This design comes from an exercise in tuning for small area, a short achievable clock period and few clock cycles per item on the open sky130 flow, not from production work. Where RTL was checked, it was by simulation tests only, not by an equivalence proof against the original. The series may have gaps, and a smaller design here may also do less where the tests do not look. No functional check of the RTL was part of runs 5 to 7 and 15 to 17.

Run 1, the metal 1 layer:
Drawn at 1 px/µm. Supply wires on this layer in gray. Cells faint in the background.
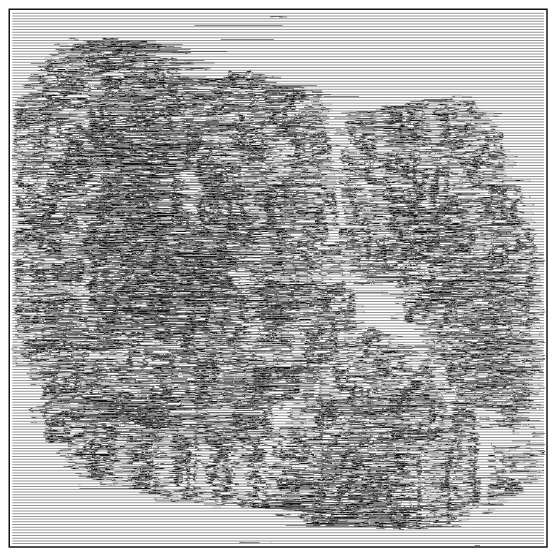
Run 1, the metal 2 layer:
Drawn at 1 px/µm.
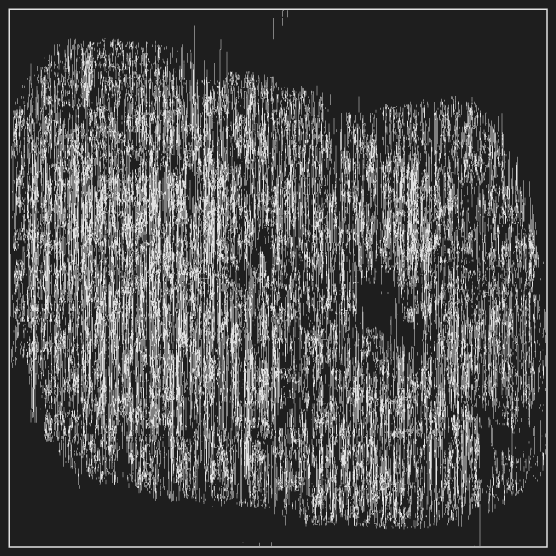
Run 1, met3 routing:
Drawn at 1 px/µm.
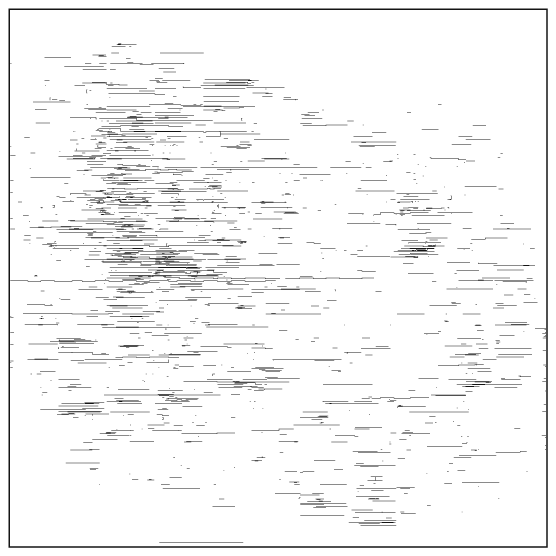
==> design.v <==
module multi_64_33_9_10_16_3(clk, reset, s_data_in_x, s_valid_x, s_ready_x, m_data_out_y, m_valid_y, m_ready_y);
  input                       clk, reset, s_valid_x, m_ready_y;
  input signed [15:0]         s_data_in_x;
  output logic                s_ready_x, m_valid_y;
  output logic signed [15:0]  m_data_out_y;
  logic [5:0] cnt;               
  logic       acc_in;
  assign acc_in = s_valid_x & s_ready_x;
  logic signed [15:0] x_r;
  logic       v1;
  logic [5:0] i1;
  always_ff @(posedge clk) begin
    x_r <= s_data_in_x;
    i1  <= cnt;
    if (reset) begin
      cnt <= 6'd0;
      v1  <= 1'b0;
    end else begin
      v1  <= acc_in;
      if (acc_in) cnt <= cnt + 6'd1;
    end
  end
  logic signed [15:0] l1_in1;    
  always_ff @(posedge clk) l1_in1 <= x_r;
  logic signed [15:0] l1_d3;
  assign l1_d3 = (x_r <<< 1) + x_r;
  logic signed [15:0] l1_d5;
  assign l1_d5 = (x_r <<< 2) + x_r;
  logic signed [15:0] l1_d9;
  assign l1_d9 = (x_r <<< 3) + x_r;
  logic signed [15:0] l1_d17;
  assign l1_d17 = (x_r <<< 4) + x_r;
  logic signed [15:0] l1_d65;
  assign l1_d65 = (x_r <<< 6) + x_r;
  logic signed [15:0] l1_m3, l1_f3;
  assign l1_m3 = l1_d3;
  logic signed [15:0] l1_m9, l1_f9;
  assign l1_m9 = l1_d9;
  logic signed [15:0] l1_m13, l1_f13;
  assign l1_m13 = x_r + (l1_d3 <<< 2);
  logic signed [15:0] l1_m17, l1_f17;
  assign l1_m17 = l1_d17;
  logic signed [15:0] l1_m27, l1_f27;
  assign l1_m27 = (x_r <<< 5) - l1_d5;
  logic signed [15:0] l1_m37, l1_f37;
  assign l1_m37 = (x_r <<< 5) + l1_d5;
  logic signed [15:0] l1_m43, l1_f43;
  assign l1_m43 = l1_d3 + (l1_d5 <<< 3);
  logic signed [15:0] l1_m45, l1_f45;
  assign l1_m45 = (l1_d3 <<< 4) - l1_d3;
  logic signed [15:0] l1_m49, l1_f49;
  assign l1_m49 = x_r + (l1_d3 <<< 4);
  logic signed [15:0] l1_m65, l1_f65;
  assign l1_m65 = l1_d65;
  logic signed [15:0] l1_m71, l1_f71;
  assign l1_m71 = (l1_d9 <<< 3) - x_r;
  logic signed [15:0] l1_m97, l1_f97;
  assign l1_m97 = x_r + (l1_d3 <<< 5);
  logic signed [15:0] l1_m99, l1_f99;
  assign l1_m99 = l1_d3 + (l1_d3 <<< 5);
  logic signed [15:0] l1_m111, l1_f111;
  assign l1_m111 = (x_r <<< 7) - l1_d17;
  logic signed [15:0] l1_m119, l1_f119;
  assign l1_m119 = (x_r <<< 7) - l1_d9;
  logic signed [15:0] l1_m121, l1_f121;
  assign l1_m121 = (l1_d65 <<< 1) - l1_d9;
  logic signed [15:0] l1_m123, l1_f123;
  assign l1_m123 = (x_r <<< 7) - l1_d5;
  logic signed [15:0] l1_m135, l1_f135;
  assign l1_m135 = (l1_d17 <<< 3) - x_r;
  logic signed [15:0] l1_m139, l1_f139;
  assign l1_m139 = l1_d3 + (l1_d17 <<< 3);
  logic signed [15:0] l1_m157, l1_f157;
  assign l1_m157 = (l1_d5 <<< 5) - l1_d3;
  logic signed [15:0] l1_m165, l1_f165;
  assign l1_m165 = l1_d5 + (l1_d5 <<< 5);
  logic signed [15:0] l1_m181, l1_f181;
  assign l1_m181 = x_r - (l1_d3 <<< 2) + (l1_d3 <<< 6);
  logic signed [15:0] l1_m187, l1_f187;
  assign l1_m187 = (l1_d3 <<< 6) - l1_d5;
  logic signed [15:0] l1_m193, l1_f193;
  assign l1_m193 = x_r + (l1_d3 <<< 6);
  logic signed [15:0] l1_m203, l1_f203;
  assign l1_m203 = (x_r <<< 3) + l1_d3 + (l1_d3 <<< 6);
  logic signed [15:0] l1_m205, l1_f205;
  assign l1_m205 = x_r + (l1_d3 <<< 2) + (l1_d3 <<< 6);
  logic signed [15:0] l1_m207, l1_f207;
  assign l1_m207 = (l1_d17 <<< 4) - l1_d65;
  logic signed [15:0] l1_m223, l1_f223;
  assign l1_m223 = (l1_d9 <<< 5) - l1_d65;
  logic [32:0] l1_sat;    
  logic l1_neg;             
  logic l1_va;
  always_ff @(posedge clk) begin
    l1_f3 <= l1_m3;
    l1_f9 <= l1_m9;
    l1_f13 <= l1_m13;
    l1_f17 <= l1_m17;
    l1_f27 <= l1_m27;
    l1_f37 <= l1_m37;
    l1_f43 <= l1_m43;
    l1_f45 <= l1_m45;
    l1_f49 <= l1_m49;
    l1_f65 <= l1_m65;
    l1_f71 <= l1_m71;
    l1_f97 <= l1_m97;
    l1_f99 <= l1_m99;
    l1_f111 <= l1_m111;
    l1_f119 <= l1_m119;
    l1_f121 <= l1_m121;
    l1_f123 <= l1_m123;
    l1_f135 <= l1_m135;
    l1_f139 <= l1_m139;
    l1_f157 <= l1_m157;
    l1_f165 <= l1_m165;
    l1_f181 <= l1_m181;
    l1_f187 <= l1_m187;
    l1_f193 <= l1_m193;
    l1_f203 <= l1_m203;
    l1_f205 <= l1_m205;
    l1_f207 <= l1_m207;
    l1_f223 <= l1_m223;
    l1_sat[0] <= (x_r <= -16'sd505) | (x_r >= 16'sd505);
    l1_sat[1] <= (x_r >= 16'sd5462) | (x_r <= -16'sd5462);
    l1_sat[2] <= (x_r <= -16'sd456) | (x_r >= 16'sd456);
    l1_sat[3] <= (x_r <= -16'sd209) | (x_r >= 16'sd209);
    l1_sat[4] <= (x_r <= -16'sd168) | (x_r >= 16'sd168);
    l1_sat[5] <= (x_r >= 16'sd166) | (x_r <= -16'sd166);
    l1_sat[6] <= (x_r <= -16'sd296) | (x_r >= 16'sd296);
    l1_sat[7] <= (x_r >= 16'sd170) | (x_r <= -16'sd170);
    l1_sat[8] <= (x_r <= -16'sd128) | (x_r >= 16'sd128);
    l1_sat[9] <= (x_r >= 16'sd763) | (x_r <= -16'sd763);
    l1_sat[10] <= (x_r >= 16'sd176) | (x_r <= -16'sd176);
    l1_sat[11] <= (x_r >= 16'sd443) | (x_r <= -16'sd443);
    l1_sat[12] <= (x_r <= -16'sd462) | (x_r >= 16'sd462);
    l1_sat[13] <= (x_r >= 16'sd159) | (x_r <= -16'sd159);
    l1_sat[14] <= (x_r >= 16'sd162) | (x_r <= -16'sd162);
    l1_sat[15] <= (x_r <= -16'sd134) | (x_r >= 16'sd134);
    l1_sat[16] <= (x_r <= -16'sd158) | (x_r >= 16'sd158);
    l1_sat[17] <= (x_r <= -16'sd169) | (x_r >= 16'sd169);
    l1_sat[18] <= (x_r >= 16'sd296) | (x_r <= -16'sd296);
    l1_sat[19] <= (x_r <= -16'sd2731) | (x_r >= 16'sd2731);
    l1_sat[20] <= (x_r >= 16'sd1928) | (x_r <= -16'sd1928);
    l1_sat[21] <= (x_r <= -16'sd147) | (x_r >= 16'sd147);
    l1_sat[22] <= (x_r >= 16'sd243) | (x_r <= -16'sd243);
    l1_sat[23] <= (x_r <= -16'sd199) | (x_r >= 16'sd199);
    l1_sat[24] <= (x_r >= 16'sd152) | (x_r <= -16'sd152);
    l1_sat[25] <= (x_r <= -16'sd136) | (x_r >= 16'sd136);
    l1_sat[26] <= (x_r <= -16'sd138) | (x_r >= 16'sd138);
    l1_sat[27] <= (x_r <= -16'sd166) | (x_r >= 16'sd166);
    l1_sat[28] <= (x_r >= 16'sd182) | (x_r <= -16'sd182);
    l1_sat[29] <= (x_r >= 16'sd729) | (x_r <= -16'sd729);
    l1_sat[30] <= (x_r >= 16'sd241) | (x_r <= -16'sd241);
    l1_sat[31] <= (x_r <= -16'sd236) | (x_r >= 16'sd236);
    l1_sat[32] <= (x_r <= -16'sd160) | (x_r >= 16'sd160);
    l1_neg <= x_r[15];
    l1_va <= reset ? 1'b0 : v1;
  end
  logic [32:1][15:0] l1_s;
  logic [32:0][16:0] l1_t;
  logic signed [16:0] l1_o0;
  assign l1_o0 = (l1_sat[0] ? (l1_neg ? -17'sd32767 : 17'sd32768) : 17'(signed'(l1_f65)));
  assign l1_t[0] = 17'sd0 - l1_o0;
  logic signed [16:0] l1_o1;
  assign l1_o1 = (l1_sat[1] ? (!l1_neg ? 17'sd32767 : -17'sd32768) : 17'(signed'((l1_f3 <<< 1))));
  assign l1_t[1] = 17'(signed'(l1_s[1])) + l1_o1;
  logic signed [16:0] l1_o2;
  assign l1_o2 = (l1_sat[2] ? (l1_neg ? -17'sd32767 : 17'sd32768) : 17'(signed'((l1_f9 <<< 3))));
  assign l1_t[2] = 17'(signed'(l1_s[2])) - l1_o2;
  logic signed [16:0] l1_o3;
  assign l1_o3 = (l1_sat[3] ? (l1_neg ? -17'sd32767 : 17'sd32768) : 17'(signed'(l1_f157)));
  assign l1_t[3] = 17'(signed'(l1_s[3])) - l1_o3;
  logic signed [16:0] l1_o4;
  assign l1_o4 = (l1_sat[4] ? (l1_neg ? -17'sd32767 : 17'sd32768) : 17'(signed'((l1_f49 <<< 2))));
  assign l1_t[4] = 17'(signed'(l1_s[4])) - l1_o4;
  logic signed [16:0] l1_o5;
  assign l1_o5 = (l1_sat[5] ? (!l1_neg ? 17'sd32767 : -17'sd32768) : 17'(signed'((l1_f99 <<< 1))));
  assign l1_t[5] = 17'(signed'(l1_s[5])) + l1_o5;
  logic signed [16:0] l1_o6;
  assign l1_o6 = (l1_sat[6] ? (l1_neg ? -17'sd32767 : 17'sd32768) : 17'(signed'(l1_f111)));
  assign l1_t[6] = 17'(signed'(l1_s[6])) - l1_o6;
  logic signed [16:0] l1_o7;
  assign l1_o7 = (l1_sat[7] ? (!l1_neg ? 17'sd32767 : -17'sd32768) : 17'(signed'(l1_f193)));
  assign l1_t[7] = 17'(signed'(l1_s[7])) + l1_o7;
  logic signed [16:0] l1_o8;
  assign l1_o8 = (l1_sat[8] ? (l1_neg ? -17'sd32767 : 17'sd32768) : 17'(signed'((l1_in1 <<< 8))));
  assign l1_t[8] = 17'(signed'(l1_s[8])) - l1_o8;
  logic signed [16:0] l1_o9;
  assign l1_o9 = (l1_sat[9] ? (!l1_neg ? 17'sd32767 : -17'sd32768) : 17'(signed'(l1_f43)));
  assign l1_t[9] = 17'(signed'(l1_s[9])) + l1_o9;
  logic signed [16:0] l1_o10;
  assign l1_o10 = (l1_sat[10] ? (!l1_neg ? 17'sd32767 : -17'sd32768) : 17'(signed'(l1_f187)));
  assign l1_t[10] = 17'(signed'(l1_s[10])) + l1_o10;
  logic signed [16:0] l1_o11;
  assign l1_o11 = (l1_sat[11] ? (!l1_neg ? 17'sd32767 : -17'sd32768) : 17'(signed'((l1_f37 <<< 1))));
  assign l1_t[11] = 17'(signed'(l1_s[11])) + l1_o11;
  logic signed [16:0] l1_o12;
  assign l1_o12 = (l1_sat[12] ? (l1_neg ? -17'sd32767 : 17'sd32768) : 17'(signed'(l1_f71)));
  assign l1_t[12] = 17'(signed'(l1_s[12])) - l1_o12;
  logic signed [16:0] l1_o13;
  assign l1_o13 = (l1_sat[13] ? (!l1_neg ? 17'sd32767 : -17'sd32768) : 17'(signed'(l1_f207)));
  assign l1_t[13] = 17'(signed'(l1_s[13])) + l1_o13;
  logic signed [16:0] l1_o14;
  assign l1_o14 = (l1_sat[14] ? (!l1_neg ? 17'sd32767 : -17'sd32768) : 17'(signed'(l1_f203)));
  assign l1_t[14] = 17'(signed'(l1_s[14])) + l1_o14;
  logic signed [16:0] l1_o15;
  assign l1_o15 = (l1_sat[15] ? (l1_neg ? -17'sd32767 : 17'sd32768) : 17'(signed'((l1_f123 <<< 1))));
  assign l1_t[15] = 17'(signed'(l1_s[15])) - l1_o15;
  logic signed [16:0] l1_o16;
  assign l1_o16 = (l1_sat[16] ? (l1_neg ? -17'sd32767 : 17'sd32768) : 17'(signed'((l1_f13 <<< 4))));
  assign l1_t[16] = 17'(signed'(l1_s[16])) - l1_o16;
  logic signed [16:0] l1_o17;
  assign l1_o17 = (l1_sat[17] ? (l1_neg ? -17'sd32767 : 17'sd32768) : 17'(signed'((l1_f97 <<< 1))));
  assign l1_t[17] = 17'(signed'(l1_s[17])) - l1_o17;
  logic signed [16:0] l1_o18;
  assign l1_o18 = (l1_sat[18] ? (!l1_neg ? 17'sd32767 : -17'sd32768) : 17'(signed'(l1_f111)));
  assign l1_t[18] = 17'(signed'(l1_s[18])) + l1_o18;
  logic signed [16:0] l1_o19;
  assign l1_o19 = (l1_sat[19] ? (l1_neg ? -17'sd32767 : 17'sd32768) : 17'(signed'((l1_f3 <<< 2))));
  assign l1_t[19] = 17'(signed'(l1_s[19])) - l1_o19;
  logic signed [16:0] l1_o20;
  assign l1_o20 = (l1_sat[20] ? (!l1_neg ? 17'sd32767 : -17'sd32768) : 17'(signed'(l1_f17)));
  assign l1_t[20] = 17'(signed'(l1_s[20])) + l1_o20;
  logic signed [16:0] l1_o21;
  assign l1_o21 = (l1_sat[21] ? (l1_neg ? -17'sd32767 : 17'sd32768) : 17'(signed'(l1_f223)));
  assign l1_t[21] = 17'(signed'(l1_s[21])) - l1_o21;
  logic signed [16:0] l1_o22;
  assign l1_o22 = (l1_sat[22] ? (!l1_neg ? 17'sd32767 : -17'sd32768) : 17'(signed'(l1_f135)));
  assign l1_t[22] = 17'(signed'(l1_s[22])) + l1_o22;
  logic signed [16:0] l1_o23;
  assign l1_o23 = (l1_sat[23] ? (l1_neg ? -17'sd32767 : 17'sd32768) : 17'(signed'(l1_f165)));
  assign l1_t[23] = 17'(signed'(l1_s[23])) - l1_o23;
  logic signed [16:0] l1_o24;
  assign l1_o24 = (l1_sat[24] ? (!l1_neg ? 17'sd32767 : -17'sd32768) : 17'(signed'((l1_f27 <<< 3))));
  assign l1_t[24] = 17'(signed'(l1_s[24])) + l1_o24;
  logic signed [16:0] l1_o25;
  assign l1_o25 = (l1_sat[25] ? (l1_neg ? -17'sd32767 : 17'sd32768) : 17'(signed'((l1_f121 <<< 1))));
  assign l1_t[25] = 17'(signed'(l1_s[25])) - l1_o25;
  logic signed [16:0] l1_o26;
  assign l1_o26 = (l1_sat[26] ? (l1_neg ? -17'sd32767 : 17'sd32768) : 17'(signed'((l1_f119 <<< 1))));
  assign l1_t[26] = 17'(signed'(l1_s[26])) - l1_o26;
  logic signed [16:0] l1_o27;
  assign l1_o27 = (l1_sat[27] ? (l1_neg ? -17'sd32767 : 17'sd32768) : 17'(signed'((l1_f99 <<< 1))));
  assign l1_t[27] = 17'(signed'(l1_s[27])) - l1_o27;
  logic signed [16:0] l1_o28;
  assign l1_o28 = (l1_sat[28] ? (!l1_neg ? 17'sd32767 : -17'sd32768) : 17'(signed'(l1_f181)));
  assign l1_t[28] = 17'(signed'(l1_s[28])) + l1_o28;
  logic signed [16:0] l1_o29;
  assign l1_o29 = (l1_sat[29] ? (!l1_neg ? 17'sd32767 : -17'sd32768) : 17'(signed'(l1_f45)));
  assign l1_t[29] = 17'(signed'(l1_s[29])) + l1_o29;
  logic signed [16:0] l1_o30;
  assign l1_o30 = (l1_sat[30] ? (!l1_neg ? 17'sd32767 : -17'sd32768) : 17'(signed'((l1_f17 <<< 3))));
  assign l1_t[30] = 17'(signed'(l1_s[30])) + l1_o30;
  logic signed [16:0] l1_o31;
  assign l1_o31 = (l1_sat[31] ? (l1_neg ? -17'sd32767 : 17'sd32768) : 17'(signed'(l1_f139)));
  assign l1_t[31] = 17'(signed'(l1_s[31])) - l1_o31;
  logic signed [16:0] l1_o32;
  assign l1_o32 = (l1_sat[32] ? (l1_neg ? -17'sd32767 : 17'sd32768) : 17'(signed'(l1_f205)));
  assign l1_t[32] = 17'(signed'(l1_s[32])) - l1_o32;
  always_ff @(posedge clk) begin
    if (l1_va) begin
      l1_s[1] <= (l1_t[0][16] != l1_t[0][15]) ? (l1_t[0][16] ? 16'h8000 : 16'h7fff) : l1_t[0][15:0];
      l1_s[2] <= (l1_t[1][16] != l1_t[1][15]) ? (l1_t[1][16] ? 16'h8000 : 16'h7fff) : l1_t[1][15:0];
      l1_s[3] <= (l1_t[2][16] != l1_t[2][15]) ? (l1_t[2][16] ? 16'h8000 : 16'h7fff) : l1_t[2][15:0];
      l1_s[4] <= (l1_t[3][16] != l1_t[3][15]) ? (l1_t[3][16] ? 16'h8000 : 16'h7fff) : l1_t[3][15:0];
      l1_s[5] <= (l1_t[4][16] != l1_t[4][15]) ? (l1_t[4][16] ? 16'h8000 : 16'h7fff) : l1_t[4][15:0];
      l1_s[6] <= (l1_t[5][16] != l1_t[5][15]) ? (l1_t[5][16] ? 16'h8000 : 16'h7fff) : l1_t[5][15:0];
      l1_s[7] <= (l1_t[6][16] != l1_t[6][15]) ? (l1_t[6][16] ? 16'h8000 : 16'h7fff) : l1_t[6][15:0];
      l1_s[8] <= (l1_t[7][16] != l1_t[7][15]) ? (l1_t[7][16] ? 16'h8000 : 16'h7fff) : l1_t[7][15:0];
      l1_s[9] <= (l1_t[8][16] != l1_t[8][15]) ? (l1_t[8][16] ? 16'h8000 : 16'h7fff) : l1_t[8][15:0];
      l1_s[10] <= (l1_t[9][16] != l1_t[9][15]) ? (l1_t[9][16] ? 16'h8000 : 16'h7fff) : l1_t[9][15:0];
      l1_s[11] <= (l1_t[10][16] != l1_t[10][15]) ? (l1_t[10][16] ? 16'h8000 : 16'h7fff) : l1_t[10][15:0];
      l1_s[12] <= (l1_t[11][16] != l1_t[11][15]) ? (l1_t[11][16] ? 16'h8000 : 16'h7fff) : l1_t[11][15:0];
      l1_s[13] <= (l1_t[12][16] != l1_t[12][15]) ? (l1_t[12][16] ? 16'h8000 : 16'h7fff) : l1_t[12][15:0];
      l1_s[14] <= (l1_t[13][16] != l1_t[13][15]) ? (l1_t[13][16] ? 16'h8000 : 16'h7fff) : l1_t[13][15:0];
      l1_s[15] <= (l1_t[14][16] != l1_t[14][15]) ? (l1_t[14][16] ? 16'h8000 : 16'h7fff) : l1_t[14][15:0];
      l1_s[16] <= (l1_t[15][16] != l1_t[15][15]) ? (l1_t[15][16] ? 16'h8000 : 16'h7fff) : l1_t[15][15:0];
      l1_s[17] <= (l1_t[16][16] != l1_t[16][15]) ? (l1_t[16][16] ? 16'h8000 : 16'h7fff) : l1_t[16][15:0];
      l1_s[18] <= (l1_t[17][16] != l1_t[17][15]) ? (l1_t[17][16] ? 16'h8000 : 16'h7fff) : l1_t[17][15:0];
      l1_s[19] <= (l1_t[18][16] != l1_t[18][15]) ? (l1_t[18][16] ? 16'h8000 : 16'h7fff) : l1_t[18][15:0];
      l1_s[20] <= (l1_t[19][16] != l1_t[19][15]) ? (l1_t[19][16] ? 16'h8000 : 16'h7fff) : l1_t[19][15:0];
      l1_s[21] <= (l1_t[20][16] != l1_t[20][15]) ? (l1_t[20][16] ? 16'h8000 : 16'h7fff) : l1_t[20][15:0];
      l1_s[22] <= (l1_t[21][16] != l1_t[21][15]) ? (l1_t[21][16] ? 16'h8000 : 16'h7fff) : l1_t[21][15:0];
      l1_s[23] <= (l1_t[22][16] != l1_t[22][15]) ? (l1_t[22][16] ? 16'h8000 : 16'h7fff) : l1_t[22][15:0];
      l1_s[24] <= (l1_t[23][16] != l1_t[23][15]) ? (l1_t[23][16] ? 16'h8000 : 16'h7fff) : l1_t[23][15:0];
      l1_s[25] <= (l1_t[24][16] != l1_t[24][15]) ? (l1_t[24][16] ? 16'h8000 : 16'h7fff) : l1_t[24][15:0];
      l1_s[26] <= (l1_t[25][16] != l1_t[25][15]) ? (l1_t[25][16] ? 16'h8000 : 16'h7fff) : l1_t[25][15:0];
      l1_s[27] <= (l1_t[26][16] != l1_t[26][15]) ? (l1_t[26][16] ? 16'h8000 : 16'h7fff) : l1_t[26][15:0];
      l1_s[28] <= (l1_t[27][16] != l1_t[27][15]) ? (l1_t[27][16] ? 16'h8000 : 16'h7fff) : l1_t[27][15:0];
      l1_s[29] <= (l1_t[28][16] != l1_t[28][15]) ? (l1_t[28][16] ? 16'h8000 : 16'h7fff) : l1_t[28][15:0];
      l1_s[30] <= (l1_t[29][16] != l1_t[29][15]) ? (l1_t[29][16] ? 16'h8000 : 16'h7fff) : l1_t[29][15:0];
      l1_s[31] <= (l1_t[30][16] != l1_t[30][15]) ? (l1_t[30][16] ? 16'h8000 : 16'h7fff) : l1_t[30][15:0];
      l1_s[32] <= (l1_t[31][16] != l1_t[31][15]) ? (l1_t[31][16] ? 16'h8000 : 16'h7fff) : l1_t[31][15:0];
    end
  end
  logic [14:0] l1_y;    
  assign l1_y = l1_t[32][16] ? 15'd0 : (l1_t[32][15] ? 15'h7fff : l1_t[32][14:0]);
  logic [5:0] i2;
  always_ff @(posedge clk) i2 <= i1;
  logic [14:0] b_r;
  logic bv;
  logic [4:0] bi;
  always_ff @(posedge clk) begin
    b_r <= l1_y;
    bi <= i2[4:0];
    bv <= reset ? 1'b0 : (l1_va & i2[5]);
  end
  logic signed [15:0] bx;
  assign bx = {1'b0, b_r};
  logic signed [15:0] l2_d3;
  assign l2_d3 = (bx <<< 1) + bx;
  logic signed [15:0] l2_d5;
  assign l2_d5 = (bx <<< 2) + bx;
  logic signed [15:0] l2_d9;
  assign l2_d9 = (bx <<< 3) + bx;
  logic signed [15:0] l2_d127;
  assign l2_d127 = (bx <<< 7) - bx;
  logic signed [15:0] l2_m3, l2_f3;
  assign l2_m3 = l2_d3;
  logic signed [15:0] l2_m5, l2_f5;
  assign l2_m5 = l2_d5;
  logic signed [15:0] l2_m9, l2_f9;
  assign l2_m9 = l2_d9;
  logic signed [15:0] l2_m59, l2_f59;
  assign l2_m59 = (bx <<< 6) - l2_d5;
  logic signed [15:0] l2_m105, l2_f105;
  assign l2_m105 = (l2_d3 <<< 5) + l2_d9;
  logic signed [15:0] l2_m107, l2_f107;
  assign l2_m107 = l2_d127 - (l2_d5 <<< 2);
  logic signed [15:0] l2_m125, l2_f125;
  assign l2_m125 = (bx <<< 7) - l2_d3;
  logic signed [15:0] l2_m207, l2_f207;
  assign l2_m207 = (l2_d5 <<< 4) + l2_d127;
  logic [8:0] l2_sat;    
  logic l2_va;
  always_ff @(posedge clk) begin
    l2_f3 <= l2_m3;
    l2_f5 <= l2_m5;
    l2_f9 <= l2_m9;
    l2_f59 <= l2_m59;
    l2_f105 <= l2_m105;
    l2_f107 <= l2_m107;
    l2_f125 <= l2_m125;
    l2_f207 <= l2_m207;
    l2_sat[0] <= (bx >= 16'sd171);
    l2_sat[1] <= (bx >= 16'sd820);
    l2_sat[2] <= (bx >= 16'sd228);
    l2_sat[3] <= (bx >= 16'sd132);
    l2_sat[4] <= (bx >= 16'sd313);
    l2_sat[5] <= (bx >= 16'sd159);
    l2_sat[6] <= (bx >= 16'sd132);
    l2_sat[7] <= (bx >= 16'sd307);
    l2_sat[8] <= (bx >= 16'sd139);
    l2_va <= reset ? 1'b0 : bv;
  end
  logic [8:1][15:0] l2_s;
  logic [8:0][16:0] l2_t;
  logic signed [16:0] l2_o0;
  assign l2_o0 = (l2_sat[0] ? (1'b0 ? -17'sd32767 : 17'sd32768) : 17'(signed'((l2_f3 <<< 6))));
  assign l2_t[0] = 17'sd0 - l2_o0;
  logic signed [16:0] l2_o1;
  assign l2_o1 = (l2_sat[1] ? (1'b0 ? -17'sd32767 : 17'sd32768) : 17'(signed'((l2_f5 <<< 3))));
  assign l2_t[1] = 17'(signed'(l2_s[1])) - l2_o1;
  logic signed [16:0] l2_o2;
  assign l2_o2 = (l2_sat[2] ? (1'b0 ? -17'sd32767 : 17'sd32768) : 17'(signed'((l2_f9 <<< 4))));
  assign l2_t[2] = 17'(signed'(l2_s[2])) - l2_o2;
  logic signed [16:0] l2_o3;
  assign l2_o3 = (l2_sat[3] ? (1'b0 ? -17'sd32767 : 17'sd32768) : 17'(signed'((l2_f125 <<< 1))));
  assign l2_t[3] = 17'(signed'(l2_s[3])) - l2_o3;
  logic signed [16:0] l2_o4;
  assign l2_o4 = (l2_sat[4] ? (1'b1 ? 17'sd32767 : -17'sd32768) : 17'(signed'(l2_f105)));
  assign l2_t[4] = 17'(signed'(l2_s[4])) + l2_o4;
  logic signed [16:0] l2_o5;
  assign l2_o5 = (l2_sat[5] ? (1'b0 ? -17'sd32767 : 17'sd32768) : 17'(signed'(l2_f207)));
  assign l2_t[5] = 17'(signed'(l2_s[5])) - l2_o5;
  logic signed [16:0] l2_o6;
  assign l2_o6 = (l2_sat[6] ? (1'b0 ? -17'sd32767 : 17'sd32768) : 17'(signed'((l2_f125 <<< 1))));
  assign l2_t[6] = 17'(signed'(l2_s[6])) - l2_o6;
  logic signed [16:0] l2_o7;
  assign l2_o7 = (l2_sat[7] ? (1'b0 ? -17'sd32767 : 17'sd32768) : 17'(signed'(l2_f107)));
  assign l2_t[7] = 17'(signed'(l2_s[7])) - l2_o7;
  logic signed [16:0] l2_o8;
  assign l2_o8 = (l2_sat[8] ? (1'b1 ? 17'sd32767 : -17'sd32768) : 17'(signed'((l2_f59 <<< 2))));
  assign l2_t[8] = 17'(signed'(l2_s[8])) + l2_o8;
  always_ff @(posedge clk) begin
    if (l2_va) begin
      l2_s[1] <= (l2_t[0][16] != l2_t[0][15]) ? (l2_t[0][16] ? 16'h8000 : 16'h7fff) : l2_t[0][15:0];
      l2_s[2] <= (l2_t[1][16] != l2_t[1][15]) ? (l2_t[1][16] ? 16'h8000 : 16'h7fff) : l2_t[1][15:0];
      l2_s[3] <= (l2_t[2][16] != l2_t[2][15]) ? (l2_t[2][16] ? 16'h8000 : 16'h7fff) : l2_t[2][15:0];
      l2_s[4] <= (l2_t[3][16] != l2_t[3][15]) ? (l2_t[3][16] ? 16'h8000 : 16'h7fff) : l2_t[3][15:0];
      l2_s[5] <= (l2_t[4][16] != l2_t[4][15]) ? (l2_t[4][16] ? 16'h8000 : 16'h7fff) : l2_t[4][15:0];
      l2_s[6] <= (l2_t[5][16] != l2_t[5][15]) ? (l2_t[5][16] ? 16'h8000 : 16'h7fff) : l2_t[5][15:0];
      l2_s[7] <= (l2_t[6][16] != l2_t[6][15]) ? (l2_t[6][16] ? 16'h8000 : 16'h7fff) : l2_t[6][15:0];
      l2_s[8] <= (l2_t[7][16] != l2_t[7][15]) ? (l2_t[7][16] ? 16'h8000 : 16'h7fff) : l2_t[7][15:0];
    end
  end
  logic [14:0] l2_y;    
  assign l2_y = l2_t[8][16] ? 15'd0 : (l2_t[8][15] ? 15'h7fff : l2_t[8][14:0]);
  logic [4:0] bi3;
  always_ff @(posedge clk) bi3 <= bi;
  logic [14:0] c_r;
  logic cv;
  logic [4:0] ci;
  always_ff @(posedge clk) begin
    c_r <= l2_y;
    ci <= bi3 - 5'd8;
    cv <= reset ? 1'b0 : (l2_va & (bi3 >= 5'd8));
  end
  logic signed [15:0] cx;
  assign cx = {1'b0, c_r};
  logic signed [15:0] l3_in1;
  always_ff @(posedge clk) l3_in1 <= cx;
  logic signed [15:0] l3_d5;
  assign l3_d5 = (cx <<< 2) + cx;
  logic signed [15:0] l3_m5, l3_f5;
  assign l3_m5 = l3_d5;
  logic signed [15:0] l3_m11, l3_f11;
  assign l3_m11 = cx + (l3_d5 <<< 1);
  logic signed [15:0] l3_m27, l3_f27;
  assign l3_m27 = (cx <<< 5) - l3_d5;
  logic signed [15:0] l3_m39, l3_f39;
  assign l3_m39 = (l3_d5 <<< 3) - cx;
  logic signed [15:0] l3_m45, l3_f45;
  assign l3_m45 = l3_d5 + (l3_d5 <<< 3);
  logic signed [15:0] l3_m57, l3_f57;
  assign l3_m57 = cx - (cx <<< 3) + (cx <<< 6);
  logic signed [15:0] l3_m59, l3_f59;
  assign l3_m59 = (cx <<< 6) - l3_d5;
  logic signed [15:0] l3_m149, l3_f149;
  assign l3_m149 = cx + (cx <<< 7) + (l3_d5 <<< 2);
  logic signed [15:0] l3_m187, l3_f187;
  assign l3_m187 = (cx <<< 6) + (cx <<< 7) - l3_d5;
  logic [9:0] l3_sat;    
  logic l3_va;
  always_ff @(posedge clk) begin
    l3_f5 <= l3_m5;
    l3_f11 <= l3_m11;
    l3_f27 <= l3_m27;
    l3_f39 <= l3_m39;
    l3_f45 <= l3_m45;
    l3_f57 <= l3_m57;
    l3_f59 <= l3_m59;
    l3_f149 <= l3_m149;
    l3_f187 <= l3_m187;
    l3_sat[0] <= (cx >= 16'sd410);
    l3_sat[1] <= (cx >= 16'sd421);
    l3_sat[2] <= (cx >= 16'sd176);
    l3_sat[3] <= (cx >= 16'sd1214);
    l3_sat[4] <= (cx >= 16'sd373);
    l3_sat[5] <= (cx >= 16'sd139);
    l3_sat[6] <= (cx >= 16'sd365);
    l3_sat[7] <= (cx >= 16'sd575);
    l3_sat[8] <= (cx >= 16'sd1024);
    l3_sat[9] <= (cx >= 16'sd220);
    l3_va <= reset ? 1'b0 : cv;
  end
  logic [9:1][15:0] l3_s;
  logic [9:0][16:0] l3_t;
  logic signed [16:0] l3_o0;
  assign l3_o0 = (l3_sat[0] ? (1'b1 ? 17'sd32767 : -17'sd32768) : 17'(signed'((l3_f5 <<< 4))));
  assign l3_t[0] = 17'sd0 + l3_o0;
  logic signed [16:0] l3_o1;
  assign l3_o1 = (l3_sat[1] ? (1'b1 ? 17'sd32767 : -17'sd32768) : 17'(signed'((l3_f39 <<< 1))));
  assign l3_t[1] = 17'(signed'(l3_s[1])) + l3_o1;
  logic signed [16:0] l3_o2;
  assign l3_o2 = (l3_sat[2] ? (1'b1 ? 17'sd32767 : -17'sd32768) : 17'(signed'(l3_f187)));
  assign l3_t[2] = 17'(signed'(l3_s[2])) + l3_o2;
  logic signed [16:0] l3_o3;
  assign l3_o3 = (l3_sat[3] ? (1'b1 ? 17'sd32767 : -17'sd32768) : 17'(signed'(l3_f27)));
  assign l3_t[3] = 17'(signed'(l3_s[3])) + l3_o3;
  logic signed [16:0] l3_o4;
  assign l3_o4 = (l3_sat[4] ? (1'b1 ? 17'sd32767 : -17'sd32768) : 17'(signed'((l3_f11 <<< 3))));
  assign l3_t[4] = 17'(signed'(l3_s[4])) + l3_o4;
  logic signed [16:0] l3_o5;
  assign l3_o5 = (l3_sat[5] ? (1'b1 ? 17'sd32767 : -17'sd32768) : 17'(signed'((l3_f59 <<< 2))));
  assign l3_t[5] = 17'(signed'(l3_s[5])) + l3_o5;
  logic signed [16:0] l3_o6;
  assign l3_o6 = (l3_sat[6] ? (1'b1 ? 17'sd32767 : -17'sd32768) : 17'(signed'((l3_f45 <<< 1))));
  assign l3_t[6] = 17'(signed'(l3_s[6])) + l3_o6;
  logic signed [16:0] l3_o7;
  assign l3_o7 = (l3_sat[7] ? (1'b0 ? -17'sd32767 : 17'sd32768) : 17'(signed'(l3_f57)));
  assign l3_t[7] = 17'(signed'(l3_s[7])) - l3_o7;
  logic signed [16:0] l3_o8;
  assign l3_o8 = (l3_sat[8] ? (1'b0 ? -17'sd32767 : 17'sd32768) : 17'(signed'((l3_in1 <<< 5))));
  assign l3_t[8] = 17'(signed'(l3_s[8])) - l3_o8;
  logic signed [16:0] l3_o9;
  assign l3_o9 = (l3_sat[9] ? (1'b0 ? -17'sd32767 : 17'sd32768) : 17'(signed'(l3_f149)));
  assign l3_t[9] = 17'(signed'(l3_s[9])) - l3_o9;
  always_ff @(posedge clk) begin
    if (l3_va) begin
      l3_s[1] <= (l3_t[0][16] != l3_t[0][15]) ? (l3_t[0][16] ? 16'h8000 : 16'h7fff) : l3_t[0][15:0];
      l3_s[2] <= (l3_t[1][16] != l3_t[1][15]) ? (l3_t[1][16] ? 16'h8000 : 16'h7fff) : l3_t[1][15:0];
      l3_s[3] <= (l3_t[2][16] != l3_t[2][15]) ? (l3_t[2][16] ? 16'h8000 : 16'h7fff) : l3_t[2][15:0];
      l3_s[4] <= (l3_t[3][16] != l3_t[3][15]) ? (l3_t[3][16] ? 16'h8000 : 16'h7fff) : l3_t[3][15:0];
      l3_s[5] <= (l3_t[4][16] != l3_t[4][15]) ? (l3_t[4][16] ? 16'h8000 : 16'h7fff) : l3_t[4][15:0];
      l3_s[6] <= (l3_t[5][16] != l3_t[5][15]) ? (l3_t[5][16] ? 16'h8000 : 16'h7fff) : l3_t[5][15:0];
      l3_s[7] <= (l3_t[6][16] != l3_t[6][15]) ? (l3_t[6][16] ? 16'h8000 : 16'h7fff) : l3_t[6][15:0];
      l3_s[8] <= (l3_t[7][16] != l3_t[7][15]) ? (l3_t[7][16] ? 16'h8000 : 16'h7fff) : l3_t[7][15:0];
      l3_s[9] <= (l3_t[8][16] != l3_t[8][15]) ? (l3_t[8][16] ? 16'h8000 : 16'h7fff) : l3_t[8][15:0];
    end
  end
  logic [14:0] l3_y;    
  assign l3_y = l3_t[9][16] ? 15'd0 : (l3_t[9][15] ? 15'h7fff : l3_t[9][14:0]);
  logic [4:0] ci5;
  always_ff @(posedge clk) ci5 <= ci;
  logic       push;
  assign push = l3_va & (ci5 >= 5'd9);
  logic [6:0][14:0] q;
  logic [2:0] wp, rp;
  logic [3:0] qn;
  logic [3:0] pend, pend_n;
  logic [14:0] out_r;
  logic        out_v, pop;
  logic [5:0]  cnt_n;
  assign pop = out_v & m_ready_y;
  assign m_valid_y = out_v;
  assign m_data_out_y = {1'b0, out_r};
  assign cnt_n = acc_in ? cnt + 6'd1 : cnt;
  assign pend_n = pend + 4'(acc_in & (cnt >= 6'd49)) - 4'(pop);
  logic        take;        
  logic        adv;         
  assign take = ~out_v | m_ready_y;
  assign adv  = take & ((qn != 0) | push);
  always_ff @(posedge clk) begin
    if (push) q[wp] <= l3_y;
    if (take) out_r <= (qn != 0) ? q[rp] : l3_y;
    if (reset) begin
      out_v <= 1'b0; qn <= '0; wp <= '0; rp <= '0; pend <= '0; s_ready_x <= 1'b1;
    end else begin
      pend <= pend_n;
      s_ready_x <= (cnt_n < 6'd49) | (pend_n < 4'd8);
      if (take) out_v <= (qn != 0) | push;
      if (push) wp <= (wp == 3'd6) ? '0 : wp + 1'b1;
      if (adv)  rp <= (rp == 3'd6) ? '0 : rp + 1'b1;
      qn <= qn + 4'(push) - 4'(adv);
    end
  end
endmodule
==> run.sh <==
#!/bin/bash
# synth_recipe.tcl (not shown) runs the flow's synth.tcl, then flattens the netlist and writes it again
# the make line also repeats each setting of config.mk as NAME=value (left out here)
make -C /OpenROAD-flow-scripts/flow DESIGN_CONFIG=/design/flow/config.mk WORK_HOME=/design/flow/orfs CLKGATE_MAP_FILE= SYNTH_SCRIPT=/design/flow/synth_recipe.tcl finish
==> config.mk <==
export PLATFORM = sky130hd
export DESIGN_NAME = multi_64_33_9_10_16_3
export DESIGN_NICKNAME = multi_64_33_9_10_16_3
export VERILOG_FILES = /design/flow/design.v
export SDC_FILE = /design/flow/constraint.sdc
export NUM_CORES = 4
export LEC_CHECK = 0
export CAP_MARGIN = 20
export CORE_MARGIN = 2
export CORE_UTILIZATION = 40
export SETUP_SLACK_MARGIN = 5
export SLEW_MARGIN = 20
==> constraint.sdc <==
create_clock -name core_clock -period 10.0 [get_ports {clk}]
set_input_delay 2.0000 -clock core_clock [delete_from_list [all_inputs] [get_ports {clk}]]
set_output_delay 2.0000 -clock core_clock [all_outputs]
set_load 0.01 [all_outputs]
==> results.toml, run 1 <==
[final_layout]
final_cell_count_no_fill = 16100
area_overhead_vs_synth_pct = 10.8
drive_gt1_frac = 0.0649
number_of_inserted_filler_cells_in_the_final_layout = 27400
layout.cells.most_common_list = "ha_1, a21oi_1, o21ai_0"
fin_nets = 13700
most_common_library_cell_in_the_layout_ignoring_fill_and_taps = "ha_1"
reg_top3 = "l1_s: 512 flops, l3_s: 141 flops, l2_s: 119 flops"

[routing]
drt_iter0_markers = 7118
routed_wl_per_cell_um = 21.7

[clocking]
post_cts_sizing = 23
clock_tree_from_tritoncts = "built"
clock_path_buffers = 4
num_clock_sinks = 1589
worst_setup_hold_path_clk_slew_ps = 70

[logic_synthesis]
compound_gate_portion_of_the_synthesized_area = 0.194
postSynthRegisterBits = 1589
synth-edff-count = 892
postSynth.asyncResetShare = 0
synthDistinctLibCells = 96
netlist_instances = 12100
synth_fa_ha_area_frac = 0.180

[timing]
rsz0062_at_grt = "true"
finalHoldViolations = 0
final.period_utilization = 0.484
setup_slack_ps = 5160
fmax_ghz = 0.207

[placement]
io_buffers = 36

[job]
max_capacitance_violation_count = 0

[run_status]
status = "complete, no violations"

[grt]
number_of_antenna_violations_at_the_first_check_in_global_routing = 22
globalRoute.totalOverflow = 0

[worst_setup_path]
worst_r2r_startpoint = "x_r[2]"
Testbench counts for the RTL of run 1, summed over its fixed seeds: cycles 5,176, frames 80.
-- 'the metal 1 layer' (at the start) --
share of all routed wire = 45%
main direction = horizontal
nets with wire on the layer = 13,125
longest straight run = 140 µm
global routing usage on met1: 0.318
routed wire length: 348,000 µm

-- 'the metal 2 layer' (at the start) --
longest straight run = 208 µm
main direction = vertical
share of all routed wire = 45%
wire length on this layer = 157 mm
nets with wire on the layer = 11,137
Via Count: 88.5k
met2 global-route usage: 0.377

-- 'met3 routing' (at the start) --
share of all routed wire = 5.5%
longest straight run = 116 µm
wire length on this layer = 19,300 µm
nets with wire on the layer = 828
main direction = horizontal
met3 track demand over resource in global routing: 0.0283

-- run 1: path summary, 6_finish.rpt --
kind / to / slack (ps) / depth (start not counted)
min reg2reg: i2[5] / 330 / 0
max: l1_f205[15] / 5160 / 22
min: i2[5] / 330 / 0
max reg2reg: l1_f205[15] / 5160 / 22
-- run 1: cells in the mapped netlist, types with 91 or more instances --
library cell / instances / area share
a21o_1: 383 / 0.025
a21oi_1: 1036 / 0.046
and3_1: 91 / 0.0050
clkbuf_1: 270 / 0.0089
dfxtp_1: 697 / 0.12
edfxtp_1: 892 / 0.24
fa_1: 114 / 0.020
ha_1: 1355 / 0.15
inv_1: 794 / 0.026
maj3_1: 112 / 0.0099
nand2_1: 749 / 0.025
nand2b_1: 383 / 0.021
nand3_1: 186 / 0.0082
nor2_1: 716 / 0.024
nor2b_1: 178 / 0.0098
nor3_1: 199 / 0.0088
o21a_1: 198 / 0.013
o21ai_0: 1016 / 0.045
o21bai_1: 153 / 0.010
or2_2: 160 / 0.0088
xnor2_1: 775 / 0.060
xor2_1: 379 / 0.029
-- run 1: critical path: stages, from the launching register on --
cell,delay [ps]
dfxtp_4,390
buf_12,150
clkinvlp_4,160
ha_1,340
a21o_1,200
a21oi_2,220
o21bai_1,110
a21oi_2,230
o21bai_1,110
a21oi_2,240
xnor2_4,230
buf_6,260
ha_1,290
a21o_1,170
a21oi_1,180
xnor2_1,140
ha_1,290
a21oi_1,150
o21ai_0,150
a21o_1,210
a21oi_1,180
xor2_1,190
xnor2_1,130
-- run 1: final cells by class --
type                       count  area, µm²  share of cell area
tap                         3743       4680              0.0373
sequential                  1589      40800               0.325
timing repair buffer         191       1650              0.0132
antenna                       17       42.5            0.000339
clock inverter                93       1060             0.00842
inverter                     796       3030              0.0241
multi-input combinational   9406      68900               0.549
clock buffer                 247       5400              0.0430
-- run 1: through the flow --
stage | hold slack (ps) | utilization
final | 325 | 0.445
after global placement | 310 | 0.419
after CTS | 327 | 0.443
after global routing | 329 | 0.445
after floorplan | 310 | -
after detailed placement | 313 | 0.419
-- run 1: metal layers --
layer,GRT usage,vias up,part of all wire
met1,0.318,41800,0.45
met5,0,-,0.00026
li1,-,43700,-
met3,0.0283,602,0.055
met4,0.101,14,0.048
met2,0.377,2363,0.45
==> inputs of run 2 (changes only) <==
--- a/config.mk
+++ b/config.mk
@@ -8,5 +8,4 @@
 export CAP_MARGIN = 20
 export CORE_MARGIN = 2
 export CORE_UTILIZATION = 40
-export SETUP_SLACK_MARGIN = 5
 export SLEW_MARGIN = 20
==> run 2 against run 1 <==
Die area is the same; worst hold slack is essentially flat; still clean on timing, DRC and antenna; global-route usage grew 0.17 points; worst setup slack worse by 1200 ps; cell count shrank 0.26%; clock skew rose by 5.4 ps; sequential cell count did not move; maximum frequency is 19% lower; non-clock buffer count fell by 46.
==> results.toml, run 2 <==
[worst_setup_path]
crit_path_cell_trace = "inv_1 > ha_1 > o21a_1 > o31a_1 > o31a_1 > o31a_1 > a21o_1 > a21oi_1 > xor2_1 > inv_1 > fa_1 > ha_1 > nand2_1 > a21oi_1 > a41o_1 > o41ai_1 > xnor2_1 > xnor2_1"
worst_path_max_delay_cell = "dfxtp_2"
critical-path-max-stage-delay_ps = 770
crit_path_frequent_cell = "o31a_1"

[final_layout]
area.sequential_um2 = 40800
number_of_inserted_filler_cells_in_the_final_layout = 27400
area_overhead_vs_synth_pct = 10.0
fin_nets = 13600
combined_area_of_the_multi_input_logic_cells_um2 = 68700
drive_gt1_frac = 0.0573
reg_top3 = "l1_s: 512 flops, l3_s: 141 flops, l2_s: 119 flops"
most_common_library_cell_in_the_layout_ignoring_fill_and_taps = "ha_1"
final_cell_count_no_fill = 16000

[timing]
final.period_utilization = 0.599
finalHoldViolations = 0
fmax_ghz = 0.167
hold-worst-slack_ps = 325
rsz0062_at_grt = "false"

[logic_synthesis]
netlist.area_leader.share = 0.236
synth_top_cells_by_area = "edfxtp_1, ha_1, dfxtp_1"
postSynth.asyncResetShare = 0
synthDistinctLibCells = 96
yosysTopAreaCell = "edfxtp_1"
netlist_instances = 12100
synth-edff-count = 892

[floorplanning]
placement_rows = 195

[clocking]
worst_setup_hold_path_clk_slew_ps = 60
post_cts_sizing = 0
num_clock_sinks = 1589
clock_tree_from_tritoncts = "built"

[routing]
drt_iter0_markers = 7015
routed_wl_per_cell_um = 21.8

[grt]
number_of_antenna_violations_at_the_first_check_in_global_routing = 20
globalRoute.totalOverflow = 0
grt_max_degree = 154

[job]
max_capacitance_violation_count = 0

[run_status]
status = "complete, no violations"

[placement]
io_buffers = 36
[run 2: worst max-delay path: cells and delay by family, from the launching register on]
| family | cells | cell delay [ps] |
|---|---|---|
| XOR/XNOR | 3 | 930 |
| adder cells (fa/ha/maj) | 3 | 1350 |
| AND/OR/NAND/NOR | 1 | 90 |
| AO/OA/AOI/OAI | 9 | 1810 |
| buffers and inverters | 2 | 910 |
| flip-flops | 1 | 770 |
[run 2: logic make-up after synthesis]
logic type / count (synthesis) / share of synthesized area
flip-flops: 1589 / 0.359
multiplexers: 65 / 0.00757
adder cells (fa/ha/maj): 1590 / 0.180
buffers and inverters: 1079 / 0.0359
AO/OA/AOI/OAI: 3564 / 0.194
AND/OR/NAND/NOR: 3027 / 0.132
XOR/XNOR: 1159 / 0.0901
other: 1 / 0.0000331
[run 2: worst paths after layout]
check	start	endpoint	slack, ps	depth (start not counted)
max	x_r[5]	l1_f203[15]	4010	18
max reg2reg	x_r[5]	l1_f203[15]	4010	18
min	i1[4]	i2[4]	330	0
min reg2reg	i1[4]	i2[4]	330	0
[run 2: per-stage QoR]
stage | worst slack, ps | cell area, µm²
3_5_place_dp | 4220 | 118000
4_1_cts | 4220 | 125000
3_3_place_gp | 4260 | 118000
5_1_grt | 3980 | 125000
6_report | 4010 | 125000
2_1_floorplan | 1940 | 113000
[run 2: final cells by class]
cell class,instances,area share
timing repair buffer,145,0.00963
inverter,796,0.0240
multi-input combinational,9406,0.551
tap,3743,0.0376
clock inverter,80,0.00657
clock buffer,262,0.0443
antenna,19,0.000381
sequential,1589,0.327
[run 2: per-layer routing]
layer / up-vias / track usage / wire, µm
met5: - / 0 / 40
met4: 6 / 0.115 / 19300
met3: 603 / 0.0270 / 18500
met2: 2419 / 0.386 / 159000
met1: 41700 / 0.310 / 153000
li1: 43600 / - / -
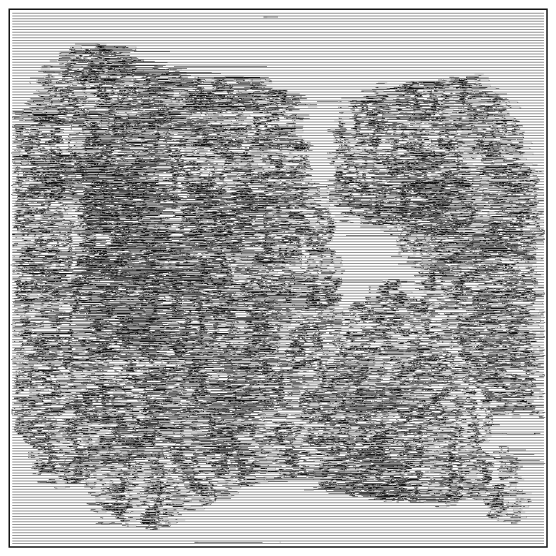
Run 2: the metal 1 layer
Drawn at 1 px/µm. Supply wires on this layer in gray. Cells faint in the background.
longest straight run = 156 µm
wire length on this layer = 153 mm
nets with wire on the layer = 13,062
main direction = horizontal
Via Count: 88.4k
routed wire length: 350,000 µm
global routing usage on met1: 0.310

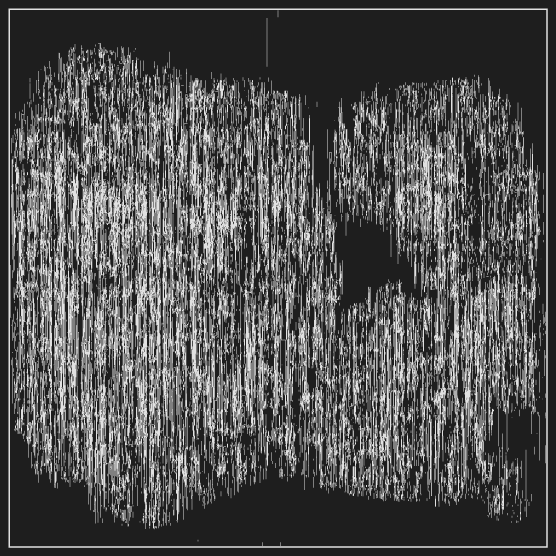
Run 2: the metal 2 layer
Drawn at 1 px/µm.
longest straight run = 144 µm
share of all routed wire = 46%
wire length on this layer = 159 mm
met2 global-route usage: 0.386

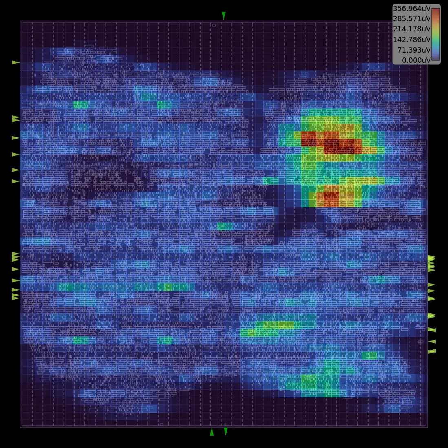
Run 2: IR drop map

==> inputs of run 3 (changes only) <==
--- a/config.mk
+++ b/config.mk
@@ -5,7 +5,8 @@
 export SDC_FILE = /design/flow/constraint.sdc
 export NUM_CORES = 4
 export LEC_CHECK = 0
+export ABC_CLOCK_PERIOD_IN_PS = 3000
 export CAP_MARGIN = 20
 export CORE_MARGIN = 2
-export CORE_UTILIZATION = 40
+export CORE_UTILIZATION = 55
 export SLEW_MARGIN = 20
==> run 3 against run 2 <==
Synthesized cell count is the same; global-route usage grew 9.5 points; cell count shrank 6.6%; synthesized area is the same; via count grew 2.2%; clock skew grew 14 ps.
==> results.toml, run 3 <==
[final_layout]
register_with_the_most_flip_flops = "l1_s"
reg_top3 = "l1_s: 512 flops, l3_s: 141 flops, l2_s: 119 flops"
final_cell_count_no_fill = 15000
combined_area_of_the_multi_input_logic_cells_um2 = 68600
area_overhead_vs_synth_pct = 8.82
area.sequential_um2 = 40800
most_common_library_cell_in_the_layout_ignoring_fill_and_taps = "ha_1"
number_of_inserted_filler_cells_in_the_final_layout = 17500
fin_nets = 13600
drive_gt1_frac = 0.0565

[timing]
finalHoldViolations = 0
finalClockSkew_ps = 68.6
finalSetupTns_ps = 0
final.period_utilization = 0.601
hold-worst-slack_ps = 325
rsz0062_at_grt = "false"
final-max-slew-violation-count = 0
fmax_ghz = 0.166
setup_slack_ps = 3990

[worst_setup_path]
cell_count_along_the_critical_path = 19
arrival_ps = 6760
crit_path_cell_trace = "buf_4 > inv_1 > ha_1 > o21a_1 > o31a_1 > o31a_1 > o31a_1 > a21o_1 > a21oi_1 > xor2_1 > inv_1 > fa_1 > ha_1 > nand2_1 > a21oi_1 > a41o_1 > o41ai_1 > xnor2_1 > xnor2_1"
critical-path-max-stage-delay_ps = 670
crit_path_frequent_cell = "o31a_1"
r2r_cells = 19
cpLargestDelayFamily = "compound AO/OA/AOI/OAI gates"
worst_path_max_delay_cell = "xor2_1"
critical_path.n_buffers_inverters = 3

[grt]
number_of_antenna_violations_at_the_first_check_in_global_routing = 31
globalRoute.totalOverflow = 0
grt_max_degree = 163
gr-usage-all-layers = 0.332

[logic_synthesis]
postSynth.asyncResetShare = 0
yosysTopAreaCell = "edfxtp_1"
netlist_instances = 12100
netlist.area_leader.share = 0.236
synthDistinctLibCells = 96
synth-edff-count = 892
synth_top_cells_by_area = "edfxtp_1, ha_1, dfxtp_1"
post_synth_instance_area_um2 = 113000

[clocking]
htreeDepth = 4
clock_tree_from_tritoncts = "built"
num_clock_sinks = 1589
cts_setup_buffers = 0
root_buffer = "clkbuf_16"
post_cts_sizing = 0
worst_setup_hold_path_clk_slew_ps = 70
cts-buffers-inserted = 179

[min_path]
whs_path_depth = 0

[routing]
drc_errors = 0
routed_wl_per_cell_um = 23.8
drt_iter0_markers = 7894

[placement]
io_buffers = 36
preCtsSetupSlack_ps = 3990

[job]
max_capacitance_violation_count = 0

[run_status]
status = "complete, no violations"

[floorplanning]
placement_rows = 166
[run 3: cell counts after synthesis]
No cell type changed its count.
[run 3: final cells by class]
cell class	instances	area share
inverters	796	0.0242
clock buffers	219	0.0393
diodes	13	0.000264
repair buffers	145	0.00989
multi-input cells	9406	0.556
flip-flops and latches	1589	0.330
clock inverters	118	0.0122
well taps	2688	0.0273
[run 3: cells by family (layout without fill, tap and decap cells)]
| family | Yosys count | in the layout | share of synthesized area |
|---|---|---|---|
| muxes | 65 | 65 | 0.00757 |
| xor gates and xnor gates | 1159 | 1159 | 0.0901 |
| DFF | 1589 | 1589 | 0.359 |
| buffers and inverters | 1079 | 1278 | 0.0359 |
| AOI/OAI and AO/OA | 3564 | 3564 | 0.194 |
| other | 1 | 14 | 0.0000331 |
| and+or+nand+nor | 3027 | 3027 | 0.132 |
| adders and majority gates | 1590 | 1590 | 0.180 |
[run 3: routing by layer]
layer,track usage,vias up,share of wire
met3,0.0400,762,0.057
met1,0.426,43100,0.42
li1,-,43600,-
met5,0,-,0.00022
met2,0.539,2889,0.45
met4,0.194,12,0.067
[run 3: worst paths after layout]
kind / from / end / slack, ps
worst min register to register: bi[0] / bi3[0] / 320
worst max-delay path: x_r[4] / l1_f203[15] / 3990
worst max register to register: x_r[4] / l1_f203[15] / 3990
worst min-delay path: bi[0] / bi3[0] / 320
[run 3: through the flow]
| stage | area (µm²) | util |
|---|---|---|
| floorplan | 113000 | - |
| global placement | 117000 | 0.571 |
| detailed placement | 117000 | 0.571 |
| CTS | 123000 | 0.602 |
| global route | 123000 | 0.602 |
| finish | 123000 | 0.602 |
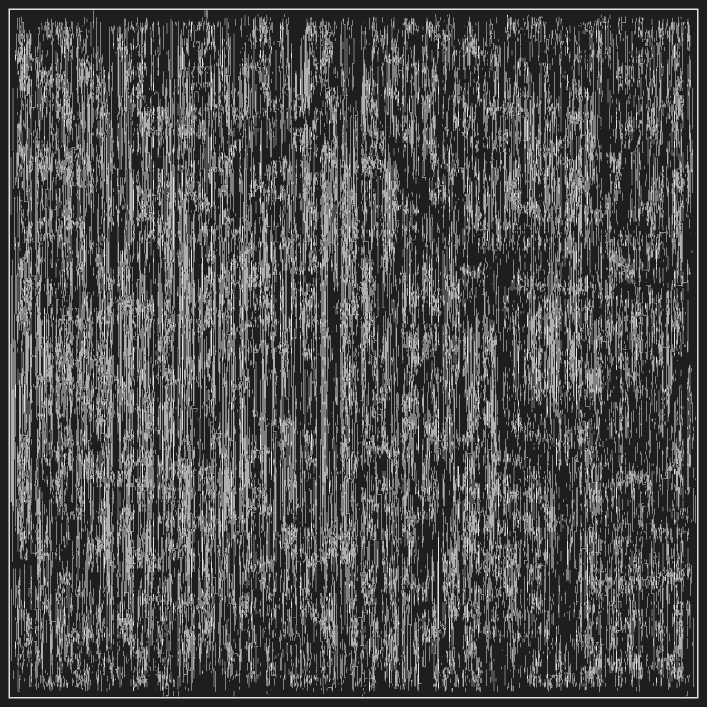
Run 3: the metal 2 layer
Drawn at 1.5 px/µm.
longest straight run = 224 µm
main direction = vertical
wire length on this layer = 161 mm
met2 global-route usage: 0.539
Via Count: 90.3k
routed wire length: 356,000 µm

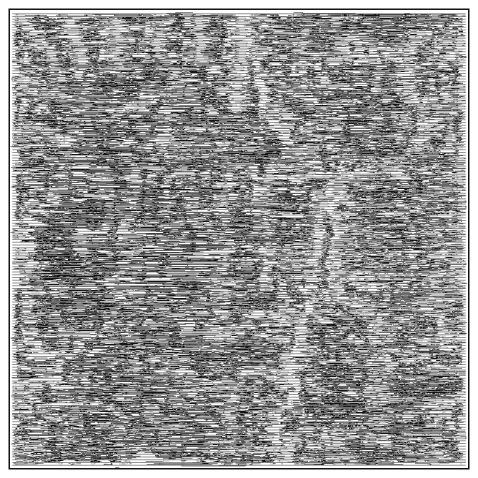
Run 3: the metal 1 layer
Drawn at 1 px/µm. Supply wires on this layer in gray. Cells faint in the background.
wire length on this layer = 150 mm
main direction = horizontal
global routing usage on met1: 0.426

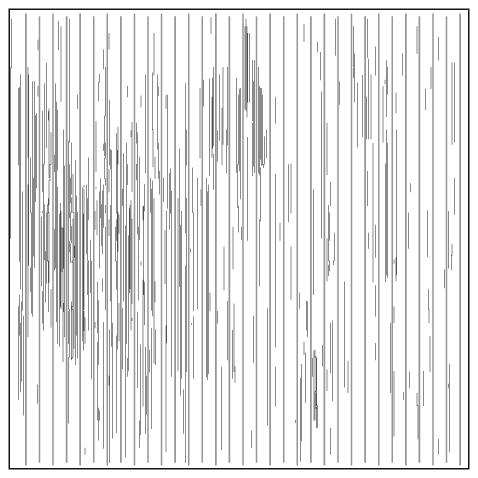
Run 3: met4 routing
Drawn at 1 px/µm. Supply wires on this layer in gray.
wire length on this layer = 23.8 mm
longest straight run = 235 µm

==> inputs of run 4 (changes only) <==
==> flow/run.sh (new file) <==
#!/bin/bash
set -euo pipefail
MARGIN=$(cat flow/margin.txt)
echo "running standard.sh with SETUP_SLACK_MARGIN=$MARGIN" > flow_run.log
bash standard.sh SETUP_SLACK_MARGIN=$MARGIN finish > standard_make.log 2>&1
echo "done" >> flow_run.log
==> flow/margin.txt (new file) <==
6.7
==> standard.sh (new file) <==
#!/bin/bash
# synth_recipe.tcl (not shown) runs the flow's synth.tcl, then flattens the netlist and writes it again
# the make line also repeats each setting of config.mk as NAME=value (left out here)
make -C /OpenROAD-flow-scripts/flow DESIGN_CONFIG=/design/flow/config.mk WORK_HOME=/design/flow/orfs CLKGATE_MAP_FILE= SYNTH_SCRIPT=/design/flow/synth_recipe.tcl "${@:-finish}"
--- a/config.mk
+++ b/config.mk
@@ -5,8 +5,7 @@
 export SDC_FILE = /design/flow/constraint.sdc
 export NUM_CORES = 4
 export LEC_CHECK = 0
-export ABC_CLOCK_PERIOD_IN_PS = 3000
 export CAP_MARGIN = 20
 export CORE_MARGIN = 2
-export CORE_UTILIZATION = 55
+export CORE_UTILIZATION = 40
 export SLEW_MARGIN = 20
removed: run.sh
==> run 4 against run 3 <==
The layout now fails its checks (max-capacitance violations, max-slew violations); highest routed layer unchanged; die area grew 37%; global-route usage is 6.7 points lower; worst hold slack better by 0.72 ps; wire length up 16%; clock skew shrank 12 ps.
==> results.toml, run 4 <==
[final_layout]
register_with_the_most_flip_flops = "l1_s"
fin_area_um2 = 155000
reg_top3 = "l1_s: 512 flops, l3_s: 141 flops, l2_s: 119 flops"
fin_nets = 15100
most_common_library_cell_in_the_layout_ignoring_fill_and_taps = "ha_1"
final_cell_count_no_fill = 17500

[worst_setup_path]
setup_slack_reg_to_reg_ps = 5460
r2r-end = "l1_f203[15]"
setup.worst_path.start = "x_r[9]"
arrival_ps = 5320
endpoint = "l1_f203[15]"
r2r_cells = 17
timing.critical_path.required_ps = 10770
worst_r2r_startpoint = "x_r[9]"

[clocking]
root_buffer = "clkbuf_16"
hold_buffers = 0
worst_setup_hold_path_clk_slew_ps = 70
clock_tree_from_tritoncts = "built"
htreeDepth = 4
num_clock_sinks = 1589
cts-buffers-inserted = 187

[logic_synthesis]
postSynth.asyncResetShare = 0
synth_top_family_by_area = "compound AO/OA/AOI/OAI gates"
compound_gate_portion_of_the_synthesized_area = 0.194
post_synth_instance_area_um2 = 113000
post_synthesis_mux_area_share = 0.00757
synthDistinctLibCells = 96
synth-xor-area-share = 0.0901
netlist.area_leader.share = 0.236
netlist_instances = 12100
synth_fa_ha_area_frac = 0.180
synth_top_cells_by_area = "edfxtp_1, ha_1, dfxtp_1"
synth_simple_gate_area_share = 0.132
synth-edff-count = 892

[timing]
fmax_ghz = 0.220
finalClockSkew_ps = 56.5
final-max-slew-violation-count = 2
finalHoldViolations = 0
finalSetupTns_ps = 0
final.period_utilization = 0.454

[run_status]
check_fails = "max-capacitance violations, max-slew violations"
status = "complete, but fails checks"

[placement]
place_congestion = 0.998
post_dp_cell_area_um2 = 119000
io_buffers = 36

[grt]
gr-usage-all-layers = 0.265
number_of_antenna_violations_at_the_first_check_in_global_routing = 30
grt_max_degree = 144
globalRoute.totalOverflow = 0

[routing]
drc_errors = 0

[job]
max_capacitance_violation_count = 1
-- run 4: how the worst min path moves through the flow --
stage	from	end	cells past startpoint
2_1_floorplan	bi[0]	bi3[0]	0
3_3_place_gp	i1[2]	i2[2]	0
3_5_place_dp	i1[5]	i2[5]	0
4_1_cts	i2[3]	bi[3]	0
5_1_grt	ci[3]	ci5[3]	0
6_report	ci[3]	ci5[3]	0
-- run 4: cell families after synthesis --
family / count (synthesis)
XOR/XNOR: 1159
buffers and inverters: 1079
flip-flops: 1589
AND/OR/NAND/NOR: 3027
multiplexers: 65
other: 1
adder cells (fa/ha/maj): 1590
AO/OA/AOI/OAI: 3564
-- run 4: area by class of cell --
cell class / instances / area, µm²
antenna: 17 / 42.5
clock buffer: 253 / 5620
clock inverter: 85 / 800
fill: 24000 / 127000
inverter: 796 / 3240
multi-input combinational: 9461 / 84100
sequential: 1589 / 40900
tap: 3743 / 4680
timing repair buffer: 1591 / 15100
-- run 4: metal layers --
| metal | vias up | GRT usage | share of wire |
|---|---|---|---|
| met2 | 4117 | 0.421 | 0.45 |
| met5 | - | 0 | 0.00033 |
| met3 | 1409 | 0.0457 | 0.073 |
| li1 | 46800 | - | - |
| met4 | 22 | 0.164 | 0.078 |
| met1 | 48200 | 0.334 | 0.40 |
-- run 4: through the flow --
step,setup slack (ps),utilization,hold slack [ps]
floorplan,5300,-,310
global placement,4350,0.420,310
detailed placement,4390,0.420,312
CTS,5600,0.510,328
global route,5330,0.548,330
finish,5460,0.548,325
-- run 4: what timing repair did --
| action | 4_1_cts | 5_1_grt |
|---|---|---|
| gates resized for setup | 2503 | 1652 |
| gates cloned | 67 | 12 |
| pin swaps | 958 | 1078 |
| buffers inserted | 980 | 444 |
| endpoints found under the setup margin | 1248 | 1131 |
-- run 4: critical path: stages (launching register included) --
cell	delay, ps
dfxtp_1	360
buf_8	340
clkinvlp_4	270
ha_1	600
nand4_1	240
o21ai_0	210
o21ai_1	150
xnor2_2	290
buf_4	230
inv_1	210
fa_1	580
inv_1	50
ha_1	350
nor3_1	200
nor2_1	70
o41ai_2	60
xnor2_1	130
xnor2_1	130
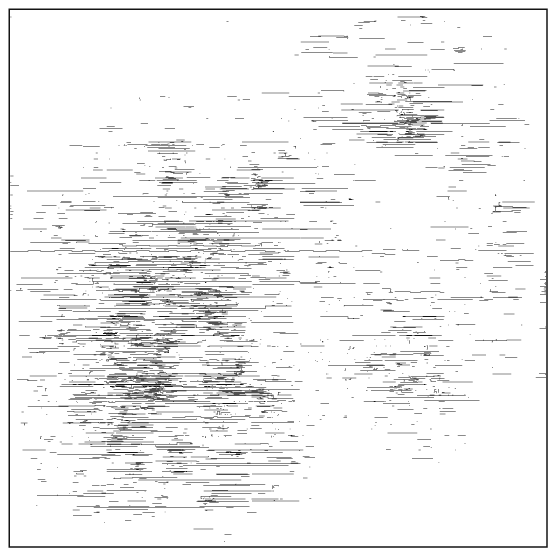
Run 4: met3 routing
Drawn at 1 px/µm.
wire length on this layer = 30.1 mm
main direction = horizontal
nets with wire on the layer = 1,493
longest straight run = 158 µm
met3 track demand over resource in global routing: 0.0457
routed wire length: 411,000 µm
Via Count: 101k

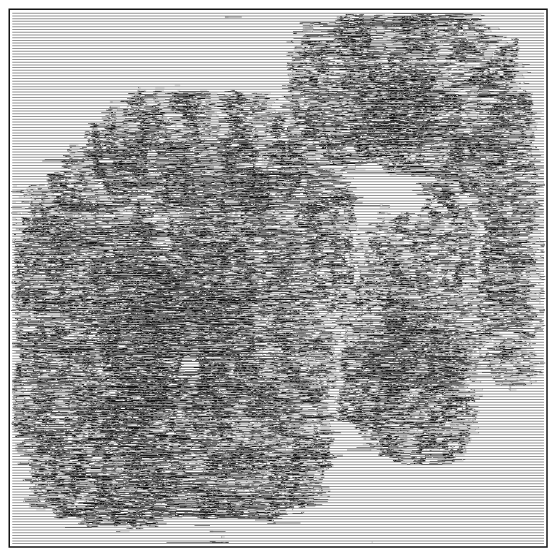
Run 4: the metal 1 layer
Drawn at 1 px/µm. Supply wires on this layer in gray. Cells faint in the background.
share of all routed wire = 40%
main direction = horizontal
nets with wire on the layer = 14,549
longest straight run = 98.9 µm
wire length on this layer = 164 mm
global routing usage on met1: 0.334

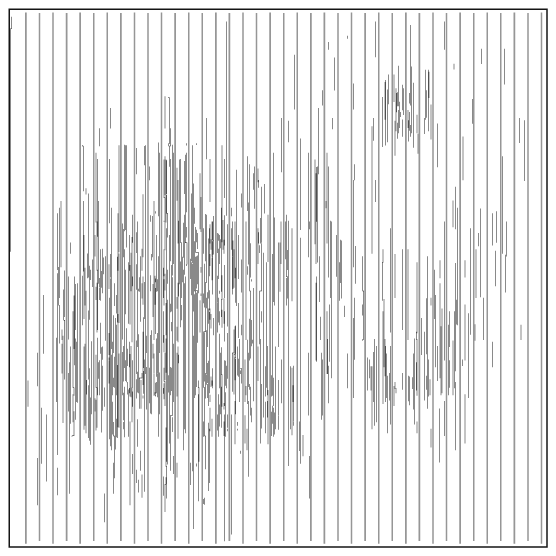
Run 4: met4 routing
Drawn at 1 px/µm. Supply wires on this layer in gray.
longest straight run = 245 µm
main direction = vertical

==> inputs of run 5 (changes only) <==
--- a/design.v
+++ b/design.v
@@ -353,49 +353,46 @@
     l2_sat[8] <= (bx >= 16'sd139);
     l2_va <= reset ? 1'b0 : bv;
   end
-  logic [8:1][15:0] l2_s;
-  logic [8:0][16:0] l2_t;
-  logic signed [16:0] l2_o0;
-  assign l2_o0 = (l2_sat[0] ? (1'b0 ? -17'sd32767 : 17'sd32768) : 17'(signed'((l2_f3 <<< 6))));
-  assign l2_t[0] = 17'sd0 - l2_o0;
-  logic signed [16:0] l2_o1;
-  assign l2_o1 = (l2_sat[1] ? (1'b0 ? -17'sd32767 : 17'sd32768) : 17'(signed'((l2_f5 <<< 3))));
-  assign l2_t[1] = 17'(signed'(l2_s[1])) - l2_o1;
-  logic signed [16:0] l2_o2;
-  assign l2_o2 = (l2_sat[2] ? (1'b0 ? -17'sd32767 : 17'sd32768) : 17'(signed'((l2_f9 <<< 4))));
-  assign l2_t[2] = 17'(signed'(l2_s[2])) - l2_o2;
-  logic signed [16:0] l2_o3;
-  assign l2_o3 = (l2_sat[3] ? (1'b0 ? -17'sd32767 : 17'sd32768) : 17'(signed'((l2_f125 <<< 1))));
-  assign l2_t[3] = 17'(signed'(l2_s[3])) - l2_o3;
-  logic signed [16:0] l2_o4;
-  assign l2_o4 = (l2_sat[4] ? (1'b1 ? 17'sd32767 : -17'sd32768) : 17'(signed'(l2_f105)));
-  assign l2_t[4] = 17'(signed'(l2_s[4])) + l2_o4;
-  logic signed [16:0] l2_o5;
-  assign l2_o5 = (l2_sat[5] ? (1'b0 ? -17'sd32767 : 17'sd32768) : 17'(signed'(l2_f207)));
-  assign l2_t[5] = 17'(signed'(l2_s[5])) - l2_o5;
-  logic signed [16:0] l2_o6;
-  assign l2_o6 = (l2_sat[6] ? (1'b0 ? -17'sd32767 : 17'sd32768) : 17'(signed'((l2_f125 <<< 1))));
-  assign l2_t[6] = 17'(signed'(l2_s[6])) - l2_o6;
-  logic signed [16:0] l2_o7;
-  assign l2_o7 = (l2_sat[7] ? (1'b0 ? -17'sd32767 : 17'sd32768) : 17'(signed'(l2_f107)));
-  assign l2_t[7] = 17'(signed'(l2_s[7])) - l2_o7;
-  logic signed [16:0] l2_o8;
-  assign l2_o8 = (l2_sat[8] ? (1'b1 ? 17'sd32767 : -17'sd32768) : 17'(signed'((l2_f59 <<< 2))));
-  assign l2_t[8] = 17'(signed'(l2_s[8])) + l2_o8;
+  logic [15:0] l2_r0;
+  assign l2_r0 = 16'd0 + (l2_sat[0] ? 16'h8000 : ~(16'((l2_f3 <<< 6)))) + {15'd0, !l2_sat[0]};
+  logic [15:0] l2_s1;
+  logic [15:0] l2_r1;
+  assign l2_r1 = l2_s1 + (l2_sat[1] ? 16'h8000 : ~(16'((l2_f5 <<< 3)))) + {15'd0, !l2_sat[1]};
+  logic [15:0] l2_s2;
+  logic [15:0] l2_r2;
+  assign l2_r2 = l2_s2 + (l2_sat[2] ? 16'h8000 : ~(16'((l2_f9 <<< 4)))) + {15'd0, !l2_sat[2]};
+  logic [15:0] l2_s3;
+  logic [15:0] l2_r3;
+  assign l2_r3 = l2_s3 + (l2_sat[3] ? 16'h8000 : ~(16'((l2_f125 <<< 1)))) + {15'd0, !l2_sat[3]};
+  logic [15:0] l2_s4;
+  logic [15:0] l2_r4;
+  assign l2_r4 = l2_s4 + (l2_sat[4] ? 16'h7fff : 16'(l2_f105)) + {15'd0, 1'b0};
+  logic [15:0] l2_s5;
+  logic [15:0] l2_r5;
+  assign l2_r5 = l2_s5 + (l2_sat[5] ? 16'h8000 : ~(16'(l2_f207))) + {15'd0, !l2_sat[5]};
+  logic [15:0] l2_s6;
+  logic [15:0] l2_r6;
+  assign l2_r6 = l2_s6 + (l2_sat[6] ? 16'h8000 : ~(16'((l2_f125 <<< 1)))) + {15'd0, !l2_sat[6]};
+  logic [15:0] l2_s7;
+  logic [15:0] l2_r7;
+  assign l2_r7 = l2_s7 + (l2_sat[7] ? 16'h8000 : ~(16'(l2_f107))) + {15'd0, !l2_sat[7]};
+  logic [15:0] l2_s8;
+  logic [15:0] l2_r8;
+  assign l2_r8 = l2_s8 + (l2_sat[8] ? 16'h7fff : 16'((l2_f59 <<< 2))) + {15'd0, 1'b0};
+  logic [14:0] l2_y;    
+  assign l2_y = (~l2_s8[15] & l2_r8[15]) ? 15'h7fff : (l2_r8[15] ? 15'd0 : l2_r8[14:0]);
   always_ff @(posedge clk) begin
     if (l2_va) begin
-      l2_s[1] <= (l2_t[0][16] != l2_t[0][15]) ? (l2_t[0][16] ? 16'h8000 : 16'h7fff) : l2_t[0][15:0];
-      l2_s[2] <= (l2_t[1][16] != l2_t[1][15]) ? (l2_t[1][16] ? 16'h8000 : 16'h7fff) : l2_t[1][15:0];
-      l2_s[3] <= (l2_t[2][16] != l2_t[2][15]) ? (l2_t[2][16] ? 16'h8000 : 16'h7fff) : l2_t[2][15:0];
-      l2_s[4] <= (l2_t[3][16] != l2_t[3][15]) ? (l2_t[3][16] ? 16'h8000 : 16'h7fff) : l2_t[3][15:0];
-      l2_s[5] <= (l2_t[4][16] != l2_t[4][15]) ? (l2_t[4][16] ? 16'h8000 : 16'h7fff) : l2_t[4][15:0];
-      l2_s[6] <= (l2_t[5][16] != l2_t[5][15]) ? (l2_t[5][16] ? 16'h8000 : 16'h7fff) : l2_t[5][15:0];
-      l2_s[7] <= (l2_t[6][16] != l2_t[6][15]) ? (l2_t[6][16] ? 16'h8000 : 16'h7fff) : l2_t[6][15:0];
-      l2_s[8] <= (l2_t[7][16] != l2_t[7][15]) ? (l2_t[7][16] ? 16'h8000 : 16'h7fff) : l2_t[7][15:0];
+      l2_s1 <= l2_r0[15:0];
+      l2_s2 <= (l2_s1[15] & ~l2_r1[15]) ? 16'h8000 : (l2_r1[15:0]);
+      l2_s3 <= (l2_s2[15] & ~l2_r2[15]) ? 16'h8000 : (l2_r2[15:0]);
+      l2_s4 <= (l2_s3[15] & ~l2_r3[15]) ? 16'h8000 : (l2_r3[15:0]);
+      l2_s5 <= l2_r4[15:0];
+      l2_s6 <= (l2_s5[15] & ~l2_r5[15]) ? 16'h8000 : (l2_r5[15:0]);
+      l2_s7 <= (l2_s6[15] & ~l2_r6[15]) ? 16'h8000 : (l2_r6[15:0]);
+      l2_s8 <= (l2_s7[15] & ~l2_r7[15]) ? 16'h8000 : (l2_r7[15:0]);
     end
   end
-  logic [14:0] l2_y;    
-  assign l2_y = l2_t[8][16] ? 15'd0 : (l2_t[8][15] ? 15'h7fff : l2_t[8][14:0]);
   logic [4:0] bi3;
   always_ff @(posedge clk) bi3 <= bi;
   logic [14:0] c_r;
@@ -454,53 +451,50 @@
     l3_sat[9] <= (cx >= 16'sd220);
     l3_va <= reset ? 1'b0 : cv;
   end
-  logic [9:1][15:0] l3_s;
-  logic [9:0][16:0] l3_t;
-  logic signed [16:0] l3_o0;
-  assign l3_o0 = (l3_sat[0] ? (1'b1 ? 17'sd32767 : -17'sd32768) : 17'(signed'((l3_f5 <<< 4))));
-  assign l3_t[0] = 17'sd0 + l3_o0;
-  logic signed [16:0] l3_o1;
-  assign l3_o1 = (l3_sat[1] ? (1'b1 ? 17'sd32767 : -17'sd32768) : 17'(signed'((l3_f39 <<< 1))));
-  assign l3_t[1] = 17'(signed'(l3_s[1])) + l3_o1;
-  logic signed [16:0] l3_o2;
-  assign l3_o2 = (l3_sat[2] ? (1'b1 ? 17'sd32767 : -17'sd32768) : 17'(signed'(l3_f187)));
-  assign l3_t[2] = 17'(signed'(l3_s[2])) + l3_o2;
-  logic signed [16:0] l3_o3;
-  assign l3_o3 = (l3_sat[3] ? (1'b1 ? 17'sd32767 : -17'sd32768) : 17'(signed'(l3_f27)));
-  assign l3_t[3] = 17'(signed'(l3_s[3])) + l3_o3;
-  logic signed [16:0] l3_o4;
-  assign l3_o4 = (l3_sat[4] ? (1'b1 ? 17'sd32767 : -17'sd32768) : 17'(signed'((l3_f11 <<< 3))));
-  assign l3_t[4] = 17'(signed'(l3_s[4])) + l3_o4;
-  logic signed [16:0] l3_o5;
-  assign l3_o5 = (l3_sat[5] ? (1'b1 ? 17'sd32767 : -17'sd32768) : 17'(signed'((l3_f59 <<< 2))));
-  assign l3_t[5] = 17'(signed'(l3_s[5])) + l3_o5;
-  logic signed [16:0] l3_o6;
-  assign l3_o6 = (l3_sat[6] ? (1'b1 ? 17'sd32767 : -17'sd32768) : 17'(signed'((l3_f45 <<< 1))));
-  assign l3_t[6] = 17'(signed'(l3_s[6])) + l3_o6;
-  logic signed [16:0] l3_o7;
-  assign l3_o7 = (l3_sat[7] ? (1'b0 ? -17'sd32767 : 17'sd32768) : 17'(signed'(l3_f57)));
-  assign l3_t[7] = 17'(signed'(l3_s[7])) - l3_o7;
-  logic signed [16:0] l3_o8;
-  assign l3_o8 = (l3_sat[8] ? (1'b0 ? -17'sd32767 : 17'sd32768) : 17'(signed'((l3_in1 <<< 5))));
-  assign l3_t[8] = 17'(signed'(l3_s[8])) - l3_o8;
-  logic signed [16:0] l3_o9;
-  assign l3_o9 = (l3_sat[9] ? (1'b0 ? -17'sd32767 : 17'sd32768) : 17'(signed'(l3_f149)));
-  assign l3_t[9] = 17'(signed'(l3_s[9])) - l3_o9;
+  logic [15:0] l3_r0;
+  assign l3_r0 = 16'd0 + (l3_sat[0] ? 16'h7fff : 16'((l3_f5 <<< 4))) + {15'd0, 1'b0};
+  logic [14:0] l3_s1;
+  logic [15:0] l3_r1;
+  assign l3_r1 = {1'b0, l3_s1} + (l3_sat[1] ? 16'h7fff : 16'((l3_f39 <<< 1))) + {15'd0, 1'b0};
+  logic [14:0] l3_s2;
+  logic [15:0] l3_r2;
+  assign l3_r2 = {1'b0, l3_s2} + (l3_sat[2] ? 16'h7fff : 16'(l3_f187)) + {15'd0, 1'b0};
+  logic [14:0] l3_s3;
+  logic [15:0] l3_r3;
+  assign l3_r3 = {1'b0, l3_s3} + (l3_sat[3] ? 16'h7fff : 16'(l3_f27)) + {15'd0, 1'b0};
+  logic [14:0] l3_s4;
+  logic [15:0] l3_r4;
+  assign l3_r4 = {1'b0, l3_s4} + (l3_sat[4] ? 16'h7fff : 16'((l3_f11 <<< 3))) + {15'd0, 1'b0};
+  logic [14:0] l3_s5;
+  logic [15:0] l3_r5;
+  assign l3_r5 = {1'b0, l3_s5} + (l3_sat[5] ? 16'h7fff : 16'((l3_f59 <<< 2))) + {15'd0, 1'b0};
+  logic [14:0] l3_s6;
+  logic [15:0] l3_r6;
+  assign l3_r6 = {1'b0, l3_s6} + (l3_sat[6] ? 16'h7fff : 16'((l3_f45 <<< 1))) + {15'd0, 1'b0};
+  logic [14:0] l3_s7;
+  logic [15:0] l3_r7;
+  assign l3_r7 = {1'b0, l3_s7} + (l3_sat[7] ? 16'h8000 : ~(16'(l3_f57))) + {15'd0, !l3_sat[7]};
+  logic [15:0] l3_s8;
+  logic [15:0] l3_r8;
+  assign l3_r8 = l3_s8 + (l3_sat[8] ? 16'h8000 : ~(16'((l3_in1 <<< 5)))) + {15'd0, !l3_sat[8]};
+  logic [15:0] l3_s9;
+  logic [15:0] l3_r9;
+  assign l3_r9 = l3_s9 + (l3_sat[9] ? 16'h8000 : ~(16'(l3_f149))) + {15'd0, !l3_sat[9]};
+  logic [14:0] l3_y;    
+  assign l3_y = (l3_s9[15] & ~l3_r9[15]) ? 15'd0 : (l3_r9[15] ? 15'd0 : l3_r9[14:0]);
   always_ff @(posedge clk) begin
     if (l3_va) begin
-      l3_s[1] <= (l3_t[0][16] != l3_t[0][15]) ? (l3_t[0][16] ? 16'h8000 : 16'h7fff) : l3_t[0][15:0];
-      l3_s[2] <= (l3_t[1][16] != l3_t[1][15]) ? (l3_t[1][16] ? 16'h8000 : 16'h7fff) : l3_t[1][15:0];
-      l3_s[3] <= (l3_t[2][16] != l3_t[2][15]) ? (l3_t[2][16] ? 16'h8000 : 16'h7fff) : l3_t[2][15:0];
-      l3_s[4] <= (l3_t[3][16] != l3_t[3][15]) ? (l3_t[3][16] ? 16'h8000 : 16'h7fff) : l3_t[3][15:0];
-      l3_s[5] <= (l3_t[4][16] != l3_t[4][15]) ? (l3_t[4][16] ? 16'h8000 : 16'h7fff) : l3_t[4][15:0];
-      l3_s[6] <= (l3_t[5][16] != l3_t[5][15]) ? (l3_t[5][16] ? 16'h8000 : 16'h7fff) : l3_t[5][15:0];
-      l3_s[7] <= (l3_t[6][16] != l3_t[6][15]) ? (l3_t[6][16] ? 16'h8000 : 16'h7fff) : l3_t[6][15:0];
-      l3_s[8] <= (l3_t[7][16] != l3_t[7][15]) ? (l3_t[7][16] ? 16'h8000 : 16'h7fff) : l3_t[7][15:0];
-      l3_s[9] <= (l3_t[8][16] != l3_t[8][15]) ? (l3_t[8][16] ? 16'h8000 : 16'h7fff) : l3_t[8][15:0];
+      l3_s1 <= l3_r0[14:0];
+      l3_s2 <= (~1'b0 & l3_r1[15]) ? 15'h7fff : l3_r1[14:0];
+      l3_s3 <= (~1'b0 & l3_r2[15]) ? 15'h7fff : l3_r2[14:0];
+      l3_s4 <= (~1'b0 & l3_r3[15]) ? 15'h7fff : l3_r3[14:0];
+      l3_s5 <= (~1'b0 & l3_r4[15]) ? 15'h7fff : l3_r4[14:0];
+      l3_s6 <= (~1'b0 & l3_r5[15]) ? 15'h7fff : l3_r5[14:0];
+      l3_s7 <= (~1'b0 & l3_r6[15]) ? 15'h7fff : l3_r6[14:0];
+      l3_s8 <= l3_r7[15:0];
+      l3_s9 <= (l3_s8[15] & ~l3_r8[15]) ? 16'h8000 : (l3_r8[15:0]);
     end
   end
-  logic [14:0] l3_y;    
-  assign l3_y = l3_t[9][16] ? 15'd0 : (l3_t[9][15] ? 15'h7fff : l3_t[9][14:0]);
   logic [4:0] ci5;
   always_ff @(posedge clk) ci5 <= ci;
   logic       push;
==> run.sh (new file) <==
#!/bin/bash
# synth_recipe.tcl (not shown) runs the flow's synth.tcl, then flattens the netlist and writes it again
# the make line also repeats each setting of config.mk as NAME=value (left out here)
make -C /OpenROAD-flow-scripts/flow DESIGN_CONFIG=/design/flow/config.mk WORK_HOME=/design/flow/orfs CLKGATE_MAP_FILE= SYNTH_SCRIPT=/design/flow/synth_recipe.tcl finish
--- a/config.mk
+++ b/config.mk
@@ -8,4 +8,5 @@
 export CAP_MARGIN = 20
 export CORE_MARGIN = 2
 export CORE_UTILIZATION = 40
+export SETUP_SLACK_MARGIN = 5
 export SLEW_MARGIN = 20
removed: flow/run.sh
removed: flow/margin.txt
removed: standard.sh
==> run 5 against run 4 <==
The run now finishes clean; die area is 1.2% lower; synthesized cell count is 1.3% lower; sequential share of layout area up 6.1 points; register-to-register slack worse by 340 ps; design area is 19% lower; wire length decreased by 11%; utilization is 10 points lower; cell count fell by 9.2%; critical endpoint is now l1_f165[14]; largest cell class unchanged; highest routed layer unchanged.
==> results.toml, run 5 <==
[run_status]
status = "complete, no violations"

[logic_synthesis]
synth-xor-area-share = 0.0887
postSynth.asyncResetShare = 0
netlist_instances = 11900
synth_top_cells_by_area = "edfxtp_1, ha_1, dfxtp_1"
synthDistinctLibCells = 93
synth_fa_ha_area_frac = 0.178

[grt]
number_of_antenna_violations_at_the_first_check_in_global_routing = 24
gr-usage-all-layers = 0.247
globalRoute.totalOverflow = 0

[clocking]
htreeDepth = 4
hold_buffers = 0
cts-buffers-inserted = 193

[worst_setup_path]
arrival_ps = 5640
setup.worst_path.start = "x_r[0]"
r2r_cells = 18
worst_r2r_startpoint = "x_r[0]"
setup_slack_reg_to_reg_ps = 5120

[final_layout]
area.sequential_um2 = 40500
combined_area_of_the_multi_input_logic_cells_um2 = 68200
reg_top3 = "l1_s: 512 flops, q: 105 flops, l1_sat: 31 flops"
number_of_inserted_filler_cells_in_the_final_layout = 26500
most_common_library_cell_in_the_layout_ignoring_fill_and_taps = "ha_1"
register_with_the_most_flip_flops = "l1_s"

[timing]
finalSetupTns_ps = 0

[routing]
top_layer_used = "met5"

[min_path]
whs_path_depth = 0
run 5: cell count changes after synthesis, moves of 52 or more:
cell      delta
o21ai_0    -161
nor2_1     +126
nor3_1     +121
a21oi_1    -102
nand2b_1    -96
nand2_1     +61
inv_1       -54
a21o_1      +52
run 5: final cells by class:
cell class                      instances  area share
Clock inverter                         88     0.00751
Timing Repair Buffer                  189      0.0134
Antenna cell                           12    0.000241
Tap cell                             3724      0.0374
Clock buffer                          265      0.0453
Inverter                              740      0.0227
Sequential cell                      1580       0.325
Multi-Input combinational cell       9329       0.548
run 5: worst min path at each step:
stage          startpoint  slack, ps     end
6_report           bi3[2]        320   ci[2]
2_1_floorplan       bi[0]        310  bi3[0]
3_5_place_dp        i2[1]        310   bi[1]
5_1_grt            bi3[2]        320   ci[2]
3_3_place_gp        i1[2]        310   i2[2]
4_1_cts             i1[4]        310   i2[4]
run 5: cells by family after synthesis:
kind of cell    count (synthesis)
compound gates               3343
xor+xnor                     1131
fa+ha+maj                    1539
buf+inv                      1007
flops                        1580
mux                            68
other cells                     1
simple gates                 3246
run 5: metrics by stage:
step,std cells,area [µm²],hold WS (ps),setup slack [ps],utilization
global placement,15500,117000,312,4210,0.419
global route,15900,125000,315,4890,0.446
detailed placement,15500,117000,312,4070,0.419
CTS,15900,124000,314,4940,0.444
finish,15900,125000,315,5120,0.447
floorplan,11900,112000,310,5010,-
run 5: what timing repair did:
action / CTS / global route
gates resized for setup: 61 / 76
cloned: 0 / 1
setup endpoints to repair: 254 / 223
buffers inserted: 14 / 24
pin swaps: 1 / 11
run 5: critical path: cells and delay by family, from the launching register on:
| kind | cells | cell delay (ps) |
|---|---|---|
| AOI/OAI and AO/OA | 10 | 1630 |
| adders and majority gates | 3 | 880 |
| buffers and inverters | 3 | 880 |
| DFF | 1 | 430 |
| xor gates and xnor gates | 2 | 900 |
run 5: per-layer routing:
layer,vias up,global-route usage
li1,43200,-
met1,43100,0.312
met2,2736,0.412
met3,750,0.0367
met4,12,0.120
met5,-,0
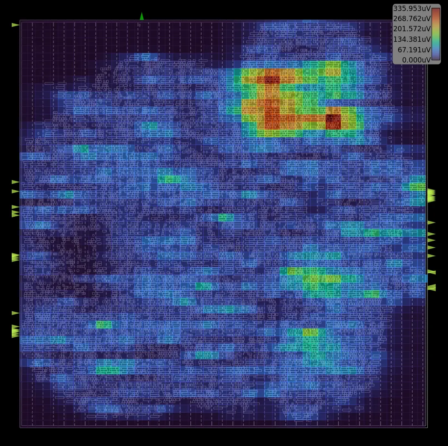
Run 5: IR drop map

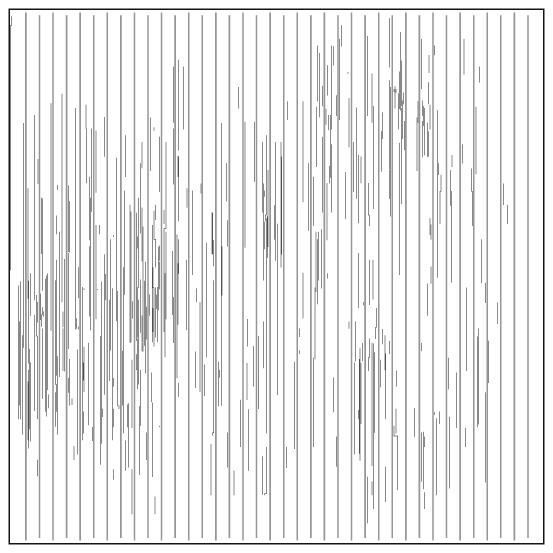
Run 5: met4 routing
Drawn at 1 px/µm. Supply wires on this layer in gray.
share of all routed wire = 5.5%
wire length on this layer = 19,900 µm
routed wire length: 364,000 µm
Via Count: 89.9k

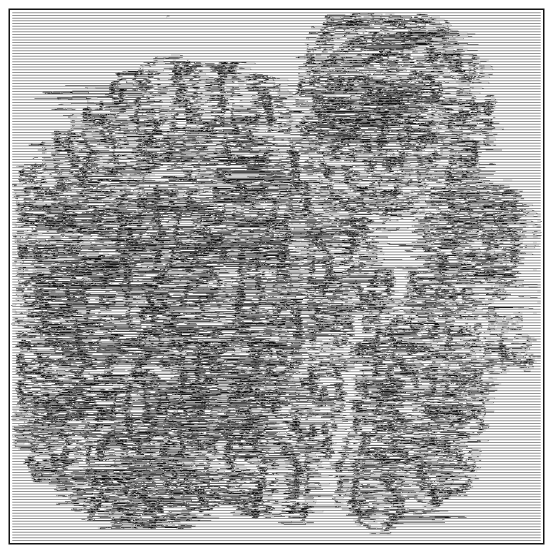
Run 5: the metal 1 layer
Drawn at 1 px/µm. Supply wires on this layer in gray. Cells faint in the background.
main direction = horizontal
share of all routed wire = 42%
longest straight run = 147 µm
global routing usage on met1: 0.312

==> inputs of run 6 (changes only) <==
--- a/config.mk
+++ b/config.mk
@@ -7,6 +7,8 @@
 export LEC_CHECK = 0
 export CAP_MARGIN = 20
 export CORE_MARGIN = 2
-export CORE_UTILIZATION = 40
+export CORE_UTILIZATION = 60
+export CTS_BUF_LIST = sky130_fd_sc_hd__clkbuf_8
+export CTS_CLUSTER_SIZE = 20
 export SETUP_SLACK_MARGIN = 5
 export SLEW_MARGIN = 20
==> run 6 against run 5 <==
Register-to-register slack got worse by 70 ps; wire length fell by 3.1%; worst hold slack better by 3.0 ps.
==> results.toml, run 6 <==
[run_status]
status = "complete, no violations"

[worst_setup_path]
critical_path.n_buffers_inverters = 1
worst_path_max_delay_cell = "o21ai_0"
arrival_ps = 5640
setup_slack_reg_to_reg_ps = 5040
cpLargestDelayFamily = "compound AO/OA/AOI/OAI gates"

[final_layout]
reg_top3 = "l1_s: 512 flops, q: 105 flops, l1_sat: 31 flops"
most_common_library_cell_in_the_layout_ignoring_fill_and_taps = "ha_1"

[logic_synthesis]
synthDistinctLibCells = 93
postSynth.asyncResetShare = 0
synth-xor-area-share = 0.0887
synth-edff-count = 885
library_cell_with_the_highest_instance_count_after_synthesis = "ha_1"
synth_top_cells_by_area = "edfxtp_1, ha_1, dfxtp_1"
synth_fa_ha_area_frac = 0.178
compound_gate_portion_of_the_synthesized_area = 0.189

[clocking]
clock_latency_ps = 1060
hold_buffers = 0
htreeDepth = 5
cts-buffers-inserted = 294

[grt]
globalRoute.totalOverflow = 0
gr-usage-all-layers = 0.361
number_of_antenna_violations_at_the_first_check_in_global_routing = 16

[timing]
finalSetupTns_ps = 0
max-slew-margin-rel = 0.179

[placement]
post_dp_cell_area_um2 = 115000
## run 6: cells by family (layout without fill, tap and decap cells)
family | count (synthesis) | in the layout
AND/OR/NAND/NOR | 3246 | 3246
adder cells (fa/ha/maj) | 1539 | 1539
XOR/XNOR | 1131 | 1131
multiplexers | 68 | 68
flip-flops | 1580 | 1580
buffers and inverters | 1007 | 1424
other | 1 | 23
AO/OA/AOI/OAI | 3343 | 3343
## run 6: stage by stage
stage           util  worst slack (ps)  instances  hold slack (ps)
6_report       0.659              5040      14800              318
5_1_grt        0.658              4810      14800              324
4_1_cts        0.656              4930      14800              317
3_5_place_dp   0.622              4230      14300              312
3_3_place_gp   0.622              4250      14300              311
2_1_floorplan      -              5010      11900              310
## run 6: final timing paths
path,startpoint,to,cells after the start
worst max-delay path,l3_sat[9],out_r[11],11
worst max register to register,l3_sat[9],out_r[11],11
worst min register to register,i1[5],i2[5],0
worst min-delay path,i1[5],i2[5],0
## run 6: timing repair
item                       CTS  global route
setup buffers               13            16
resized for setup           40            52
pin swaps                    0             1
setup endpoints to repair  170           165
gates cloned                 0             2
## run 6: cell type report
class | count | area [µm²]
sequential | 1580 | 40500
timing repair inverter | 1 | 5.00
fill | 15200 | 63300
antenna | 21 | 52.6
multi-input combinational | 9329 | 68100
clock inverter | 157 | 1150
tap | 2480 | 3100
inverter | 740 | 2830
timing repair buffer | 172 | 1550
clock buffer | 354 | 4870
## run 6: metal layers
metal,track usage,vias to the layer above,part of all wire
li1,-,43500,-
met1,0.438,43600,0.40
met5,0,-,0.000082
met2,0.589,3499,0.46
met4,0.254,4,0.080
met3,0.0556,1072,0.066
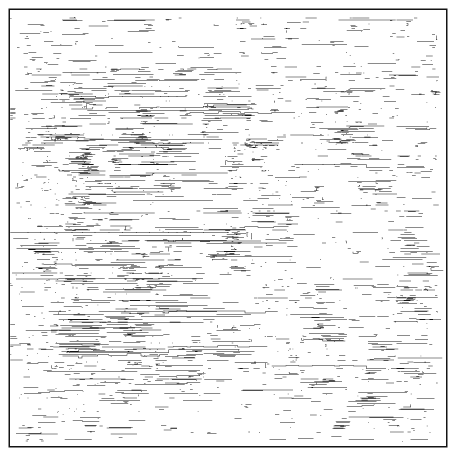
Run 6: met3 routing
Drawn at 1 px/µm.
longest straight run = 134 µm
wire length on this layer = 23.2 mm
nets with wire on the layer = 1,194
main direction = horizontal
share of all routed wire = 6.6%
routed wire length: 353,000 µm
Via Count: 91.7k
met3 track demand over resource in global routing: 0.0556

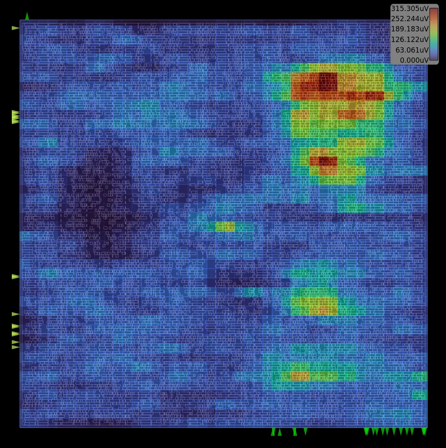
Run 6: IR drop map

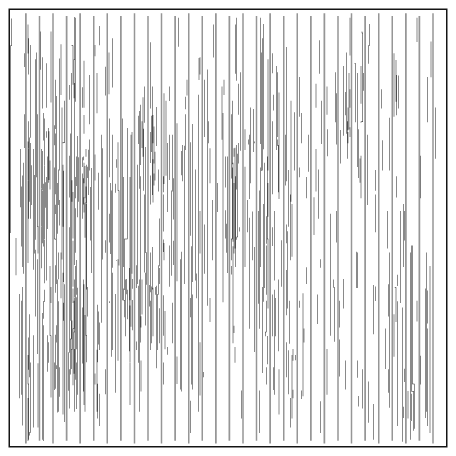
Run 6: met4 routing
Drawn at 1 px/µm. Supply wires on this layer in gray.
main direction = vertical
longest straight run = 317 µm
wire length on this layer = 28.4 mm
nets with wire on the layer = 358

==> inputs of run 7 (changes only) <==
==> flow/run.sh (new file) <==
#!/bin/bash
set -euo pipefail
MARGIN=$(cat flow/margin.txt)
echo "running standard.sh with SETUP_SLACK_MARGIN=$MARGIN" > flow_run.log
bash standard.sh SETUP_SLACK_MARGIN=$MARGIN finish > standard_make.log 2>&1
echo "done" >> flow_run.log
==> flow/margin.txt (new file) <==
5.6
==> standard.sh (new file) <==
#!/bin/bash
# synth_recipe.tcl (not shown) runs the flow's synth.tcl, then flattens the netlist and writes it again
# the make line also repeats each setting of config.mk as NAME=value (left out here)
make -C /OpenROAD-flow-scripts/flow DESIGN_CONFIG=/design/flow/config.mk WORK_HOME=/design/flow/orfs CLKGATE_MAP_FILE= SYNTH_SCRIPT=/design/flow/synth_recipe.tcl "${@:-finish}"
--- a/config.mk
+++ b/config.mk
@@ -7,8 +7,5 @@
 export LEC_CHECK = 0
 export CAP_MARGIN = 20
 export CORE_MARGIN = 2
-export CORE_UTILIZATION = 60
-export CTS_BUF_LIST = sky130_fd_sc_hd__clkbuf_8
-export CTS_CLUSTER_SIZE = 20
-export SETUP_SLACK_MARGIN = 5
+export CORE_UTILIZATION = 40
 export SLEW_MARGIN = 20
removed: run.sh
==> run 7 against run 6 <==
Cell count increased by 8.2%; utilization decreased by 20 points; critical path type unchanged; largest cell class unchanged; highest routed layer unchanged.
==> results.toml, run 7 <==
[routing]
vias_per_cell = 5.66
drt-pass1-iter-count = 8

[worst_setup_path]
arrival_ps = 5200
timing.critical_path.fanout_max = 6
setup_slack_reg_to_reg_ps = 5590
r2r_cells = 22
r2r-end = "l1_f205[15]"
worst_r2r_startpoint = "x_r[2]"
setup.worst_path.start = "x_r[2]"

[floorplanning]
die-area_um2 = 284000
die_width_um = 533

[timing]
final_critical_delay_including_setup_and_external_delays_ps = 4410
max-slew-margin-rel = 0.255
finalSetupTns_ps = 0
finalClockSkew_ps = 48.7
setup_slack_ps = 5590
finalHoldViolations = 0

[final_layout]
fin_nets = 13600
drive_gt1_frac = 0.0962
number_of_inserted_filler_cells_in_the_final_layout = 26300
reg_top3 = "l1_s: 512 flops, q: 105 flops, l1_sat: 31 flops"
area.sequential_um2 = 40600
most_common_library_cell_in_the_layout_ignoring_fill_and_taps = "ha_1"
combined_area_of_the_multi_input_logic_cells_um2 = 69400
final_cell_count_no_fill = 16000

[min_path]
hold-path-endpoint = "bi3[4]"
hold_start = "bi[4]"
hold_path_class = "flop to flop"
whs_path_depth = 0

[logic_synthesis]
synth_fa_ha_area_frac = 0.178
library_cell_with_the_highest_instance_count_after_synthesis = "ha_1"
ys_warnings = 1
synthDistinctLibCells = 93
compound_gate_portion_of_the_synthesized_area = 0.189
synth-edff-count = 885
postSynth.asyncResetShare = 0
synth_top_cells_by_area = "edfxtp_1, ha_1, dfxtp_1"
synth-xor-area-share = 0.0887

[clocking]
hold_buffers = 0
clock_path_buffers = 4
htreeDepth = 4
cts-buffers-inserted = 188
clock_latency_ps = 900

[placement]
post_dp_cell_area_um2 = 117000
placed_cells_incl_taps = 15500
preCtsSetupSlack_ps = 4280

[grt]
number_of_antenna_violations_at_the_first_check_in_global_routing = 37
gr-usage-all-layers = 0.253
globalRoute.totalOverflow = 0

[run_status]
status = "complete, no violations"
-- run 7: cell counts after synthesis --
Identical to the previous run, type by type.
-- run 7: how the worst max path moves through the flow --
stage                  end  slack, ps  depth (start not counted)
3_3_place_gp   l1_f181[14]       4330                         17
2_1_floorplan  l1_f203[15]       5560                         20
5_1_grt        l1_f205[15]       5420                         22
4_1_cts        l1_f203[15]       5380                         15
3_5_place_dp   l1_f181[14]       4280                         16
6_report       l1_f205[15]       5590                         22
-- run 7: layout make-up --
class                           instances  area share
Antenna cell                           13    0.000256
Clock buffer                          259      0.0430
Clock inverter                         90     0.00771
Inverter                              740      0.0227
Multi-Input combinational cell       9332       0.547
Sequential cell                      1580       0.320
Tap cell                             3724      0.0367
Timing Repair Buffer                  311      0.0229
-- run 7: logic make-up (layout without fill, tap and decap cells) --
logic type,after synthesis,count (layout)
buffers and inverters,1007,1400
and+or+nand+nor,3246,3248
adders and majority gates,1539,1539
DFF,1580,1580
AOI/OAI and AO/OA,3343,3344
xor gates and xnor gates,1131,1131
muxes,68,68
other,1,15
-- run 7: what timing repair did --
item                                    in CTS  in global routing
resized for setup                          167                228
buffers inserted                            63                 91
cloned                                       1                  6
pin swaps                                    8                 65
endpoints found under the setup margin     436                501
-- run 7: layer usage --
metal,up-vias,GRT usage,wire [µm]
met4,12,0.135,21700
li1,43500,-,-
met5,-,0,83
met3,708,0.0302,20500
met1,43900,0.327,161000
met2,2731,0.414,172000
-- run 7: stage by stage --
step | util | hold WS (ps)
CTS | 0.448 | 327
global route | 0.455 | 331
global placement | 0.420 | 312
finish | 0.455 | 326
detailed placement | 0.420 | 313
floorplan | - | 310
-- run 7: critical path: stages (launching register included) --
cell and delay, ps:
dfxtp_4 430, clkinvlp_4 180, buf_6 160, fa_2 620, clkinvlp_4 190, ha_4 270, a21o_1 180, a21oi_2 180
o21bai_1 100, a21oi_2 190, nor2b_2 70, o21a_1 170, nor2_1 110, xnor2_1 170, ha_1 330, nand2_1 90
o21ai_1 80, o21ai_1 130, nand2b_1 100, a21oi_2 200, o21ai_2 90, xnor2_2 140, xnor2_1 150
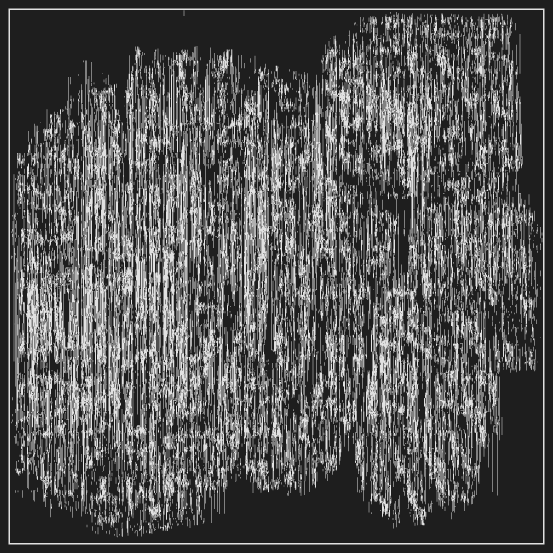
Run 7: the metal 2 layer
Drawn at 1 px/µm.
wire length on this layer = 172 mm
nets with wire on the layer = 11,612
longest straight run = 193 µm
main direction = vertical
share of all routed wire = 46%
Via Count: 90.8k
routed wire length: 376,000 µm
met2 global-route usage: 0.414

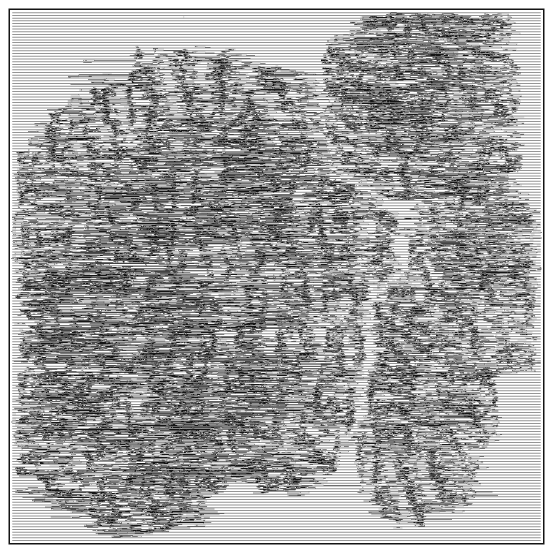
Run 7: the metal 1 layer
Drawn at 1 px/µm. Supply wires on this layer in gray. Cells faint in the background.
wire length on this layer = 161 mm
main direction = horizontal
global routing usage on met1: 0.327

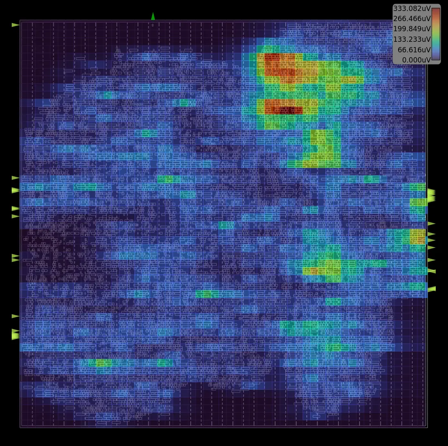
Run 7: IR drop map

==> inputs of run 8 (changes only) <==
--- a/design.v
+++ b/design.v
@@ -8,10 +8,10 @@
   assign acc_in = s_valid_x & s_ready_x;
   logic signed [15:0] x_r;
   logic       v1;
-  logic [5:0] i1;
+  logic [2:0] i1;               
   always_ff @(posedge clk) begin
     x_r <= s_data_in_x;
-    i1  <= cnt;
+    i1  <= {cnt >= 6'd49, cnt >= 6'd40, cnt[5]};
     if (reset) begin
       cnt <= 6'd0;
       v1  <= 1'b0;
@@ -295,15 +295,15 @@
   end
   logic [14:0] l1_y;    
   assign l1_y = l1_t[32][16] ? 15'd0 : (l1_t[32][15] ? 15'h7fff : l1_t[32][14:0]);
-  logic [5:0] i2;
+  logic [2:0] i2;
   always_ff @(posedge clk) i2 <= i1;
   logic [14:0] b_r;
   logic bv;
-  logic [4:0] bi;
+  logic [1:0] bi;
   always_ff @(posedge clk) begin
     b_r <= l1_y;
-    bi <= i2[4:0];
-    bv <= reset ? 1'b0 : (l1_va & i2[5]);
+    bi <= i2[2:1];
+    bv <= reset ? 1'b0 : (l1_va & i2[0]);
   end
   logic signed [15:0] bx;
   assign bx = {1'b0, b_r};
@@ -393,15 +393,15 @@
       l2_s8 <= (l2_s7[15] & ~l2_r7[15]) ? 16'h8000 : (l2_r7[15:0]);
     end
   end
-  logic [4:0] bi3;
+  logic [1:0] bi3;
   always_ff @(posedge clk) bi3 <= bi;
   logic [14:0] c_r;
   logic cv;
-  logic [4:0] ci;
+  logic ci;
   always_ff @(posedge clk) begin
     c_r <= l2_y;
-    ci <= bi3 - 5'd8;
-    cv <= reset ? 1'b0 : (l2_va & (bi3 >= 5'd8));
+    ci <= bi3[1];
+    cv <= reset ? 1'b0 : (l2_va & bi3[0]);
   end
   logic signed [15:0] cx;
   assign cx = {1'b0, c_r};
@@ -495,10 +495,10 @@
       l3_s9 <= (l3_s8[15] & ~l3_r8[15]) ? 16'h8000 : (l3_r8[15:0]);
     end
   end
-  logic [4:0] ci5;
+  logic ci5;
   always_ff @(posedge clk) ci5 <= ci;
   logic       push;
-  assign push = l3_va & (ci5 >= 5'd9);
+  assign push = l3_va & ci5;
   logic [6:0][14:0] q;
   logic [2:0] wp, rp;
   logic [3:0] qn;
--- a/config.mk
+++ b/config.mk
@@ -8,4 +8,5 @@
 export CAP_MARGIN = 20
 export CORE_MARGIN = 2
 export CORE_UTILIZATION = 40
+export CTS_CLUSTER_SIZE = 28
 export SLEW_MARGIN = 20
==> run 8 against run 7 <==
Synthesized area shrank 1.2%; critical endpoint unchanged; die area shrank 1.2%; synthesized cell count shrank 0.67%; still clean.
==> results.toml, run 8 <==
[run_status]
status = "complete, no violations"

[min_path]
hold_path_class = "flop to flop"

[timing]
hold-worst-slack_ps = 320
final_critical_delay_including_setup_and_external_delays_ps = 4470
max-slew-margin-rel = 0.199
finalClockSkew_ps = 49.3
finalSetupTns_ps = 0
setup_slack_ps = 5530
finalHoldViolations = 0

[grt]
gr-usage-all-layers = 0.252

[final_layout]
most_common_library_cell_in_the_layout_ignoring_fill_and_taps = "ha_1"
area.sequential_um2 = 40200
layout.core_utilization = 0.455
fin_nets = 13600
number_of_inserted_filler_cells_in_the_final_layout = 26200
combined_area_of_the_multi_input_logic_cells_um2 = 68100
reg_top3 = "l1_s: 512 flops, q: 105 flops, l1_sat: 31 flops"
drive_gt1_frac = 0.0942
final_cell_count_no_fill = 15900

[logic_synthesis]
postSynth.asyncResetShare = 0
synthDistinctLibCells = 89
library_cell_with_the_highest_instance_count_after_synthesis = "ha_1"
synth-edff-count = 885
synth_top_cells_by_area = "edfxtp_1, ha_1, dfxtp_1"
ys_warnings = 1

[clocking]
clock_path_buffers = 4
hold_buffers = 0
htreeDepth = 4
clock_latency_ps = 880

[placement]
preCtsSetupSlack_ps = 4090
placed_cells_incl_taps = 15400
post_dp_cell_area_um2 = 116000

[routing]
drt-pass1-iter-count = 7
vias_per_cell = 5.62

[worst_setup_path]
worst_path_max_delay_cell = "fa_2"
crit_path_cell_trace = "ha_4 > fa_2 > a21oi_1 > nor2_1 > nor2_2 > xnor2_4 > buf_4 > ha_1 > a21oi_2 > nand2_1 > a21oi_1 > xnor2_1 > ha_1 > inv_1 > o21bai_1 > a21oi_2 > o21ai_1 > a21o_1 > a21oi_2 > xor2_1 > xnor2_1"
crit_path_frequent_cell = "a21oi_2"
arrival_ps = 5260
timing.critical_path.fanout_max = 8

[floorplanning]
die_width_um = 530
die-area_um2 = 281000
Testbench counts for the RTL of run 8, summed over its fixed seeds: cycles 5,176, frames 80.
==> run 8: cell count changes after synthesis, moves of 21 or more <==
cell      change
nor2_1       -69
clkbuf_1     +21
nand2_1      +48
nor2b_1      -21
o41ai_1      -24
nor3_1       -37
a31oi_1      +38
inv_1        +37
a21o_1      -111
nand3_1      -41
o21ai_0     +102
xnor2_1      +34
a21oi_1      +75
==> run 8: final cells by class <==
cell class,count,share of cell area
Inverter,778,0.0239
Clock inverter,87,0.00730
Timing Repair Buffer,312,0.0231
Tap cell,3705,0.0369
Clock buffer,265,0.0454
Multi-Input combinational cell,9225,0.543
Antenna cell,12,0.000239
Sequential cell,1562,0.320
==> run 8: cell families (layout without fill, tap and decap cells) <==
| group | count (synthesis) | after routing | synth area share |
|---|---|---|---|
| buffers and inverters | 1052 | 1442 | 0.0357 |
| flip-flops | 1562 | 1562 | 0.363 |
| other | 1 | 14 | 0.0000339 |
| AO/OA/AOI/OAI | 3336 | 3336 | 0.186 |
| adder cells (fa/ha/maj) | 1542 | 1542 | 0.180 |
| multiplexers | 63 | 63 | 0.00755 |
| AND/OR/NAND/NOR | 3117 | 3120 | 0.136 |
| XOR/XNOR | 1162 | 1162 | 0.0921 |
==> run 8: critical path, delay by kind of cell, from the launching register on <==
kind / cells / cell delay [ps]
buffers and inverters: 2 / 330
AND/OR/NAND/NOR: 3 / 340
flip-flops: 1 / 400
AO/OA/AOI/OAI: 8 / 1360
adder cells (fa/ha/maj): 4 / 1310
XOR/XNOR: 4 / 650
==> run 8: layer usage <==
metal,vias up,GRT usage,wire length (µm)
met5,-,0.00615,322
met4,14,0.120,19100
met3,697,0.0343,19900
met2,2688,0.421,171000
met1,43200,0.319,155000
li1,43000,-,-
==> run 8: repair_timing <==
item,4_1_cts,5_1_grt
setup endpoints to repair,513,403
cloned,5,1
buffers inserted,79,88
pin swaps,24,58
gates resized for setup,175,195
==> run 8: worst paths after layout <==
| check | startpoint | end | slack [ps] | depth (start not counted) |
|---|---|---|---|---|
| max | x_r[0] | l1_f205[15] | 5530 | 21 |
| min | ci | ci5 | 320 | 0 |
| max reg2reg | x_r[0] | l1_f205[15] | 5530 | 21 |
| min reg2reg | ci | ci5 | 320 | 0 |
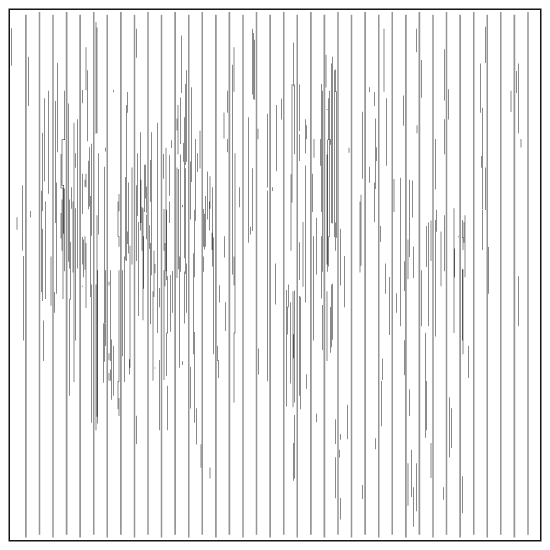
Run 8: met4 routing
Drawn at 1 px/µm. Supply wires on this layer in gray.
nets with wire on the layer = 225
share of all routed wire = 5.2%
main direction = vertical
wire length on this layer = 19,100 µm
longest straight run = 259 µm
routed wire length: 365,000 µm
Via Count: 89.6k

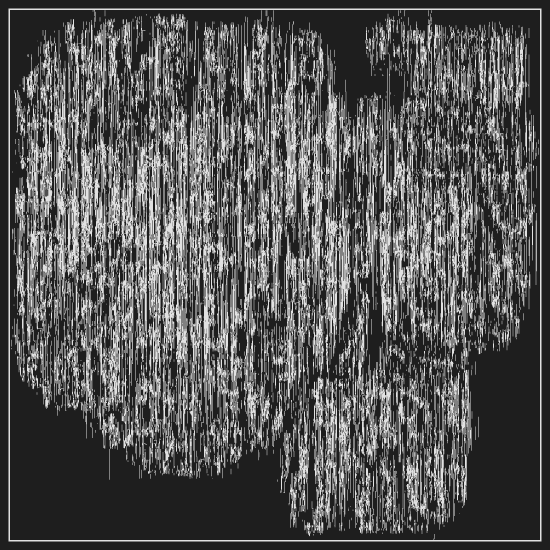
Run 8: the metal 2 layer
Drawn at 1 px/µm.
nets with wire on the layer = 11,530
wire length on this layer = 171 mm
share of all routed wire = 47%
longest straight run = 123 µm
met2 global-route usage: 0.421

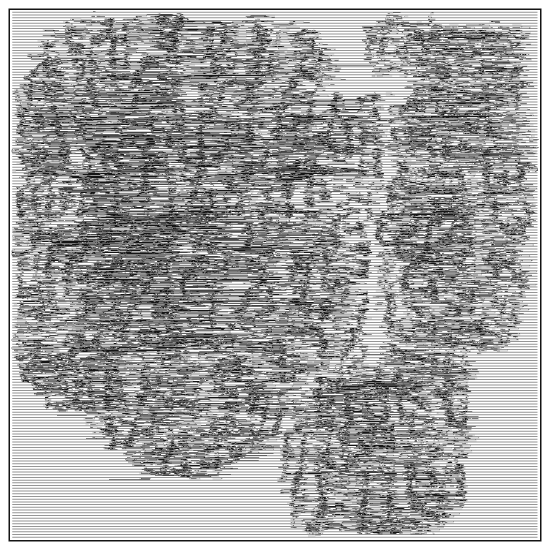
Run 8: the metal 1 layer
Drawn at 1 px/µm. Supply wires on this layer in gray. Cells faint in the background.
share of all routed wire = 42%
longest straight run = 181 µm
nets with wire on the layer = 13,066
wire length on this layer = 155 mm
main direction = horizontal
global routing usage on met1: 0.319

==> inputs of run 9 (changes only) <==
==> flow/margin.txt (replaced) <==
6.3
--- a/config.mk
+++ b/config.mk
@@ -8,5 +8,4 @@
 export CAP_MARGIN = 20
 export CORE_MARGIN = 2
 export CORE_UTILIZATION = 40
-export CTS_CLUSTER_SIZE = 28
 export SLEW_MARGIN = 20
==> run 9 against run 8 <==
Register-to-register slack improved by 270 ps; via count up 4.5%; first-iteration DRC count is 17% higher; global-route usage is 1.0 points higher; synthesized area unchanged; cell count is 3.5% higher; die area unchanged; worst setup slack improved by 270 ps; highest routed layer unchanged; clock skew down 13 ps; critical path type unchanged.
==> results.toml, run 9 <==
[routing]
top_layer_used = "met5"
routed_wire_length_on_met3_um = 23500
vias_per_cell = 5.68

[min_path]
hold_start = "i1[0]"

[worst_setup_path]
arrival_ps = 4990
worst_r2r_startpoint = "x_r[1]"
setup.worst_path.start = "x_r[1]"
timing.critical_path.fanout_max = 5

[logic_synthesis]
library_cell_with_the_highest_instance_count_after_synthesis = "ha_1"
synth_top_family_by_area = "compound AO/OA/AOI/OAI gates"
synth_fa_ha_area_frac = 0.180
synth_top_cells_by_area = "edfxtp_1, ha_1, dfxtp_1"
ys_warnings = 1
postSynth.asyncResetShare = 0
post_synthesis_mux_area_share = 0.00755
synth-edff-count = 885

[run_status]
status = "complete, no violations"

[grt]
busiest_layer = "met2"
globalRouteMet1Util = 0.331
gr-usage-all-layers = 0.262

[timing]
max-slew-margin-rel = 0.255
finalClockSkew_ps = 36.8
final_critical_delay_including_setup_and_external_delays_ps = 4210

[floorplanning]
die_width_um = 530
die-area_um2 = 281000

[final_layout]
reg_top3 = "l1_s: 512 flops, q: 105 flops, l1_sat: 31 flops"
fin_nets = 14100
layout.core_utilization = 0.497
number_of_inserted_filler_cells_in_the_final_layout = 25200

[clocking]
htreeDepth = 4
hold_buffers = 0
clock_latency_ps = 880
## run 9: logic make-up after synthesis
group,after synthesis
flip-flops,1562
XOR/XNOR,1162
buffers and inverters,1052
AND/OR/NAND/NOR,3117
other,1
adder cells (fa/ha/maj),1542
AO/OA/AOI/OAI,3336
multiplexers,63
## run 9: critical path, cell delays in order (launching register included)
cell	delay, ps
dfxtp_4	370
buf_12	150
ha_4	180
fa_2	370
a211o_1	280
a21oi_2	180
o21ai_2	100
a21oi_2	210
o21bai_1	110
a21oi_2	180
xnor2_2	130
buf_6	160
fa_2	460
ha_4	270
and3_4	170
a211o_1	320
a21o_1	200
a21oi_2	160
xnor2_1	130
## run 9: path summary, 6_finish.rpt
check / depth (start not counted) / end / slack, ps
worst min-delay path: 0 / i2[0] / 330
worst min register to register: 0 / i2[0] / 330
worst max-delay path: 18 / l1_f203[15] / 5790
worst max register to register: 18 / l1_f203[15] / 5790
## run 9: area by class of cell
class | count | area, µm² | area share
Multi-Input combinational cell | 9259 | 74600 | 0.545
Tap cell | 3705 | 4640 | 0.0338
Timing Repair Buffer | 836 | 7880 | 0.0575
Clock buffer | 233 | 5150 | 0.0376
Inverter | 778 | 3110 | 0.0227
Antenna cell | 11 | 27.5 | 0.000201
Clock inverter | 118 | 1290 | 0.00940
Sequential cell | 1562 | 40300 | 0.294
## run 9: what timing repair did
action,CTS,global route
hold endpoints to repair,0,0
pin swaps,309,533
setup buffers,393,288
setup endpoints to repair,1012,865
resized for setup,984,945
gates cloned,25,27
## run 9: per-stage QoR
step | setup WS [ps] | area (µm²) | instances | hold slack (ps)
after detailed placement | 4280 | 116000 | 15400 | 314
after global placement | 4280 | 116000 | 15400 | 314
after CTS | 5760 | 130000 | 16200 | 328
after floorplan | 5470 | 111000 | 11800 | 310
after global routing | 5610 | 137000 | 16500 | 336
final | 5790 | 137000 | 16500 | 327
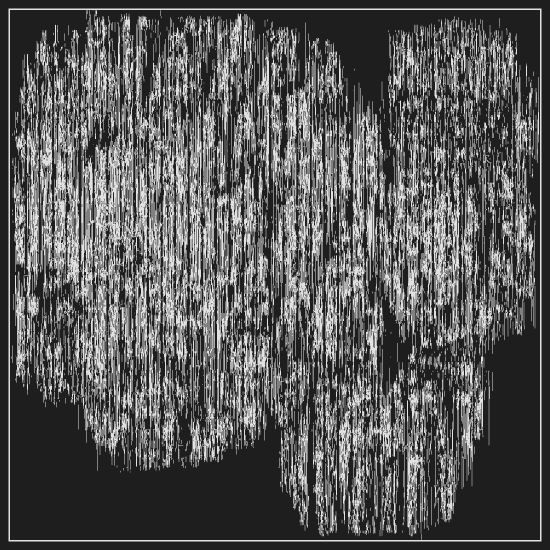
Run 9: the metal 2 layer
Drawn at 1 px/µm.
share of all routed wire = 46%
longest straight run = 117 µm
main direction = vertical
nets with wire on the layer = 12,210
wire length on this layer = 179 mm
routed wire length: 387,000 µm
Via Count: 93.7k
met2 global-route usage: 0.436

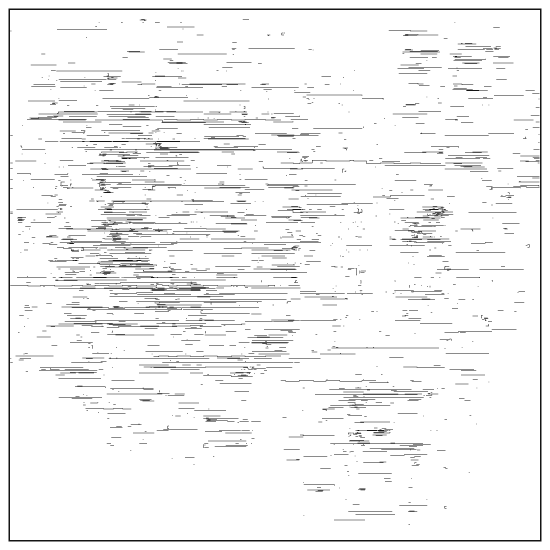
Run 9: met3 routing
Drawn at 1 px/µm.
wire length on this layer = 23.5 mm
main direction = horizontal
share of all routed wire = 6.1%
longest straight run = 207 µm
met3 track demand over resource in global routing: 0.0380

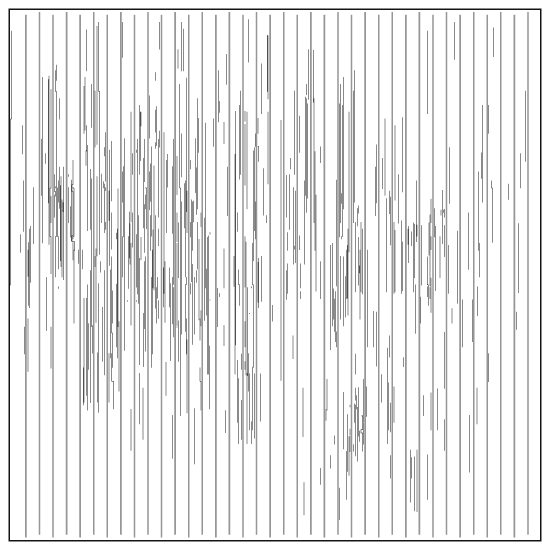
Run 9: met4 routing
Drawn at 1 px/µm. Supply wires on this layer in gray.
share of all routed wire = 6.2%
nets with wire on the layer = 325
main direction = vertical
wire length on this layer = 23.9 mm
longest straight run = 260 µm

==> inputs of run 10 (changes only) <==
==> flow/margin.txt (replaced) <==
6.0
==> run 10 against run 9 <==
Still clean on timing, DRC and antenna; worst setup slack improved by 12 ps; global-route usage decreased by 0.93 points; die area unchanged; synthesized cell count unchanged; cell count decreased by 2.2%; register-to-register slack about the same; via count decreased by 2.5%; synthesized area unchanged; clock-buffer cell count increased by 14; wire length decreased by 4.4%; critical path type unchanged; critical endpoint is now l1_f181[15].
==> results.toml, run 10 <==
[run_status]
status = "complete, no violations"

[worst_setup_path]
setup_slack_reg_to_reg_ps = 5800
worst_r2r_startpoint = "x_r[2]"
worst_path_max_delay_cell = "dfxtp_4"
timing.critical_path.required_ps = 10740
critical-path-max-stage-delay_ps = 440
cpLargestDelayFamily = "adder cells"
timing.critical_path.fanout_max = 4
critical_path.n_buffers_inverters = 5
r2r-end = "l1_f181[15]"
r2r_cells = 19
arrival_ps = 4940
crit_path_cell_trace = "clkinvlp_4 > buf_6 > ha_4 > a21oi_1 > nor2_1 > nor2_2 > xnor2_2 > buf_12 > buf_4 > clkinvlp_4 > fa_2 > ha_4 > a21oi_4 > nor2b_4 > or2_4 > o311a_4 > o41ai_4 > o21ai_1 > xnor2_1"

[min_path]
whs_path_depth = 0
hold_start = "ci"
hold-path-endpoint = "ci5"

[logic_synthesis]
synth-edff-count = 885
library_cell_with_the_highest_instance_count_after_synthesis = "ha_1"
synth_top_cells_by_area = "edfxtp_1, ha_1, dfxtp_1"
postSynth.asyncResetShare = 0
ys_warnings = 1

[timing]
final_critical_delay_including_setup_and_external_delays_ps = 4200
rsz0062_at_grt = "true"
finalClockSkew_ps = 51.6
max-slew-margin-rel = 0.251
hold-worst-slack_ps = 328
finalSetupTns_ps = 0

[grt]
globalRoute.totalOverflow = 0
gr-usage-all-layers = 0.253

[clocking]
htreeDepth = 4
hold_buffers = 0

[floorplanning]
die_width_um = 530
die-area_um2 = 281000

[placement]
placed_cells_incl_taps = 15400

[final_layout]
reg_top3 = "l1_s: 512 flops, q: 105 flops, l1_sat: 31 flops"
most_common_library_cell_in_the_layout_ignoring_fill_and_taps = "ha_1"
final_cell_count_no_fill = 16100
largest_register_ff_count = 512
layout.core_utilization = 0.470
number_of_inserted_filler_cells_in_the_final_layout = 25700

[routing]
vias_per_cell = 5.66
==> run 10: cell counts after synthesis <==
No cell type changed its count.
==> run 10: worst max-delay path by stage <==
| stage | endpoint | start | slack [ps] | depth (start not counted) |
|---|---|---|---|---|
| 6_report | l1_f181[15] | x_r[2] | 5800 | 19 |
| 5_1_grt | l1_f205[15] | x_r[0] | 5660 | 20 |
| 4_1_cts | l1_f181[15] | x_r[2] | 5770 | 17 |
| 3_5_place_dp | l1_s[233] | l1_neg | 4320 | 15 |
| 3_3_place_gp | l1_s[322] | l1_neg | 4550 | 14 |
| 2_1_floorplan | l1_f205[15] | x_r[1] | 5470 | 22 |
==> run 10: final cells by class <==
cell class | count | area [µm²] | share of cell area
Sequential cell | 1562 | 40200 | 0.311
Tap cell | 3705 | 4640 | 0.0358
Timing Repair Buffer | 499 | 4740 | 0.0366
Inverter | 778 | 3030 | 0.0234
Antenna cell | 12 | 30.0 | 0.000232
Multi-Input combinational cell | 9235 | 70400 | 0.544
Clock inverter | 100 | 1100 | 0.00849
Clock buffer | 247 | 5290 | 0.0409
==> run 10: logic make-up (layout without fill, tap and decap cells) <==
group                      after synthesis  count (layout)  share of synthesized area
AOI/OAI and AO/OA                     3336            3341                      0.186
and+or+nand+nor                       3117            3124                      0.136
DFF                                   1562            1562                      0.363
adders and majority gates             1542            1542                      0.180
xor gates and xnor gates              1162            1163                     0.0921
buffers and inverters                 1052            1624                     0.0357
muxes                                   63              63                    0.00755
other                                    1              14                  0.0000339
==> run 10: per-layer routing <==
layer / global-route usage / wire [µm]
met5: 0 / 115
met4: 0.130 / 22200
met3: 0.0347 / 22900
met2: 0.416 / 169000
met1: 0.323 / 156000
==> run 10: repair_timing <==
item	4_1_cts	5_1_grt
pin swaps	90	214
setup buffers	191	156
hold endpoints to repair	0	0
gates resized for setup	452	449
gates cloned	13	11
endpoints found under the setup margin	844	604
==> run 10: metrics by stage <==
stage	area, µm²	setup slack [ps]
5_1_grt	129000	5660
6_report	129000	5800
3_5_place_dp	116000	4320
4_1_cts	126000	5770
3_3_place_gp	116000	4550
2_1_floorplan	111000	5470
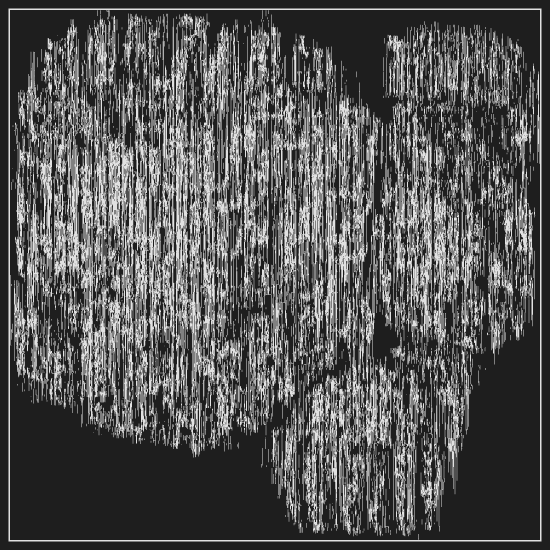
Run 10: the metal 2 layer
Drawn at 1 px/µm.
share of all routed wire = 46%
nets with wire on the layer = 11,832
met2 global-route usage: 0.416
routed wire length: 370,000 µm
Via Count: 91.4k

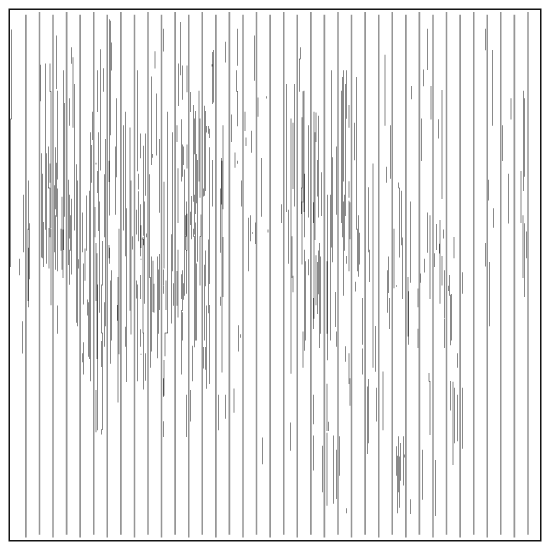
Run 10: met4 routing
Drawn at 1 px/µm. Supply wires on this layer in gray.
main direction = vertical
wire length on this layer = 22.2 mm
longest straight run = 255 µm

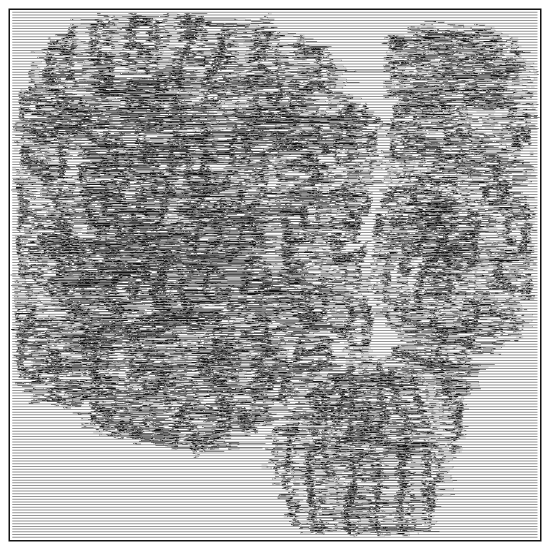
Run 10: the metal 1 layer
Drawn at 1 px/µm. Supply wires on this layer in gray. Cells faint in the background.
longest straight run = 195 µm
main direction = horizontal
wire length on this layer = 156 mm
nets with wire on the layer = 13,216
global routing usage on met1: 0.323

==> inputs of run 11 (changes only) <==
--- a/design.v
+++ b/design.v
@@ -23,15 +23,17 @@
   logic signed [15:0] l1_in1;    
   always_ff @(posedge clk) l1_in1 <= x_r;
   logic signed [15:0] l1_d3;
-  assign l1_d3 = (x_r <<< 1) + x_r;
   logic signed [15:0] l1_d5;
-  assign l1_d5 = (x_r <<< 2) + x_r;
   logic signed [15:0] l1_d9;
-  assign l1_d9 = (x_r <<< 3) + x_r;
   logic signed [15:0] l1_d17;
-  assign l1_d17 = (x_r <<< 4) + x_r;
   logic signed [15:0] l1_d65;
-  assign l1_d65 = (x_r <<< 6) + x_r;
+  always_ff @(posedge clk) begin
+    l1_d3 <= (s_data_in_x <<< 1) + s_data_in_x;
+    l1_d5 <= (s_data_in_x <<< 2) + s_data_in_x;
+    l1_d9 <= (s_data_in_x <<< 3) + s_data_in_x;
+    l1_d17 <= (s_data_in_x <<< 4) + s_data_in_x;
+    l1_d65 <= (s_data_in_x <<< 6) + s_data_in_x;
+  end
   logic signed [15:0] l1_m3, l1_f3;
   assign l1_m3 = l1_d3;
   logic signed [15:0] l1_m9, l1_f9;
==> flow/margin.txt (replaced) <==
6.6
==> run 11 against run 10 <==
Still clean on timing, DRC and antenna; clock skew grew 14 ps; utilization grew 3.7 points; design area grew 8.4%; non-clock buffer count grew 480; via count grew 3.0%; worst hold slack lost 3.6 ps; synthesized area grew 0.91%; maximum frequency grew 9.0%; global-route usage grew 0.11 points; highest routed layer unchanged.
==> results.toml, run 11 <==
[run_status]
status = "complete, no violations"

[logic_synthesis]
compound_gate_portion_of_the_synthesized_area = 0.187
synth_simple_gate_area_share = 0.134
synth_top_cells_by_area = "edfxtp_1, ha_1, dfxtp_1"
post_synthesis_mux_area_share = 0.00947
synth_fa_ha_area_frac = 0.173
synth_top_family_by_area = "compound AO/OA/AOI/OAI gates"
synth_ff_type = "edfxtp_1"
yosysTopAreaCell = "edfxtp_1"
postSynth.asyncResetShare = 0
synth-xor-area-share = 0.0891
ys_warnings = 1
synth-edff-count = 885
library_cell_with_the_highest_instance_count_after_synthesis = "ha_1"
post_synth_instance_area_um2 = 112000

[clocking]
post_cts_sizing = 1160
htreeDepth = 4
cts_setup_buffers = 434
hold_buffers = 0

[final_layout]
largest_register_ff_count = 512
layout.cells.most_common_list = "ha_1, edfxtp_1, nor2_1"
reg_top3 = "l1_s: 512 flops, q: 105 flops, l1_sat: 31 flops"
drive_gt1_frac = 0.234
fin_area_um2 = 140000
most_common_library_cell_in_the_layout_ignoring_fill_and_taps = "ha_1"
area_overhead_vs_synth_pct = 25.7

[floorplanning]
die_width_um = 532
die-area_um2 = 283000

[timing]
final_critical_delay_including_setup_and_external_delays_ps = 3850
finalHoldViolations = 0
worstMarginPinSlew_ps = 1080
finalClockSkew_ps = 65.6
rsz0062_at_grt = "true"
setup_slack_ps = 6150
finalSetupTns_ps = 0
max-slew-margin-rel = 0.273

[worst_setup_path]
timing.critical_path.required_ps = 10640
timing.critical_path.fanout_max = 8
critical-path-max-stage-delay_ps = 380
arrival_ps = 4480
crit_path_cell_trace = "buf_12 > buf_16 > nand2b_4 > buf_4 > buf_4 > o21ai_0 > ha_1 > o21a_1 > o21a_1 > o41ai_2 > a21oi_2 > o41a_1 > a221o_1 > buf_4 > nor3_4 > o21bai_4 > a21o_1"
worst_path_max_delay_cell = "a221o_1"
setup.worst_path.start = "l1_neg"
cpLargestDelayFamily = "compound AO/OA/AOI/OAI gates"
critical_path.n_buffers_inverters = 5
worst_r2r_startpoint = "l1_neg"

[grt]
gr-usage-all-layers = 0.254
global_route_wire_length_before_repair_um = 554000
globalRoute.totalOverflow = 0
first_global_vias = 90500
grt_max_degree = 164
number_of_antenna_violations_at_the_first_check_in_global_routing = 19

[routing]
drt-pass1-iter-count = 6
vias_per_cell = 5.67

[min_path]
hold_start = "i1[2]"

[placement]
post_dp_cell_area_um2 = 117000
preCtsSetupSlack_ps = 4710
Testbench counts for the RTL of run 11, summed over its fixed seeds: cycles 5,176, frames 80.
-- run 11: cell count changes in the layout (fill, tap and decap cells not counted), sizes merged, moves of 30 or more --
| cell | before | now |
|---|---|---|
| xnor2 | 789 | 741 |
| o21a | 180 | 236 |
| a22o | 6 | 56 |
| nand2 | 860 | 771 |
| dfxtp | 677 | 743 |
| maj3 | 79 | 48 |
| nor2 | 778 | 874 |
| o21ai | 960 | 834 |
| clkdlybuf4s50 | 36 | 6 |
| buf | 452 | 960 |
-- run 11: through the flow --
| step | hold WS (ps) | instances | util |
|---|---|---|---|
| 4_1_cts | 327 | 16200 | 0.475 |
| 3_3_place_gp | 314 | 15400 | 0.422 |
| 5_1_grt | 338 | 16600 | 0.507 |
| 3_5_place_dp | 313 | 15400 | 0.423 |
| 2_1_floorplan | 310 | 11800 | - |
| 6_report | 325 | 16600 | 0.507 |
-- run 11: path summary, 6_finish.rpt --
check | to | cells past startpoint | slack, ps
setup reg to reg | l1_s[226] | 17 | 6150
hold reg to reg | i2[2] | 0 | 320
setup / recovery | l1_s[226] | 17 | 6150
hold / removal | i2[2] | 0 | 320
-- run 11: layout make-up --
cell class / count / area [µm²]
Clock buffer: 252 / 5440
Timing Repair Buffer: 979 / 9220
Fill cell: 24700 / 137000
Multi-Input combinational cell: 9141 / 75300
Antenna cell: 7 / 17.5
Inverter: 797 / 3120
Tap cell: 3705 / 4640
Clock inverter: 99 / 991
Sequential cell: 1628 / 41600
-- run 11: cells by family (layout without fill, tap and decap cells) --
group,Yosys count,in the layout
AO/OA/AOI/OAI,3302,3313
XOR/XNOR,1133,1137
adder cells (fa/ha/maj),1483,1483
buffers and inverters,1054,2127
flip-flops,1628,1628
multiplexers,85,85
other,1,9
AND/OR/NAND/NOR,3091,3121
-- run 11: routing by layer --
metal | GRT usage | wire length, µm | vias up
met5 | 0 | 40 | -
met4 | 0.150 | 26700 | 6
met3 | 0.0339 | 22300 | 978
met2 | 0.420 | 180000 | 3083
met1 | 0.316 | 157000 | 45700
li1 | - | - | 44400
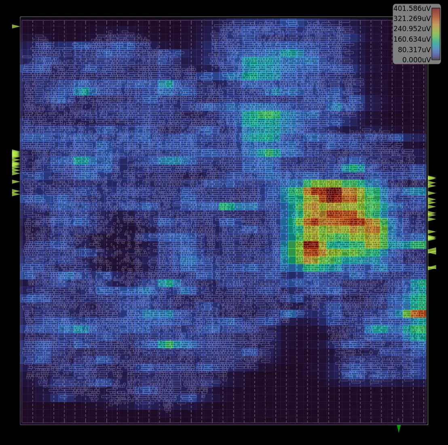
Run 11: IR drop map

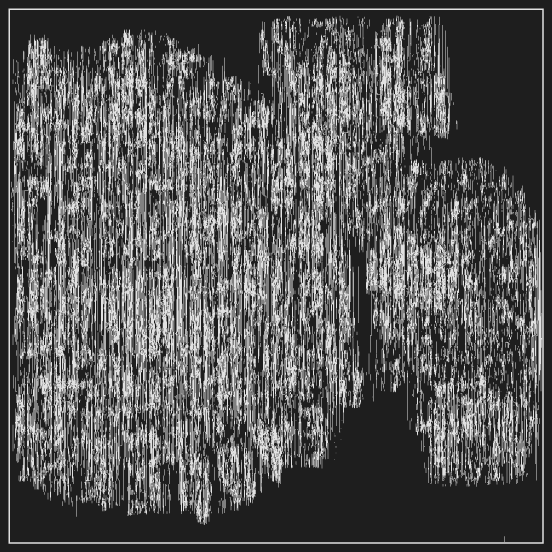
Run 11: the metal 2 layer
Drawn at 1 px/µm.
share of all routed wire = 47%
longest straight run = 169 µm
wire length on this layer = 180 mm
main direction = vertical
Via Count: 94.1k
met2 global-route usage: 0.420
routed wire length: 386,000 µm

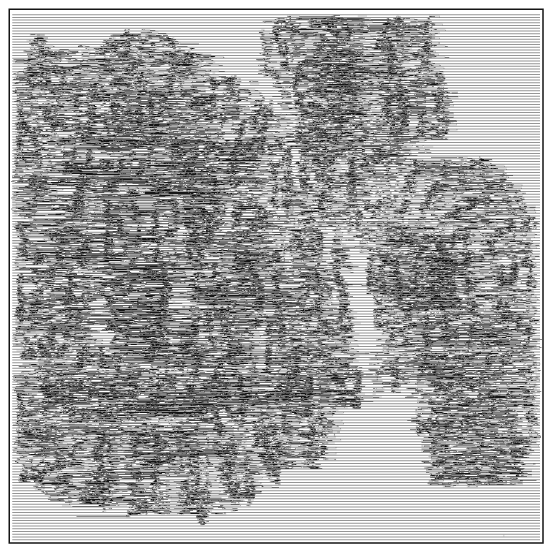
Run 11: the metal 1 layer
Drawn at 1 px/µm. Supply wires on this layer in gray. Cells faint in the background.
longest straight run = 110 µm
share of all routed wire = 41%
main direction = horizontal
global routing usage on met1: 0.316

==> inputs of run 12 (changes only) <==
==> flow/margin.txt (replaced) <==
6.3
==> run 12 against run 11 <==
Cell count decreased by 2.7%; still clean on timing, DRC and antenna; synthesized area is the same; critical path type unchanged.
==> results.toml, run 12 <==
[grt]
globalRoute.totalOverflow = 0
global_route_wire_length_before_repair_um = 531000
first_global_vias = 87700
grt_max_degree = 157
number_of_antenna_violations_at_the_first_check_in_global_routing = 24
gr-usage-all-layers = 0.241

[floorplanning]
die_width_um = 532
die_height_um = 532
die-area_um2 = 283000

[clocking]
htreeDepth = 4
hold_buffers = 0
clock_tree_from_tritoncts = "built"
num_clock_sinks = 1628

[routing]
drt-pass1-iter-count = 6
vias_per_cell = 5.65

[logic_synthesis]
synth_ff_type = "edfxtp_1"
post_synth_instance_area_um2 = 112000
postSynthRegisterBits = 1628
netlist_instances = 11800
ys_warnings = 1
synth_top_cells_by_area = "edfxtp_1, ha_1, dfxtp_1"
synth-edff-count = 885
postSynth.asyncResetShare = 0
library_cell_with_the_highest_instance_count_after_synthesis = "ha_1"
syn_area_per_cell_um2 = 9.48
yosysTopAreaCell = "edfxtp_1"

[placement]
post_dp_cell_area_um2 = 117000
placed_cells_incl_taps = 15400
io_buffers = 36

[timing]
max-slew-margin-rel = 0.262
finalSetupTns_ps = 0
final_critical_delay_including_setup_and_external_delays_ps = 3890
worstMarginPinSlew_ps = 1110
finalClockSkew_ps = 65.4
finalHoldViolations = 0
rsz0062_at_grt = "true"

[final_layout]
layout.cells.most_common_list = "ha_1, edfxtp_1, a21oi_1"
final_cell_count_no_fill = 16200
largest_register_ff_count = 512
most_common_library_cell_in_the_layout_ignoring_fill_and_taps = "ha_1"
drive_gt1_frac = 0.148
number_of_inserted_filler_cells_in_the_final_layout = 25500
fin_area_um2 = 131000
area_overhead_vs_synth_pct = 17.6
reg_top3 = "l1_s: 512 flops, q: 105 flops, l1_sat: 31 flops"
fin_nets = 13700

[worst_setup_path]
arrival_ps = 4490
timing.critical_path.required_ps = 10600
timing.critical_path.fanout_max = 15
worstSetupEndpointType = "flop"
timing.critical_path.from_type = "flop"

[min_path]
hold_path_class = "flop to flop"

[run_status]
status = "complete, no violations"
run 12: kinds of logic after synthesis:
family                   share of synthesized area
AO/OA/AOI/OAI                                0.187
adder cells (fa/ha/maj)                      0.173
flip-flops                                   0.371
XOR/XNOR                                    0.0891
multiplexers                               0.00947
other                                    0.0000336
buffers and inverters                       0.0361
AND/OR/NAND/NOR                              0.134
run 12: final timing paths:
kind	from	to	slack, ps	cells past startpoint
worst max-delay path	l1_neg	l1_s[93]	6110	17
worst min-delay path	i2[1]	bi[0]	320	0
worst max register to register	l1_neg	l1_s[93]	6110	17
worst min register to register	i2[1]	bi[0]	320	0
run 12: stage by stage:
| step | setup slack, ps | hold slack, ps | util |
|---|---|---|---|
| CTS | 6130 | 292 | 0.458 |
| detailed placement | 4500 | 312 | 0.421 |
| global placement | 4470 | 315 | 0.421 |
| finish | 6110 | 316 | 0.474 |
| global route | 6030 | 303 | 0.474 |
| floorplan | 5800 | 310 | - |
run 12: critical path, stage by stage, from the launching register on:
cell	delay (ps)
dfxtp_4	370
buf_12	140
buf_16	140
buf_12	140
buf_4	150
nand2b_2	210
buf_4	160
buf_4	130
nand2_1	70
ha_1	280
nor2b_1	160
a311o_1	350
o31a_1	330
a22o_1	240
or3_4	350
a21oi_4	170
buf_12	150
o21ai_1	80
run 12: what timing repair did:
action | 4_1_cts | 5_1_grt
gates cloned | 18 | 22
buffers inserted | 193 | 209
endpoints found under the setup margin | 919 | 800
pin swaps | 134 | 326
resized for setup | 499 | 614
run 12: cell type report:
type,count,area [µm²],share of cell area
Multi-Input combinational cell,9127,70600,0.537
Sequential cell,1628,41600,0.317
Clock buffer,259,5560,0.0423
Timing Repair Buffer,539,4970,0.0379
Tap cell,3705,4640,0.0353
Inverter,797,3100,0.0236
Clock inverter,97,902,0.00687
Antenna cell,8,20.0,0.000152
run 12: metal layers:
metal	part of all wire	vias to the layer above	GRT usage	routed length [µm]
met1	0.43	44000	0.313	155000
met3	0.062	856	0.0379	22600
met5	0.00049	-	0	178
met4	0.058	26	0.120	20800
li1	-	43400	-	-
met2	0.45	2921	0.389	163000
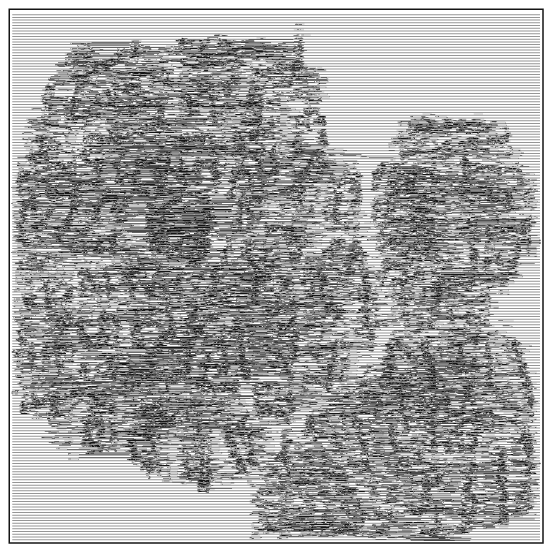
Run 12: the metal 1 layer
Drawn at 1 px/µm. Supply wires on this layer in gray. Cells faint in the background.
wire length on this layer = 155 mm
nets with wire on the layer = 13,291
share of all routed wire = 43%
longest straight run = 128 µm
main direction = horizontal
routed wire length: 362,000 µm
Via Count: 91.3k
global routing usage on met1: 0.313

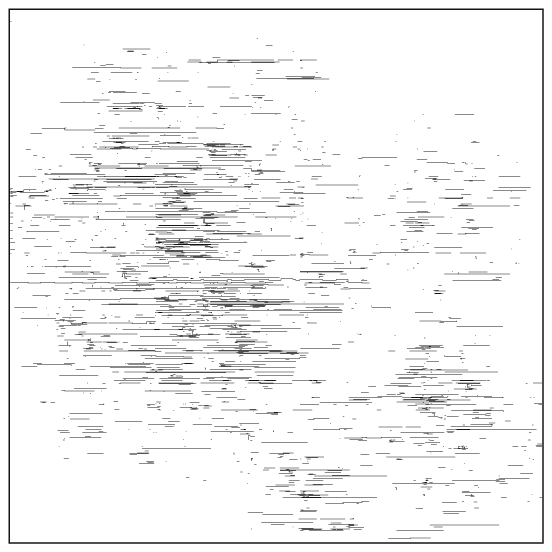
Run 12: met3 routing
Drawn at 1 px/µm.
longest straight run = 164 µm
share of all routed wire = 6.2%
wire length on this layer = 22.6 mm
nets with wire on the layer = 1,030
met3 track demand over resource in global routing: 0.0379

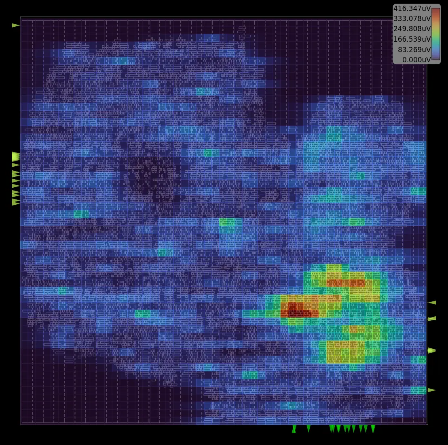
Run 12: IR drop map

==> inputs of run 13 (changes only) <==
==> flow/margin.txt (replaced) <==
6.0
==> run 13 against run 12 <==
Utilization fell by 1.9 points; clock skew rose by 18 ps; design area decreased by 4.0%; synthesized cell count unchanged; highest routed layer unchanged; critical path depth increased by 1; wire length decreased by 0.34%; largest cell class unchanged; critical path type unchanged; clock-buffer cell count down 2; still clean on timing, DRC and antenna; global-route usage rose by 0.14 points; worst hold slack improved by 10 ps.
==> results.toml, run 13 <==
[run_status]
status = "complete, no violations"

[timing]
finalSetupTns_ps = 0
max-slew-margin-rel = 0.230
final_critical_delay_including_setup_and_external_delays_ps = 3980

[grt]
gr-usage-all-layers = 0.243
busiest_layer = "met2"
globalRoute.totalOverflow = 0
global_route_wire_length_before_repair_um = 530000
number_of_antenna_violations_at_the_first_check_in_global_routing = 25

[final_layout]
reg_top3 = "l1_s: 512 flops, q: 105 flops, l1_sat: 31 flops"
area_overhead_vs_synth_pct = 12.8

[logic_synthesis]
ys_warnings = 1
synth_ff_type = "edfxtp_1"
library_cell_with_the_highest_instance_count_after_synthesis = "ha_1"
yosysTopAreaCell = "edfxtp_1"

[worst_setup_path]
setup_slack_reg_to_reg_ps = 6020
timing.critical_path.required_ps = 10750
arrival_ps = 4730
worst_path_max_delay_cell = "fa_1"
worstSetupEndpointType = "flop"

[clocking]
htreeDepth = 4
-- run 13: cell counts after synthesis --
Identical to the previous run, type by type.
-- run 13: final timing paths --
check,start,end,cells past startpoint
min reg2reg,i1[1],i2[1],0
max,c_r[0],l3_f187[14],18
max reg2reg,c_r[0],l3_f187[14],18
min,i1[1],i2[1],0
-- run 13: kinds of logic (layout without fill, tap and decap cells) --
family | after synthesis | count (layout) | synth area share
muxes | 85 | 85 | 0.00947
and+or+nand+nor | 3091 | 3094 | 0.134
other | 1 | 16 | 0.0000336
xor gates and xnor gates | 1133 | 1134 | 0.0891
adders and majority gates | 1483 | 1483 | 0.173
DFF | 1628 | 1628 | 0.371
AOI/OAI and AO/OA | 3302 | 3306 | 0.187
buffers and inverters | 1054 | 1422 | 0.0361
-- run 13: final cells by class --
class,count,area (µm²)
fillers,26100,151000
multi-input cells,9104,67600
flip-flops and latches,1628,41500
clock buffers,257,5660
well taps,3705,4640
inverters,797,3060
repair buffers,276,2620
clock inverters,92,822
diodes,14,35.0
-- run 13: timing repair --
action / in CTS / in global routing
endpoints found under the setup margin: 649 / 595
buffers inserted: 46 / 89
gates resized for setup: 181 / 265
gates cloned: 2 / 12
pin swaps: 13 / 55
-- run 13: stage by stage --
| step | area [µm²] | utilization | instances | hold slack, ps | setup slack, ps |
|---|---|---|---|---|---|
| after detailed placement | 117000 | 0.421 | 15400 | 312 | 4690 |
| after global routing | 126000 | 0.455 | 15900 | 333 | 5860 |
| after global placement | 117000 | 0.421 | 15400 | 311 | 4690 |
| after floorplan | 112000 | - | 11800 | 310 | 5800 |
| after CTS | 124000 | 0.448 | 15800 | 327 | 5940 |
| final | 126000 | 0.455 | 15900 | 326 | 6020 |
-- run 13: worst max-delay path, delay by kind of cell, from the launching register on --
kind                       cells  cell delay, ps
AOI/OAI and AO/OA              9            1540
and+or+nand+nor                2             160
xor gates and xnor gates       2             310
buffers and inverters          1             110
adders and majority gates      4            1380
DFF                            1             350
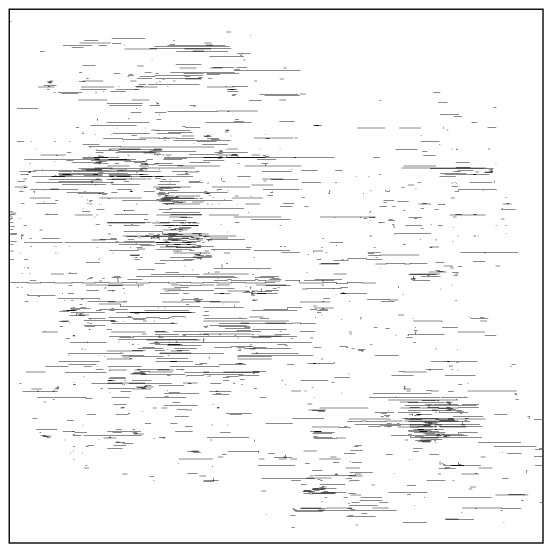
Run 13: met3 routing
Drawn at 1 px/µm.
longest straight run = 170 µm
wire length on this layer = 21.9 mm
share of all routed wire = 6.1%
nets with wire on the layer = 957
met3 track demand over resource in global routing: 0.0333
Via Count: 89.4k

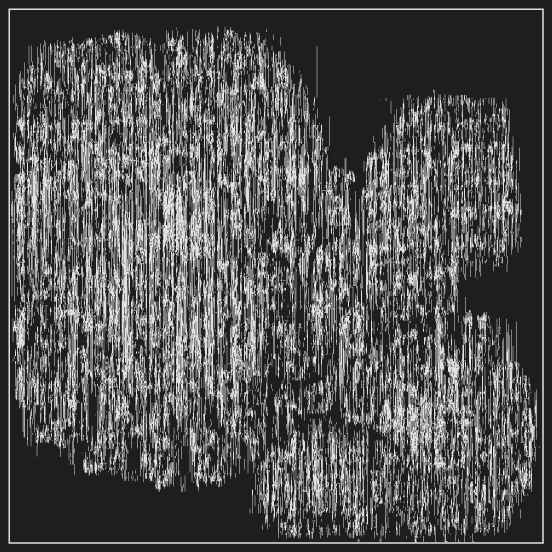
Run 13: the metal 2 layer
Drawn at 1 px/µm.
main direction = vertical
nets with wire on the layer = 11,515
share of all routed wire = 46%
met2 global-route usage: 0.398
routed wire length: 361,000 µm

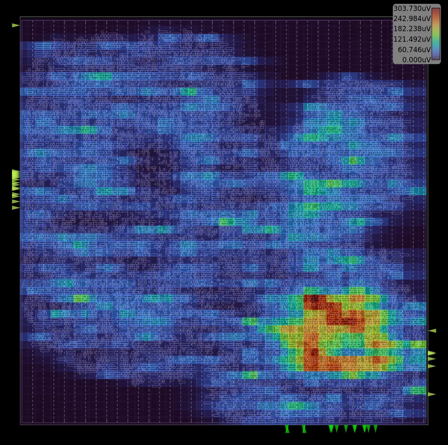
Run 13: IR drop map

==> inputs of run 14 (changes only) <==
--- a/config.mk
+++ b/config.mk
@@ -7,5 +7,5 @@
 export LEC_CHECK = 0
 export CAP_MARGIN = 20
 export CORE_MARGIN = 2
-export CORE_UTILIZATION = 40
+export CORE_UTILIZATION = 55
 export SLEW_MARGIN = 20
==> run 14 against run 13 <==
Synthesized cell count unchanged; non-clock buffer count up 4; clock skew down 55 ps; critical path depth is 10 lower; critical endpoint is now l1_sat[26]; largest cell class unchanged.
==> results.toml, run 14 <==
[final_layout]
reg_top3 = "l1_s: 512 flops, q: 105 flops, l1_sat: 31 flops"
layout.cells.most_common_list = "ha_1, a21oi_1, edfxtp_1"
layout.core_utilization = 0.616
most_common_library_cell_in_the_layout_ignoring_fill_and_taps = "ha_1"
drive_gt1_frac = 0.0923
largest_register_ff_count = 512
area_overhead_vs_synth_pct = 11.4
fin_nets = 13400

[placement]
preCtsSetupSlack_ps = 4730

[clocking]
num_clock_sinks = 1628
htreeDepth = 4
clock_path_buffers = 3
hold_buffers = 0
clock_tree_from_tritoncts = "built"
clock_latency_ps = 850
root_buffer = "clkbuf_16"

[routing]
vias_per_cell = 6.09
routed_wl_per_cell_um = 24.0

[grt]
gr-usage-all-layers = 0.333
number_of_antenna_violations_at_the_first_check_in_global_routing = 32
globalRoute.totalOverflow = 0
global_route_wire_length_before_repair_um = 522000

[timing]
final_critical_delay_including_setup_and_external_delays_ps = 4040
final.period_utilization = 0.404
worstMarginPinSlew_ps = 1250
finalSetupTns_ps = 0
finalClockSkew_ps = 28.9
max-slew-margin-rel = 0.158
setup_slack_ps = 5960

[worst_setup_path]
timing.critical_path.required_ps = 10580
timing.critical_path.fanout_max = 14
arrival_ps = 4620
worstSetupEndpointType = "flop"

[logic_synthesis]
synthDistinctLibCells = 113
post_synth_instance_area_um2 = 112000
postSynthRegisterBits = 1628
ys_warnings = 1
library_cell_with_the_highest_instance_count_after_synthesis = "ha_1"
yosysTopAreaCell = "edfxtp_1"
synth_ff_type = "edfxtp_1"

[floorplanning]
die_height_um = 455
placeableCoreArea_um2 = 202000

[run_status]
status = "complete, no violations"
==> run 14: metrics by stage <==
step / hold slack (ps) / cells / instance area, µm²
floorplan: 310 / 11800 / 112000
global placement: 315 / 14300 / 115000
detailed placement: 314 / 14300 / 115000
CTS: 328 / 14700 / 123000
global route: 341 / 14800 / 124000
finish: 326 / 14800 / 124000
==> run 14: per-layer routing <==
metal	GRT usage	routed length, µm
met4	0.166	19500
met2	0.511	155000
met5	0	74
met3	0.0591	29300
met1	0.452	152000
==> run 14: final timing paths <==
kind / from / slack [ps] / cells past startpoint / endpoint
worst max register to register: x_r[9] / 5960 / 8 / l1_sat[26]
worst max-delay path: x_r[9] / 5960 / 8 / l1_sat[26]
worst min-delay path: i1[1] / 330 / 0 / i2[1]
worst min register to register: i1[1] / 330 / 0 / i2[1]
==> run 14: cell families (layout without fill, tap and decap cells) <==
kind of cell	Yosys count	in the layout	share of synthesized area
multiplexers	85	85	0.00947
AND/OR/NAND/NOR	3091	3096	0.134
buffers and inverters	1054	1422	0.0361
XOR/XNOR	1133	1134	0.0891
adder cells (fa/ha/maj)	1483	1483	0.173
other	1	10	0.0000336
flip-flops	1628	1628	0.371
AO/OA/AOI/OAI	3302	3304	0.187
==> run 14: cell type report <==
type	instances	area [µm²]
Tap cell	2672	3340
Fill cell	17000	77500
Multi-Input combinational cell	9104	67600
Sequential cell	1628	41500
Clock buffer	234	5120
Clock inverter	111	1200
Timing Repair Buffer	280	2580
Antenna cell	8	20.0
Inverter	797	3050
==> run 14: timing repair <==
| item | CTS | global route |
|---|---|---|
| setup endpoints to repair | 666 | 700 |
| gates resized for setup | 159 | 252 |
| gates cloned | 2 | 10 |
| pin swaps | 14 | 59 |
| buffers inserted | 47 | 85 |
==> run 14: critical path: stages, from the launching register on <==
cell and delay [ps]:
dfxtp_1 310, buf_4 370, clkinv_1 590, nor2_1 510, nand3_1 510, a211oi_2 660, o21ai_0 210, a21oi_1 220
o21ai_0 360
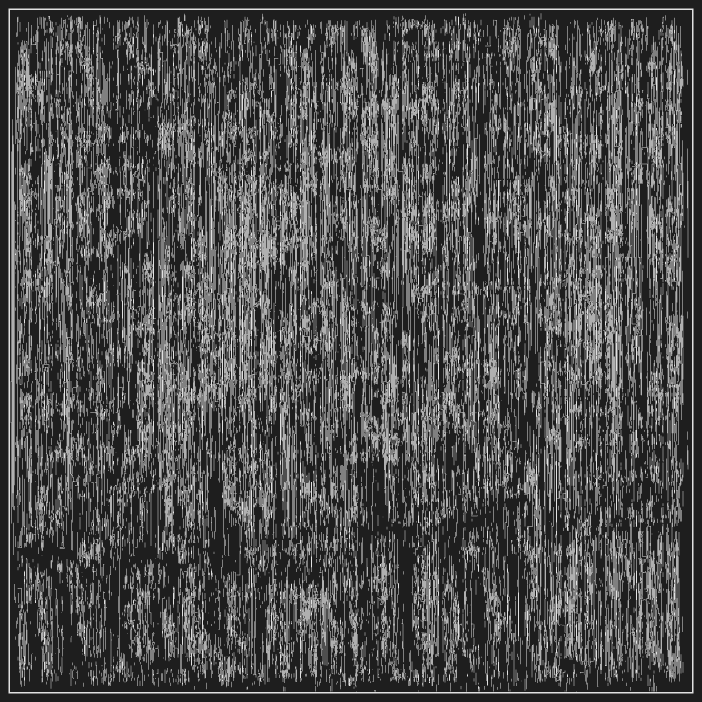
Run 14: the metal 2 layer
Drawn at 1.5 px/µm.
main direction = vertical
wire length on this layer = 155 mm
share of all routed wire = 44%
longest straight run = 258 µm
Via Count: 90.3k
routed wire length: 356,000 µm
met2 global-route usage: 0.511

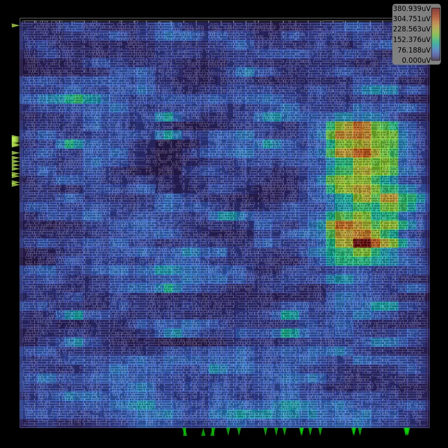
Run 14: IR drop map

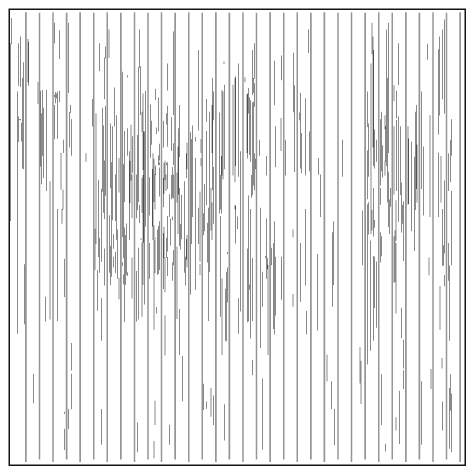
Run 14: met4 routing
Drawn at 1 px/µm. Supply wires on this layer in gray.
share of all routed wire = 5.5%
nets with wire on the layer = 256
main direction = vertical

--- run 15 (changed files replaced; the others as in run 14) ---
removed: flow/run.sh
removed: flow/margin.txt
removed: standard.sh
==> design.v <==
module multi_64_33_9_10_16_3(clk, reset, s_data_in_x, s_valid_x, s_ready_x, m_data_out_y, m_valid_y, m_ready_y);
	input 				clk, reset, s_valid_x, m_ready_y;
	input signed [15:0] 		s_data_in_x;
	output logic        		s_ready_x, m_valid_y;
	output logic signed [15:0] m_data_out_y;
	logic 				m_valid_y0, m_valid_y1, m_ready_y0, m_ready_y1;
	logic signed [15:0]		m_data_out_y0, m_data_out_y1;
	layer1_64_33_16_1 conv1(clk, reset, s_data_in_x, s_valid_x, s_ready_x, m_data_out_y0, m_valid_y0, m_ready_y0);
	layer2_32_9_16_1 conv2(clk, reset, m_data_out_y0, m_valid_y0, m_ready_y0, m_data_out_y1, m_valid_y1, m_ready_y1);
	layer3_24_9_16_1 conv3(clk, reset, m_data_out_y1, m_valid_y1, m_ready_y1, m_data_out_y, m_valid_y, m_ready_y);
endmodule
module layer1_64_33_16_1(clk, reset, s_data_in_x, s_valid_x, s_ready_x, m_data_out_y, m_valid_y, m_ready_y);
	input 				clk, reset, s_valid_x, m_ready_y;
	input signed [15:0] 		s_data_in_x;
	output logic        		s_ready_x, m_valid_y;
	output logic signed [15:0] m_data_out_y;
	logic [5:0]		addr_f;
	logic [5:0]		addr_x;
	logic [5:0]		acc_addr;
	logic 					wr_en_x, clear_acc, en_acc, valid_out, bias_addr_x;
	controlpath_64_33_16_1 mycontrolpath(	clk, reset, s_valid_x, s_ready_x, m_valid_y, m_ready_y,
					addr_x, wr_en_x,addr_f, clear_acc, en_acc, acc_addr,
					valid_out, bias_addr_x);
	datapath_64_33_16_1 mydatapath(	clk, reset, s_data_in_x, addr_x, wr_en_x, addr_f, clear_acc, en_acc,
				m_data_out_y, acc_addr, valid_out, bias_addr_x);
endmodule
module controlpath_64_33_16_1(	clk, reset, s_valid_x, s_ready_x,
			m_valid_y, m_ready_y, addr_x, wr_en_x,
			addr_f, clear_acc, en_acc, acc_addr, valid_out, bias_addr_x);
	input 			clk, reset, s_valid_x, m_ready_y, valid_out;
	output logic    	s_ready_x, m_valid_y, wr_en_x, clear_acc, en_acc, bias_addr_x;
		logic [1:0]		x_state, acc_state, acc_state_cntr;
	logic [5:0]	L_cntr;
	logic			pipeline_delay; 
	output logic [5:0]	addr_f;
	output logic [5:0] addr_x;
	output logic [5:0] acc_addr;
	always_ff @(posedge clk) begin
	    if(reset==1) begin
	    	s_ready_x<=1; m_valid_y<=0; addr_x<=0; bias_addr_x<=0;
	    	addr_f<=0; clear_acc<=1; en_acc<=0; x_state<=0;
		acc_state<=0; L_cntr <=0; acc_addr<=0; pipeline_delay<=0;
	    end
	    else begin
	    	if(x_state==0) begin 
		    if(s_valid_x==1) begin
			if(addr_x==63) begin  
		    	    x_state <= 1;
			    addr_x <= 0;
			    s_ready_x <= 0;
			end else begin
			    addr_x <= addr_x + 1;
			end
		    end
		end
		if(acc_state==0) begin 
		    acc_state_cntr <= 0;
		    en_acc <= 0;
		    if(x_state==1) begin
			acc_state <= 1;
			addr_x <= 0; addr_f <= 0;
			L_cntr <= 1;
			bias_addr_x <= 1;
		    end
		end else if(acc_state==1) begin 
		    if(acc_addr == 32) begin
			acc_state <= 2;
			acc_addr <= 0;
			en_acc <= 0;
			addr_x <= 0; addr_f <= 0;
			x_state <= 0;
			s_ready_x <= 1;
			bias_addr_x <= 0;
		    end else begin
			en_acc <= 1;
		    	if(pipeline_delay==1) begin 
			    addr_f <= 0;
			    addr_x <= 1*L_cntr;
			    L_cntr <= L_cntr + 1;
			    acc_addr <= L_cntr;
			    clear_acc <= 1;
			    pipeline_delay <= 0;
			end else if(addr_f!=32) begin
			    clear_acc <= 0;
			    addr_f <= addr_f + 1;
			    addr_x <= addr_x + 1;
			end else if(valid_out==1)
			    pipeline_delay <= 1;
		    end
		end else if(acc_state==2) begin 
		    if(m_ready_y==1) begin
			if(m_valid_y == 1) begin
			    if(acc_addr == 31) begin
			        acc_addr <= 0;
			        acc_state <= 0;
			        m_valid_y <= 0;
			    end else begin
				acc_addr <= acc_addr + 1;
			    	m_valid_y <= 0;
			    end
			end else
			    m_valid_y <= 1;
		    end
		end
	    end
	end
	always_comb begin
	    if(x_state==0)
		wr_en_x = s_valid_x;
	    else
		wr_en_x = 0;
	end
endmodule
module datapath_64_33_16_1(clk, reset, s_data_in_x, 
		addr_x, wr_en_x, addr_f, clear_acc, en_acc, 
		m_data_out_y, acc_addr, valid_out, bias_addr_x);
	input 				clk, reset, wr_en_x, clear_acc, en_acc, bias_addr_x;
	input signed [15:0] 		s_data_in_x;
	input [5:0]		addr_f;
	input [5:0]		addr_x;
	output logic signed [15:0] m_data_out_y;
	logic [15:0]			dout_x, dout_f;
	logic signed [15:0]	din_y, ReLU;
	input [5:0]		acc_addr;
	output logic 			valid_out;
	memory_64_33_16_1 #(64, 6) memX(clk, s_data_in_x, dout_x, addr_x, wr_en_x);
	layer1_64_33_16_1_f_rom my_rom(clk, addr_f, dout_f);
	memory_64_33_16_1 #(32, 6) memY(clk, ReLU, m_data_out_y, acc_addr, valid_out);
	mult_acc_64_33_16_1 my_mult_acc(clk, clear_acc, dout_x, dout_f, en_acc, din_y, valid_out);
	always_comb begin
	    if(din_y < 0)
		ReLU = 0;
	    else
		ReLU = din_y;
    end
endmodule
module layer1_64_33_16_1_f_rom(clk, addr, z);
   input clk;
   input [5:0] addr;
   output logic signed [15:0] z;
   always_ff @(posedge clk) begin
      case(addr)
        0: z <= -16'd65;
        1: z <= 16'd6;
        2: z <= -16'd72;
        3: z <= -16'd157;
        4: z <= -16'd196;
        5: z <= 16'd198;
        6: z <= -16'd111;
        7: z <= 16'd193;
        8: z <= -16'd256;
        9: z <= 16'd43;
        10: z <= 16'd187;
        11: z <= 16'd74;
        12: z <= -16'd71;
        13: z <= 16'd207;
        14: z <= 16'd203;
        15: z <= -16'd246;
        16: z <= -16'd208;
        17: z <= -16'd194;
        18: z <= 16'd111;
        19: z <= -16'd12;
        20: z <= 16'd17;
        21: z <= -16'd223;
        22: z <= 16'd135;
        23: z <= -16'd165;
        24: z <= 16'd216;
        25: z <= -16'd242;
        26: z <= -16'd238;
        27: z <= -16'd198;
        28: z <= 16'd181;
        29: z <= 16'd45;
        30: z <= 16'd136;
        31: z <= -16'd139;
        32: z <= -16'd205;
      endcase
   end
endmodule
module memory_64_33_16_1(clk, data_in, data_out, addr, wr_en);
    parameter                   		SIZE=64, LOGSIZE=6;
    input [15:0]			data_in;
    output logic [15:0]   	data_out;
    input [LOGSIZE-1:0]         		addr;
    input                       		clk, wr_en;
    logic [SIZE-1:0][15:0]	mem;
    always_ff @(posedge clk) begin
	    data_out <= mem[addr];
	    if (wr_en)
		mem[addr] <= data_in;
    end
endmodule
module mult_acc_64_33_16_1(clk, reset, a, b, valid_in, f, valid_out);
    input 				clk, reset, valid_in;
    input signed [15:0] 		a, b; 
    output logic signed [15:0] 	f;
    output logic 			valid_out;
    logic signed [37:0] 		sum, product;
    logic [32:0]			sum_count;
    logic				pipeline_delay;
    localparam signed [37:0] MAXVAL = 38'd32767; 
    localparam signed [37:0] MINVAL = -38'd32768; 
    always_ff @(posedge clk) begin
        if(reset == 1) begin
	    f <= 0;
	    valid_out <= 0;
	    sum_count <= 0;
	    product <= 0;
	    pipeline_delay <= 0;
	end
	else begin
	    if(valid_in == 1) begin
		if( sum < MINVAL )
		    f <= -16'd32768; 
		else if ( sum > MAXVAL )
		    f <= 16'd32767; 
		else
	    	    f <= sum;
		if( a*b < MINVAL )
		    product <= -16'd32768; 
		else if ( a*b > MAXVAL)
		    product <= 16'd32767; 
		else
	    	    product <= a*b;
		if(pipeline_delay == 1) begin
	    	    valid_out <= 1;
		    sum_count <= 0;
		    pipeline_delay <= 0;
		end else if(sum_count == 32)
		    pipeline_delay <= 1;
	    	else begin
		    valid_out <= 0;
		    sum_count <= sum_count + 1;
		end
	    end
	end
    end
    always_comb begin
	sum = product+f;
    end 
endmodule
module layer2_32_9_16_1(clk, reset, s_data_in_x, s_valid_x, s_ready_x, m_data_out_y, m_valid_y, m_ready_y);
	input 				clk, reset, s_valid_x, m_ready_y;
	input signed [15:0] 		s_data_in_x;
	output logic        		s_ready_x, m_valid_y;
	output logic signed [15:0] m_data_out_y;
	logic [3:0]		addr_f;
	logic [4:0]		addr_x;
	logic [5:0]		acc_addr;
	logic 					wr_en_x, clear_acc, en_acc, valid_out, bias_addr_x;
	controlpath_32_9_16_1 mycontrolpath(	clk, reset, s_valid_x, s_ready_x, m_valid_y, m_ready_y,
					addr_x, wr_en_x,addr_f, clear_acc, en_acc, acc_addr,
					valid_out, bias_addr_x);
	datapath_32_9_16_1 mydatapath(	clk, reset, s_data_in_x, addr_x, wr_en_x, addr_f, clear_acc, en_acc,
				m_data_out_y, acc_addr, valid_out, bias_addr_x);
endmodule
module controlpath_32_9_16_1(	clk, reset, s_valid_x, s_ready_x,
			m_valid_y, m_ready_y, addr_x, wr_en_x,
			addr_f, clear_acc, en_acc, acc_addr, valid_out, bias_addr_x);
	input 			clk, reset, s_valid_x, m_ready_y, valid_out;
	output logic    	s_ready_x, m_valid_y, wr_en_x, clear_acc, en_acc, bias_addr_x;
		logic [1:0]		x_state, acc_state, acc_state_cntr;
	logic [5:0]	L_cntr;
	logic			pipeline_delay; 
	output logic [3:0]	addr_f;
	output logic [4:0] addr_x;
	output logic [5:0] acc_addr;
	always_ff @(posedge clk) begin
	    if(reset==1) begin
	    	s_ready_x<=1; m_valid_y<=0; addr_x<=0; bias_addr_x<=0;
	    	addr_f<=0; clear_acc<=1; en_acc<=0; x_state<=0;
		acc_state<=0; L_cntr <=0; acc_addr<=0; pipeline_delay<=0;
	    end
	    else begin
	    	if(x_state==0) begin 
		    if(s_valid_x==1) begin
			if(addr_x==31) begin  
		    	    x_state <= 1;
			    addr_x <= 0;
			    s_ready_x <= 0;
			end else begin
			    addr_x <= addr_x + 1;
			end
		    end
		end
		if(acc_state==0) begin 
		    acc_state_cntr <= 0;
		    en_acc <= 0;
		    if(x_state==1) begin
			acc_state <= 1;
			addr_x <= 0; addr_f <= 0;
			L_cntr <= 1;
			bias_addr_x <= 1;
		    end
		end else if(acc_state==1) begin 
		    if(acc_addr == 24) begin
			acc_state <= 2;
			acc_addr <= 0;
			en_acc <= 0;
			addr_x <= 0; addr_f <= 0;
			x_state <= 0;
			s_ready_x <= 1;
			bias_addr_x <= 0;
		    end else begin
			en_acc <= 1;
		    	if(pipeline_delay==1) begin 
			    addr_f <= 0;
			    addr_x <= 1*L_cntr;
			    L_cntr <= L_cntr + 1;
			    acc_addr <= L_cntr;
			    clear_acc <= 1;
			    pipeline_delay <= 0;
			end else if(addr_f!=8) begin
			    clear_acc <= 0;
			    addr_f <= addr_f + 1;
			    addr_x <= addr_x + 1;
			end else if(valid_out==1)
			    pipeline_delay <= 1;
		    end
		end else if(acc_state==2) begin 
		    if(m_ready_y==1) begin
			if(m_valid_y == 1) begin
			    if(acc_addr == 23) begin
			        acc_addr <= 0;
			        acc_state <= 0;
			        m_valid_y <= 0;
			    end else begin
				acc_addr <= acc_addr + 1;
			    	m_valid_y <= 0;
			    end
			end else
			    m_valid_y <= 1;
		    end
		end
	    end
	end
	always_comb begin
	    if(x_state==0)
		wr_en_x = s_valid_x;
	    else
		wr_en_x = 0;
	end
endmodule
module datapath_32_9_16_1(clk, reset, s_data_in_x, 
		addr_x, wr_en_x, addr_f, clear_acc, en_acc, 
		m_data_out_y, acc_addr, valid_out, bias_addr_x);
	input 				clk, reset, wr_en_x, clear_acc, en_acc, bias_addr_x;
	input signed [15:0] 		s_data_in_x;
	input [3:0]		addr_f;
	input [4:0]		addr_x;
	output logic signed [15:0] m_data_out_y;
	logic [15:0]			dout_x, dout_f;
	logic signed [15:0]	din_y, ReLU;
	input [5:0]		acc_addr;
	output logic 			valid_out;
	memory_32_9_16_1 #(32, 5) memX(clk, s_data_in_x, dout_x, addr_x, wr_en_x);
	layer2_32_9_16_1_f_rom my_rom(clk, addr_f, dout_f);
	memory_32_9_16_1 #(24, 6) memY(clk, ReLU, m_data_out_y, acc_addr, valid_out);
	mult_acc_32_9_16_1 my_mult_acc(clk, clear_acc, dout_x, dout_f, en_acc, din_y, valid_out);
	always_comb begin
	    if(din_y < 0)
		ReLU = 0;
	    else
		ReLU = din_y;
    end
endmodule
module layer2_32_9_16_1_f_rom(clk, addr, z);
   input clk;
   input [3:0] addr;
   output logic signed [15:0] z;
   always_ff @(posedge clk) begin
      case(addr)
        0: z <= -16'd192;
        1: z <= -16'd40;
        2: z <= -16'd144;
        3: z <= -16'd250;
        4: z <= 16'd105;
        5: z <= -16'd207;
        6: z <= -16'd250;
        7: z <= -16'd107;
        8: z <= 16'd236;
      endcase
   end
endmodule
module memory_32_9_16_1(clk, data_in, data_out, addr, wr_en);
    parameter                   		SIZE=64, LOGSIZE=6;
    input [15:0]			data_in;
    output logic [15:0]   	data_out;
    input [LOGSIZE-1:0]         		addr;
    input                       		clk, wr_en;
    logic [SIZE-1:0][15:0]	mem;
    always_ff @(posedge clk) begin
	    data_out <= mem[addr];
	    if (wr_en)
		mem[addr] <= data_in;
    end
endmodule
module mult_acc_32_9_16_1(clk, reset, a, b, valid_in, f, valid_out);
    input 				clk, reset, valid_in;
    input signed [15:0] 		a, b; 
    output logic signed [15:0] 	f;
    output logic 			valid_out;
    logic signed [35:0] 		sum, product;
    logic [8:0]			sum_count;
    logic				pipeline_delay;
    localparam signed [35:0] MAXVAL = 36'd32767; 
    localparam signed [35:0] MINVAL = -36'd32768; 
    always_ff @(posedge clk) begin
        if(reset == 1) begin
	    f <= 0;
	    valid_out <= 0;
	    sum_count <= 0;
	    product <= 0;
	    pipeline_delay <= 0;
	end
	else begin
	    if(valid_in == 1) begin
		if( sum < MINVAL )
		    f <= -16'd32768; 
		else if ( sum > MAXVAL )
		    f <= 16'd32767; 
		else
	    	    f <= sum;
		if( a*b < MINVAL )
		    product <= -16'd32768; 
		else if ( a*b > MAXVAL)
		    product <= 16'd32767; 
		else
	    	    product <= a*b;
		if(pipeline_delay == 1) begin
	    	    valid_out <= 1;
		    sum_count <= 0;
		    pipeline_delay <= 0;
		end else if(sum_count == 8)
		    pipeline_delay <= 1;
	    	else begin
		    valid_out <= 0;
		    sum_count <= sum_count + 1;
		end
	    end
	end
    end
    always_comb begin
	sum = product+f;
    end 
endmodule
module layer3_24_9_16_1(clk, reset, s_data_in_x, s_valid_x, s_ready_x, m_data_out_y, m_valid_y, m_ready_y);
	input 				clk, reset, s_valid_x, m_ready_y;
	input signed [15:0] 		s_data_in_x;
	output logic        		s_ready_x, m_valid_y;
	output logic signed [15:0] m_data_out_y;
	logic [3:0]		addr_f;
	logic [4:0]		addr_x;
	logic [4:0]		acc_addr;
	logic 					wr_en_x, clear_acc, en_acc, valid_out, bias_addr_x;
	controlpath_24_10_16_1 mycontrolpath(	clk, reset, s_valid_x, s_ready_x, m_valid_y, m_ready_y,
					addr_x, wr_en_x,addr_f, clear_acc, en_acc, acc_addr,
					valid_out, bias_addr_x);
	datapath_24_10_16_1 mydatapath(	clk, reset, s_data_in_x, addr_x, wr_en_x, addr_f, clear_acc, en_acc,
				m_data_out_y, acc_addr, valid_out, bias_addr_x);
endmodule
module controlpath_24_10_16_1(	clk, reset, s_valid_x, s_ready_x,
			m_valid_y, m_ready_y, addr_x, wr_en_x,
			addr_f, clear_acc, en_acc, acc_addr, valid_out, bias_addr_x);
	input 			clk, reset, s_valid_x, m_ready_y, valid_out;
	output logic    	s_ready_x, m_valid_y, wr_en_x, clear_acc, en_acc, bias_addr_x;
		logic [1:0]		x_state, acc_state, acc_state_cntr;
	logic [4:0]	L_cntr;
	logic			pipeline_delay; 
	output logic [3:0]	addr_f;
	output logic [4:0] addr_x;
	output logic [4:0] acc_addr;
	always_ff @(posedge clk) begin
	    if(reset==1) begin
	    	s_ready_x<=1; m_valid_y<=0; addr_x<=0; bias_addr_x<=0;
	    	addr_f<=0; clear_acc<=1; en_acc<=0; x_state<=0;
		acc_state<=0; L_cntr <=0; acc_addr<=0; pipeline_delay<=0;
	    end
	    else begin
	    	if(x_state==0) begin 
		    if(s_valid_x==1) begin
			if(addr_x==23) begin  
		    	    x_state <= 1;
			    addr_x <= 0;
			    s_ready_x <= 0;
			end else begin
			    addr_x <= addr_x + 1;
			end
		    end
		end
		if(acc_state==0) begin 
		    acc_state_cntr <= 0;
		    en_acc <= 0;
		    if(x_state==1) begin
			acc_state <= 1;
			addr_x <= 0; addr_f <= 0;
			L_cntr <= 1;
			bias_addr_x <= 1;
		    end
		end else if(acc_state==1) begin 
		    if(acc_addr == 15) begin
			acc_state <= 2;
			acc_addr <= 0;
			en_acc <= 0;
			addr_x <= 0; addr_f <= 0;
			x_state <= 0;
			s_ready_x <= 1;
			bias_addr_x <= 0;
		    end else begin
			en_acc <= 1;
		    	if(pipeline_delay==1) begin 
			    addr_f <= 0;
			    addr_x <= 1*L_cntr;
			    L_cntr <= L_cntr + 1;
			    acc_addr <= L_cntr;
			    clear_acc <= 1;
			    pipeline_delay <= 0;
			end else if(addr_f!=9) begin
			    clear_acc <= 0;
			    addr_f <= addr_f + 1;
			    addr_x <= addr_x + 1;
			end else if(valid_out==1)
			    pipeline_delay <= 1;
		    end
		end else if(acc_state==2) begin 
		    if(m_ready_y==1) begin
			if(m_valid_y == 1) begin
			    if(acc_addr == 14) begin
			        acc_addr <= 0;
			        acc_state <= 0;
			        m_valid_y <= 0;
			    end else begin
				acc_addr <= acc_addr + 1;
			    	m_valid_y <= 0;
			    end
			end else
			    m_valid_y <= 1;
		    end
		end
	    end
	end
	always_comb begin
	    if(x_state==0)
		wr_en_x = s_valid_x;
	    else
		wr_en_x = 0;
	end
endmodule
module datapath_24_10_16_1(clk, reset, s_data_in_x, 
		addr_x, wr_en_x, addr_f, clear_acc, en_acc, 
		m_data_out_y, acc_addr, valid_out, bias_addr_x);
	input 				clk, reset, wr_en_x, clear_acc, en_acc, bias_addr_x;
	input signed [15:0] 		s_data_in_x;
	input [3:0]		addr_f;
	input [4:0]		addr_x;
	output logic signed [15:0] m_data_out_y;
	logic [15:0]			dout_x, dout_f;
	logic signed [15:0]	din_y, ReLU;
	input [4:0]		acc_addr;
	output logic 			valid_out;
	memory_24_10_16_1 #(24, 5) memX(clk, s_data_in_x, dout_x, addr_x, wr_en_x);
	layer3_24_9_16_1_f_rom my_rom(clk, addr_f, dout_f);
	memory_24_10_16_1 #(15, 5) memY(clk, ReLU, m_data_out_y, acc_addr, valid_out);
	mult_acc_24_10_16_1 my_mult_acc(clk, clear_acc, dout_x, dout_f, en_acc, din_y, valid_out);
	always_comb begin
	    if(din_y < 0)
		ReLU = 0;
	    else
		ReLU = din_y;
    end
endmodule
module layer3_24_9_16_1_f_rom(clk, addr, z);
   input clk;
   input [3:0] addr;
   output logic signed [15:0] z;
   always_ff @(posedge clk) begin
      case(addr)
        0: z <= 16'd80;
        1: z <= 16'd78;
        2: z <= 16'd187;
        3: z <= 16'd27;
        4: z <= 16'd88;
        5: z <= 16'd236;
        6: z <= 16'd90;
        7: z <= -16'd57;
        8: z <= -16'd32;
        9: z <= -16'd149;
      endcase
   end
endmodule
module memory_24_10_16_1(clk, data_in, data_out, addr, wr_en);
    parameter                   		SIZE=64, LOGSIZE=6;
    input [15:0]			data_in;
    output logic [15:0]   	data_out;
    input [LOGSIZE-1:0]         		addr;
    input                       		clk, wr_en;
    logic [SIZE-1:0][15:0]	mem;
    always_ff @(posedge clk) begin
	    data_out <= mem[addr];
	    if (wr_en)
		mem[addr] <= data_in;
    end
endmodule
module mult_acc_24_10_16_1(clk, reset, a, b, valid_in, f, valid_out);
    input 				clk, reset, valid_in;
    input signed [15:0] 		a, b; 
    output logic signed [15:0] 	f;
    output logic 			valid_out;
    logic signed [35:0] 		sum, product;
    logic [9:0]			sum_count;
    logic				pipeline_delay;
    localparam signed [35:0] MAXVAL = 36'd32767; 
    localparam signed [35:0] MINVAL = -36'd32768; 
    always_ff @(posedge clk) begin
        if(reset == 1) begin
	    f <= 0;
	    valid_out <= 0;
	    sum_count <= 0;
	    product <= 0;
	    pipeline_delay <= 0;
	end
	else begin
	    if(valid_in == 1) begin
		if( sum < MINVAL )
		    f <= -16'd32768; 
		else if ( sum > MAXVAL )
		    f <= 16'd32767; 
		else
	    	    f <= sum;
		if( a*b < MINVAL )
		    product <= -16'd32768; 
		else if ( a*b > MAXVAL)
		    product <= 16'd32767; 
		else
	    	    product <= a*b;
		if(pipeline_delay == 1) begin
	    	    valid_out <= 1;
		    sum_count <= 0;
		    pipeline_delay <= 0;
		end else if(sum_count == 9)
		    pipeline_delay <= 1;
	    	else begin
		    valid_out <= 0;
		    sum_count <= sum_count + 1;
		end
	    end
	end
    end
    always_comb begin
	sum = product+f;
    end 
endmodule
==> run.sh <==
#!/bin/bash
# synth_recipe.tcl (not shown) runs the flow's synth.tcl, then flattens the netlist and writes it again
# the make line also repeats each setting of config.mk as NAME=value (left out here)
make -C /OpenROAD-flow-scripts/flow DESIGN_CONFIG=/design/flow/config.mk WORK_HOME=/design/flow/orfs CLKGATE_MAP_FILE= SYNTH_SCRIPT=/design/flow/synth_recipe.tcl finish
==> config.mk <==
export PLATFORM = sky130hd
export DESIGN_NAME = multi_64_33_9_10_16_3
export DESIGN_NICKNAME = multi_64_33_9_10_16_3
export VERILOG_FILES = /design/flow/design.v
export SDC_FILE = /design/flow/constraint.sdc
export NUM_CORES = 4
export LEC_CHECK = 0
export CAP_MARGIN = 20
export CORE_MARGIN = 2
export CORE_UTILIZATION = 40
export SLEW_MARGIN = 20
==> run 15 against run 14 <==
Die area increased by 150%; sequential cell count grew 1844; critical path depth up 13; clock skew increased by 110 ps; global-route usage is 13 points lower; synthesized area rose by 81%; critical endpoint is now conv2.mydatapath.my_mult_acc.product[5]; largest cell class is now registers; highest routed layer unchanged.
==> results.toml, run 15 <==
[run_status]
status = "complete, no violations"

[logic_synthesis]
library_cell_with_the_highest_instance_count_after_synthesis = "edfxtp_1"
synth-xor-area-share = 0.0112
synthDistinctLibCells = 103
post_synthesis_mux_area_share = 0.163
synth_top_family_by_area = "multiplexers"
compound_gate_portion_of_the_synthesized_area = 0.105
yosysTopAreaCell = "edfxtp_1"
postSynthRegisterBits = 3472
ys_warnings = 18
synth_simple_gate_area_share = 0.0845
post_synth_instance_area_um2 = 202000

[clocking]
clock_latency_ps = 1080
clock_path_buffers = 4
htreeDepth = 5
root_buffer = "clkbuf_16"
cts_setup_buffers = 0
post_cts_sizing = 0
num_clock_sinks = 3472

[worst_setup_path]
setup_slack_reg_to_reg_ps = 1600
worstSetupEndpointType = "flop"
crit_path_frequent_cell = "fa_1"
timing.critical_path.required_ps = 10840
crit_path_cell_trace = "nand2_1 > inv_1 > fa_1 > fa_1 > fa_1 > fa_1 > fa_1 > inv_1 > fa_1 > inv_1 > ha_1 > a21o_1 > a21o_1 > a21oi_1 > mux2_2 > a311oi_1 > o311ai_0 > or4_1 > nor2_1 > nand4b_1 > a221oi_1"
arrival_ps = 9250
timing.critical_path.fanout_max = 23
critical-path-max-stage-delay_ps = 840

[routing]
vias_per_cell = 5.79
routed_wl_per_cell_um = 23.8

[final_layout]
layout.cells.most_common_list = "edfxtp_1, nand2_1, o21ai_0"
most_common_library_cell_in_the_layout_ignoring_fill_and_taps = "edfxtp_1"
area_overhead_vs_synth_pct = 9.79
drive_gt1_frac = 0.182
fin_area_um2 = 222000
largest_register_ff_count = 1024
layout.core_utilization = 0.440

[timing]
final.period_utilization = 0.840
worstMarginPinSlew_ps = 1180
max-slew-margin-rel = 0.214
finalClockSkew_ps = 140
finalSetupTns_ps = 0
final_critical_delay_including_setup_and_external_delays_ps = 8400

[grt]
gr-usage-all-layers = 0.205
globalRoute.totalOverflow = 0
global_route_wire_length_before_repair_um = 821000

[floorplanning]
placeableCoreArea_um2 = 505000
-- run 15: worst paths after layout --
path / to / from / cells past startpoint
hold / removal: conv1.mydatapath.my_mult_acc.product[36] / conv1.mydatapath.my_mult_acc.product[36] / 1
setup / recovery: conv2.mydatapath.my_mult_acc.product[5] / conv2.mydatapath.my_rom.z[14] / 21
setup reg to reg: conv2.mydatapath.my_mult_acc.product[5] / conv2.mydatapath.my_rom.z[14] / 21
hold reg to reg: conv1.mydatapath.my_mult_acc.product[36] / conv1.mydatapath.my_mult_acc.product[36] / 1
-- run 15: worst max-delay path, delay by kind of cell, from the launching register on --
family / cells / cell delay [ps]
compound gates: 6 / 1760
fa+ha+maj: 7 / 3370
buf+inv: 3 / 380
flops: 1 / 840
mux: 1 / 380
simple gates: 4 / 1490
-- run 15: cell type report --
cell class / count / area [µm²]
antenna: 7 / 17.5
clock buffer: 513 / 10600
clock inverter: 211 / 2280
fill: 46100 / 282000
inverter: 976 / 3680
multi-input combinational: 10500 / 93900
sequential: 3472 / 100000
tap: 6706 / 8390
timing repair buffer: 322 / 2730
-- run 15: cell families (layout without fill, tap and decap cells) --
| logic type | count (synthesis) | count (layout) |
|---|---|---|
| DFF | 3472 | 3472 |
| xor gates and xnor gates | 258 | 258 |
| and+or+nand+nor | 3758 | 3758 |
| buffers and inverters | 2173 | 2022 |
| muxes | 2040 | 2040 |
| adders and majority gates | 1158 | 1158 |
| AOI/OAI and AO/OA | 3246 | 3246 |
| other | 0 | 7 |
-- run 15: stage by stage --
stage / instances / hold slack [ps] / worst slack [ps]
CTS: 22700 / 460 / 1640
global placement: 21900 / 438 / 1810
detailed placement: 21900 / 446 / 1690
floorplan: 16100 / 430 / -8530
global route: 22700 / 470 / 992
finish: 22700 / 455 / 1600
-- run 15: per-layer routing --
| layer | wire length (µm) | track usage | part of all wire |
|---|---|---|---|
| met1 | 236000 | 0.291 | 0.44 |
| met2 | 251000 | 0.331 | 0.47 |
| met3 | 35200 | 0.0272 | 0.065 |
| met4 | 16500 | 0.0595 | 0.031 |
| met5 | 24 | 0 | 0.000045 |
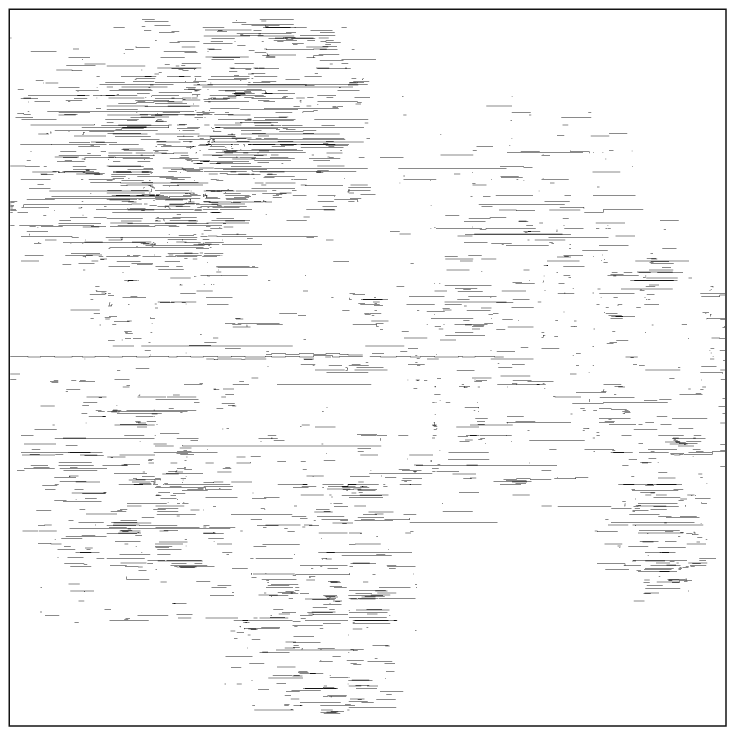
Run 15: met3 routing
Drawn at 1 px/µm.
nets with wire on the layer = 1,144
share of all routed wire = 6.5%
wire length on this layer = 35.2 mm
main direction = horizontal
longest straight run = 199 µm
Via Count: 131k
routed wire length: 539,000 µm

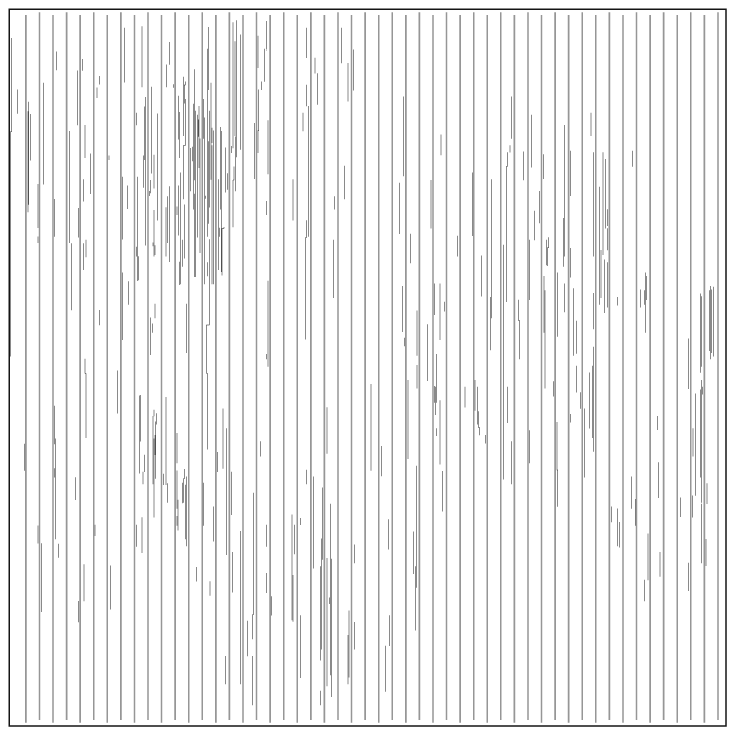
Run 15: met4 routing
Drawn at 1 px/µm. Supply wires on this layer in gray.
main direction = vertical
longest straight run = 235 µm
share of all routed wire = 3.1%

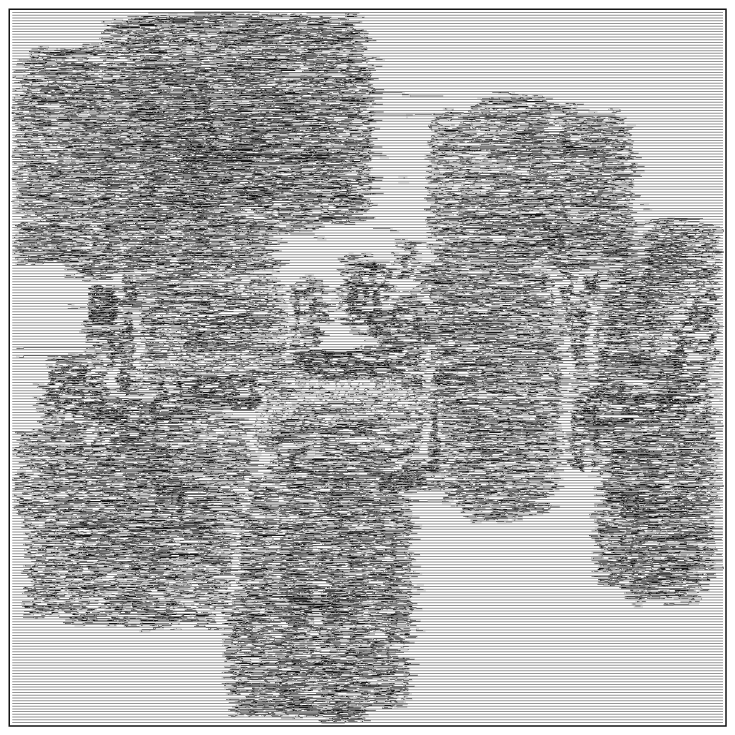
Run 15: the metal 1 layer
Drawn at 1 px/µm. Supply wires on this layer in gray. Cells faint in the background.
wire length on this layer = 236 mm
main direction = horizontal
longest straight run = 120 µm
global routing usage on met1: 0.291

## Run 16: files that changed since run 15, shown whole
==> design.v <==
module multi_64_33_9_10_16_3(clk, reset, s_data_in_x, s_valid_x, s_ready_x, m_data_out_y, m_valid_y, m_ready_y);
  input                       clk, reset, s_valid_x, m_ready_y;
  input signed [15:0]         s_data_in_x;
  output logic                s_ready_x, m_valid_y;
  output logic signed [15:0]  m_data_out_y;
  logic [5:0] cnt;               
  logic       acc_in;
  assign acc_in = s_valid_x & s_ready_x;
  logic signed [15:0] x_r;
  logic       v1;
  logic [5:0] i1;
  always_ff @(posedge clk) begin
    x_r <= s_data_in_x;
    i1  <= cnt;
    if (reset) begin
      cnt <= 6'd0;
      v1  <= 1'b0;
    end else begin
      v1  <= acc_in;
      if (acc_in) cnt <= cnt + 6'd1;
    end
  end
  logic signed [16:0] vs_l1;
  assign vs_l1 = x_r;
  logic signed [15:0] l1_p [0:32];
  logic signed [15:0] l1_m0;
  assign l1_m0 = (16'sd0 - x_r) - (x_r <<< 6);
  logic signed [15:0] l1_m1;
  assign l1_m1 = (16'sd0 - (x_r <<< 1)) + (x_r <<< 3);
  logic signed [15:0] l1_m2;
  assign l1_m2 = (16'sd0 - (x_r <<< 3)) - (x_r <<< 6);
  logic signed [15:0] l1_m3;
  assign l1_m3 = (16'sd0 - x_r) + (x_r <<< 2) - (x_r <<< 5) - (x_r <<< 7);
  logic signed [15:0] l1_m4;
  assign l1_m4 = (16'sd0 - (x_r <<< 2)) + (x_r <<< 6) - (x_r <<< 8);
  logic signed [15:0] l1_m5;
  assign l1_m5 = (16'sd0 - (x_r <<< 1)) + (x_r <<< 3) - (x_r <<< 6) + (x_r <<< 8);
  logic signed [15:0] l1_m6;
  assign l1_m6 = x_r + (x_r <<< 4) - (x_r <<< 7);
  logic signed [15:0] l1_m7;
  assign l1_m7 = x_r - (x_r <<< 6) + (x_r <<< 8);
  logic signed [15:0] l1_m8;
  assign l1_m8 = (16'sd0 - (x_r <<< 8));
  logic signed [15:0] l1_m9;
  assign l1_m9 = (16'sd0 - x_r) - (x_r <<< 2) - (x_r <<< 4) + (x_r <<< 6);
  logic signed [15:0] l1_m10;
  assign l1_m10 = (16'sd0 - x_r) - (x_r <<< 2) - (x_r <<< 6) + (x_r <<< 8);
  logic signed [15:0] l1_m11;
  assign l1_m11 = (x_r <<< 1) + (x_r <<< 3) + (x_r <<< 6);
  logic signed [15:0] l1_m12;
  assign l1_m12 = x_r - (x_r <<< 3) - (x_r <<< 6);
  logic signed [15:0] l1_m13;
  assign l1_m13 = (16'sd0 - x_r) + (x_r <<< 4) - (x_r <<< 6) + (x_r <<< 8);
  logic signed [15:0] l1_m14;
  assign l1_m14 = (16'sd0 - x_r) - (x_r <<< 2) + (x_r <<< 4) - (x_r <<< 6) + (x_r <<< 8);
  logic signed [15:0] l1_m15;
  assign l1_m15 = (x_r <<< 1) + (x_r <<< 3) - (x_r <<< 8);
  logic signed [15:0] l1_m16;
  assign l1_m16 = (16'sd0 - (x_r <<< 4)) + (x_r <<< 6) - (x_r <<< 8);
  logic signed [15:0] l1_m17;
  assign l1_m17 = (16'sd0 - (x_r <<< 1)) + (x_r <<< 6) - (x_r <<< 8);
  logic signed [15:0] l1_m18;
  assign l1_m18 = (16'sd0 - x_r) - (x_r <<< 4) + (x_r <<< 7);
  logic signed [15:0] l1_m19;
  assign l1_m19 = (x_r <<< 2) - (x_r <<< 4);
  logic signed [15:0] l1_m20;
  assign l1_m20 = x_r + (x_r <<< 4);
  logic signed [15:0] l1_m21;
  assign l1_m21 = x_r + (x_r <<< 5) - (x_r <<< 8);
  logic signed [15:0] l1_m22;
  assign l1_m22 = (16'sd0 - x_r) + (x_r <<< 3) + (x_r <<< 7);
  logic signed [15:0] l1_m23;
  assign l1_m23 = (16'sd0 - x_r) - (x_r <<< 2) - (x_r <<< 5) - (x_r <<< 7);
  logic signed [15:0] l1_m24;
  assign l1_m24 = (16'sd0 - (x_r <<< 3)) - (x_r <<< 5) + (x_r <<< 8);
  logic signed [15:0] l1_m25;
  assign l1_m25 = (16'sd0 - (x_r <<< 1)) + (x_r <<< 4) - (x_r <<< 8);
  logic signed [15:0] l1_m26;
  assign l1_m26 = (x_r <<< 1) + (x_r <<< 4) - (x_r <<< 8);
  logic signed [15:0] l1_m27;
  assign l1_m27 = (x_r <<< 1) - (x_r <<< 3) + (x_r <<< 6) - (x_r <<< 8);
  logic signed [15:0] l1_m28;
  assign l1_m28 = x_r + (x_r <<< 2) - (x_r <<< 4) - (x_r <<< 6) + (x_r <<< 8);
  logic signed [15:0] l1_m29;
  assign l1_m29 = x_r - (x_r <<< 2) - (x_r <<< 4) + (x_r <<< 6);
  logic signed [15:0] l1_m30;
  assign l1_m30 = (x_r <<< 3) + (x_r <<< 7);
  logic signed [15:0] l1_m31;
  assign l1_m31 = x_r + (x_r <<< 2) - (x_r <<< 4) - (x_r <<< 7);
  logic signed [15:0] l1_m32;
  assign l1_m32 = (16'sd0 - x_r) + (x_r <<< 2) - (x_r <<< 4) + (x_r <<< 6) - (x_r <<< 8);
  always_ff @(posedge clk) begin
    l1_p[0] <= (vs_l1 <= -17'sd505) ? 16'sd32767 : ((vs_l1 >= 17'sd505) ? -16'sd32768 : l1_m0);
    l1_p[1] <= (vs_l1 >= 17'sd5462) ? 16'sd32767 : ((vs_l1 <= -17'sd5462) ? -16'sd32768 : l1_m1);
    l1_p[2] <= (vs_l1 <= -17'sd456) ? 16'sd32767 : ((vs_l1 >= 17'sd456) ? -16'sd32768 : l1_m2);
    l1_p[3] <= (vs_l1 <= -17'sd209) ? 16'sd32767 : ((vs_l1 >= 17'sd209) ? -16'sd32768 : l1_m3);
    l1_p[4] <= (vs_l1 <= -17'sd168) ? 16'sd32767 : ((vs_l1 >= 17'sd168) ? -16'sd32768 : l1_m4);
    l1_p[5] <= (vs_l1 >= 17'sd166) ? 16'sd32767 : ((vs_l1 <= -17'sd166) ? -16'sd32768 : l1_m5);
    l1_p[6] <= (vs_l1 <= -17'sd296) ? 16'sd32767 : ((vs_l1 >= 17'sd296) ? -16'sd32768 : l1_m6);
    l1_p[7] <= (vs_l1 >= 17'sd170) ? 16'sd32767 : ((vs_l1 <= -17'sd170) ? -16'sd32768 : l1_m7);
    l1_p[8] <= (vs_l1 <= -17'sd128) ? 16'sd32767 : ((vs_l1 >= 17'sd128) ? -16'sd32768 : l1_m8);
    l1_p[9] <= (vs_l1 >= 17'sd763) ? 16'sd32767 : ((vs_l1 <= -17'sd763) ? -16'sd32768 : l1_m9);
    l1_p[10] <= (vs_l1 >= 17'sd176) ? 16'sd32767 : ((vs_l1 <= -17'sd176) ? -16'sd32768 : l1_m10);
    l1_p[11] <= (vs_l1 >= 17'sd443) ? 16'sd32767 : ((vs_l1 <= -17'sd443) ? -16'sd32768 : l1_m11);
    l1_p[12] <= (vs_l1 <= -17'sd462) ? 16'sd32767 : ((vs_l1 >= 17'sd462) ? -16'sd32768 : l1_m12);
    l1_p[13] <= (vs_l1 >= 17'sd159) ? 16'sd32767 : ((vs_l1 <= -17'sd159) ? -16'sd32768 : l1_m13);
    l1_p[14] <= (vs_l1 >= 17'sd162) ? 16'sd32767 : ((vs_l1 <= -17'sd162) ? -16'sd32768 : l1_m14);
    l1_p[15] <= (vs_l1 <= -17'sd134) ? 16'sd32767 : ((vs_l1 >= 17'sd134) ? -16'sd32768 : l1_m15);
    l1_p[16] <= (vs_l1 <= -17'sd158) ? 16'sd32767 : ((vs_l1 >= 17'sd158) ? -16'sd32768 : l1_m16);
    l1_p[17] <= (vs_l1 <= -17'sd169) ? 16'sd32767 : ((vs_l1 >= 17'sd169) ? -16'sd32768 : l1_m17);
    l1_p[18] <= (vs_l1 >= 17'sd296) ? 16'sd32767 : ((vs_l1 <= -17'sd296) ? -16'sd32768 : l1_m18);
    l1_p[19] <= (vs_l1 <= -17'sd2731) ? 16'sd32767 : ((vs_l1 >= 17'sd2731) ? -16'sd32768 : l1_m19);
    l1_p[20] <= (vs_l1 >= 17'sd1928) ? 16'sd32767 : ((vs_l1 <= -17'sd1928) ? -16'sd32768 : l1_m20);
    l1_p[21] <= (vs_l1 <= -17'sd147) ? 16'sd32767 : ((vs_l1 >= 17'sd147) ? -16'sd32768 : l1_m21);
    l1_p[22] <= (vs_l1 >= 17'sd243) ? 16'sd32767 : ((vs_l1 <= -17'sd243) ? -16'sd32768 : l1_m22);
    l1_p[23] <= (vs_l1 <= -17'sd199) ? 16'sd32767 : ((vs_l1 >= 17'sd199) ? -16'sd32768 : l1_m23);
    l1_p[24] <= (vs_l1 >= 17'sd152) ? 16'sd32767 : ((vs_l1 <= -17'sd152) ? -16'sd32768 : l1_m24);
    l1_p[25] <= (vs_l1 <= -17'sd136) ? 16'sd32767 : ((vs_l1 >= 17'sd136) ? -16'sd32768 : l1_m25);
    l1_p[26] <= (vs_l1 <= -17'sd138) ? 16'sd32767 : ((vs_l1 >= 17'sd138) ? -16'sd32768 : l1_m26);
    l1_p[27] <= (vs_l1 <= -17'sd166) ? 16'sd32767 : ((vs_l1 >= 17'sd166) ? -16'sd32768 : l1_m27);
    l1_p[28] <= (vs_l1 >= 17'sd182) ? 16'sd32767 : ((vs_l1 <= -17'sd182) ? -16'sd32768 : l1_m28);
    l1_p[29] <= (vs_l1 >= 17'sd729) ? 16'sd32767 : ((vs_l1 <= -17'sd729) ? -16'sd32768 : l1_m29);
    l1_p[30] <= (vs_l1 >= 17'sd241) ? 16'sd32767 : ((vs_l1 <= -17'sd241) ? -16'sd32768 : l1_m30);
    l1_p[31] <= (vs_l1 <= -17'sd236) ? 16'sd32767 : ((vs_l1 >= 17'sd236) ? -16'sd32768 : l1_m31);
    l1_p[32] <= (vs_l1 <= -17'sd160) ? 16'sd32767 : ((vs_l1 >= 17'sd160) ? -16'sd32768 : l1_m32);
  end
  logic v2;
  logic [5:0] i2;
  always_ff @(posedge clk) begin
    i2 <= i1;
    v2 <= reset ? 1'b0 : v1;
  end
  logic [32:1][15:0] l1_s;
  logic [32:0][16:0] l1_t;
  assign l1_t[0] = {l1_p[0][15], l1_p[0]};
  assign l1_t[1] = {l1_s[1][15], l1_s[1]} + {l1_p[1][15], l1_p[1]};
  assign l1_t[2] = {l1_s[2][15], l1_s[2]} + {l1_p[2][15], l1_p[2]};
  assign l1_t[3] = {l1_s[3][15], l1_s[3]} + {l1_p[3][15], l1_p[3]};
  assign l1_t[4] = {l1_s[4][15], l1_s[4]} + {l1_p[4][15], l1_p[4]};
  assign l1_t[5] = {l1_s[5][15], l1_s[5]} + {l1_p[5][15], l1_p[5]};
  assign l1_t[6] = {l1_s[6][15], l1_s[6]} + {l1_p[6][15], l1_p[6]};
  assign l1_t[7] = {l1_s[7][15], l1_s[7]} + {l1_p[7][15], l1_p[7]};
  assign l1_t[8] = {l1_s[8][15], l1_s[8]} + {l1_p[8][15], l1_p[8]};
  assign l1_t[9] = {l1_s[9][15], l1_s[9]} + {l1_p[9][15], l1_p[9]};
  assign l1_t[10] = {l1_s[10][15], l1_s[10]} + {l1_p[10][15], l1_p[10]};
  assign l1_t[11] = {l1_s[11][15], l1_s[11]} + {l1_p[11][15], l1_p[11]};
  assign l1_t[12] = {l1_s[12][15], l1_s[12]} + {l1_p[12][15], l1_p[12]};
  assign l1_t[13] = {l1_s[13][15], l1_s[13]} + {l1_p[13][15], l1_p[13]};
  assign l1_t[14] = {l1_s[14][15], l1_s[14]} + {l1_p[14][15], l1_p[14]};
  assign l1_t[15] = {l1_s[15][15], l1_s[15]} + {l1_p[15][15], l1_p[15]};
  assign l1_t[16] = {l1_s[16][15], l1_s[16]} + {l1_p[16][15], l1_p[16]};
  assign l1_t[17] = {l1_s[17][15], l1_s[17]} + {l1_p[17][15], l1_p[17]};
  assign l1_t[18] = {l1_s[18][15], l1_s[18]} + {l1_p[18][15], l1_p[18]};
  assign l1_t[19] = {l1_s[19][15], l1_s[19]} + {l1_p[19][15], l1_p[19]};
  assign l1_t[20] = {l1_s[20][15], l1_s[20]} + {l1_p[20][15], l1_p[20]};
  assign l1_t[21] = {l1_s[21][15], l1_s[21]} + {l1_p[21][15], l1_p[21]};
  assign l1_t[22] = {l1_s[22][15], l1_s[22]} + {l1_p[22][15], l1_p[22]};
  assign l1_t[23] = {l1_s[23][15], l1_s[23]} + {l1_p[23][15], l1_p[23]};
  assign l1_t[24] = {l1_s[24][15], l1_s[24]} + {l1_p[24][15], l1_p[24]};
  assign l1_t[25] = {l1_s[25][15], l1_s[25]} + {l1_p[25][15], l1_p[25]};
  assign l1_t[26] = {l1_s[26][15], l1_s[26]} + {l1_p[26][15], l1_p[26]};
  assign l1_t[27] = {l1_s[27][15], l1_s[27]} + {l1_p[27][15], l1_p[27]};
  assign l1_t[28] = {l1_s[28][15], l1_s[28]} + {l1_p[28][15], l1_p[28]};
  assign l1_t[29] = {l1_s[29][15], l1_s[29]} + {l1_p[29][15], l1_p[29]};
  assign l1_t[30] = {l1_s[30][15], l1_s[30]} + {l1_p[30][15], l1_p[30]};
  assign l1_t[31] = {l1_s[31][15], l1_s[31]} + {l1_p[31][15], l1_p[31]};
  assign l1_t[32] = {l1_s[32][15], l1_s[32]} + {l1_p[32][15], l1_p[32]};
  logic [14:0] l1_y;    
  logic [14:0] b_r;
  assign l1_y = l1_t[32][16] ? 15'd0 : (l1_t[32][15] ? 15'h7fff : l1_t[32][14:0]);
  always_ff @(posedge clk) begin
    if (v2) begin
      l1_s[1] <= (l1_t[0][16] != l1_t[0][15]) ? (l1_t[0][16] ? -16'sd32768 : 16'sd32767) : l1_t[0][15:0];
      l1_s[2] <= (l1_t[1][16] != l1_t[1][15]) ? (l1_t[1][16] ? -16'sd32768 : 16'sd32767) : l1_t[1][15:0];
      l1_s[3] <= (l1_t[2][16] != l1_t[2][15]) ? (l1_t[2][16] ? -16'sd32768 : 16'sd32767) : l1_t[2][15:0];
      l1_s[4] <= (l1_t[3][16] != l1_t[3][15]) ? (l1_t[3][16] ? -16'sd32768 : 16'sd32767) : l1_t[3][15:0];
      l1_s[5] <= (l1_t[4][16] != l1_t[4][15]) ? (l1_t[4][16] ? -16'sd32768 : 16'sd32767) : l1_t[4][15:0];
      l1_s[6] <= (l1_t[5][16] != l1_t[5][15]) ? (l1_t[5][16] ? -16'sd32768 : 16'sd32767) : l1_t[5][15:0];
      l1_s[7] <= (l1_t[6][16] != l1_t[6][15]) ? (l1_t[6][16] ? -16'sd32768 : 16'sd32767) : l1_t[6][15:0];
      l1_s[8] <= (l1_t[7][16] != l1_t[7][15]) ? (l1_t[7][16] ? -16'sd32768 : 16'sd32767) : l1_t[7][15:0];
      l1_s[9] <= (l1_t[8][16] != l1_t[8][15]) ? (l1_t[8][16] ? -16'sd32768 : 16'sd32767) : l1_t[8][15:0];
      l1_s[10] <= (l1_t[9][16] != l1_t[9][15]) ? (l1_t[9][16] ? -16'sd32768 : 16'sd32767) : l1_t[9][15:0];
      l1_s[11] <= (l1_t[10][16] != l1_t[10][15]) ? (l1_t[10][16] ? -16'sd32768 : 16'sd32767) : l1_t[10][15:0];
      l1_s[12] <= (l1_t[11][16] != l1_t[11][15]) ? (l1_t[11][16] ? -16'sd32768 : 16'sd32767) : l1_t[11][15:0];
      l1_s[13] <= (l1_t[12][16] != l1_t[12][15]) ? (l1_t[12][16] ? -16'sd32768 : 16'sd32767) : l1_t[12][15:0];
      l1_s[14] <= (l1_t[13][16] != l1_t[13][15]) ? (l1_t[13][16] ? -16'sd32768 : 16'sd32767) : l1_t[13][15:0];
      l1_s[15] <= (l1_t[14][16] != l1_t[14][15]) ? (l1_t[14][16] ? -16'sd32768 : 16'sd32767) : l1_t[14][15:0];
      l1_s[16] <= (l1_t[15][16] != l1_t[15][15]) ? (l1_t[15][16] ? -16'sd32768 : 16'sd32767) : l1_t[15][15:0];
      l1_s[17] <= (l1_t[16][16] != l1_t[16][15]) ? (l1_t[16][16] ? -16'sd32768 : 16'sd32767) : l1_t[16][15:0];
      l1_s[18] <= (l1_t[17][16] != l1_t[17][15]) ? (l1_t[17][16] ? -16'sd32768 : 16'sd32767) : l1_t[17][15:0];
      l1_s[19] <= (l1_t[18][16] != l1_t[18][15]) ? (l1_t[18][16] ? -16'sd32768 : 16'sd32767) : l1_t[18][15:0];
      l1_s[20] <= (l1_t[19][16] != l1_t[19][15]) ? (l1_t[19][16] ? -16'sd32768 : 16'sd32767) : l1_t[19][15:0];
      l1_s[21] <= (l1_t[20][16] != l1_t[20][15]) ? (l1_t[20][16] ? -16'sd32768 : 16'sd32767) : l1_t[20][15:0];
      l1_s[22] <= (l1_t[21][16] != l1_t[21][15]) ? (l1_t[21][16] ? -16'sd32768 : 16'sd32767) : l1_t[21][15:0];
      l1_s[23] <= (l1_t[22][16] != l1_t[22][15]) ? (l1_t[22][16] ? -16'sd32768 : 16'sd32767) : l1_t[22][15:0];
      l1_s[24] <= (l1_t[23][16] != l1_t[23][15]) ? (l1_t[23][16] ? -16'sd32768 : 16'sd32767) : l1_t[23][15:0];
      l1_s[25] <= (l1_t[24][16] != l1_t[24][15]) ? (l1_t[24][16] ? -16'sd32768 : 16'sd32767) : l1_t[24][15:0];
      l1_s[26] <= (l1_t[25][16] != l1_t[25][15]) ? (l1_t[25][16] ? -16'sd32768 : 16'sd32767) : l1_t[25][15:0];
      l1_s[27] <= (l1_t[26][16] != l1_t[26][15]) ? (l1_t[26][16] ? -16'sd32768 : 16'sd32767) : l1_t[26][15:0];
      l1_s[28] <= (l1_t[27][16] != l1_t[27][15]) ? (l1_t[27][16] ? -16'sd32768 : 16'sd32767) : l1_t[27][15:0];
      l1_s[29] <= (l1_t[28][16] != l1_t[28][15]) ? (l1_t[28][16] ? -16'sd32768 : 16'sd32767) : l1_t[28][15:0];
      l1_s[30] <= (l1_t[29][16] != l1_t[29][15]) ? (l1_t[29][16] ? -16'sd32768 : 16'sd32767) : l1_t[29][15:0];
      l1_s[31] <= (l1_t[30][16] != l1_t[30][15]) ? (l1_t[30][16] ? -16'sd32768 : 16'sd32767) : l1_t[30][15:0];
      l1_s[32] <= (l1_t[31][16] != l1_t[31][15]) ? (l1_t[31][16] ? -16'sd32768 : 16'sd32767) : l1_t[31][15:0];
    end
    b_r <= l1_y;
  end
  logic bv;
  logic [4:0] bi;
  always_ff @(posedge clk) begin
    bi <= i2[4:0];
    bv <= reset ? 1'b0 : (v2 & i2[5]);
  end
  logic signed [15:0] bx;
  assign bx = {1'b0, b_r};
  logic signed [16:0] vs_l2;
  assign vs_l2 = bx;
  logic signed [15:0] l2_p [0:8];
  logic signed [15:0] l2_m0;
  assign l2_m0 = (bx <<< 6) - (bx <<< 8);
  logic signed [15:0] l2_m1;
  assign l2_m1 = (16'sd0 - (bx <<< 3)) - (bx <<< 5);
  logic signed [15:0] l2_m2;
  assign l2_m2 = (16'sd0 - (bx <<< 4)) - (bx <<< 7);
  logic signed [15:0] l2_m3;
  assign l2_m3 = (16'sd0 - (bx <<< 1)) + (bx <<< 3) - (bx <<< 8);
  logic signed [15:0] l2_m4;
  assign l2_m4 = bx + (bx <<< 3) - (bx <<< 5) + (bx <<< 7);
  logic signed [15:0] l2_m5;
  assign l2_m5 = bx - (bx <<< 4) + (bx <<< 6) - (bx <<< 8);
  logic signed [15:0] l2_m6;
  assign l2_m6 = (16'sd0 - (bx <<< 1)) + (bx <<< 3) - (bx <<< 8);
  logic signed [15:0] l2_m7;
  assign l2_m7 = bx + (bx <<< 2) + (bx <<< 4) - (bx <<< 7);
  logic signed [15:0] l2_m8;
  assign l2_m8 = (16'sd0 - (bx <<< 2)) - (bx <<< 4) + (bx <<< 8);
  always_ff @(posedge clk) begin
    l2_p[0] <= (vs_l2 >= 17'sd171) ? -16'sd32768 : l2_m0;
    l2_p[1] <= (vs_l2 >= 17'sd820) ? -16'sd32768 : l2_m1;
    l2_p[2] <= (vs_l2 >= 17'sd228) ? -16'sd32768 : l2_m2;
    l2_p[3] <= (vs_l2 >= 17'sd132) ? -16'sd32768 : l2_m3;
    l2_p[4] <= (vs_l2 >= 17'sd313) ? 16'sd32767 : (l2_m4);
    l2_p[5] <= (vs_l2 >= 17'sd159) ? -16'sd32768 : l2_m5;
    l2_p[6] <= (vs_l2 >= 17'sd132) ? -16'sd32768 : l2_m6;
    l2_p[7] <= (vs_l2 >= 17'sd307) ? -16'sd32768 : l2_m7;
    l2_p[8] <= (vs_l2 >= 17'sd139) ? 16'sd32767 : (l2_m8);
  end
  logic v3;
  logic [4:0] bi3;
  always_ff @(posedge clk) begin
    bi3 <= bi;
    v3 <= reset ? 1'b0 : bv;
  end
  logic [8:1][15:0] l2_s;
  logic [8:0][16:0] l2_t;
  assign l2_t[0] = {l2_p[0][15], l2_p[0]};
  assign l2_t[1] = {l2_s[1][15], l2_s[1]} + {l2_p[1][15], l2_p[1]};
  assign l2_t[2] = {l2_s[2][15], l2_s[2]} + {l2_p[2][15], l2_p[2]};
  assign l2_t[3] = {l2_s[3][15], l2_s[3]} + {l2_p[3][15], l2_p[3]};
  assign l2_t[4] = {l2_s[4][15], l2_s[4]} + {l2_p[4][15], l2_p[4]};
  assign l2_t[5] = {l2_s[5][15], l2_s[5]} + {l2_p[5][15], l2_p[5]};
  assign l2_t[6] = {l2_s[6][15], l2_s[6]} + {l2_p[6][15], l2_p[6]};
  assign l2_t[7] = {l2_s[7][15], l2_s[7]} + {l2_p[7][15], l2_p[7]};
  assign l2_t[8] = {l2_s[8][15], l2_s[8]} + {l2_p[8][15], l2_p[8]};
  logic [14:0] l2_y;    
  logic [14:0] c_r;
  assign l2_y = l2_t[8][16] ? 15'd0 : (l2_t[8][15] ? 15'h7fff : l2_t[8][14:0]);
  always_ff @(posedge clk) begin
    if (v3) begin
      l2_s[1] <= (l2_t[0][16] != l2_t[0][15]) ? (l2_t[0][16] ? -16'sd32768 : 16'sd32767) : l2_t[0][15:0];
      l2_s[2] <= (l2_t[1][16] != l2_t[1][15]) ? (l2_t[1][16] ? -16'sd32768 : 16'sd32767) : l2_t[1][15:0];
      l2_s[3] <= (l2_t[2][16] != l2_t[2][15]) ? (l2_t[2][16] ? -16'sd32768 : 16'sd32767) : l2_t[2][15:0];
      l2_s[4] <= (l2_t[3][16] != l2_t[3][15]) ? (l2_t[3][16] ? -16'sd32768 : 16'sd32767) : l2_t[3][15:0];
      l2_s[5] <= (l2_t[4][16] != l2_t[4][15]) ? (l2_t[4][16] ? -16'sd32768 : 16'sd32767) : l2_t[4][15:0];
      l2_s[6] <= (l2_t[5][16] != l2_t[5][15]) ? (l2_t[5][16] ? -16'sd32768 : 16'sd32767) : l2_t[5][15:0];
      l2_s[7] <= (l2_t[6][16] != l2_t[6][15]) ? (l2_t[6][16] ? -16'sd32768 : 16'sd32767) : l2_t[6][15:0];
      l2_s[8] <= (l2_t[7][16] != l2_t[7][15]) ? (l2_t[7][16] ? -16'sd32768 : 16'sd32767) : l2_t[7][15:0];
    end
    c_r <= l2_y;
  end
  logic cv;
  logic [4:0] ci;
  always_ff @(posedge clk) begin
    ci <= bi3 - 5'd8;
    cv <= reset ? 1'b0 : (v3 & (bi3 >= 5'd8));
  end
  logic signed [15:0] cx;
  assign cx = {1'b0, c_r};
  logic signed [16:0] vs_l3;
  assign vs_l3 = cx;
  logic signed [15:0] l3_p [0:9];
  logic signed [15:0] l3_m0;
  assign l3_m0 = (cx <<< 4) + (cx <<< 6);
  logic signed [15:0] l3_m1;
  assign l3_m1 = (16'sd0 - (cx <<< 1)) + (cx <<< 4) + (cx <<< 6);
  logic signed [15:0] l3_m2;
  assign l3_m2 = (16'sd0 - cx) - (cx <<< 2) - (cx <<< 6) + (cx <<< 8);
  logic signed [15:0] l3_m3;
  assign l3_m3 = (16'sd0 - cx) - (cx <<< 2) + (cx <<< 5);
  logic signed [15:0] l3_m4;
  assign l3_m4 = (16'sd0 - (cx <<< 3)) - (cx <<< 5) + (cx <<< 7);
  logic signed [15:0] l3_m5;
  assign l3_m5 = (16'sd0 - (cx <<< 2)) - (cx <<< 4) + (cx <<< 8);
  logic signed [15:0] l3_m6;
  assign l3_m6 = (cx <<< 1) - (cx <<< 3) - (cx <<< 5) + (cx <<< 7);
  logic signed [15:0] l3_m7;
  assign l3_m7 = (16'sd0 - cx) + (cx <<< 3) - (cx <<< 6);
  logic signed [15:0] l3_m8;
  assign l3_m8 = (16'sd0 - (cx <<< 5));
  logic signed [15:0] l3_m9;
  assign l3_m9 = (16'sd0 - cx) - (cx <<< 2) - (cx <<< 4) - (cx <<< 7);
  always_ff @(posedge clk) begin
    l3_p[0] <= (vs_l3 >= 17'sd410) ? 16'sd32767 : (l3_m0);
    l3_p[1] <= (vs_l3 >= 17'sd421) ? 16'sd32767 : (l3_m1);
    l3_p[2] <= (vs_l3 >= 17'sd176) ? 16'sd32767 : (l3_m2);
    l3_p[3] <= (vs_l3 >= 17'sd1214) ? 16'sd32767 : (l3_m3);
    l3_p[4] <= (vs_l3 >= 17'sd373) ? 16'sd32767 : (l3_m4);
    l3_p[5] <= (vs_l3 >= 17'sd139) ? 16'sd32767 : (l3_m5);
    l3_p[6] <= (vs_l3 >= 17'sd365) ? 16'sd32767 : (l3_m6);
    l3_p[7] <= (vs_l3 >= 17'sd575) ? -16'sd32768 : l3_m7;
    l3_p[8] <= (vs_l3 >= 17'sd1024) ? -16'sd32768 : l3_m8;
    l3_p[9] <= (vs_l3 >= 17'sd220) ? -16'sd32768 : l3_m9;
  end
  logic v5;
  logic [4:0] ci5;
  always_ff @(posedge clk) begin
    ci5 <= ci;
    v5 <= reset ? 1'b0 : cv;
  end
  logic [9:1][15:0] l3_s;
  logic [9:0][16:0] l3_t;
  assign l3_t[0] = {l3_p[0][15], l3_p[0]};
  assign l3_t[1] = {l3_s[1][15], l3_s[1]} + {l3_p[1][15], l3_p[1]};
  assign l3_t[2] = {l3_s[2][15], l3_s[2]} + {l3_p[2][15], l3_p[2]};
  assign l3_t[3] = {l3_s[3][15], l3_s[3]} + {l3_p[3][15], l3_p[3]};
  assign l3_t[4] = {l3_s[4][15], l3_s[4]} + {l3_p[4][15], l3_p[4]};
  assign l3_t[5] = {l3_s[5][15], l3_s[5]} + {l3_p[5][15], l3_p[5]};
  assign l3_t[6] = {l3_s[6][15], l3_s[6]} + {l3_p[6][15], l3_p[6]};
  assign l3_t[7] = {l3_s[7][15], l3_s[7]} + {l3_p[7][15], l3_p[7]};
  assign l3_t[8] = {l3_s[8][15], l3_s[8]} + {l3_p[8][15], l3_p[8]};
  assign l3_t[9] = {l3_s[9][15], l3_s[9]} + {l3_p[9][15], l3_p[9]};
  logic [14:0] l3_y;    
  assign l3_y = l3_t[9][16] ? 15'd0 : (l3_t[9][15] ? 15'h7fff : l3_t[9][14:0]);
  always_ff @(posedge clk) begin
    if (v5) begin
      l3_s[1] <= (l3_t[0][16] != l3_t[0][15]) ? (l3_t[0][16] ? -16'sd32768 : 16'sd32767) : l3_t[0][15:0];
      l3_s[2] <= (l3_t[1][16] != l3_t[1][15]) ? (l3_t[1][16] ? -16'sd32768 : 16'sd32767) : l3_t[1][15:0];
      l3_s[3] <= (l3_t[2][16] != l3_t[2][15]) ? (l3_t[2][16] ? -16'sd32768 : 16'sd32767) : l3_t[2][15:0];
      l3_s[4] <= (l3_t[3][16] != l3_t[3][15]) ? (l3_t[3][16] ? -16'sd32768 : 16'sd32767) : l3_t[3][15:0];
      l3_s[5] <= (l3_t[4][16] != l3_t[4][15]) ? (l3_t[4][16] ? -16'sd32768 : 16'sd32767) : l3_t[4][15:0];
      l3_s[6] <= (l3_t[5][16] != l3_t[5][15]) ? (l3_t[5][16] ? -16'sd32768 : 16'sd32767) : l3_t[5][15:0];
      l3_s[7] <= (l3_t[6][16] != l3_t[6][15]) ? (l3_t[6][16] ? -16'sd32768 : 16'sd32767) : l3_t[6][15:0];
      l3_s[8] <= (l3_t[7][16] != l3_t[7][15]) ? (l3_t[7][16] ? -16'sd32768 : 16'sd32767) : l3_t[7][15:0];
      l3_s[9] <= (l3_t[8][16] != l3_t[8][15]) ? (l3_t[8][16] ? -16'sd32768 : 16'sd32767) : l3_t[8][15:0];
    end
  end
  logic       push;
  assign push = v5 & (ci5 >= 5'd9);
  logic [6:0][14:0] q;
  logic [2:0] wp, rp;
  logic [3:0] qn;
  logic [3:0] pend, pend_n;
  logic [14:0] out_r;
  logic        out_v, pop;
  logic [5:0]  cnt_n;
  assign pop = out_v & m_ready_y;
  assign m_valid_y = out_v;
  assign m_data_out_y = {1'b0, out_r};
  assign cnt_n = acc_in ? cnt + 6'd1 : cnt;
  assign pend_n = pend + 4'(acc_in & (cnt >= 6'd49)) - 4'(pop);
  always_ff @(posedge clk) begin
    if (reset) begin
      out_v <= 1'b0; qn <= '0; wp <= '0; rp <= '0; pend <= '0; s_ready_x <= 1'b1;
    end else begin
      pend <= pend_n;
      s_ready_x <= (cnt_n < 6'd49) | (pend_n < 4'd8);
      if (!out_v || pop) begin
        if (qn != 0) begin
          out_r <= q[rp]; out_v <= 1'b1;
          rp <= (rp == 3'd6) ? '0 : rp + 1'b1;
          if (push) begin
            q[wp] <= l3_y;
            wp <= (wp == 3'd6) ? '0 : wp + 1'b1;
          end else qn <= qn - 1'b1;
        end else if (push) begin
          out_r <= l3_y; out_v <= 1'b1;
        end else out_v <= 1'b0;
      end else if (push) begin
        q[wp] <= l3_y;
        wp <= (wp == 3'd6) ? '0 : wp + 1'b1;
        qn <= qn + 1'b1;
      end
    end
  end
endmodule
==> run 16 against run 15 <==
Worst hold slack got worse by 130 ps; utilization rose by 0.24 points; wire length fell by 26%; largest cell class is now multi-input gates; highest routed layer unchanged; critical path depth rose by 3; non-clock buffer count fell by 100; global-route usage rose by 3.4 points; design area fell by 37%; clock skew fell by 53 ps; sequential share of layout area fell by 14 points; register-to-register slack improved by 540 ps.
==> results.toml, run 16 <==
[floorplanning]
placeableCoreArea_um2 = 318000

[routing]
routed_wl_per_cell_um = 22.4

[logic_synthesis]
postSynthRegisterBits = 1769
ys_warnings = 4
post_synth_instance_area_um2 = 128000
synthDistinctLibCells = 114
yosysTopAreaCell = "edfxtp_1"

[clocking]
cts_setup_buffers = 0
htreeDepth = 4
num_clock_sinks = 1769
root_buffer = "clkbuf_16"
clock_latency_ps = 920
clock_path_buffers = 4

[timing]
hold-worst-slack_ps = 324
worstMarginPinSlew_ps = 1290
max-slew-margin-rel = 0.141
final.period_utilization = 0.786
finalClockSkew_ps = 87.2
final_critical_delay_including_setup_and_external_delays_ps = 7860
finalSetupTns_ps = 0

[worst_setup_path]
arrival_ps = 8590
worstSetupEndpointType = "flop"
timing.critical_path.required_ps = 10730

[grt]
global_route_wire_length_before_repair_um = 595000
gr-usage-all-layers = 0.240

[final_layout]
area_overhead_vs_synth_pct = 10.2
largest_register_ff_count = 512
drive_gt1_frac = 0.0575
layout.cells.most_common_list = "ha_1, o21ai_0, a21oi_1"
most_common_library_cell_in_the_layout_ignoring_fill_and_taps = "ha_1"

[run_status]
status = "complete, no violations"
## run 16: kinds of logic (layout without fill, tap and decap cells)
| logic type | after synthesis | in the layout | synth area share |
|---|---|---|---|
| AO/OA/AOI/OAI | 4082 | 4082 | 0.202 |
| XOR/XNOR | 1157 | 1157 | 0.0796 |
| adder cells (fa/ha/maj) | 1964 | 1964 | 0.215 |
| buffers and inverters | 1302 | 1607 | 0.0391 |
| flip-flops | 1769 | 1769 | 0.347 |
| multiplexers | 56 | 56 | 0.00597 |
| other | 1 | 18 | 0.0000294 |
| AND/OR/NAND/NOR | 2933 | 2933 | 0.111 |
## run 16: worst paths after layout
path | slack (ps) | start | end | depth (start not counted)
worst max-delay path | 2140 | x_r[3] | l1_p[23][14] | 24
worst min-delay path | 320 | i1[4] | i2[4] | 0
worst max register to register | 2140 | x_r[3] | l1_p[23][14] | 24
worst min register to register | 320 | i1[4] | i2[4] | 0
## run 16: area by class of cell
| class | count | area, µm² |
|---|---|---|
| timing repair buffer | 222 | 1800 |
| sequential | 1769 | 44400 |
| tap | 4180 | 5230 |
| clock inverter | 122 | 1250 |
| multi-input combinational | 10200 | 78500 |
| clock buffer | 259 | 5690 |
| fill | 30500 | 177000 |
| antenna | 17 | 42.5 |
| inverter | 1004 | 3780 |
## run 16: critical path, stage by stage (launching register included)
cell	delay [ps]
dfxtp_4	500
inv_2	590
buf_4	730
ha_1	370
nand3_1	140
xnor2_1	620
inv_1	450
ha_1	540
o21a_1	180
o21ai_0	140
nand2_1	110
xnor2_1	590
inv_1	200
fa_1	520
inv_1	40
ha_1	340
a21o_1	180
a21o_1	190
a211oi_1	410
o21bai_1	160
a21oi_1	250
nor2b_1	80
nor2_1	120
xor2_1	160
o21ai_0	80
## run 16: layer usage
metal | global-route usage | wire, µm | share of wire | vias to the layer above
met3 | 0.0355 | 26200 | 0.066 | 781
li1 | - | - | - | 48000
met4 | 0.102 | 19700 | 0.050 | 14
met1 | 0.323 | 175000 | 0.44 | 47600
met5 | 0 | 94 | 0.00024 | -
met2 | 0.382 | 176000 | 0.44 | 3089
## run 16: stage by stage
| stage | utilization | instance area [µm²] |
|---|---|---|
| after global routing | 0.443 | 141000 |
| final | 0.443 | 141000 |
| after floorplan | - | 128000 |
| after global placement | 0.420 | 134000 |
| after detailed placement | 0.420 | 134000 |
| after CTS | 0.442 | 141000 |
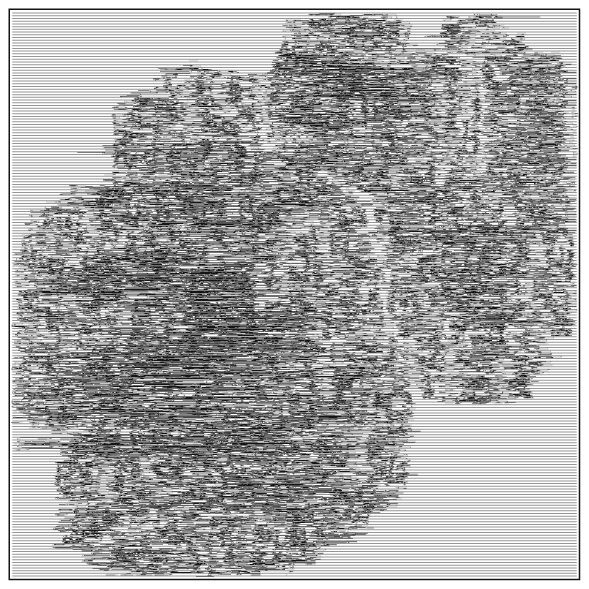
Run 16: the metal 1 layer
Drawn at 1 px/µm. Supply wires on this layer in gray. Cells faint in the background.
main direction = horizontal
longest straight run = 118 µm
nets with wire on the layer = 14,719
wire length on this layer = 175 mm
routed wire length: 397,000 µm
global routing usage on met1: 0.323
Via Count: 99.5k

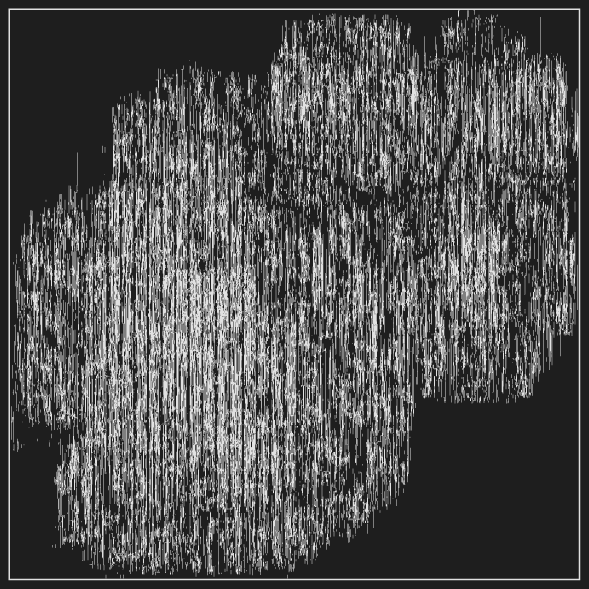
Run 16: the metal 2 layer
Drawn at 1 px/µm.
main direction = vertical
wire length on this layer = 176 mm
met2 global-route usage: 0.382

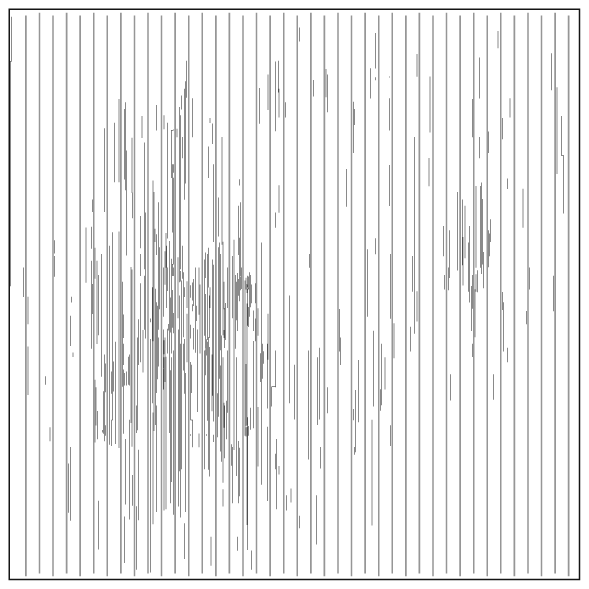
Run 16: met4 routing
Drawn at 1 px/µm. Supply wires on this layer in gray.
wire length on this layer = 19,700 µm
longest straight run = 242 µm
main direction = vertical
share of all routed wire = 5.0%

## Run 17: large edit since run 16, in outline
design.v: 395 -> 508 lines; modules unchanged: 0
  multi_64_33_9_10_16_3: edited, 395 -> 508 lines
--- a/config.mk
+++ b/config.mk
@@ -9,3 +9,4 @@
 export CORE_MARGIN = 2
 export CORE_UTILIZATION = 40
+export SETUP_SLACK_MARGIN = 5
 export SLEW_MARGIN = 20
==> run 17 against run 16 <==
Via count down 2.2%; die area is 0.92% lower; non-clock buffer count down 87; wire length shrank 2.6%; synthesized area fell by 0.93%; design area decreased by 0.74%; highest routed layer unchanged.
==> results.toml, run 17 <==
[worst_setup_path]
setup.worst_path.start = "l3_d5[0]"
timing.critical_path.fanout_max = 14
timing.critical_path.required_ps = 10770
crit_path_cell_trace = "inv_1 > ha_1 > inv_1 > nor4_1 > nor2_1 > fa_1 > a21o_1 > a21oi_1 > o21bai_1 > a21oi_1 > o21ai_0 > nand3_1 > a21oi_1 > or3b_2"
worst_r2r_startpoint = "l3_d5[0]"
r2r_cells = 14
critical-path-max-stage-delay_ps = 750
worstSetupEndpointType = "flop"
worst_path_max_delay_cell = "nor4_1"
crit_path_frequent_cell = "a21oi_1"

[final_layout]
number_of_inserted_filler_cells_in_the_final_layout = 30000
most_common_library_cell_in_the_layout_ignoring_fill_and_taps = "ha_1"
area_overhead_vs_synth_pct = 10.5
combined_area_of_the_multi_input_logic_cells_um2 = 71500
area.sequential_um2 = 50200
layout.cells.most_common_list = "ha_1, dfxtp_1, o21ai_0"
largest_register_ff_count = 150
drive_gt1_frac = 0.0564
layout.core_utilization = 0.444
final_cell_count_no_fill = 17500
fin_area_um2 = 140000

[clocking]
post_cts_sizing = 0
cts_setup_buffers = 0
clock_path_buffers = 4
htreeDepth = 4
clock_latency_ps = 940
num_clock_sinks = 2041
root_buffer = "clkbuf_16"

[logic_synthesis]
postSynthRegisterBits = 2041
yosysTopAreaCell = "edfxtp_1"
synthDistinctLibCells = 104
post_synth_instance_area_um2 = 126000
ys_warnings = 1

[timing]
finalSetupTns_ps = 0
finalClockSkew_ps = 74.9
worstMarginPinSlew_ps = 1130
max-slew-margin-rel = 0.239
final_critical_delay_including_setup_and_external_delays_ps = 4630
final.period_utilization = 0.463

[routing]
routed_wl_per_cell_um = 22.1
drt-pass1-iter-count = 6

[run_status]
status = "complete, no violations"

[placement]
post_dp_cell_area_um2 = 131000

[floorplanning]
initial_standard_cell_utilization_of_the_core = 0.402
placeableCoreArea_um2 = 315000

[grt]
number_of_antenna_violations_at_the_first_check_in_global_routing = 27
global_route_wire_length_before_repair_um = 578000
gr-usage-all-layers = 0.234

[min_path]
hold_start = "bi2a[3]"
whs_path_depth = 0
[run 17: layer usage]
layer  GRT usage  vias to the layer above  part of all wire
li1            -                    47500                 -
met1       0.311                    46200              0.43
met2       0.382                     2984              0.45
met3      0.0312                      660             0.064
met4      0.0993                       14             0.047
met5           0                        -           0.00024
[run 17: logic make-up (layout without fill, tap and decap cells)]
kind of cell	Yosys count	in the layout	synth area share
AND/OR/NAND/NOR	3378	3378	0.131
other	1	6	0.0000297
AO/OA/AOI/OAI	3761	3761	0.190
XOR/XNOR	976	976	0.0676
flip-flops	2041	2041	0.397
multiplexers	118	118	0.0124
buffers and inverters	1239	1496	0.0378
adder cells (fa/ha/maj)	1574	1574	0.164
[run 17: critical path, delay by kind of cell (launching register included)]
family	cells	cell delay, ps
and+or+nand+nor	4	1510
AOI/OAI and AO/OA	6	970
adders and majority gates	2	910
buffers and inverters	2	580
DFF	1	530
[run 17: path summary, 6_finish.rpt]
check	slack, ps	to
min reg2reg	290	bi2b[3]
max	5370	l3_p1[14]
max reg2reg	5370	l3_p1[14]
min	290	bi2b[3]
[run 17: final cells by class]
type | instances | share of cell area
timing repair buffer | 135 | 0.00808
inverter | 928 | 0.0249
tap | 4160 | 0.0373
multi-input combinational | 9808 | 0.512
clock buffer | 292 | 0.0461
sequential | 2041 | 0.359
clock inverter | 141 | 0.0121
antenna | 5 | 0.0000896
[run 17: per-stage QoR]
step,hold slack (ps),worst slack (ps)
2_1_floorplan,310,5270
3_3_place_gp,310,5380
3_5_place_dp,312,5410
4_1_cts,294,5420
5_1_grt,313,5060
6_report,292,5370
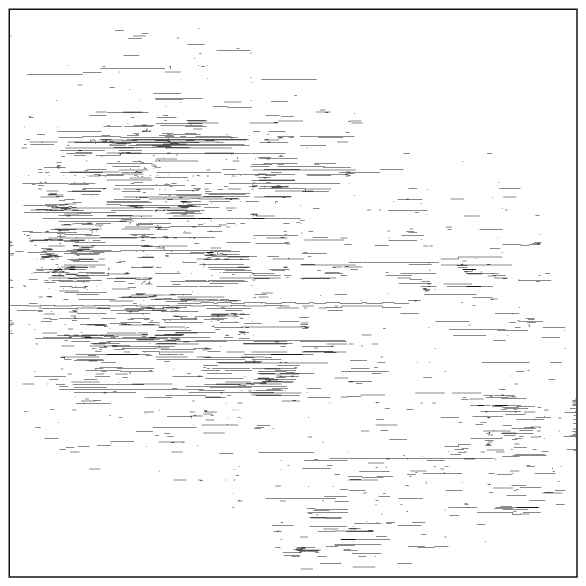
Run 17: met3 routing
Drawn at 1 px/µm.
nets with wire on the layer = 949
longest straight run = 169 µm
wire length on this layer = 24.9 mm
met3 track demand over resource in global routing: 0.0312
Via Count: 97.3k
routed wire length: 387,000 µm

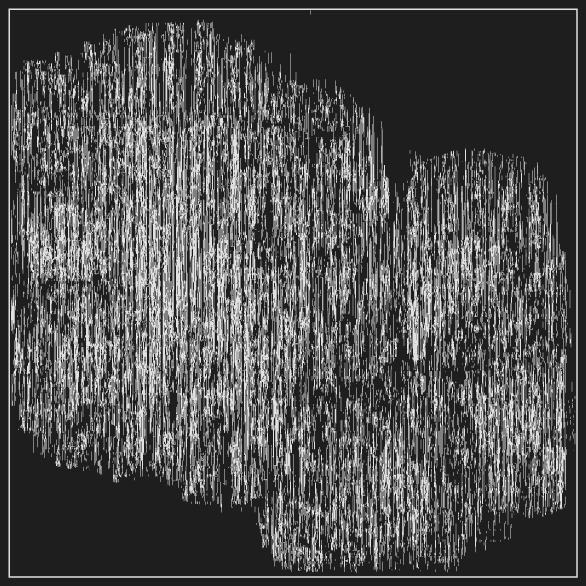
Run 17: the metal 2 layer
Drawn at 1 px/µm.
main direction = vertical
wire length on this layer = 176 mm
share of all routed wire = 45%
longest straight run = 162 µm
met2 global-route usage: 0.382

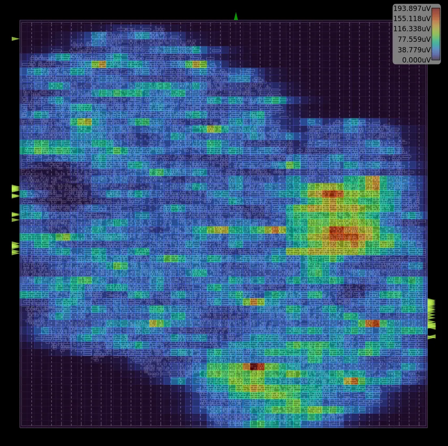
Run 17: IR drop map


==> notes/layouts.md <==
Pictures saved along the way, in no particular order.

Met4 routing.
Drawn at 1 px/µm. Supply wires on this layer in gray.
(a)
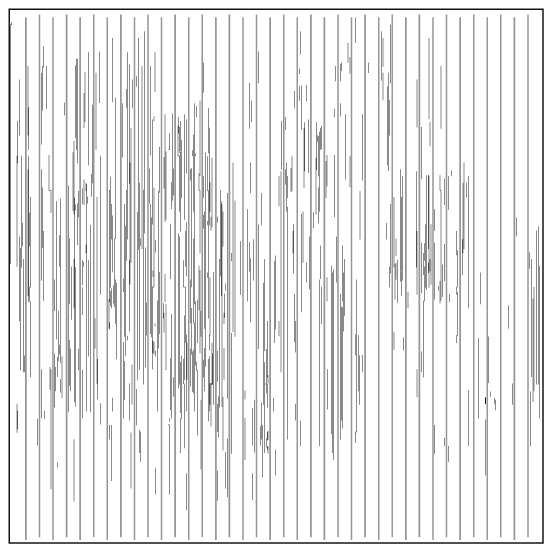
(b)
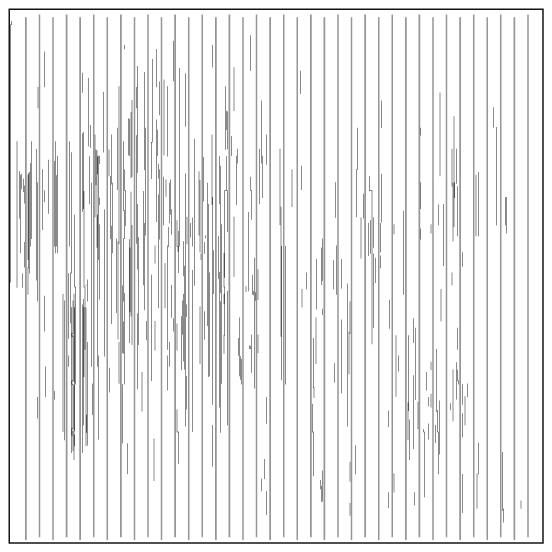
(c)
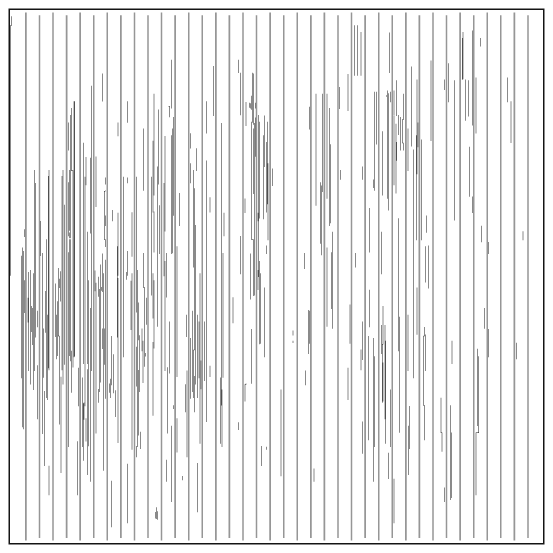
(d)
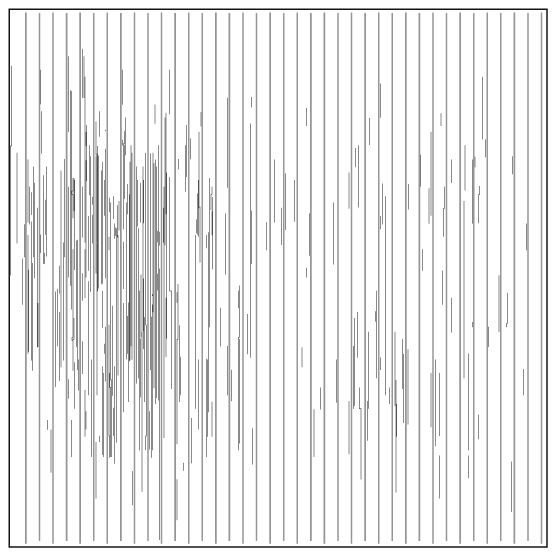
run 7 -> (c)
run 13 -> (b)
run 2 -> (d)
run 11 -> (a)

Key to (a):
main direction = vertical
nets with wire on the layer = 351
wire length on this layer = 26.7 mm


## Gallery

The metal 2 layer.
Plate I
Drawn at 1 px/µm.
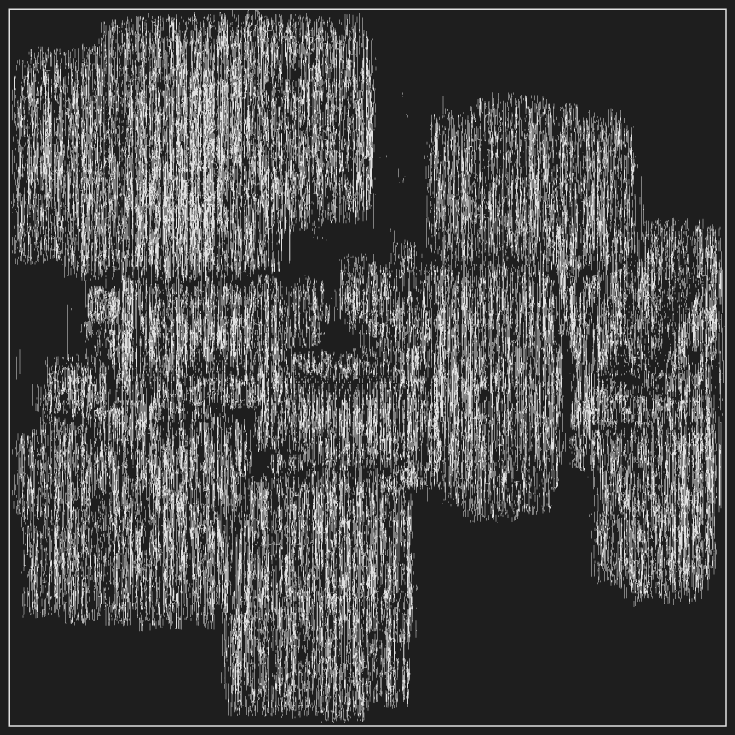
Plate II
Drawn at 1 px/µm.
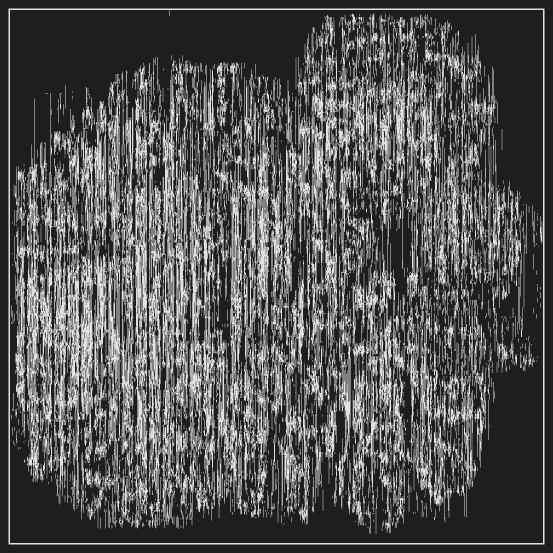
Plate III
Drawn at 1 px/µm.
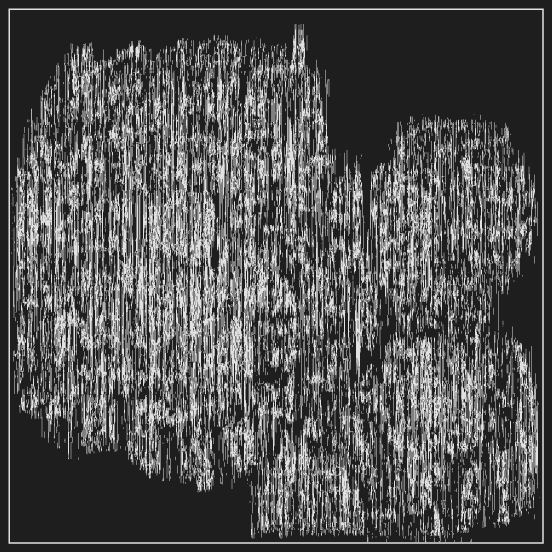
Plate IV
Drawn at 1.5 px/µm.
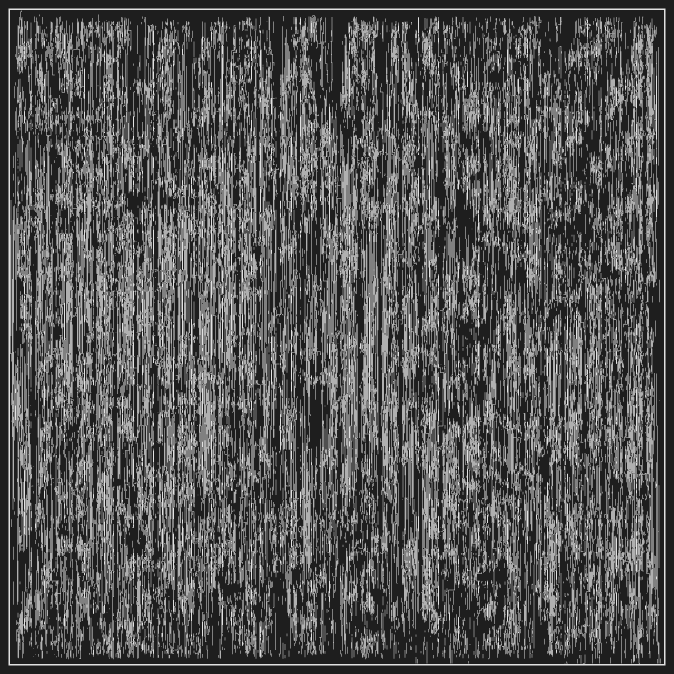
Plate IV: run 6
Plate I: run 15
Plate II: run 5
Plate III: run 12
- largest die: Plate I
- smallest die: Plate IV

-- separate check: timing with driven ports --
No port has a modelled driver above. Below, the same layouts with a new extraction and two added sets of constraints.
Step 1 (the two cells are an assumption about what drives the block):
set clk [get_ports {clk}]
set_driving_cell -lib_cell sky130_fd_sc_hd__clkbuf_16 $clk
set_driving_cell -lib_cell sky130_fd_sc_hd__buf_2 [delete_from_list [all_inputs] $clk]
Step 2 times the ports against the registers' clock, not the clock port: input delays grow and output delays shrink by t, the midpoint of the rising clock arrivals with the driver on.
Three values: no drivers, after step 1, after step 2; two values: the first two.
run	t (ns)	setup WS [ns]	latest minus earliest clock arrival (ns)	worst register clock-pin slew, ns	pins driven straight from the clock port
run 1	0.940	5.164 / 5.164 / 5.164	0.053 / 0.053	0.07 / 0.07	1
run 2	0.954	4.009 / 4.009 / 4.009	0.056 / 0.055	0.07 / 0.07	1
run 3	0.955	3.987 / 3.987 / 3.987	0.071 / 0.071	0.07 / 0.07	1
run 4	0.959	5.457 / 5.457 / 5.457	0.060 / 0.059	0.07 / 0.07	1
run 5	0.962	5.118 / 5.118 / 5.118	0.086 / 0.086	0.07 / 0.07	1
run 6	1.120	5.043 / 5.043 / 5.043	0.068 / 0.068	0.08 / 0.08	1
run 7	0.974	5.585 / 5.585 / 5.202	0.058 / 0.058	0.07 / 0.07	1
run 8	0.966	5.527 / 5.527 / 5.144	0.056 / 0.057	0.07 / 0.07	1
run 9	0.966	5.793 / 5.793 / 5.535	0.041 / 0.041	0.07 / 0.07	1
run 10	0.964	5.804 / 5.804 / 5.242	0.055 / 0.056	0.07 / 0.07	1
run 11	0.958	6.151 / 6.151 / 5.705	0.069 / 0.069	0.07 / 0.07	1
run 12	0.961	6.110 / 6.110 / 5.547	0.082 / 0.082	0.07 / 0.07	1
run 13	0.945	6.021 / 6.021 / 5.288	0.087 / 0.087	0.07 / 0.07	1
run 14	0.936	5.963 / 5.963 / 5.282	0.039 / 0.039	0.07 / 0.07	1
run 15	1.116	1.598 / 1.598 / 1.598	0.163 / 0.163	0.07 / 0.07	1
run 16	0.982	2.139 / 2.139 / 2.139	0.093 / 0.094	0.07 / 0.07	1
run 17	1.011	5.372 / 5.372 / 5.368	0.081 / 0.080	0.07 / 0.07	1
For run 13, which loses most, drivers alone change the setup slack by 0.000 ns; drivers and shift together by -0.733 ns.
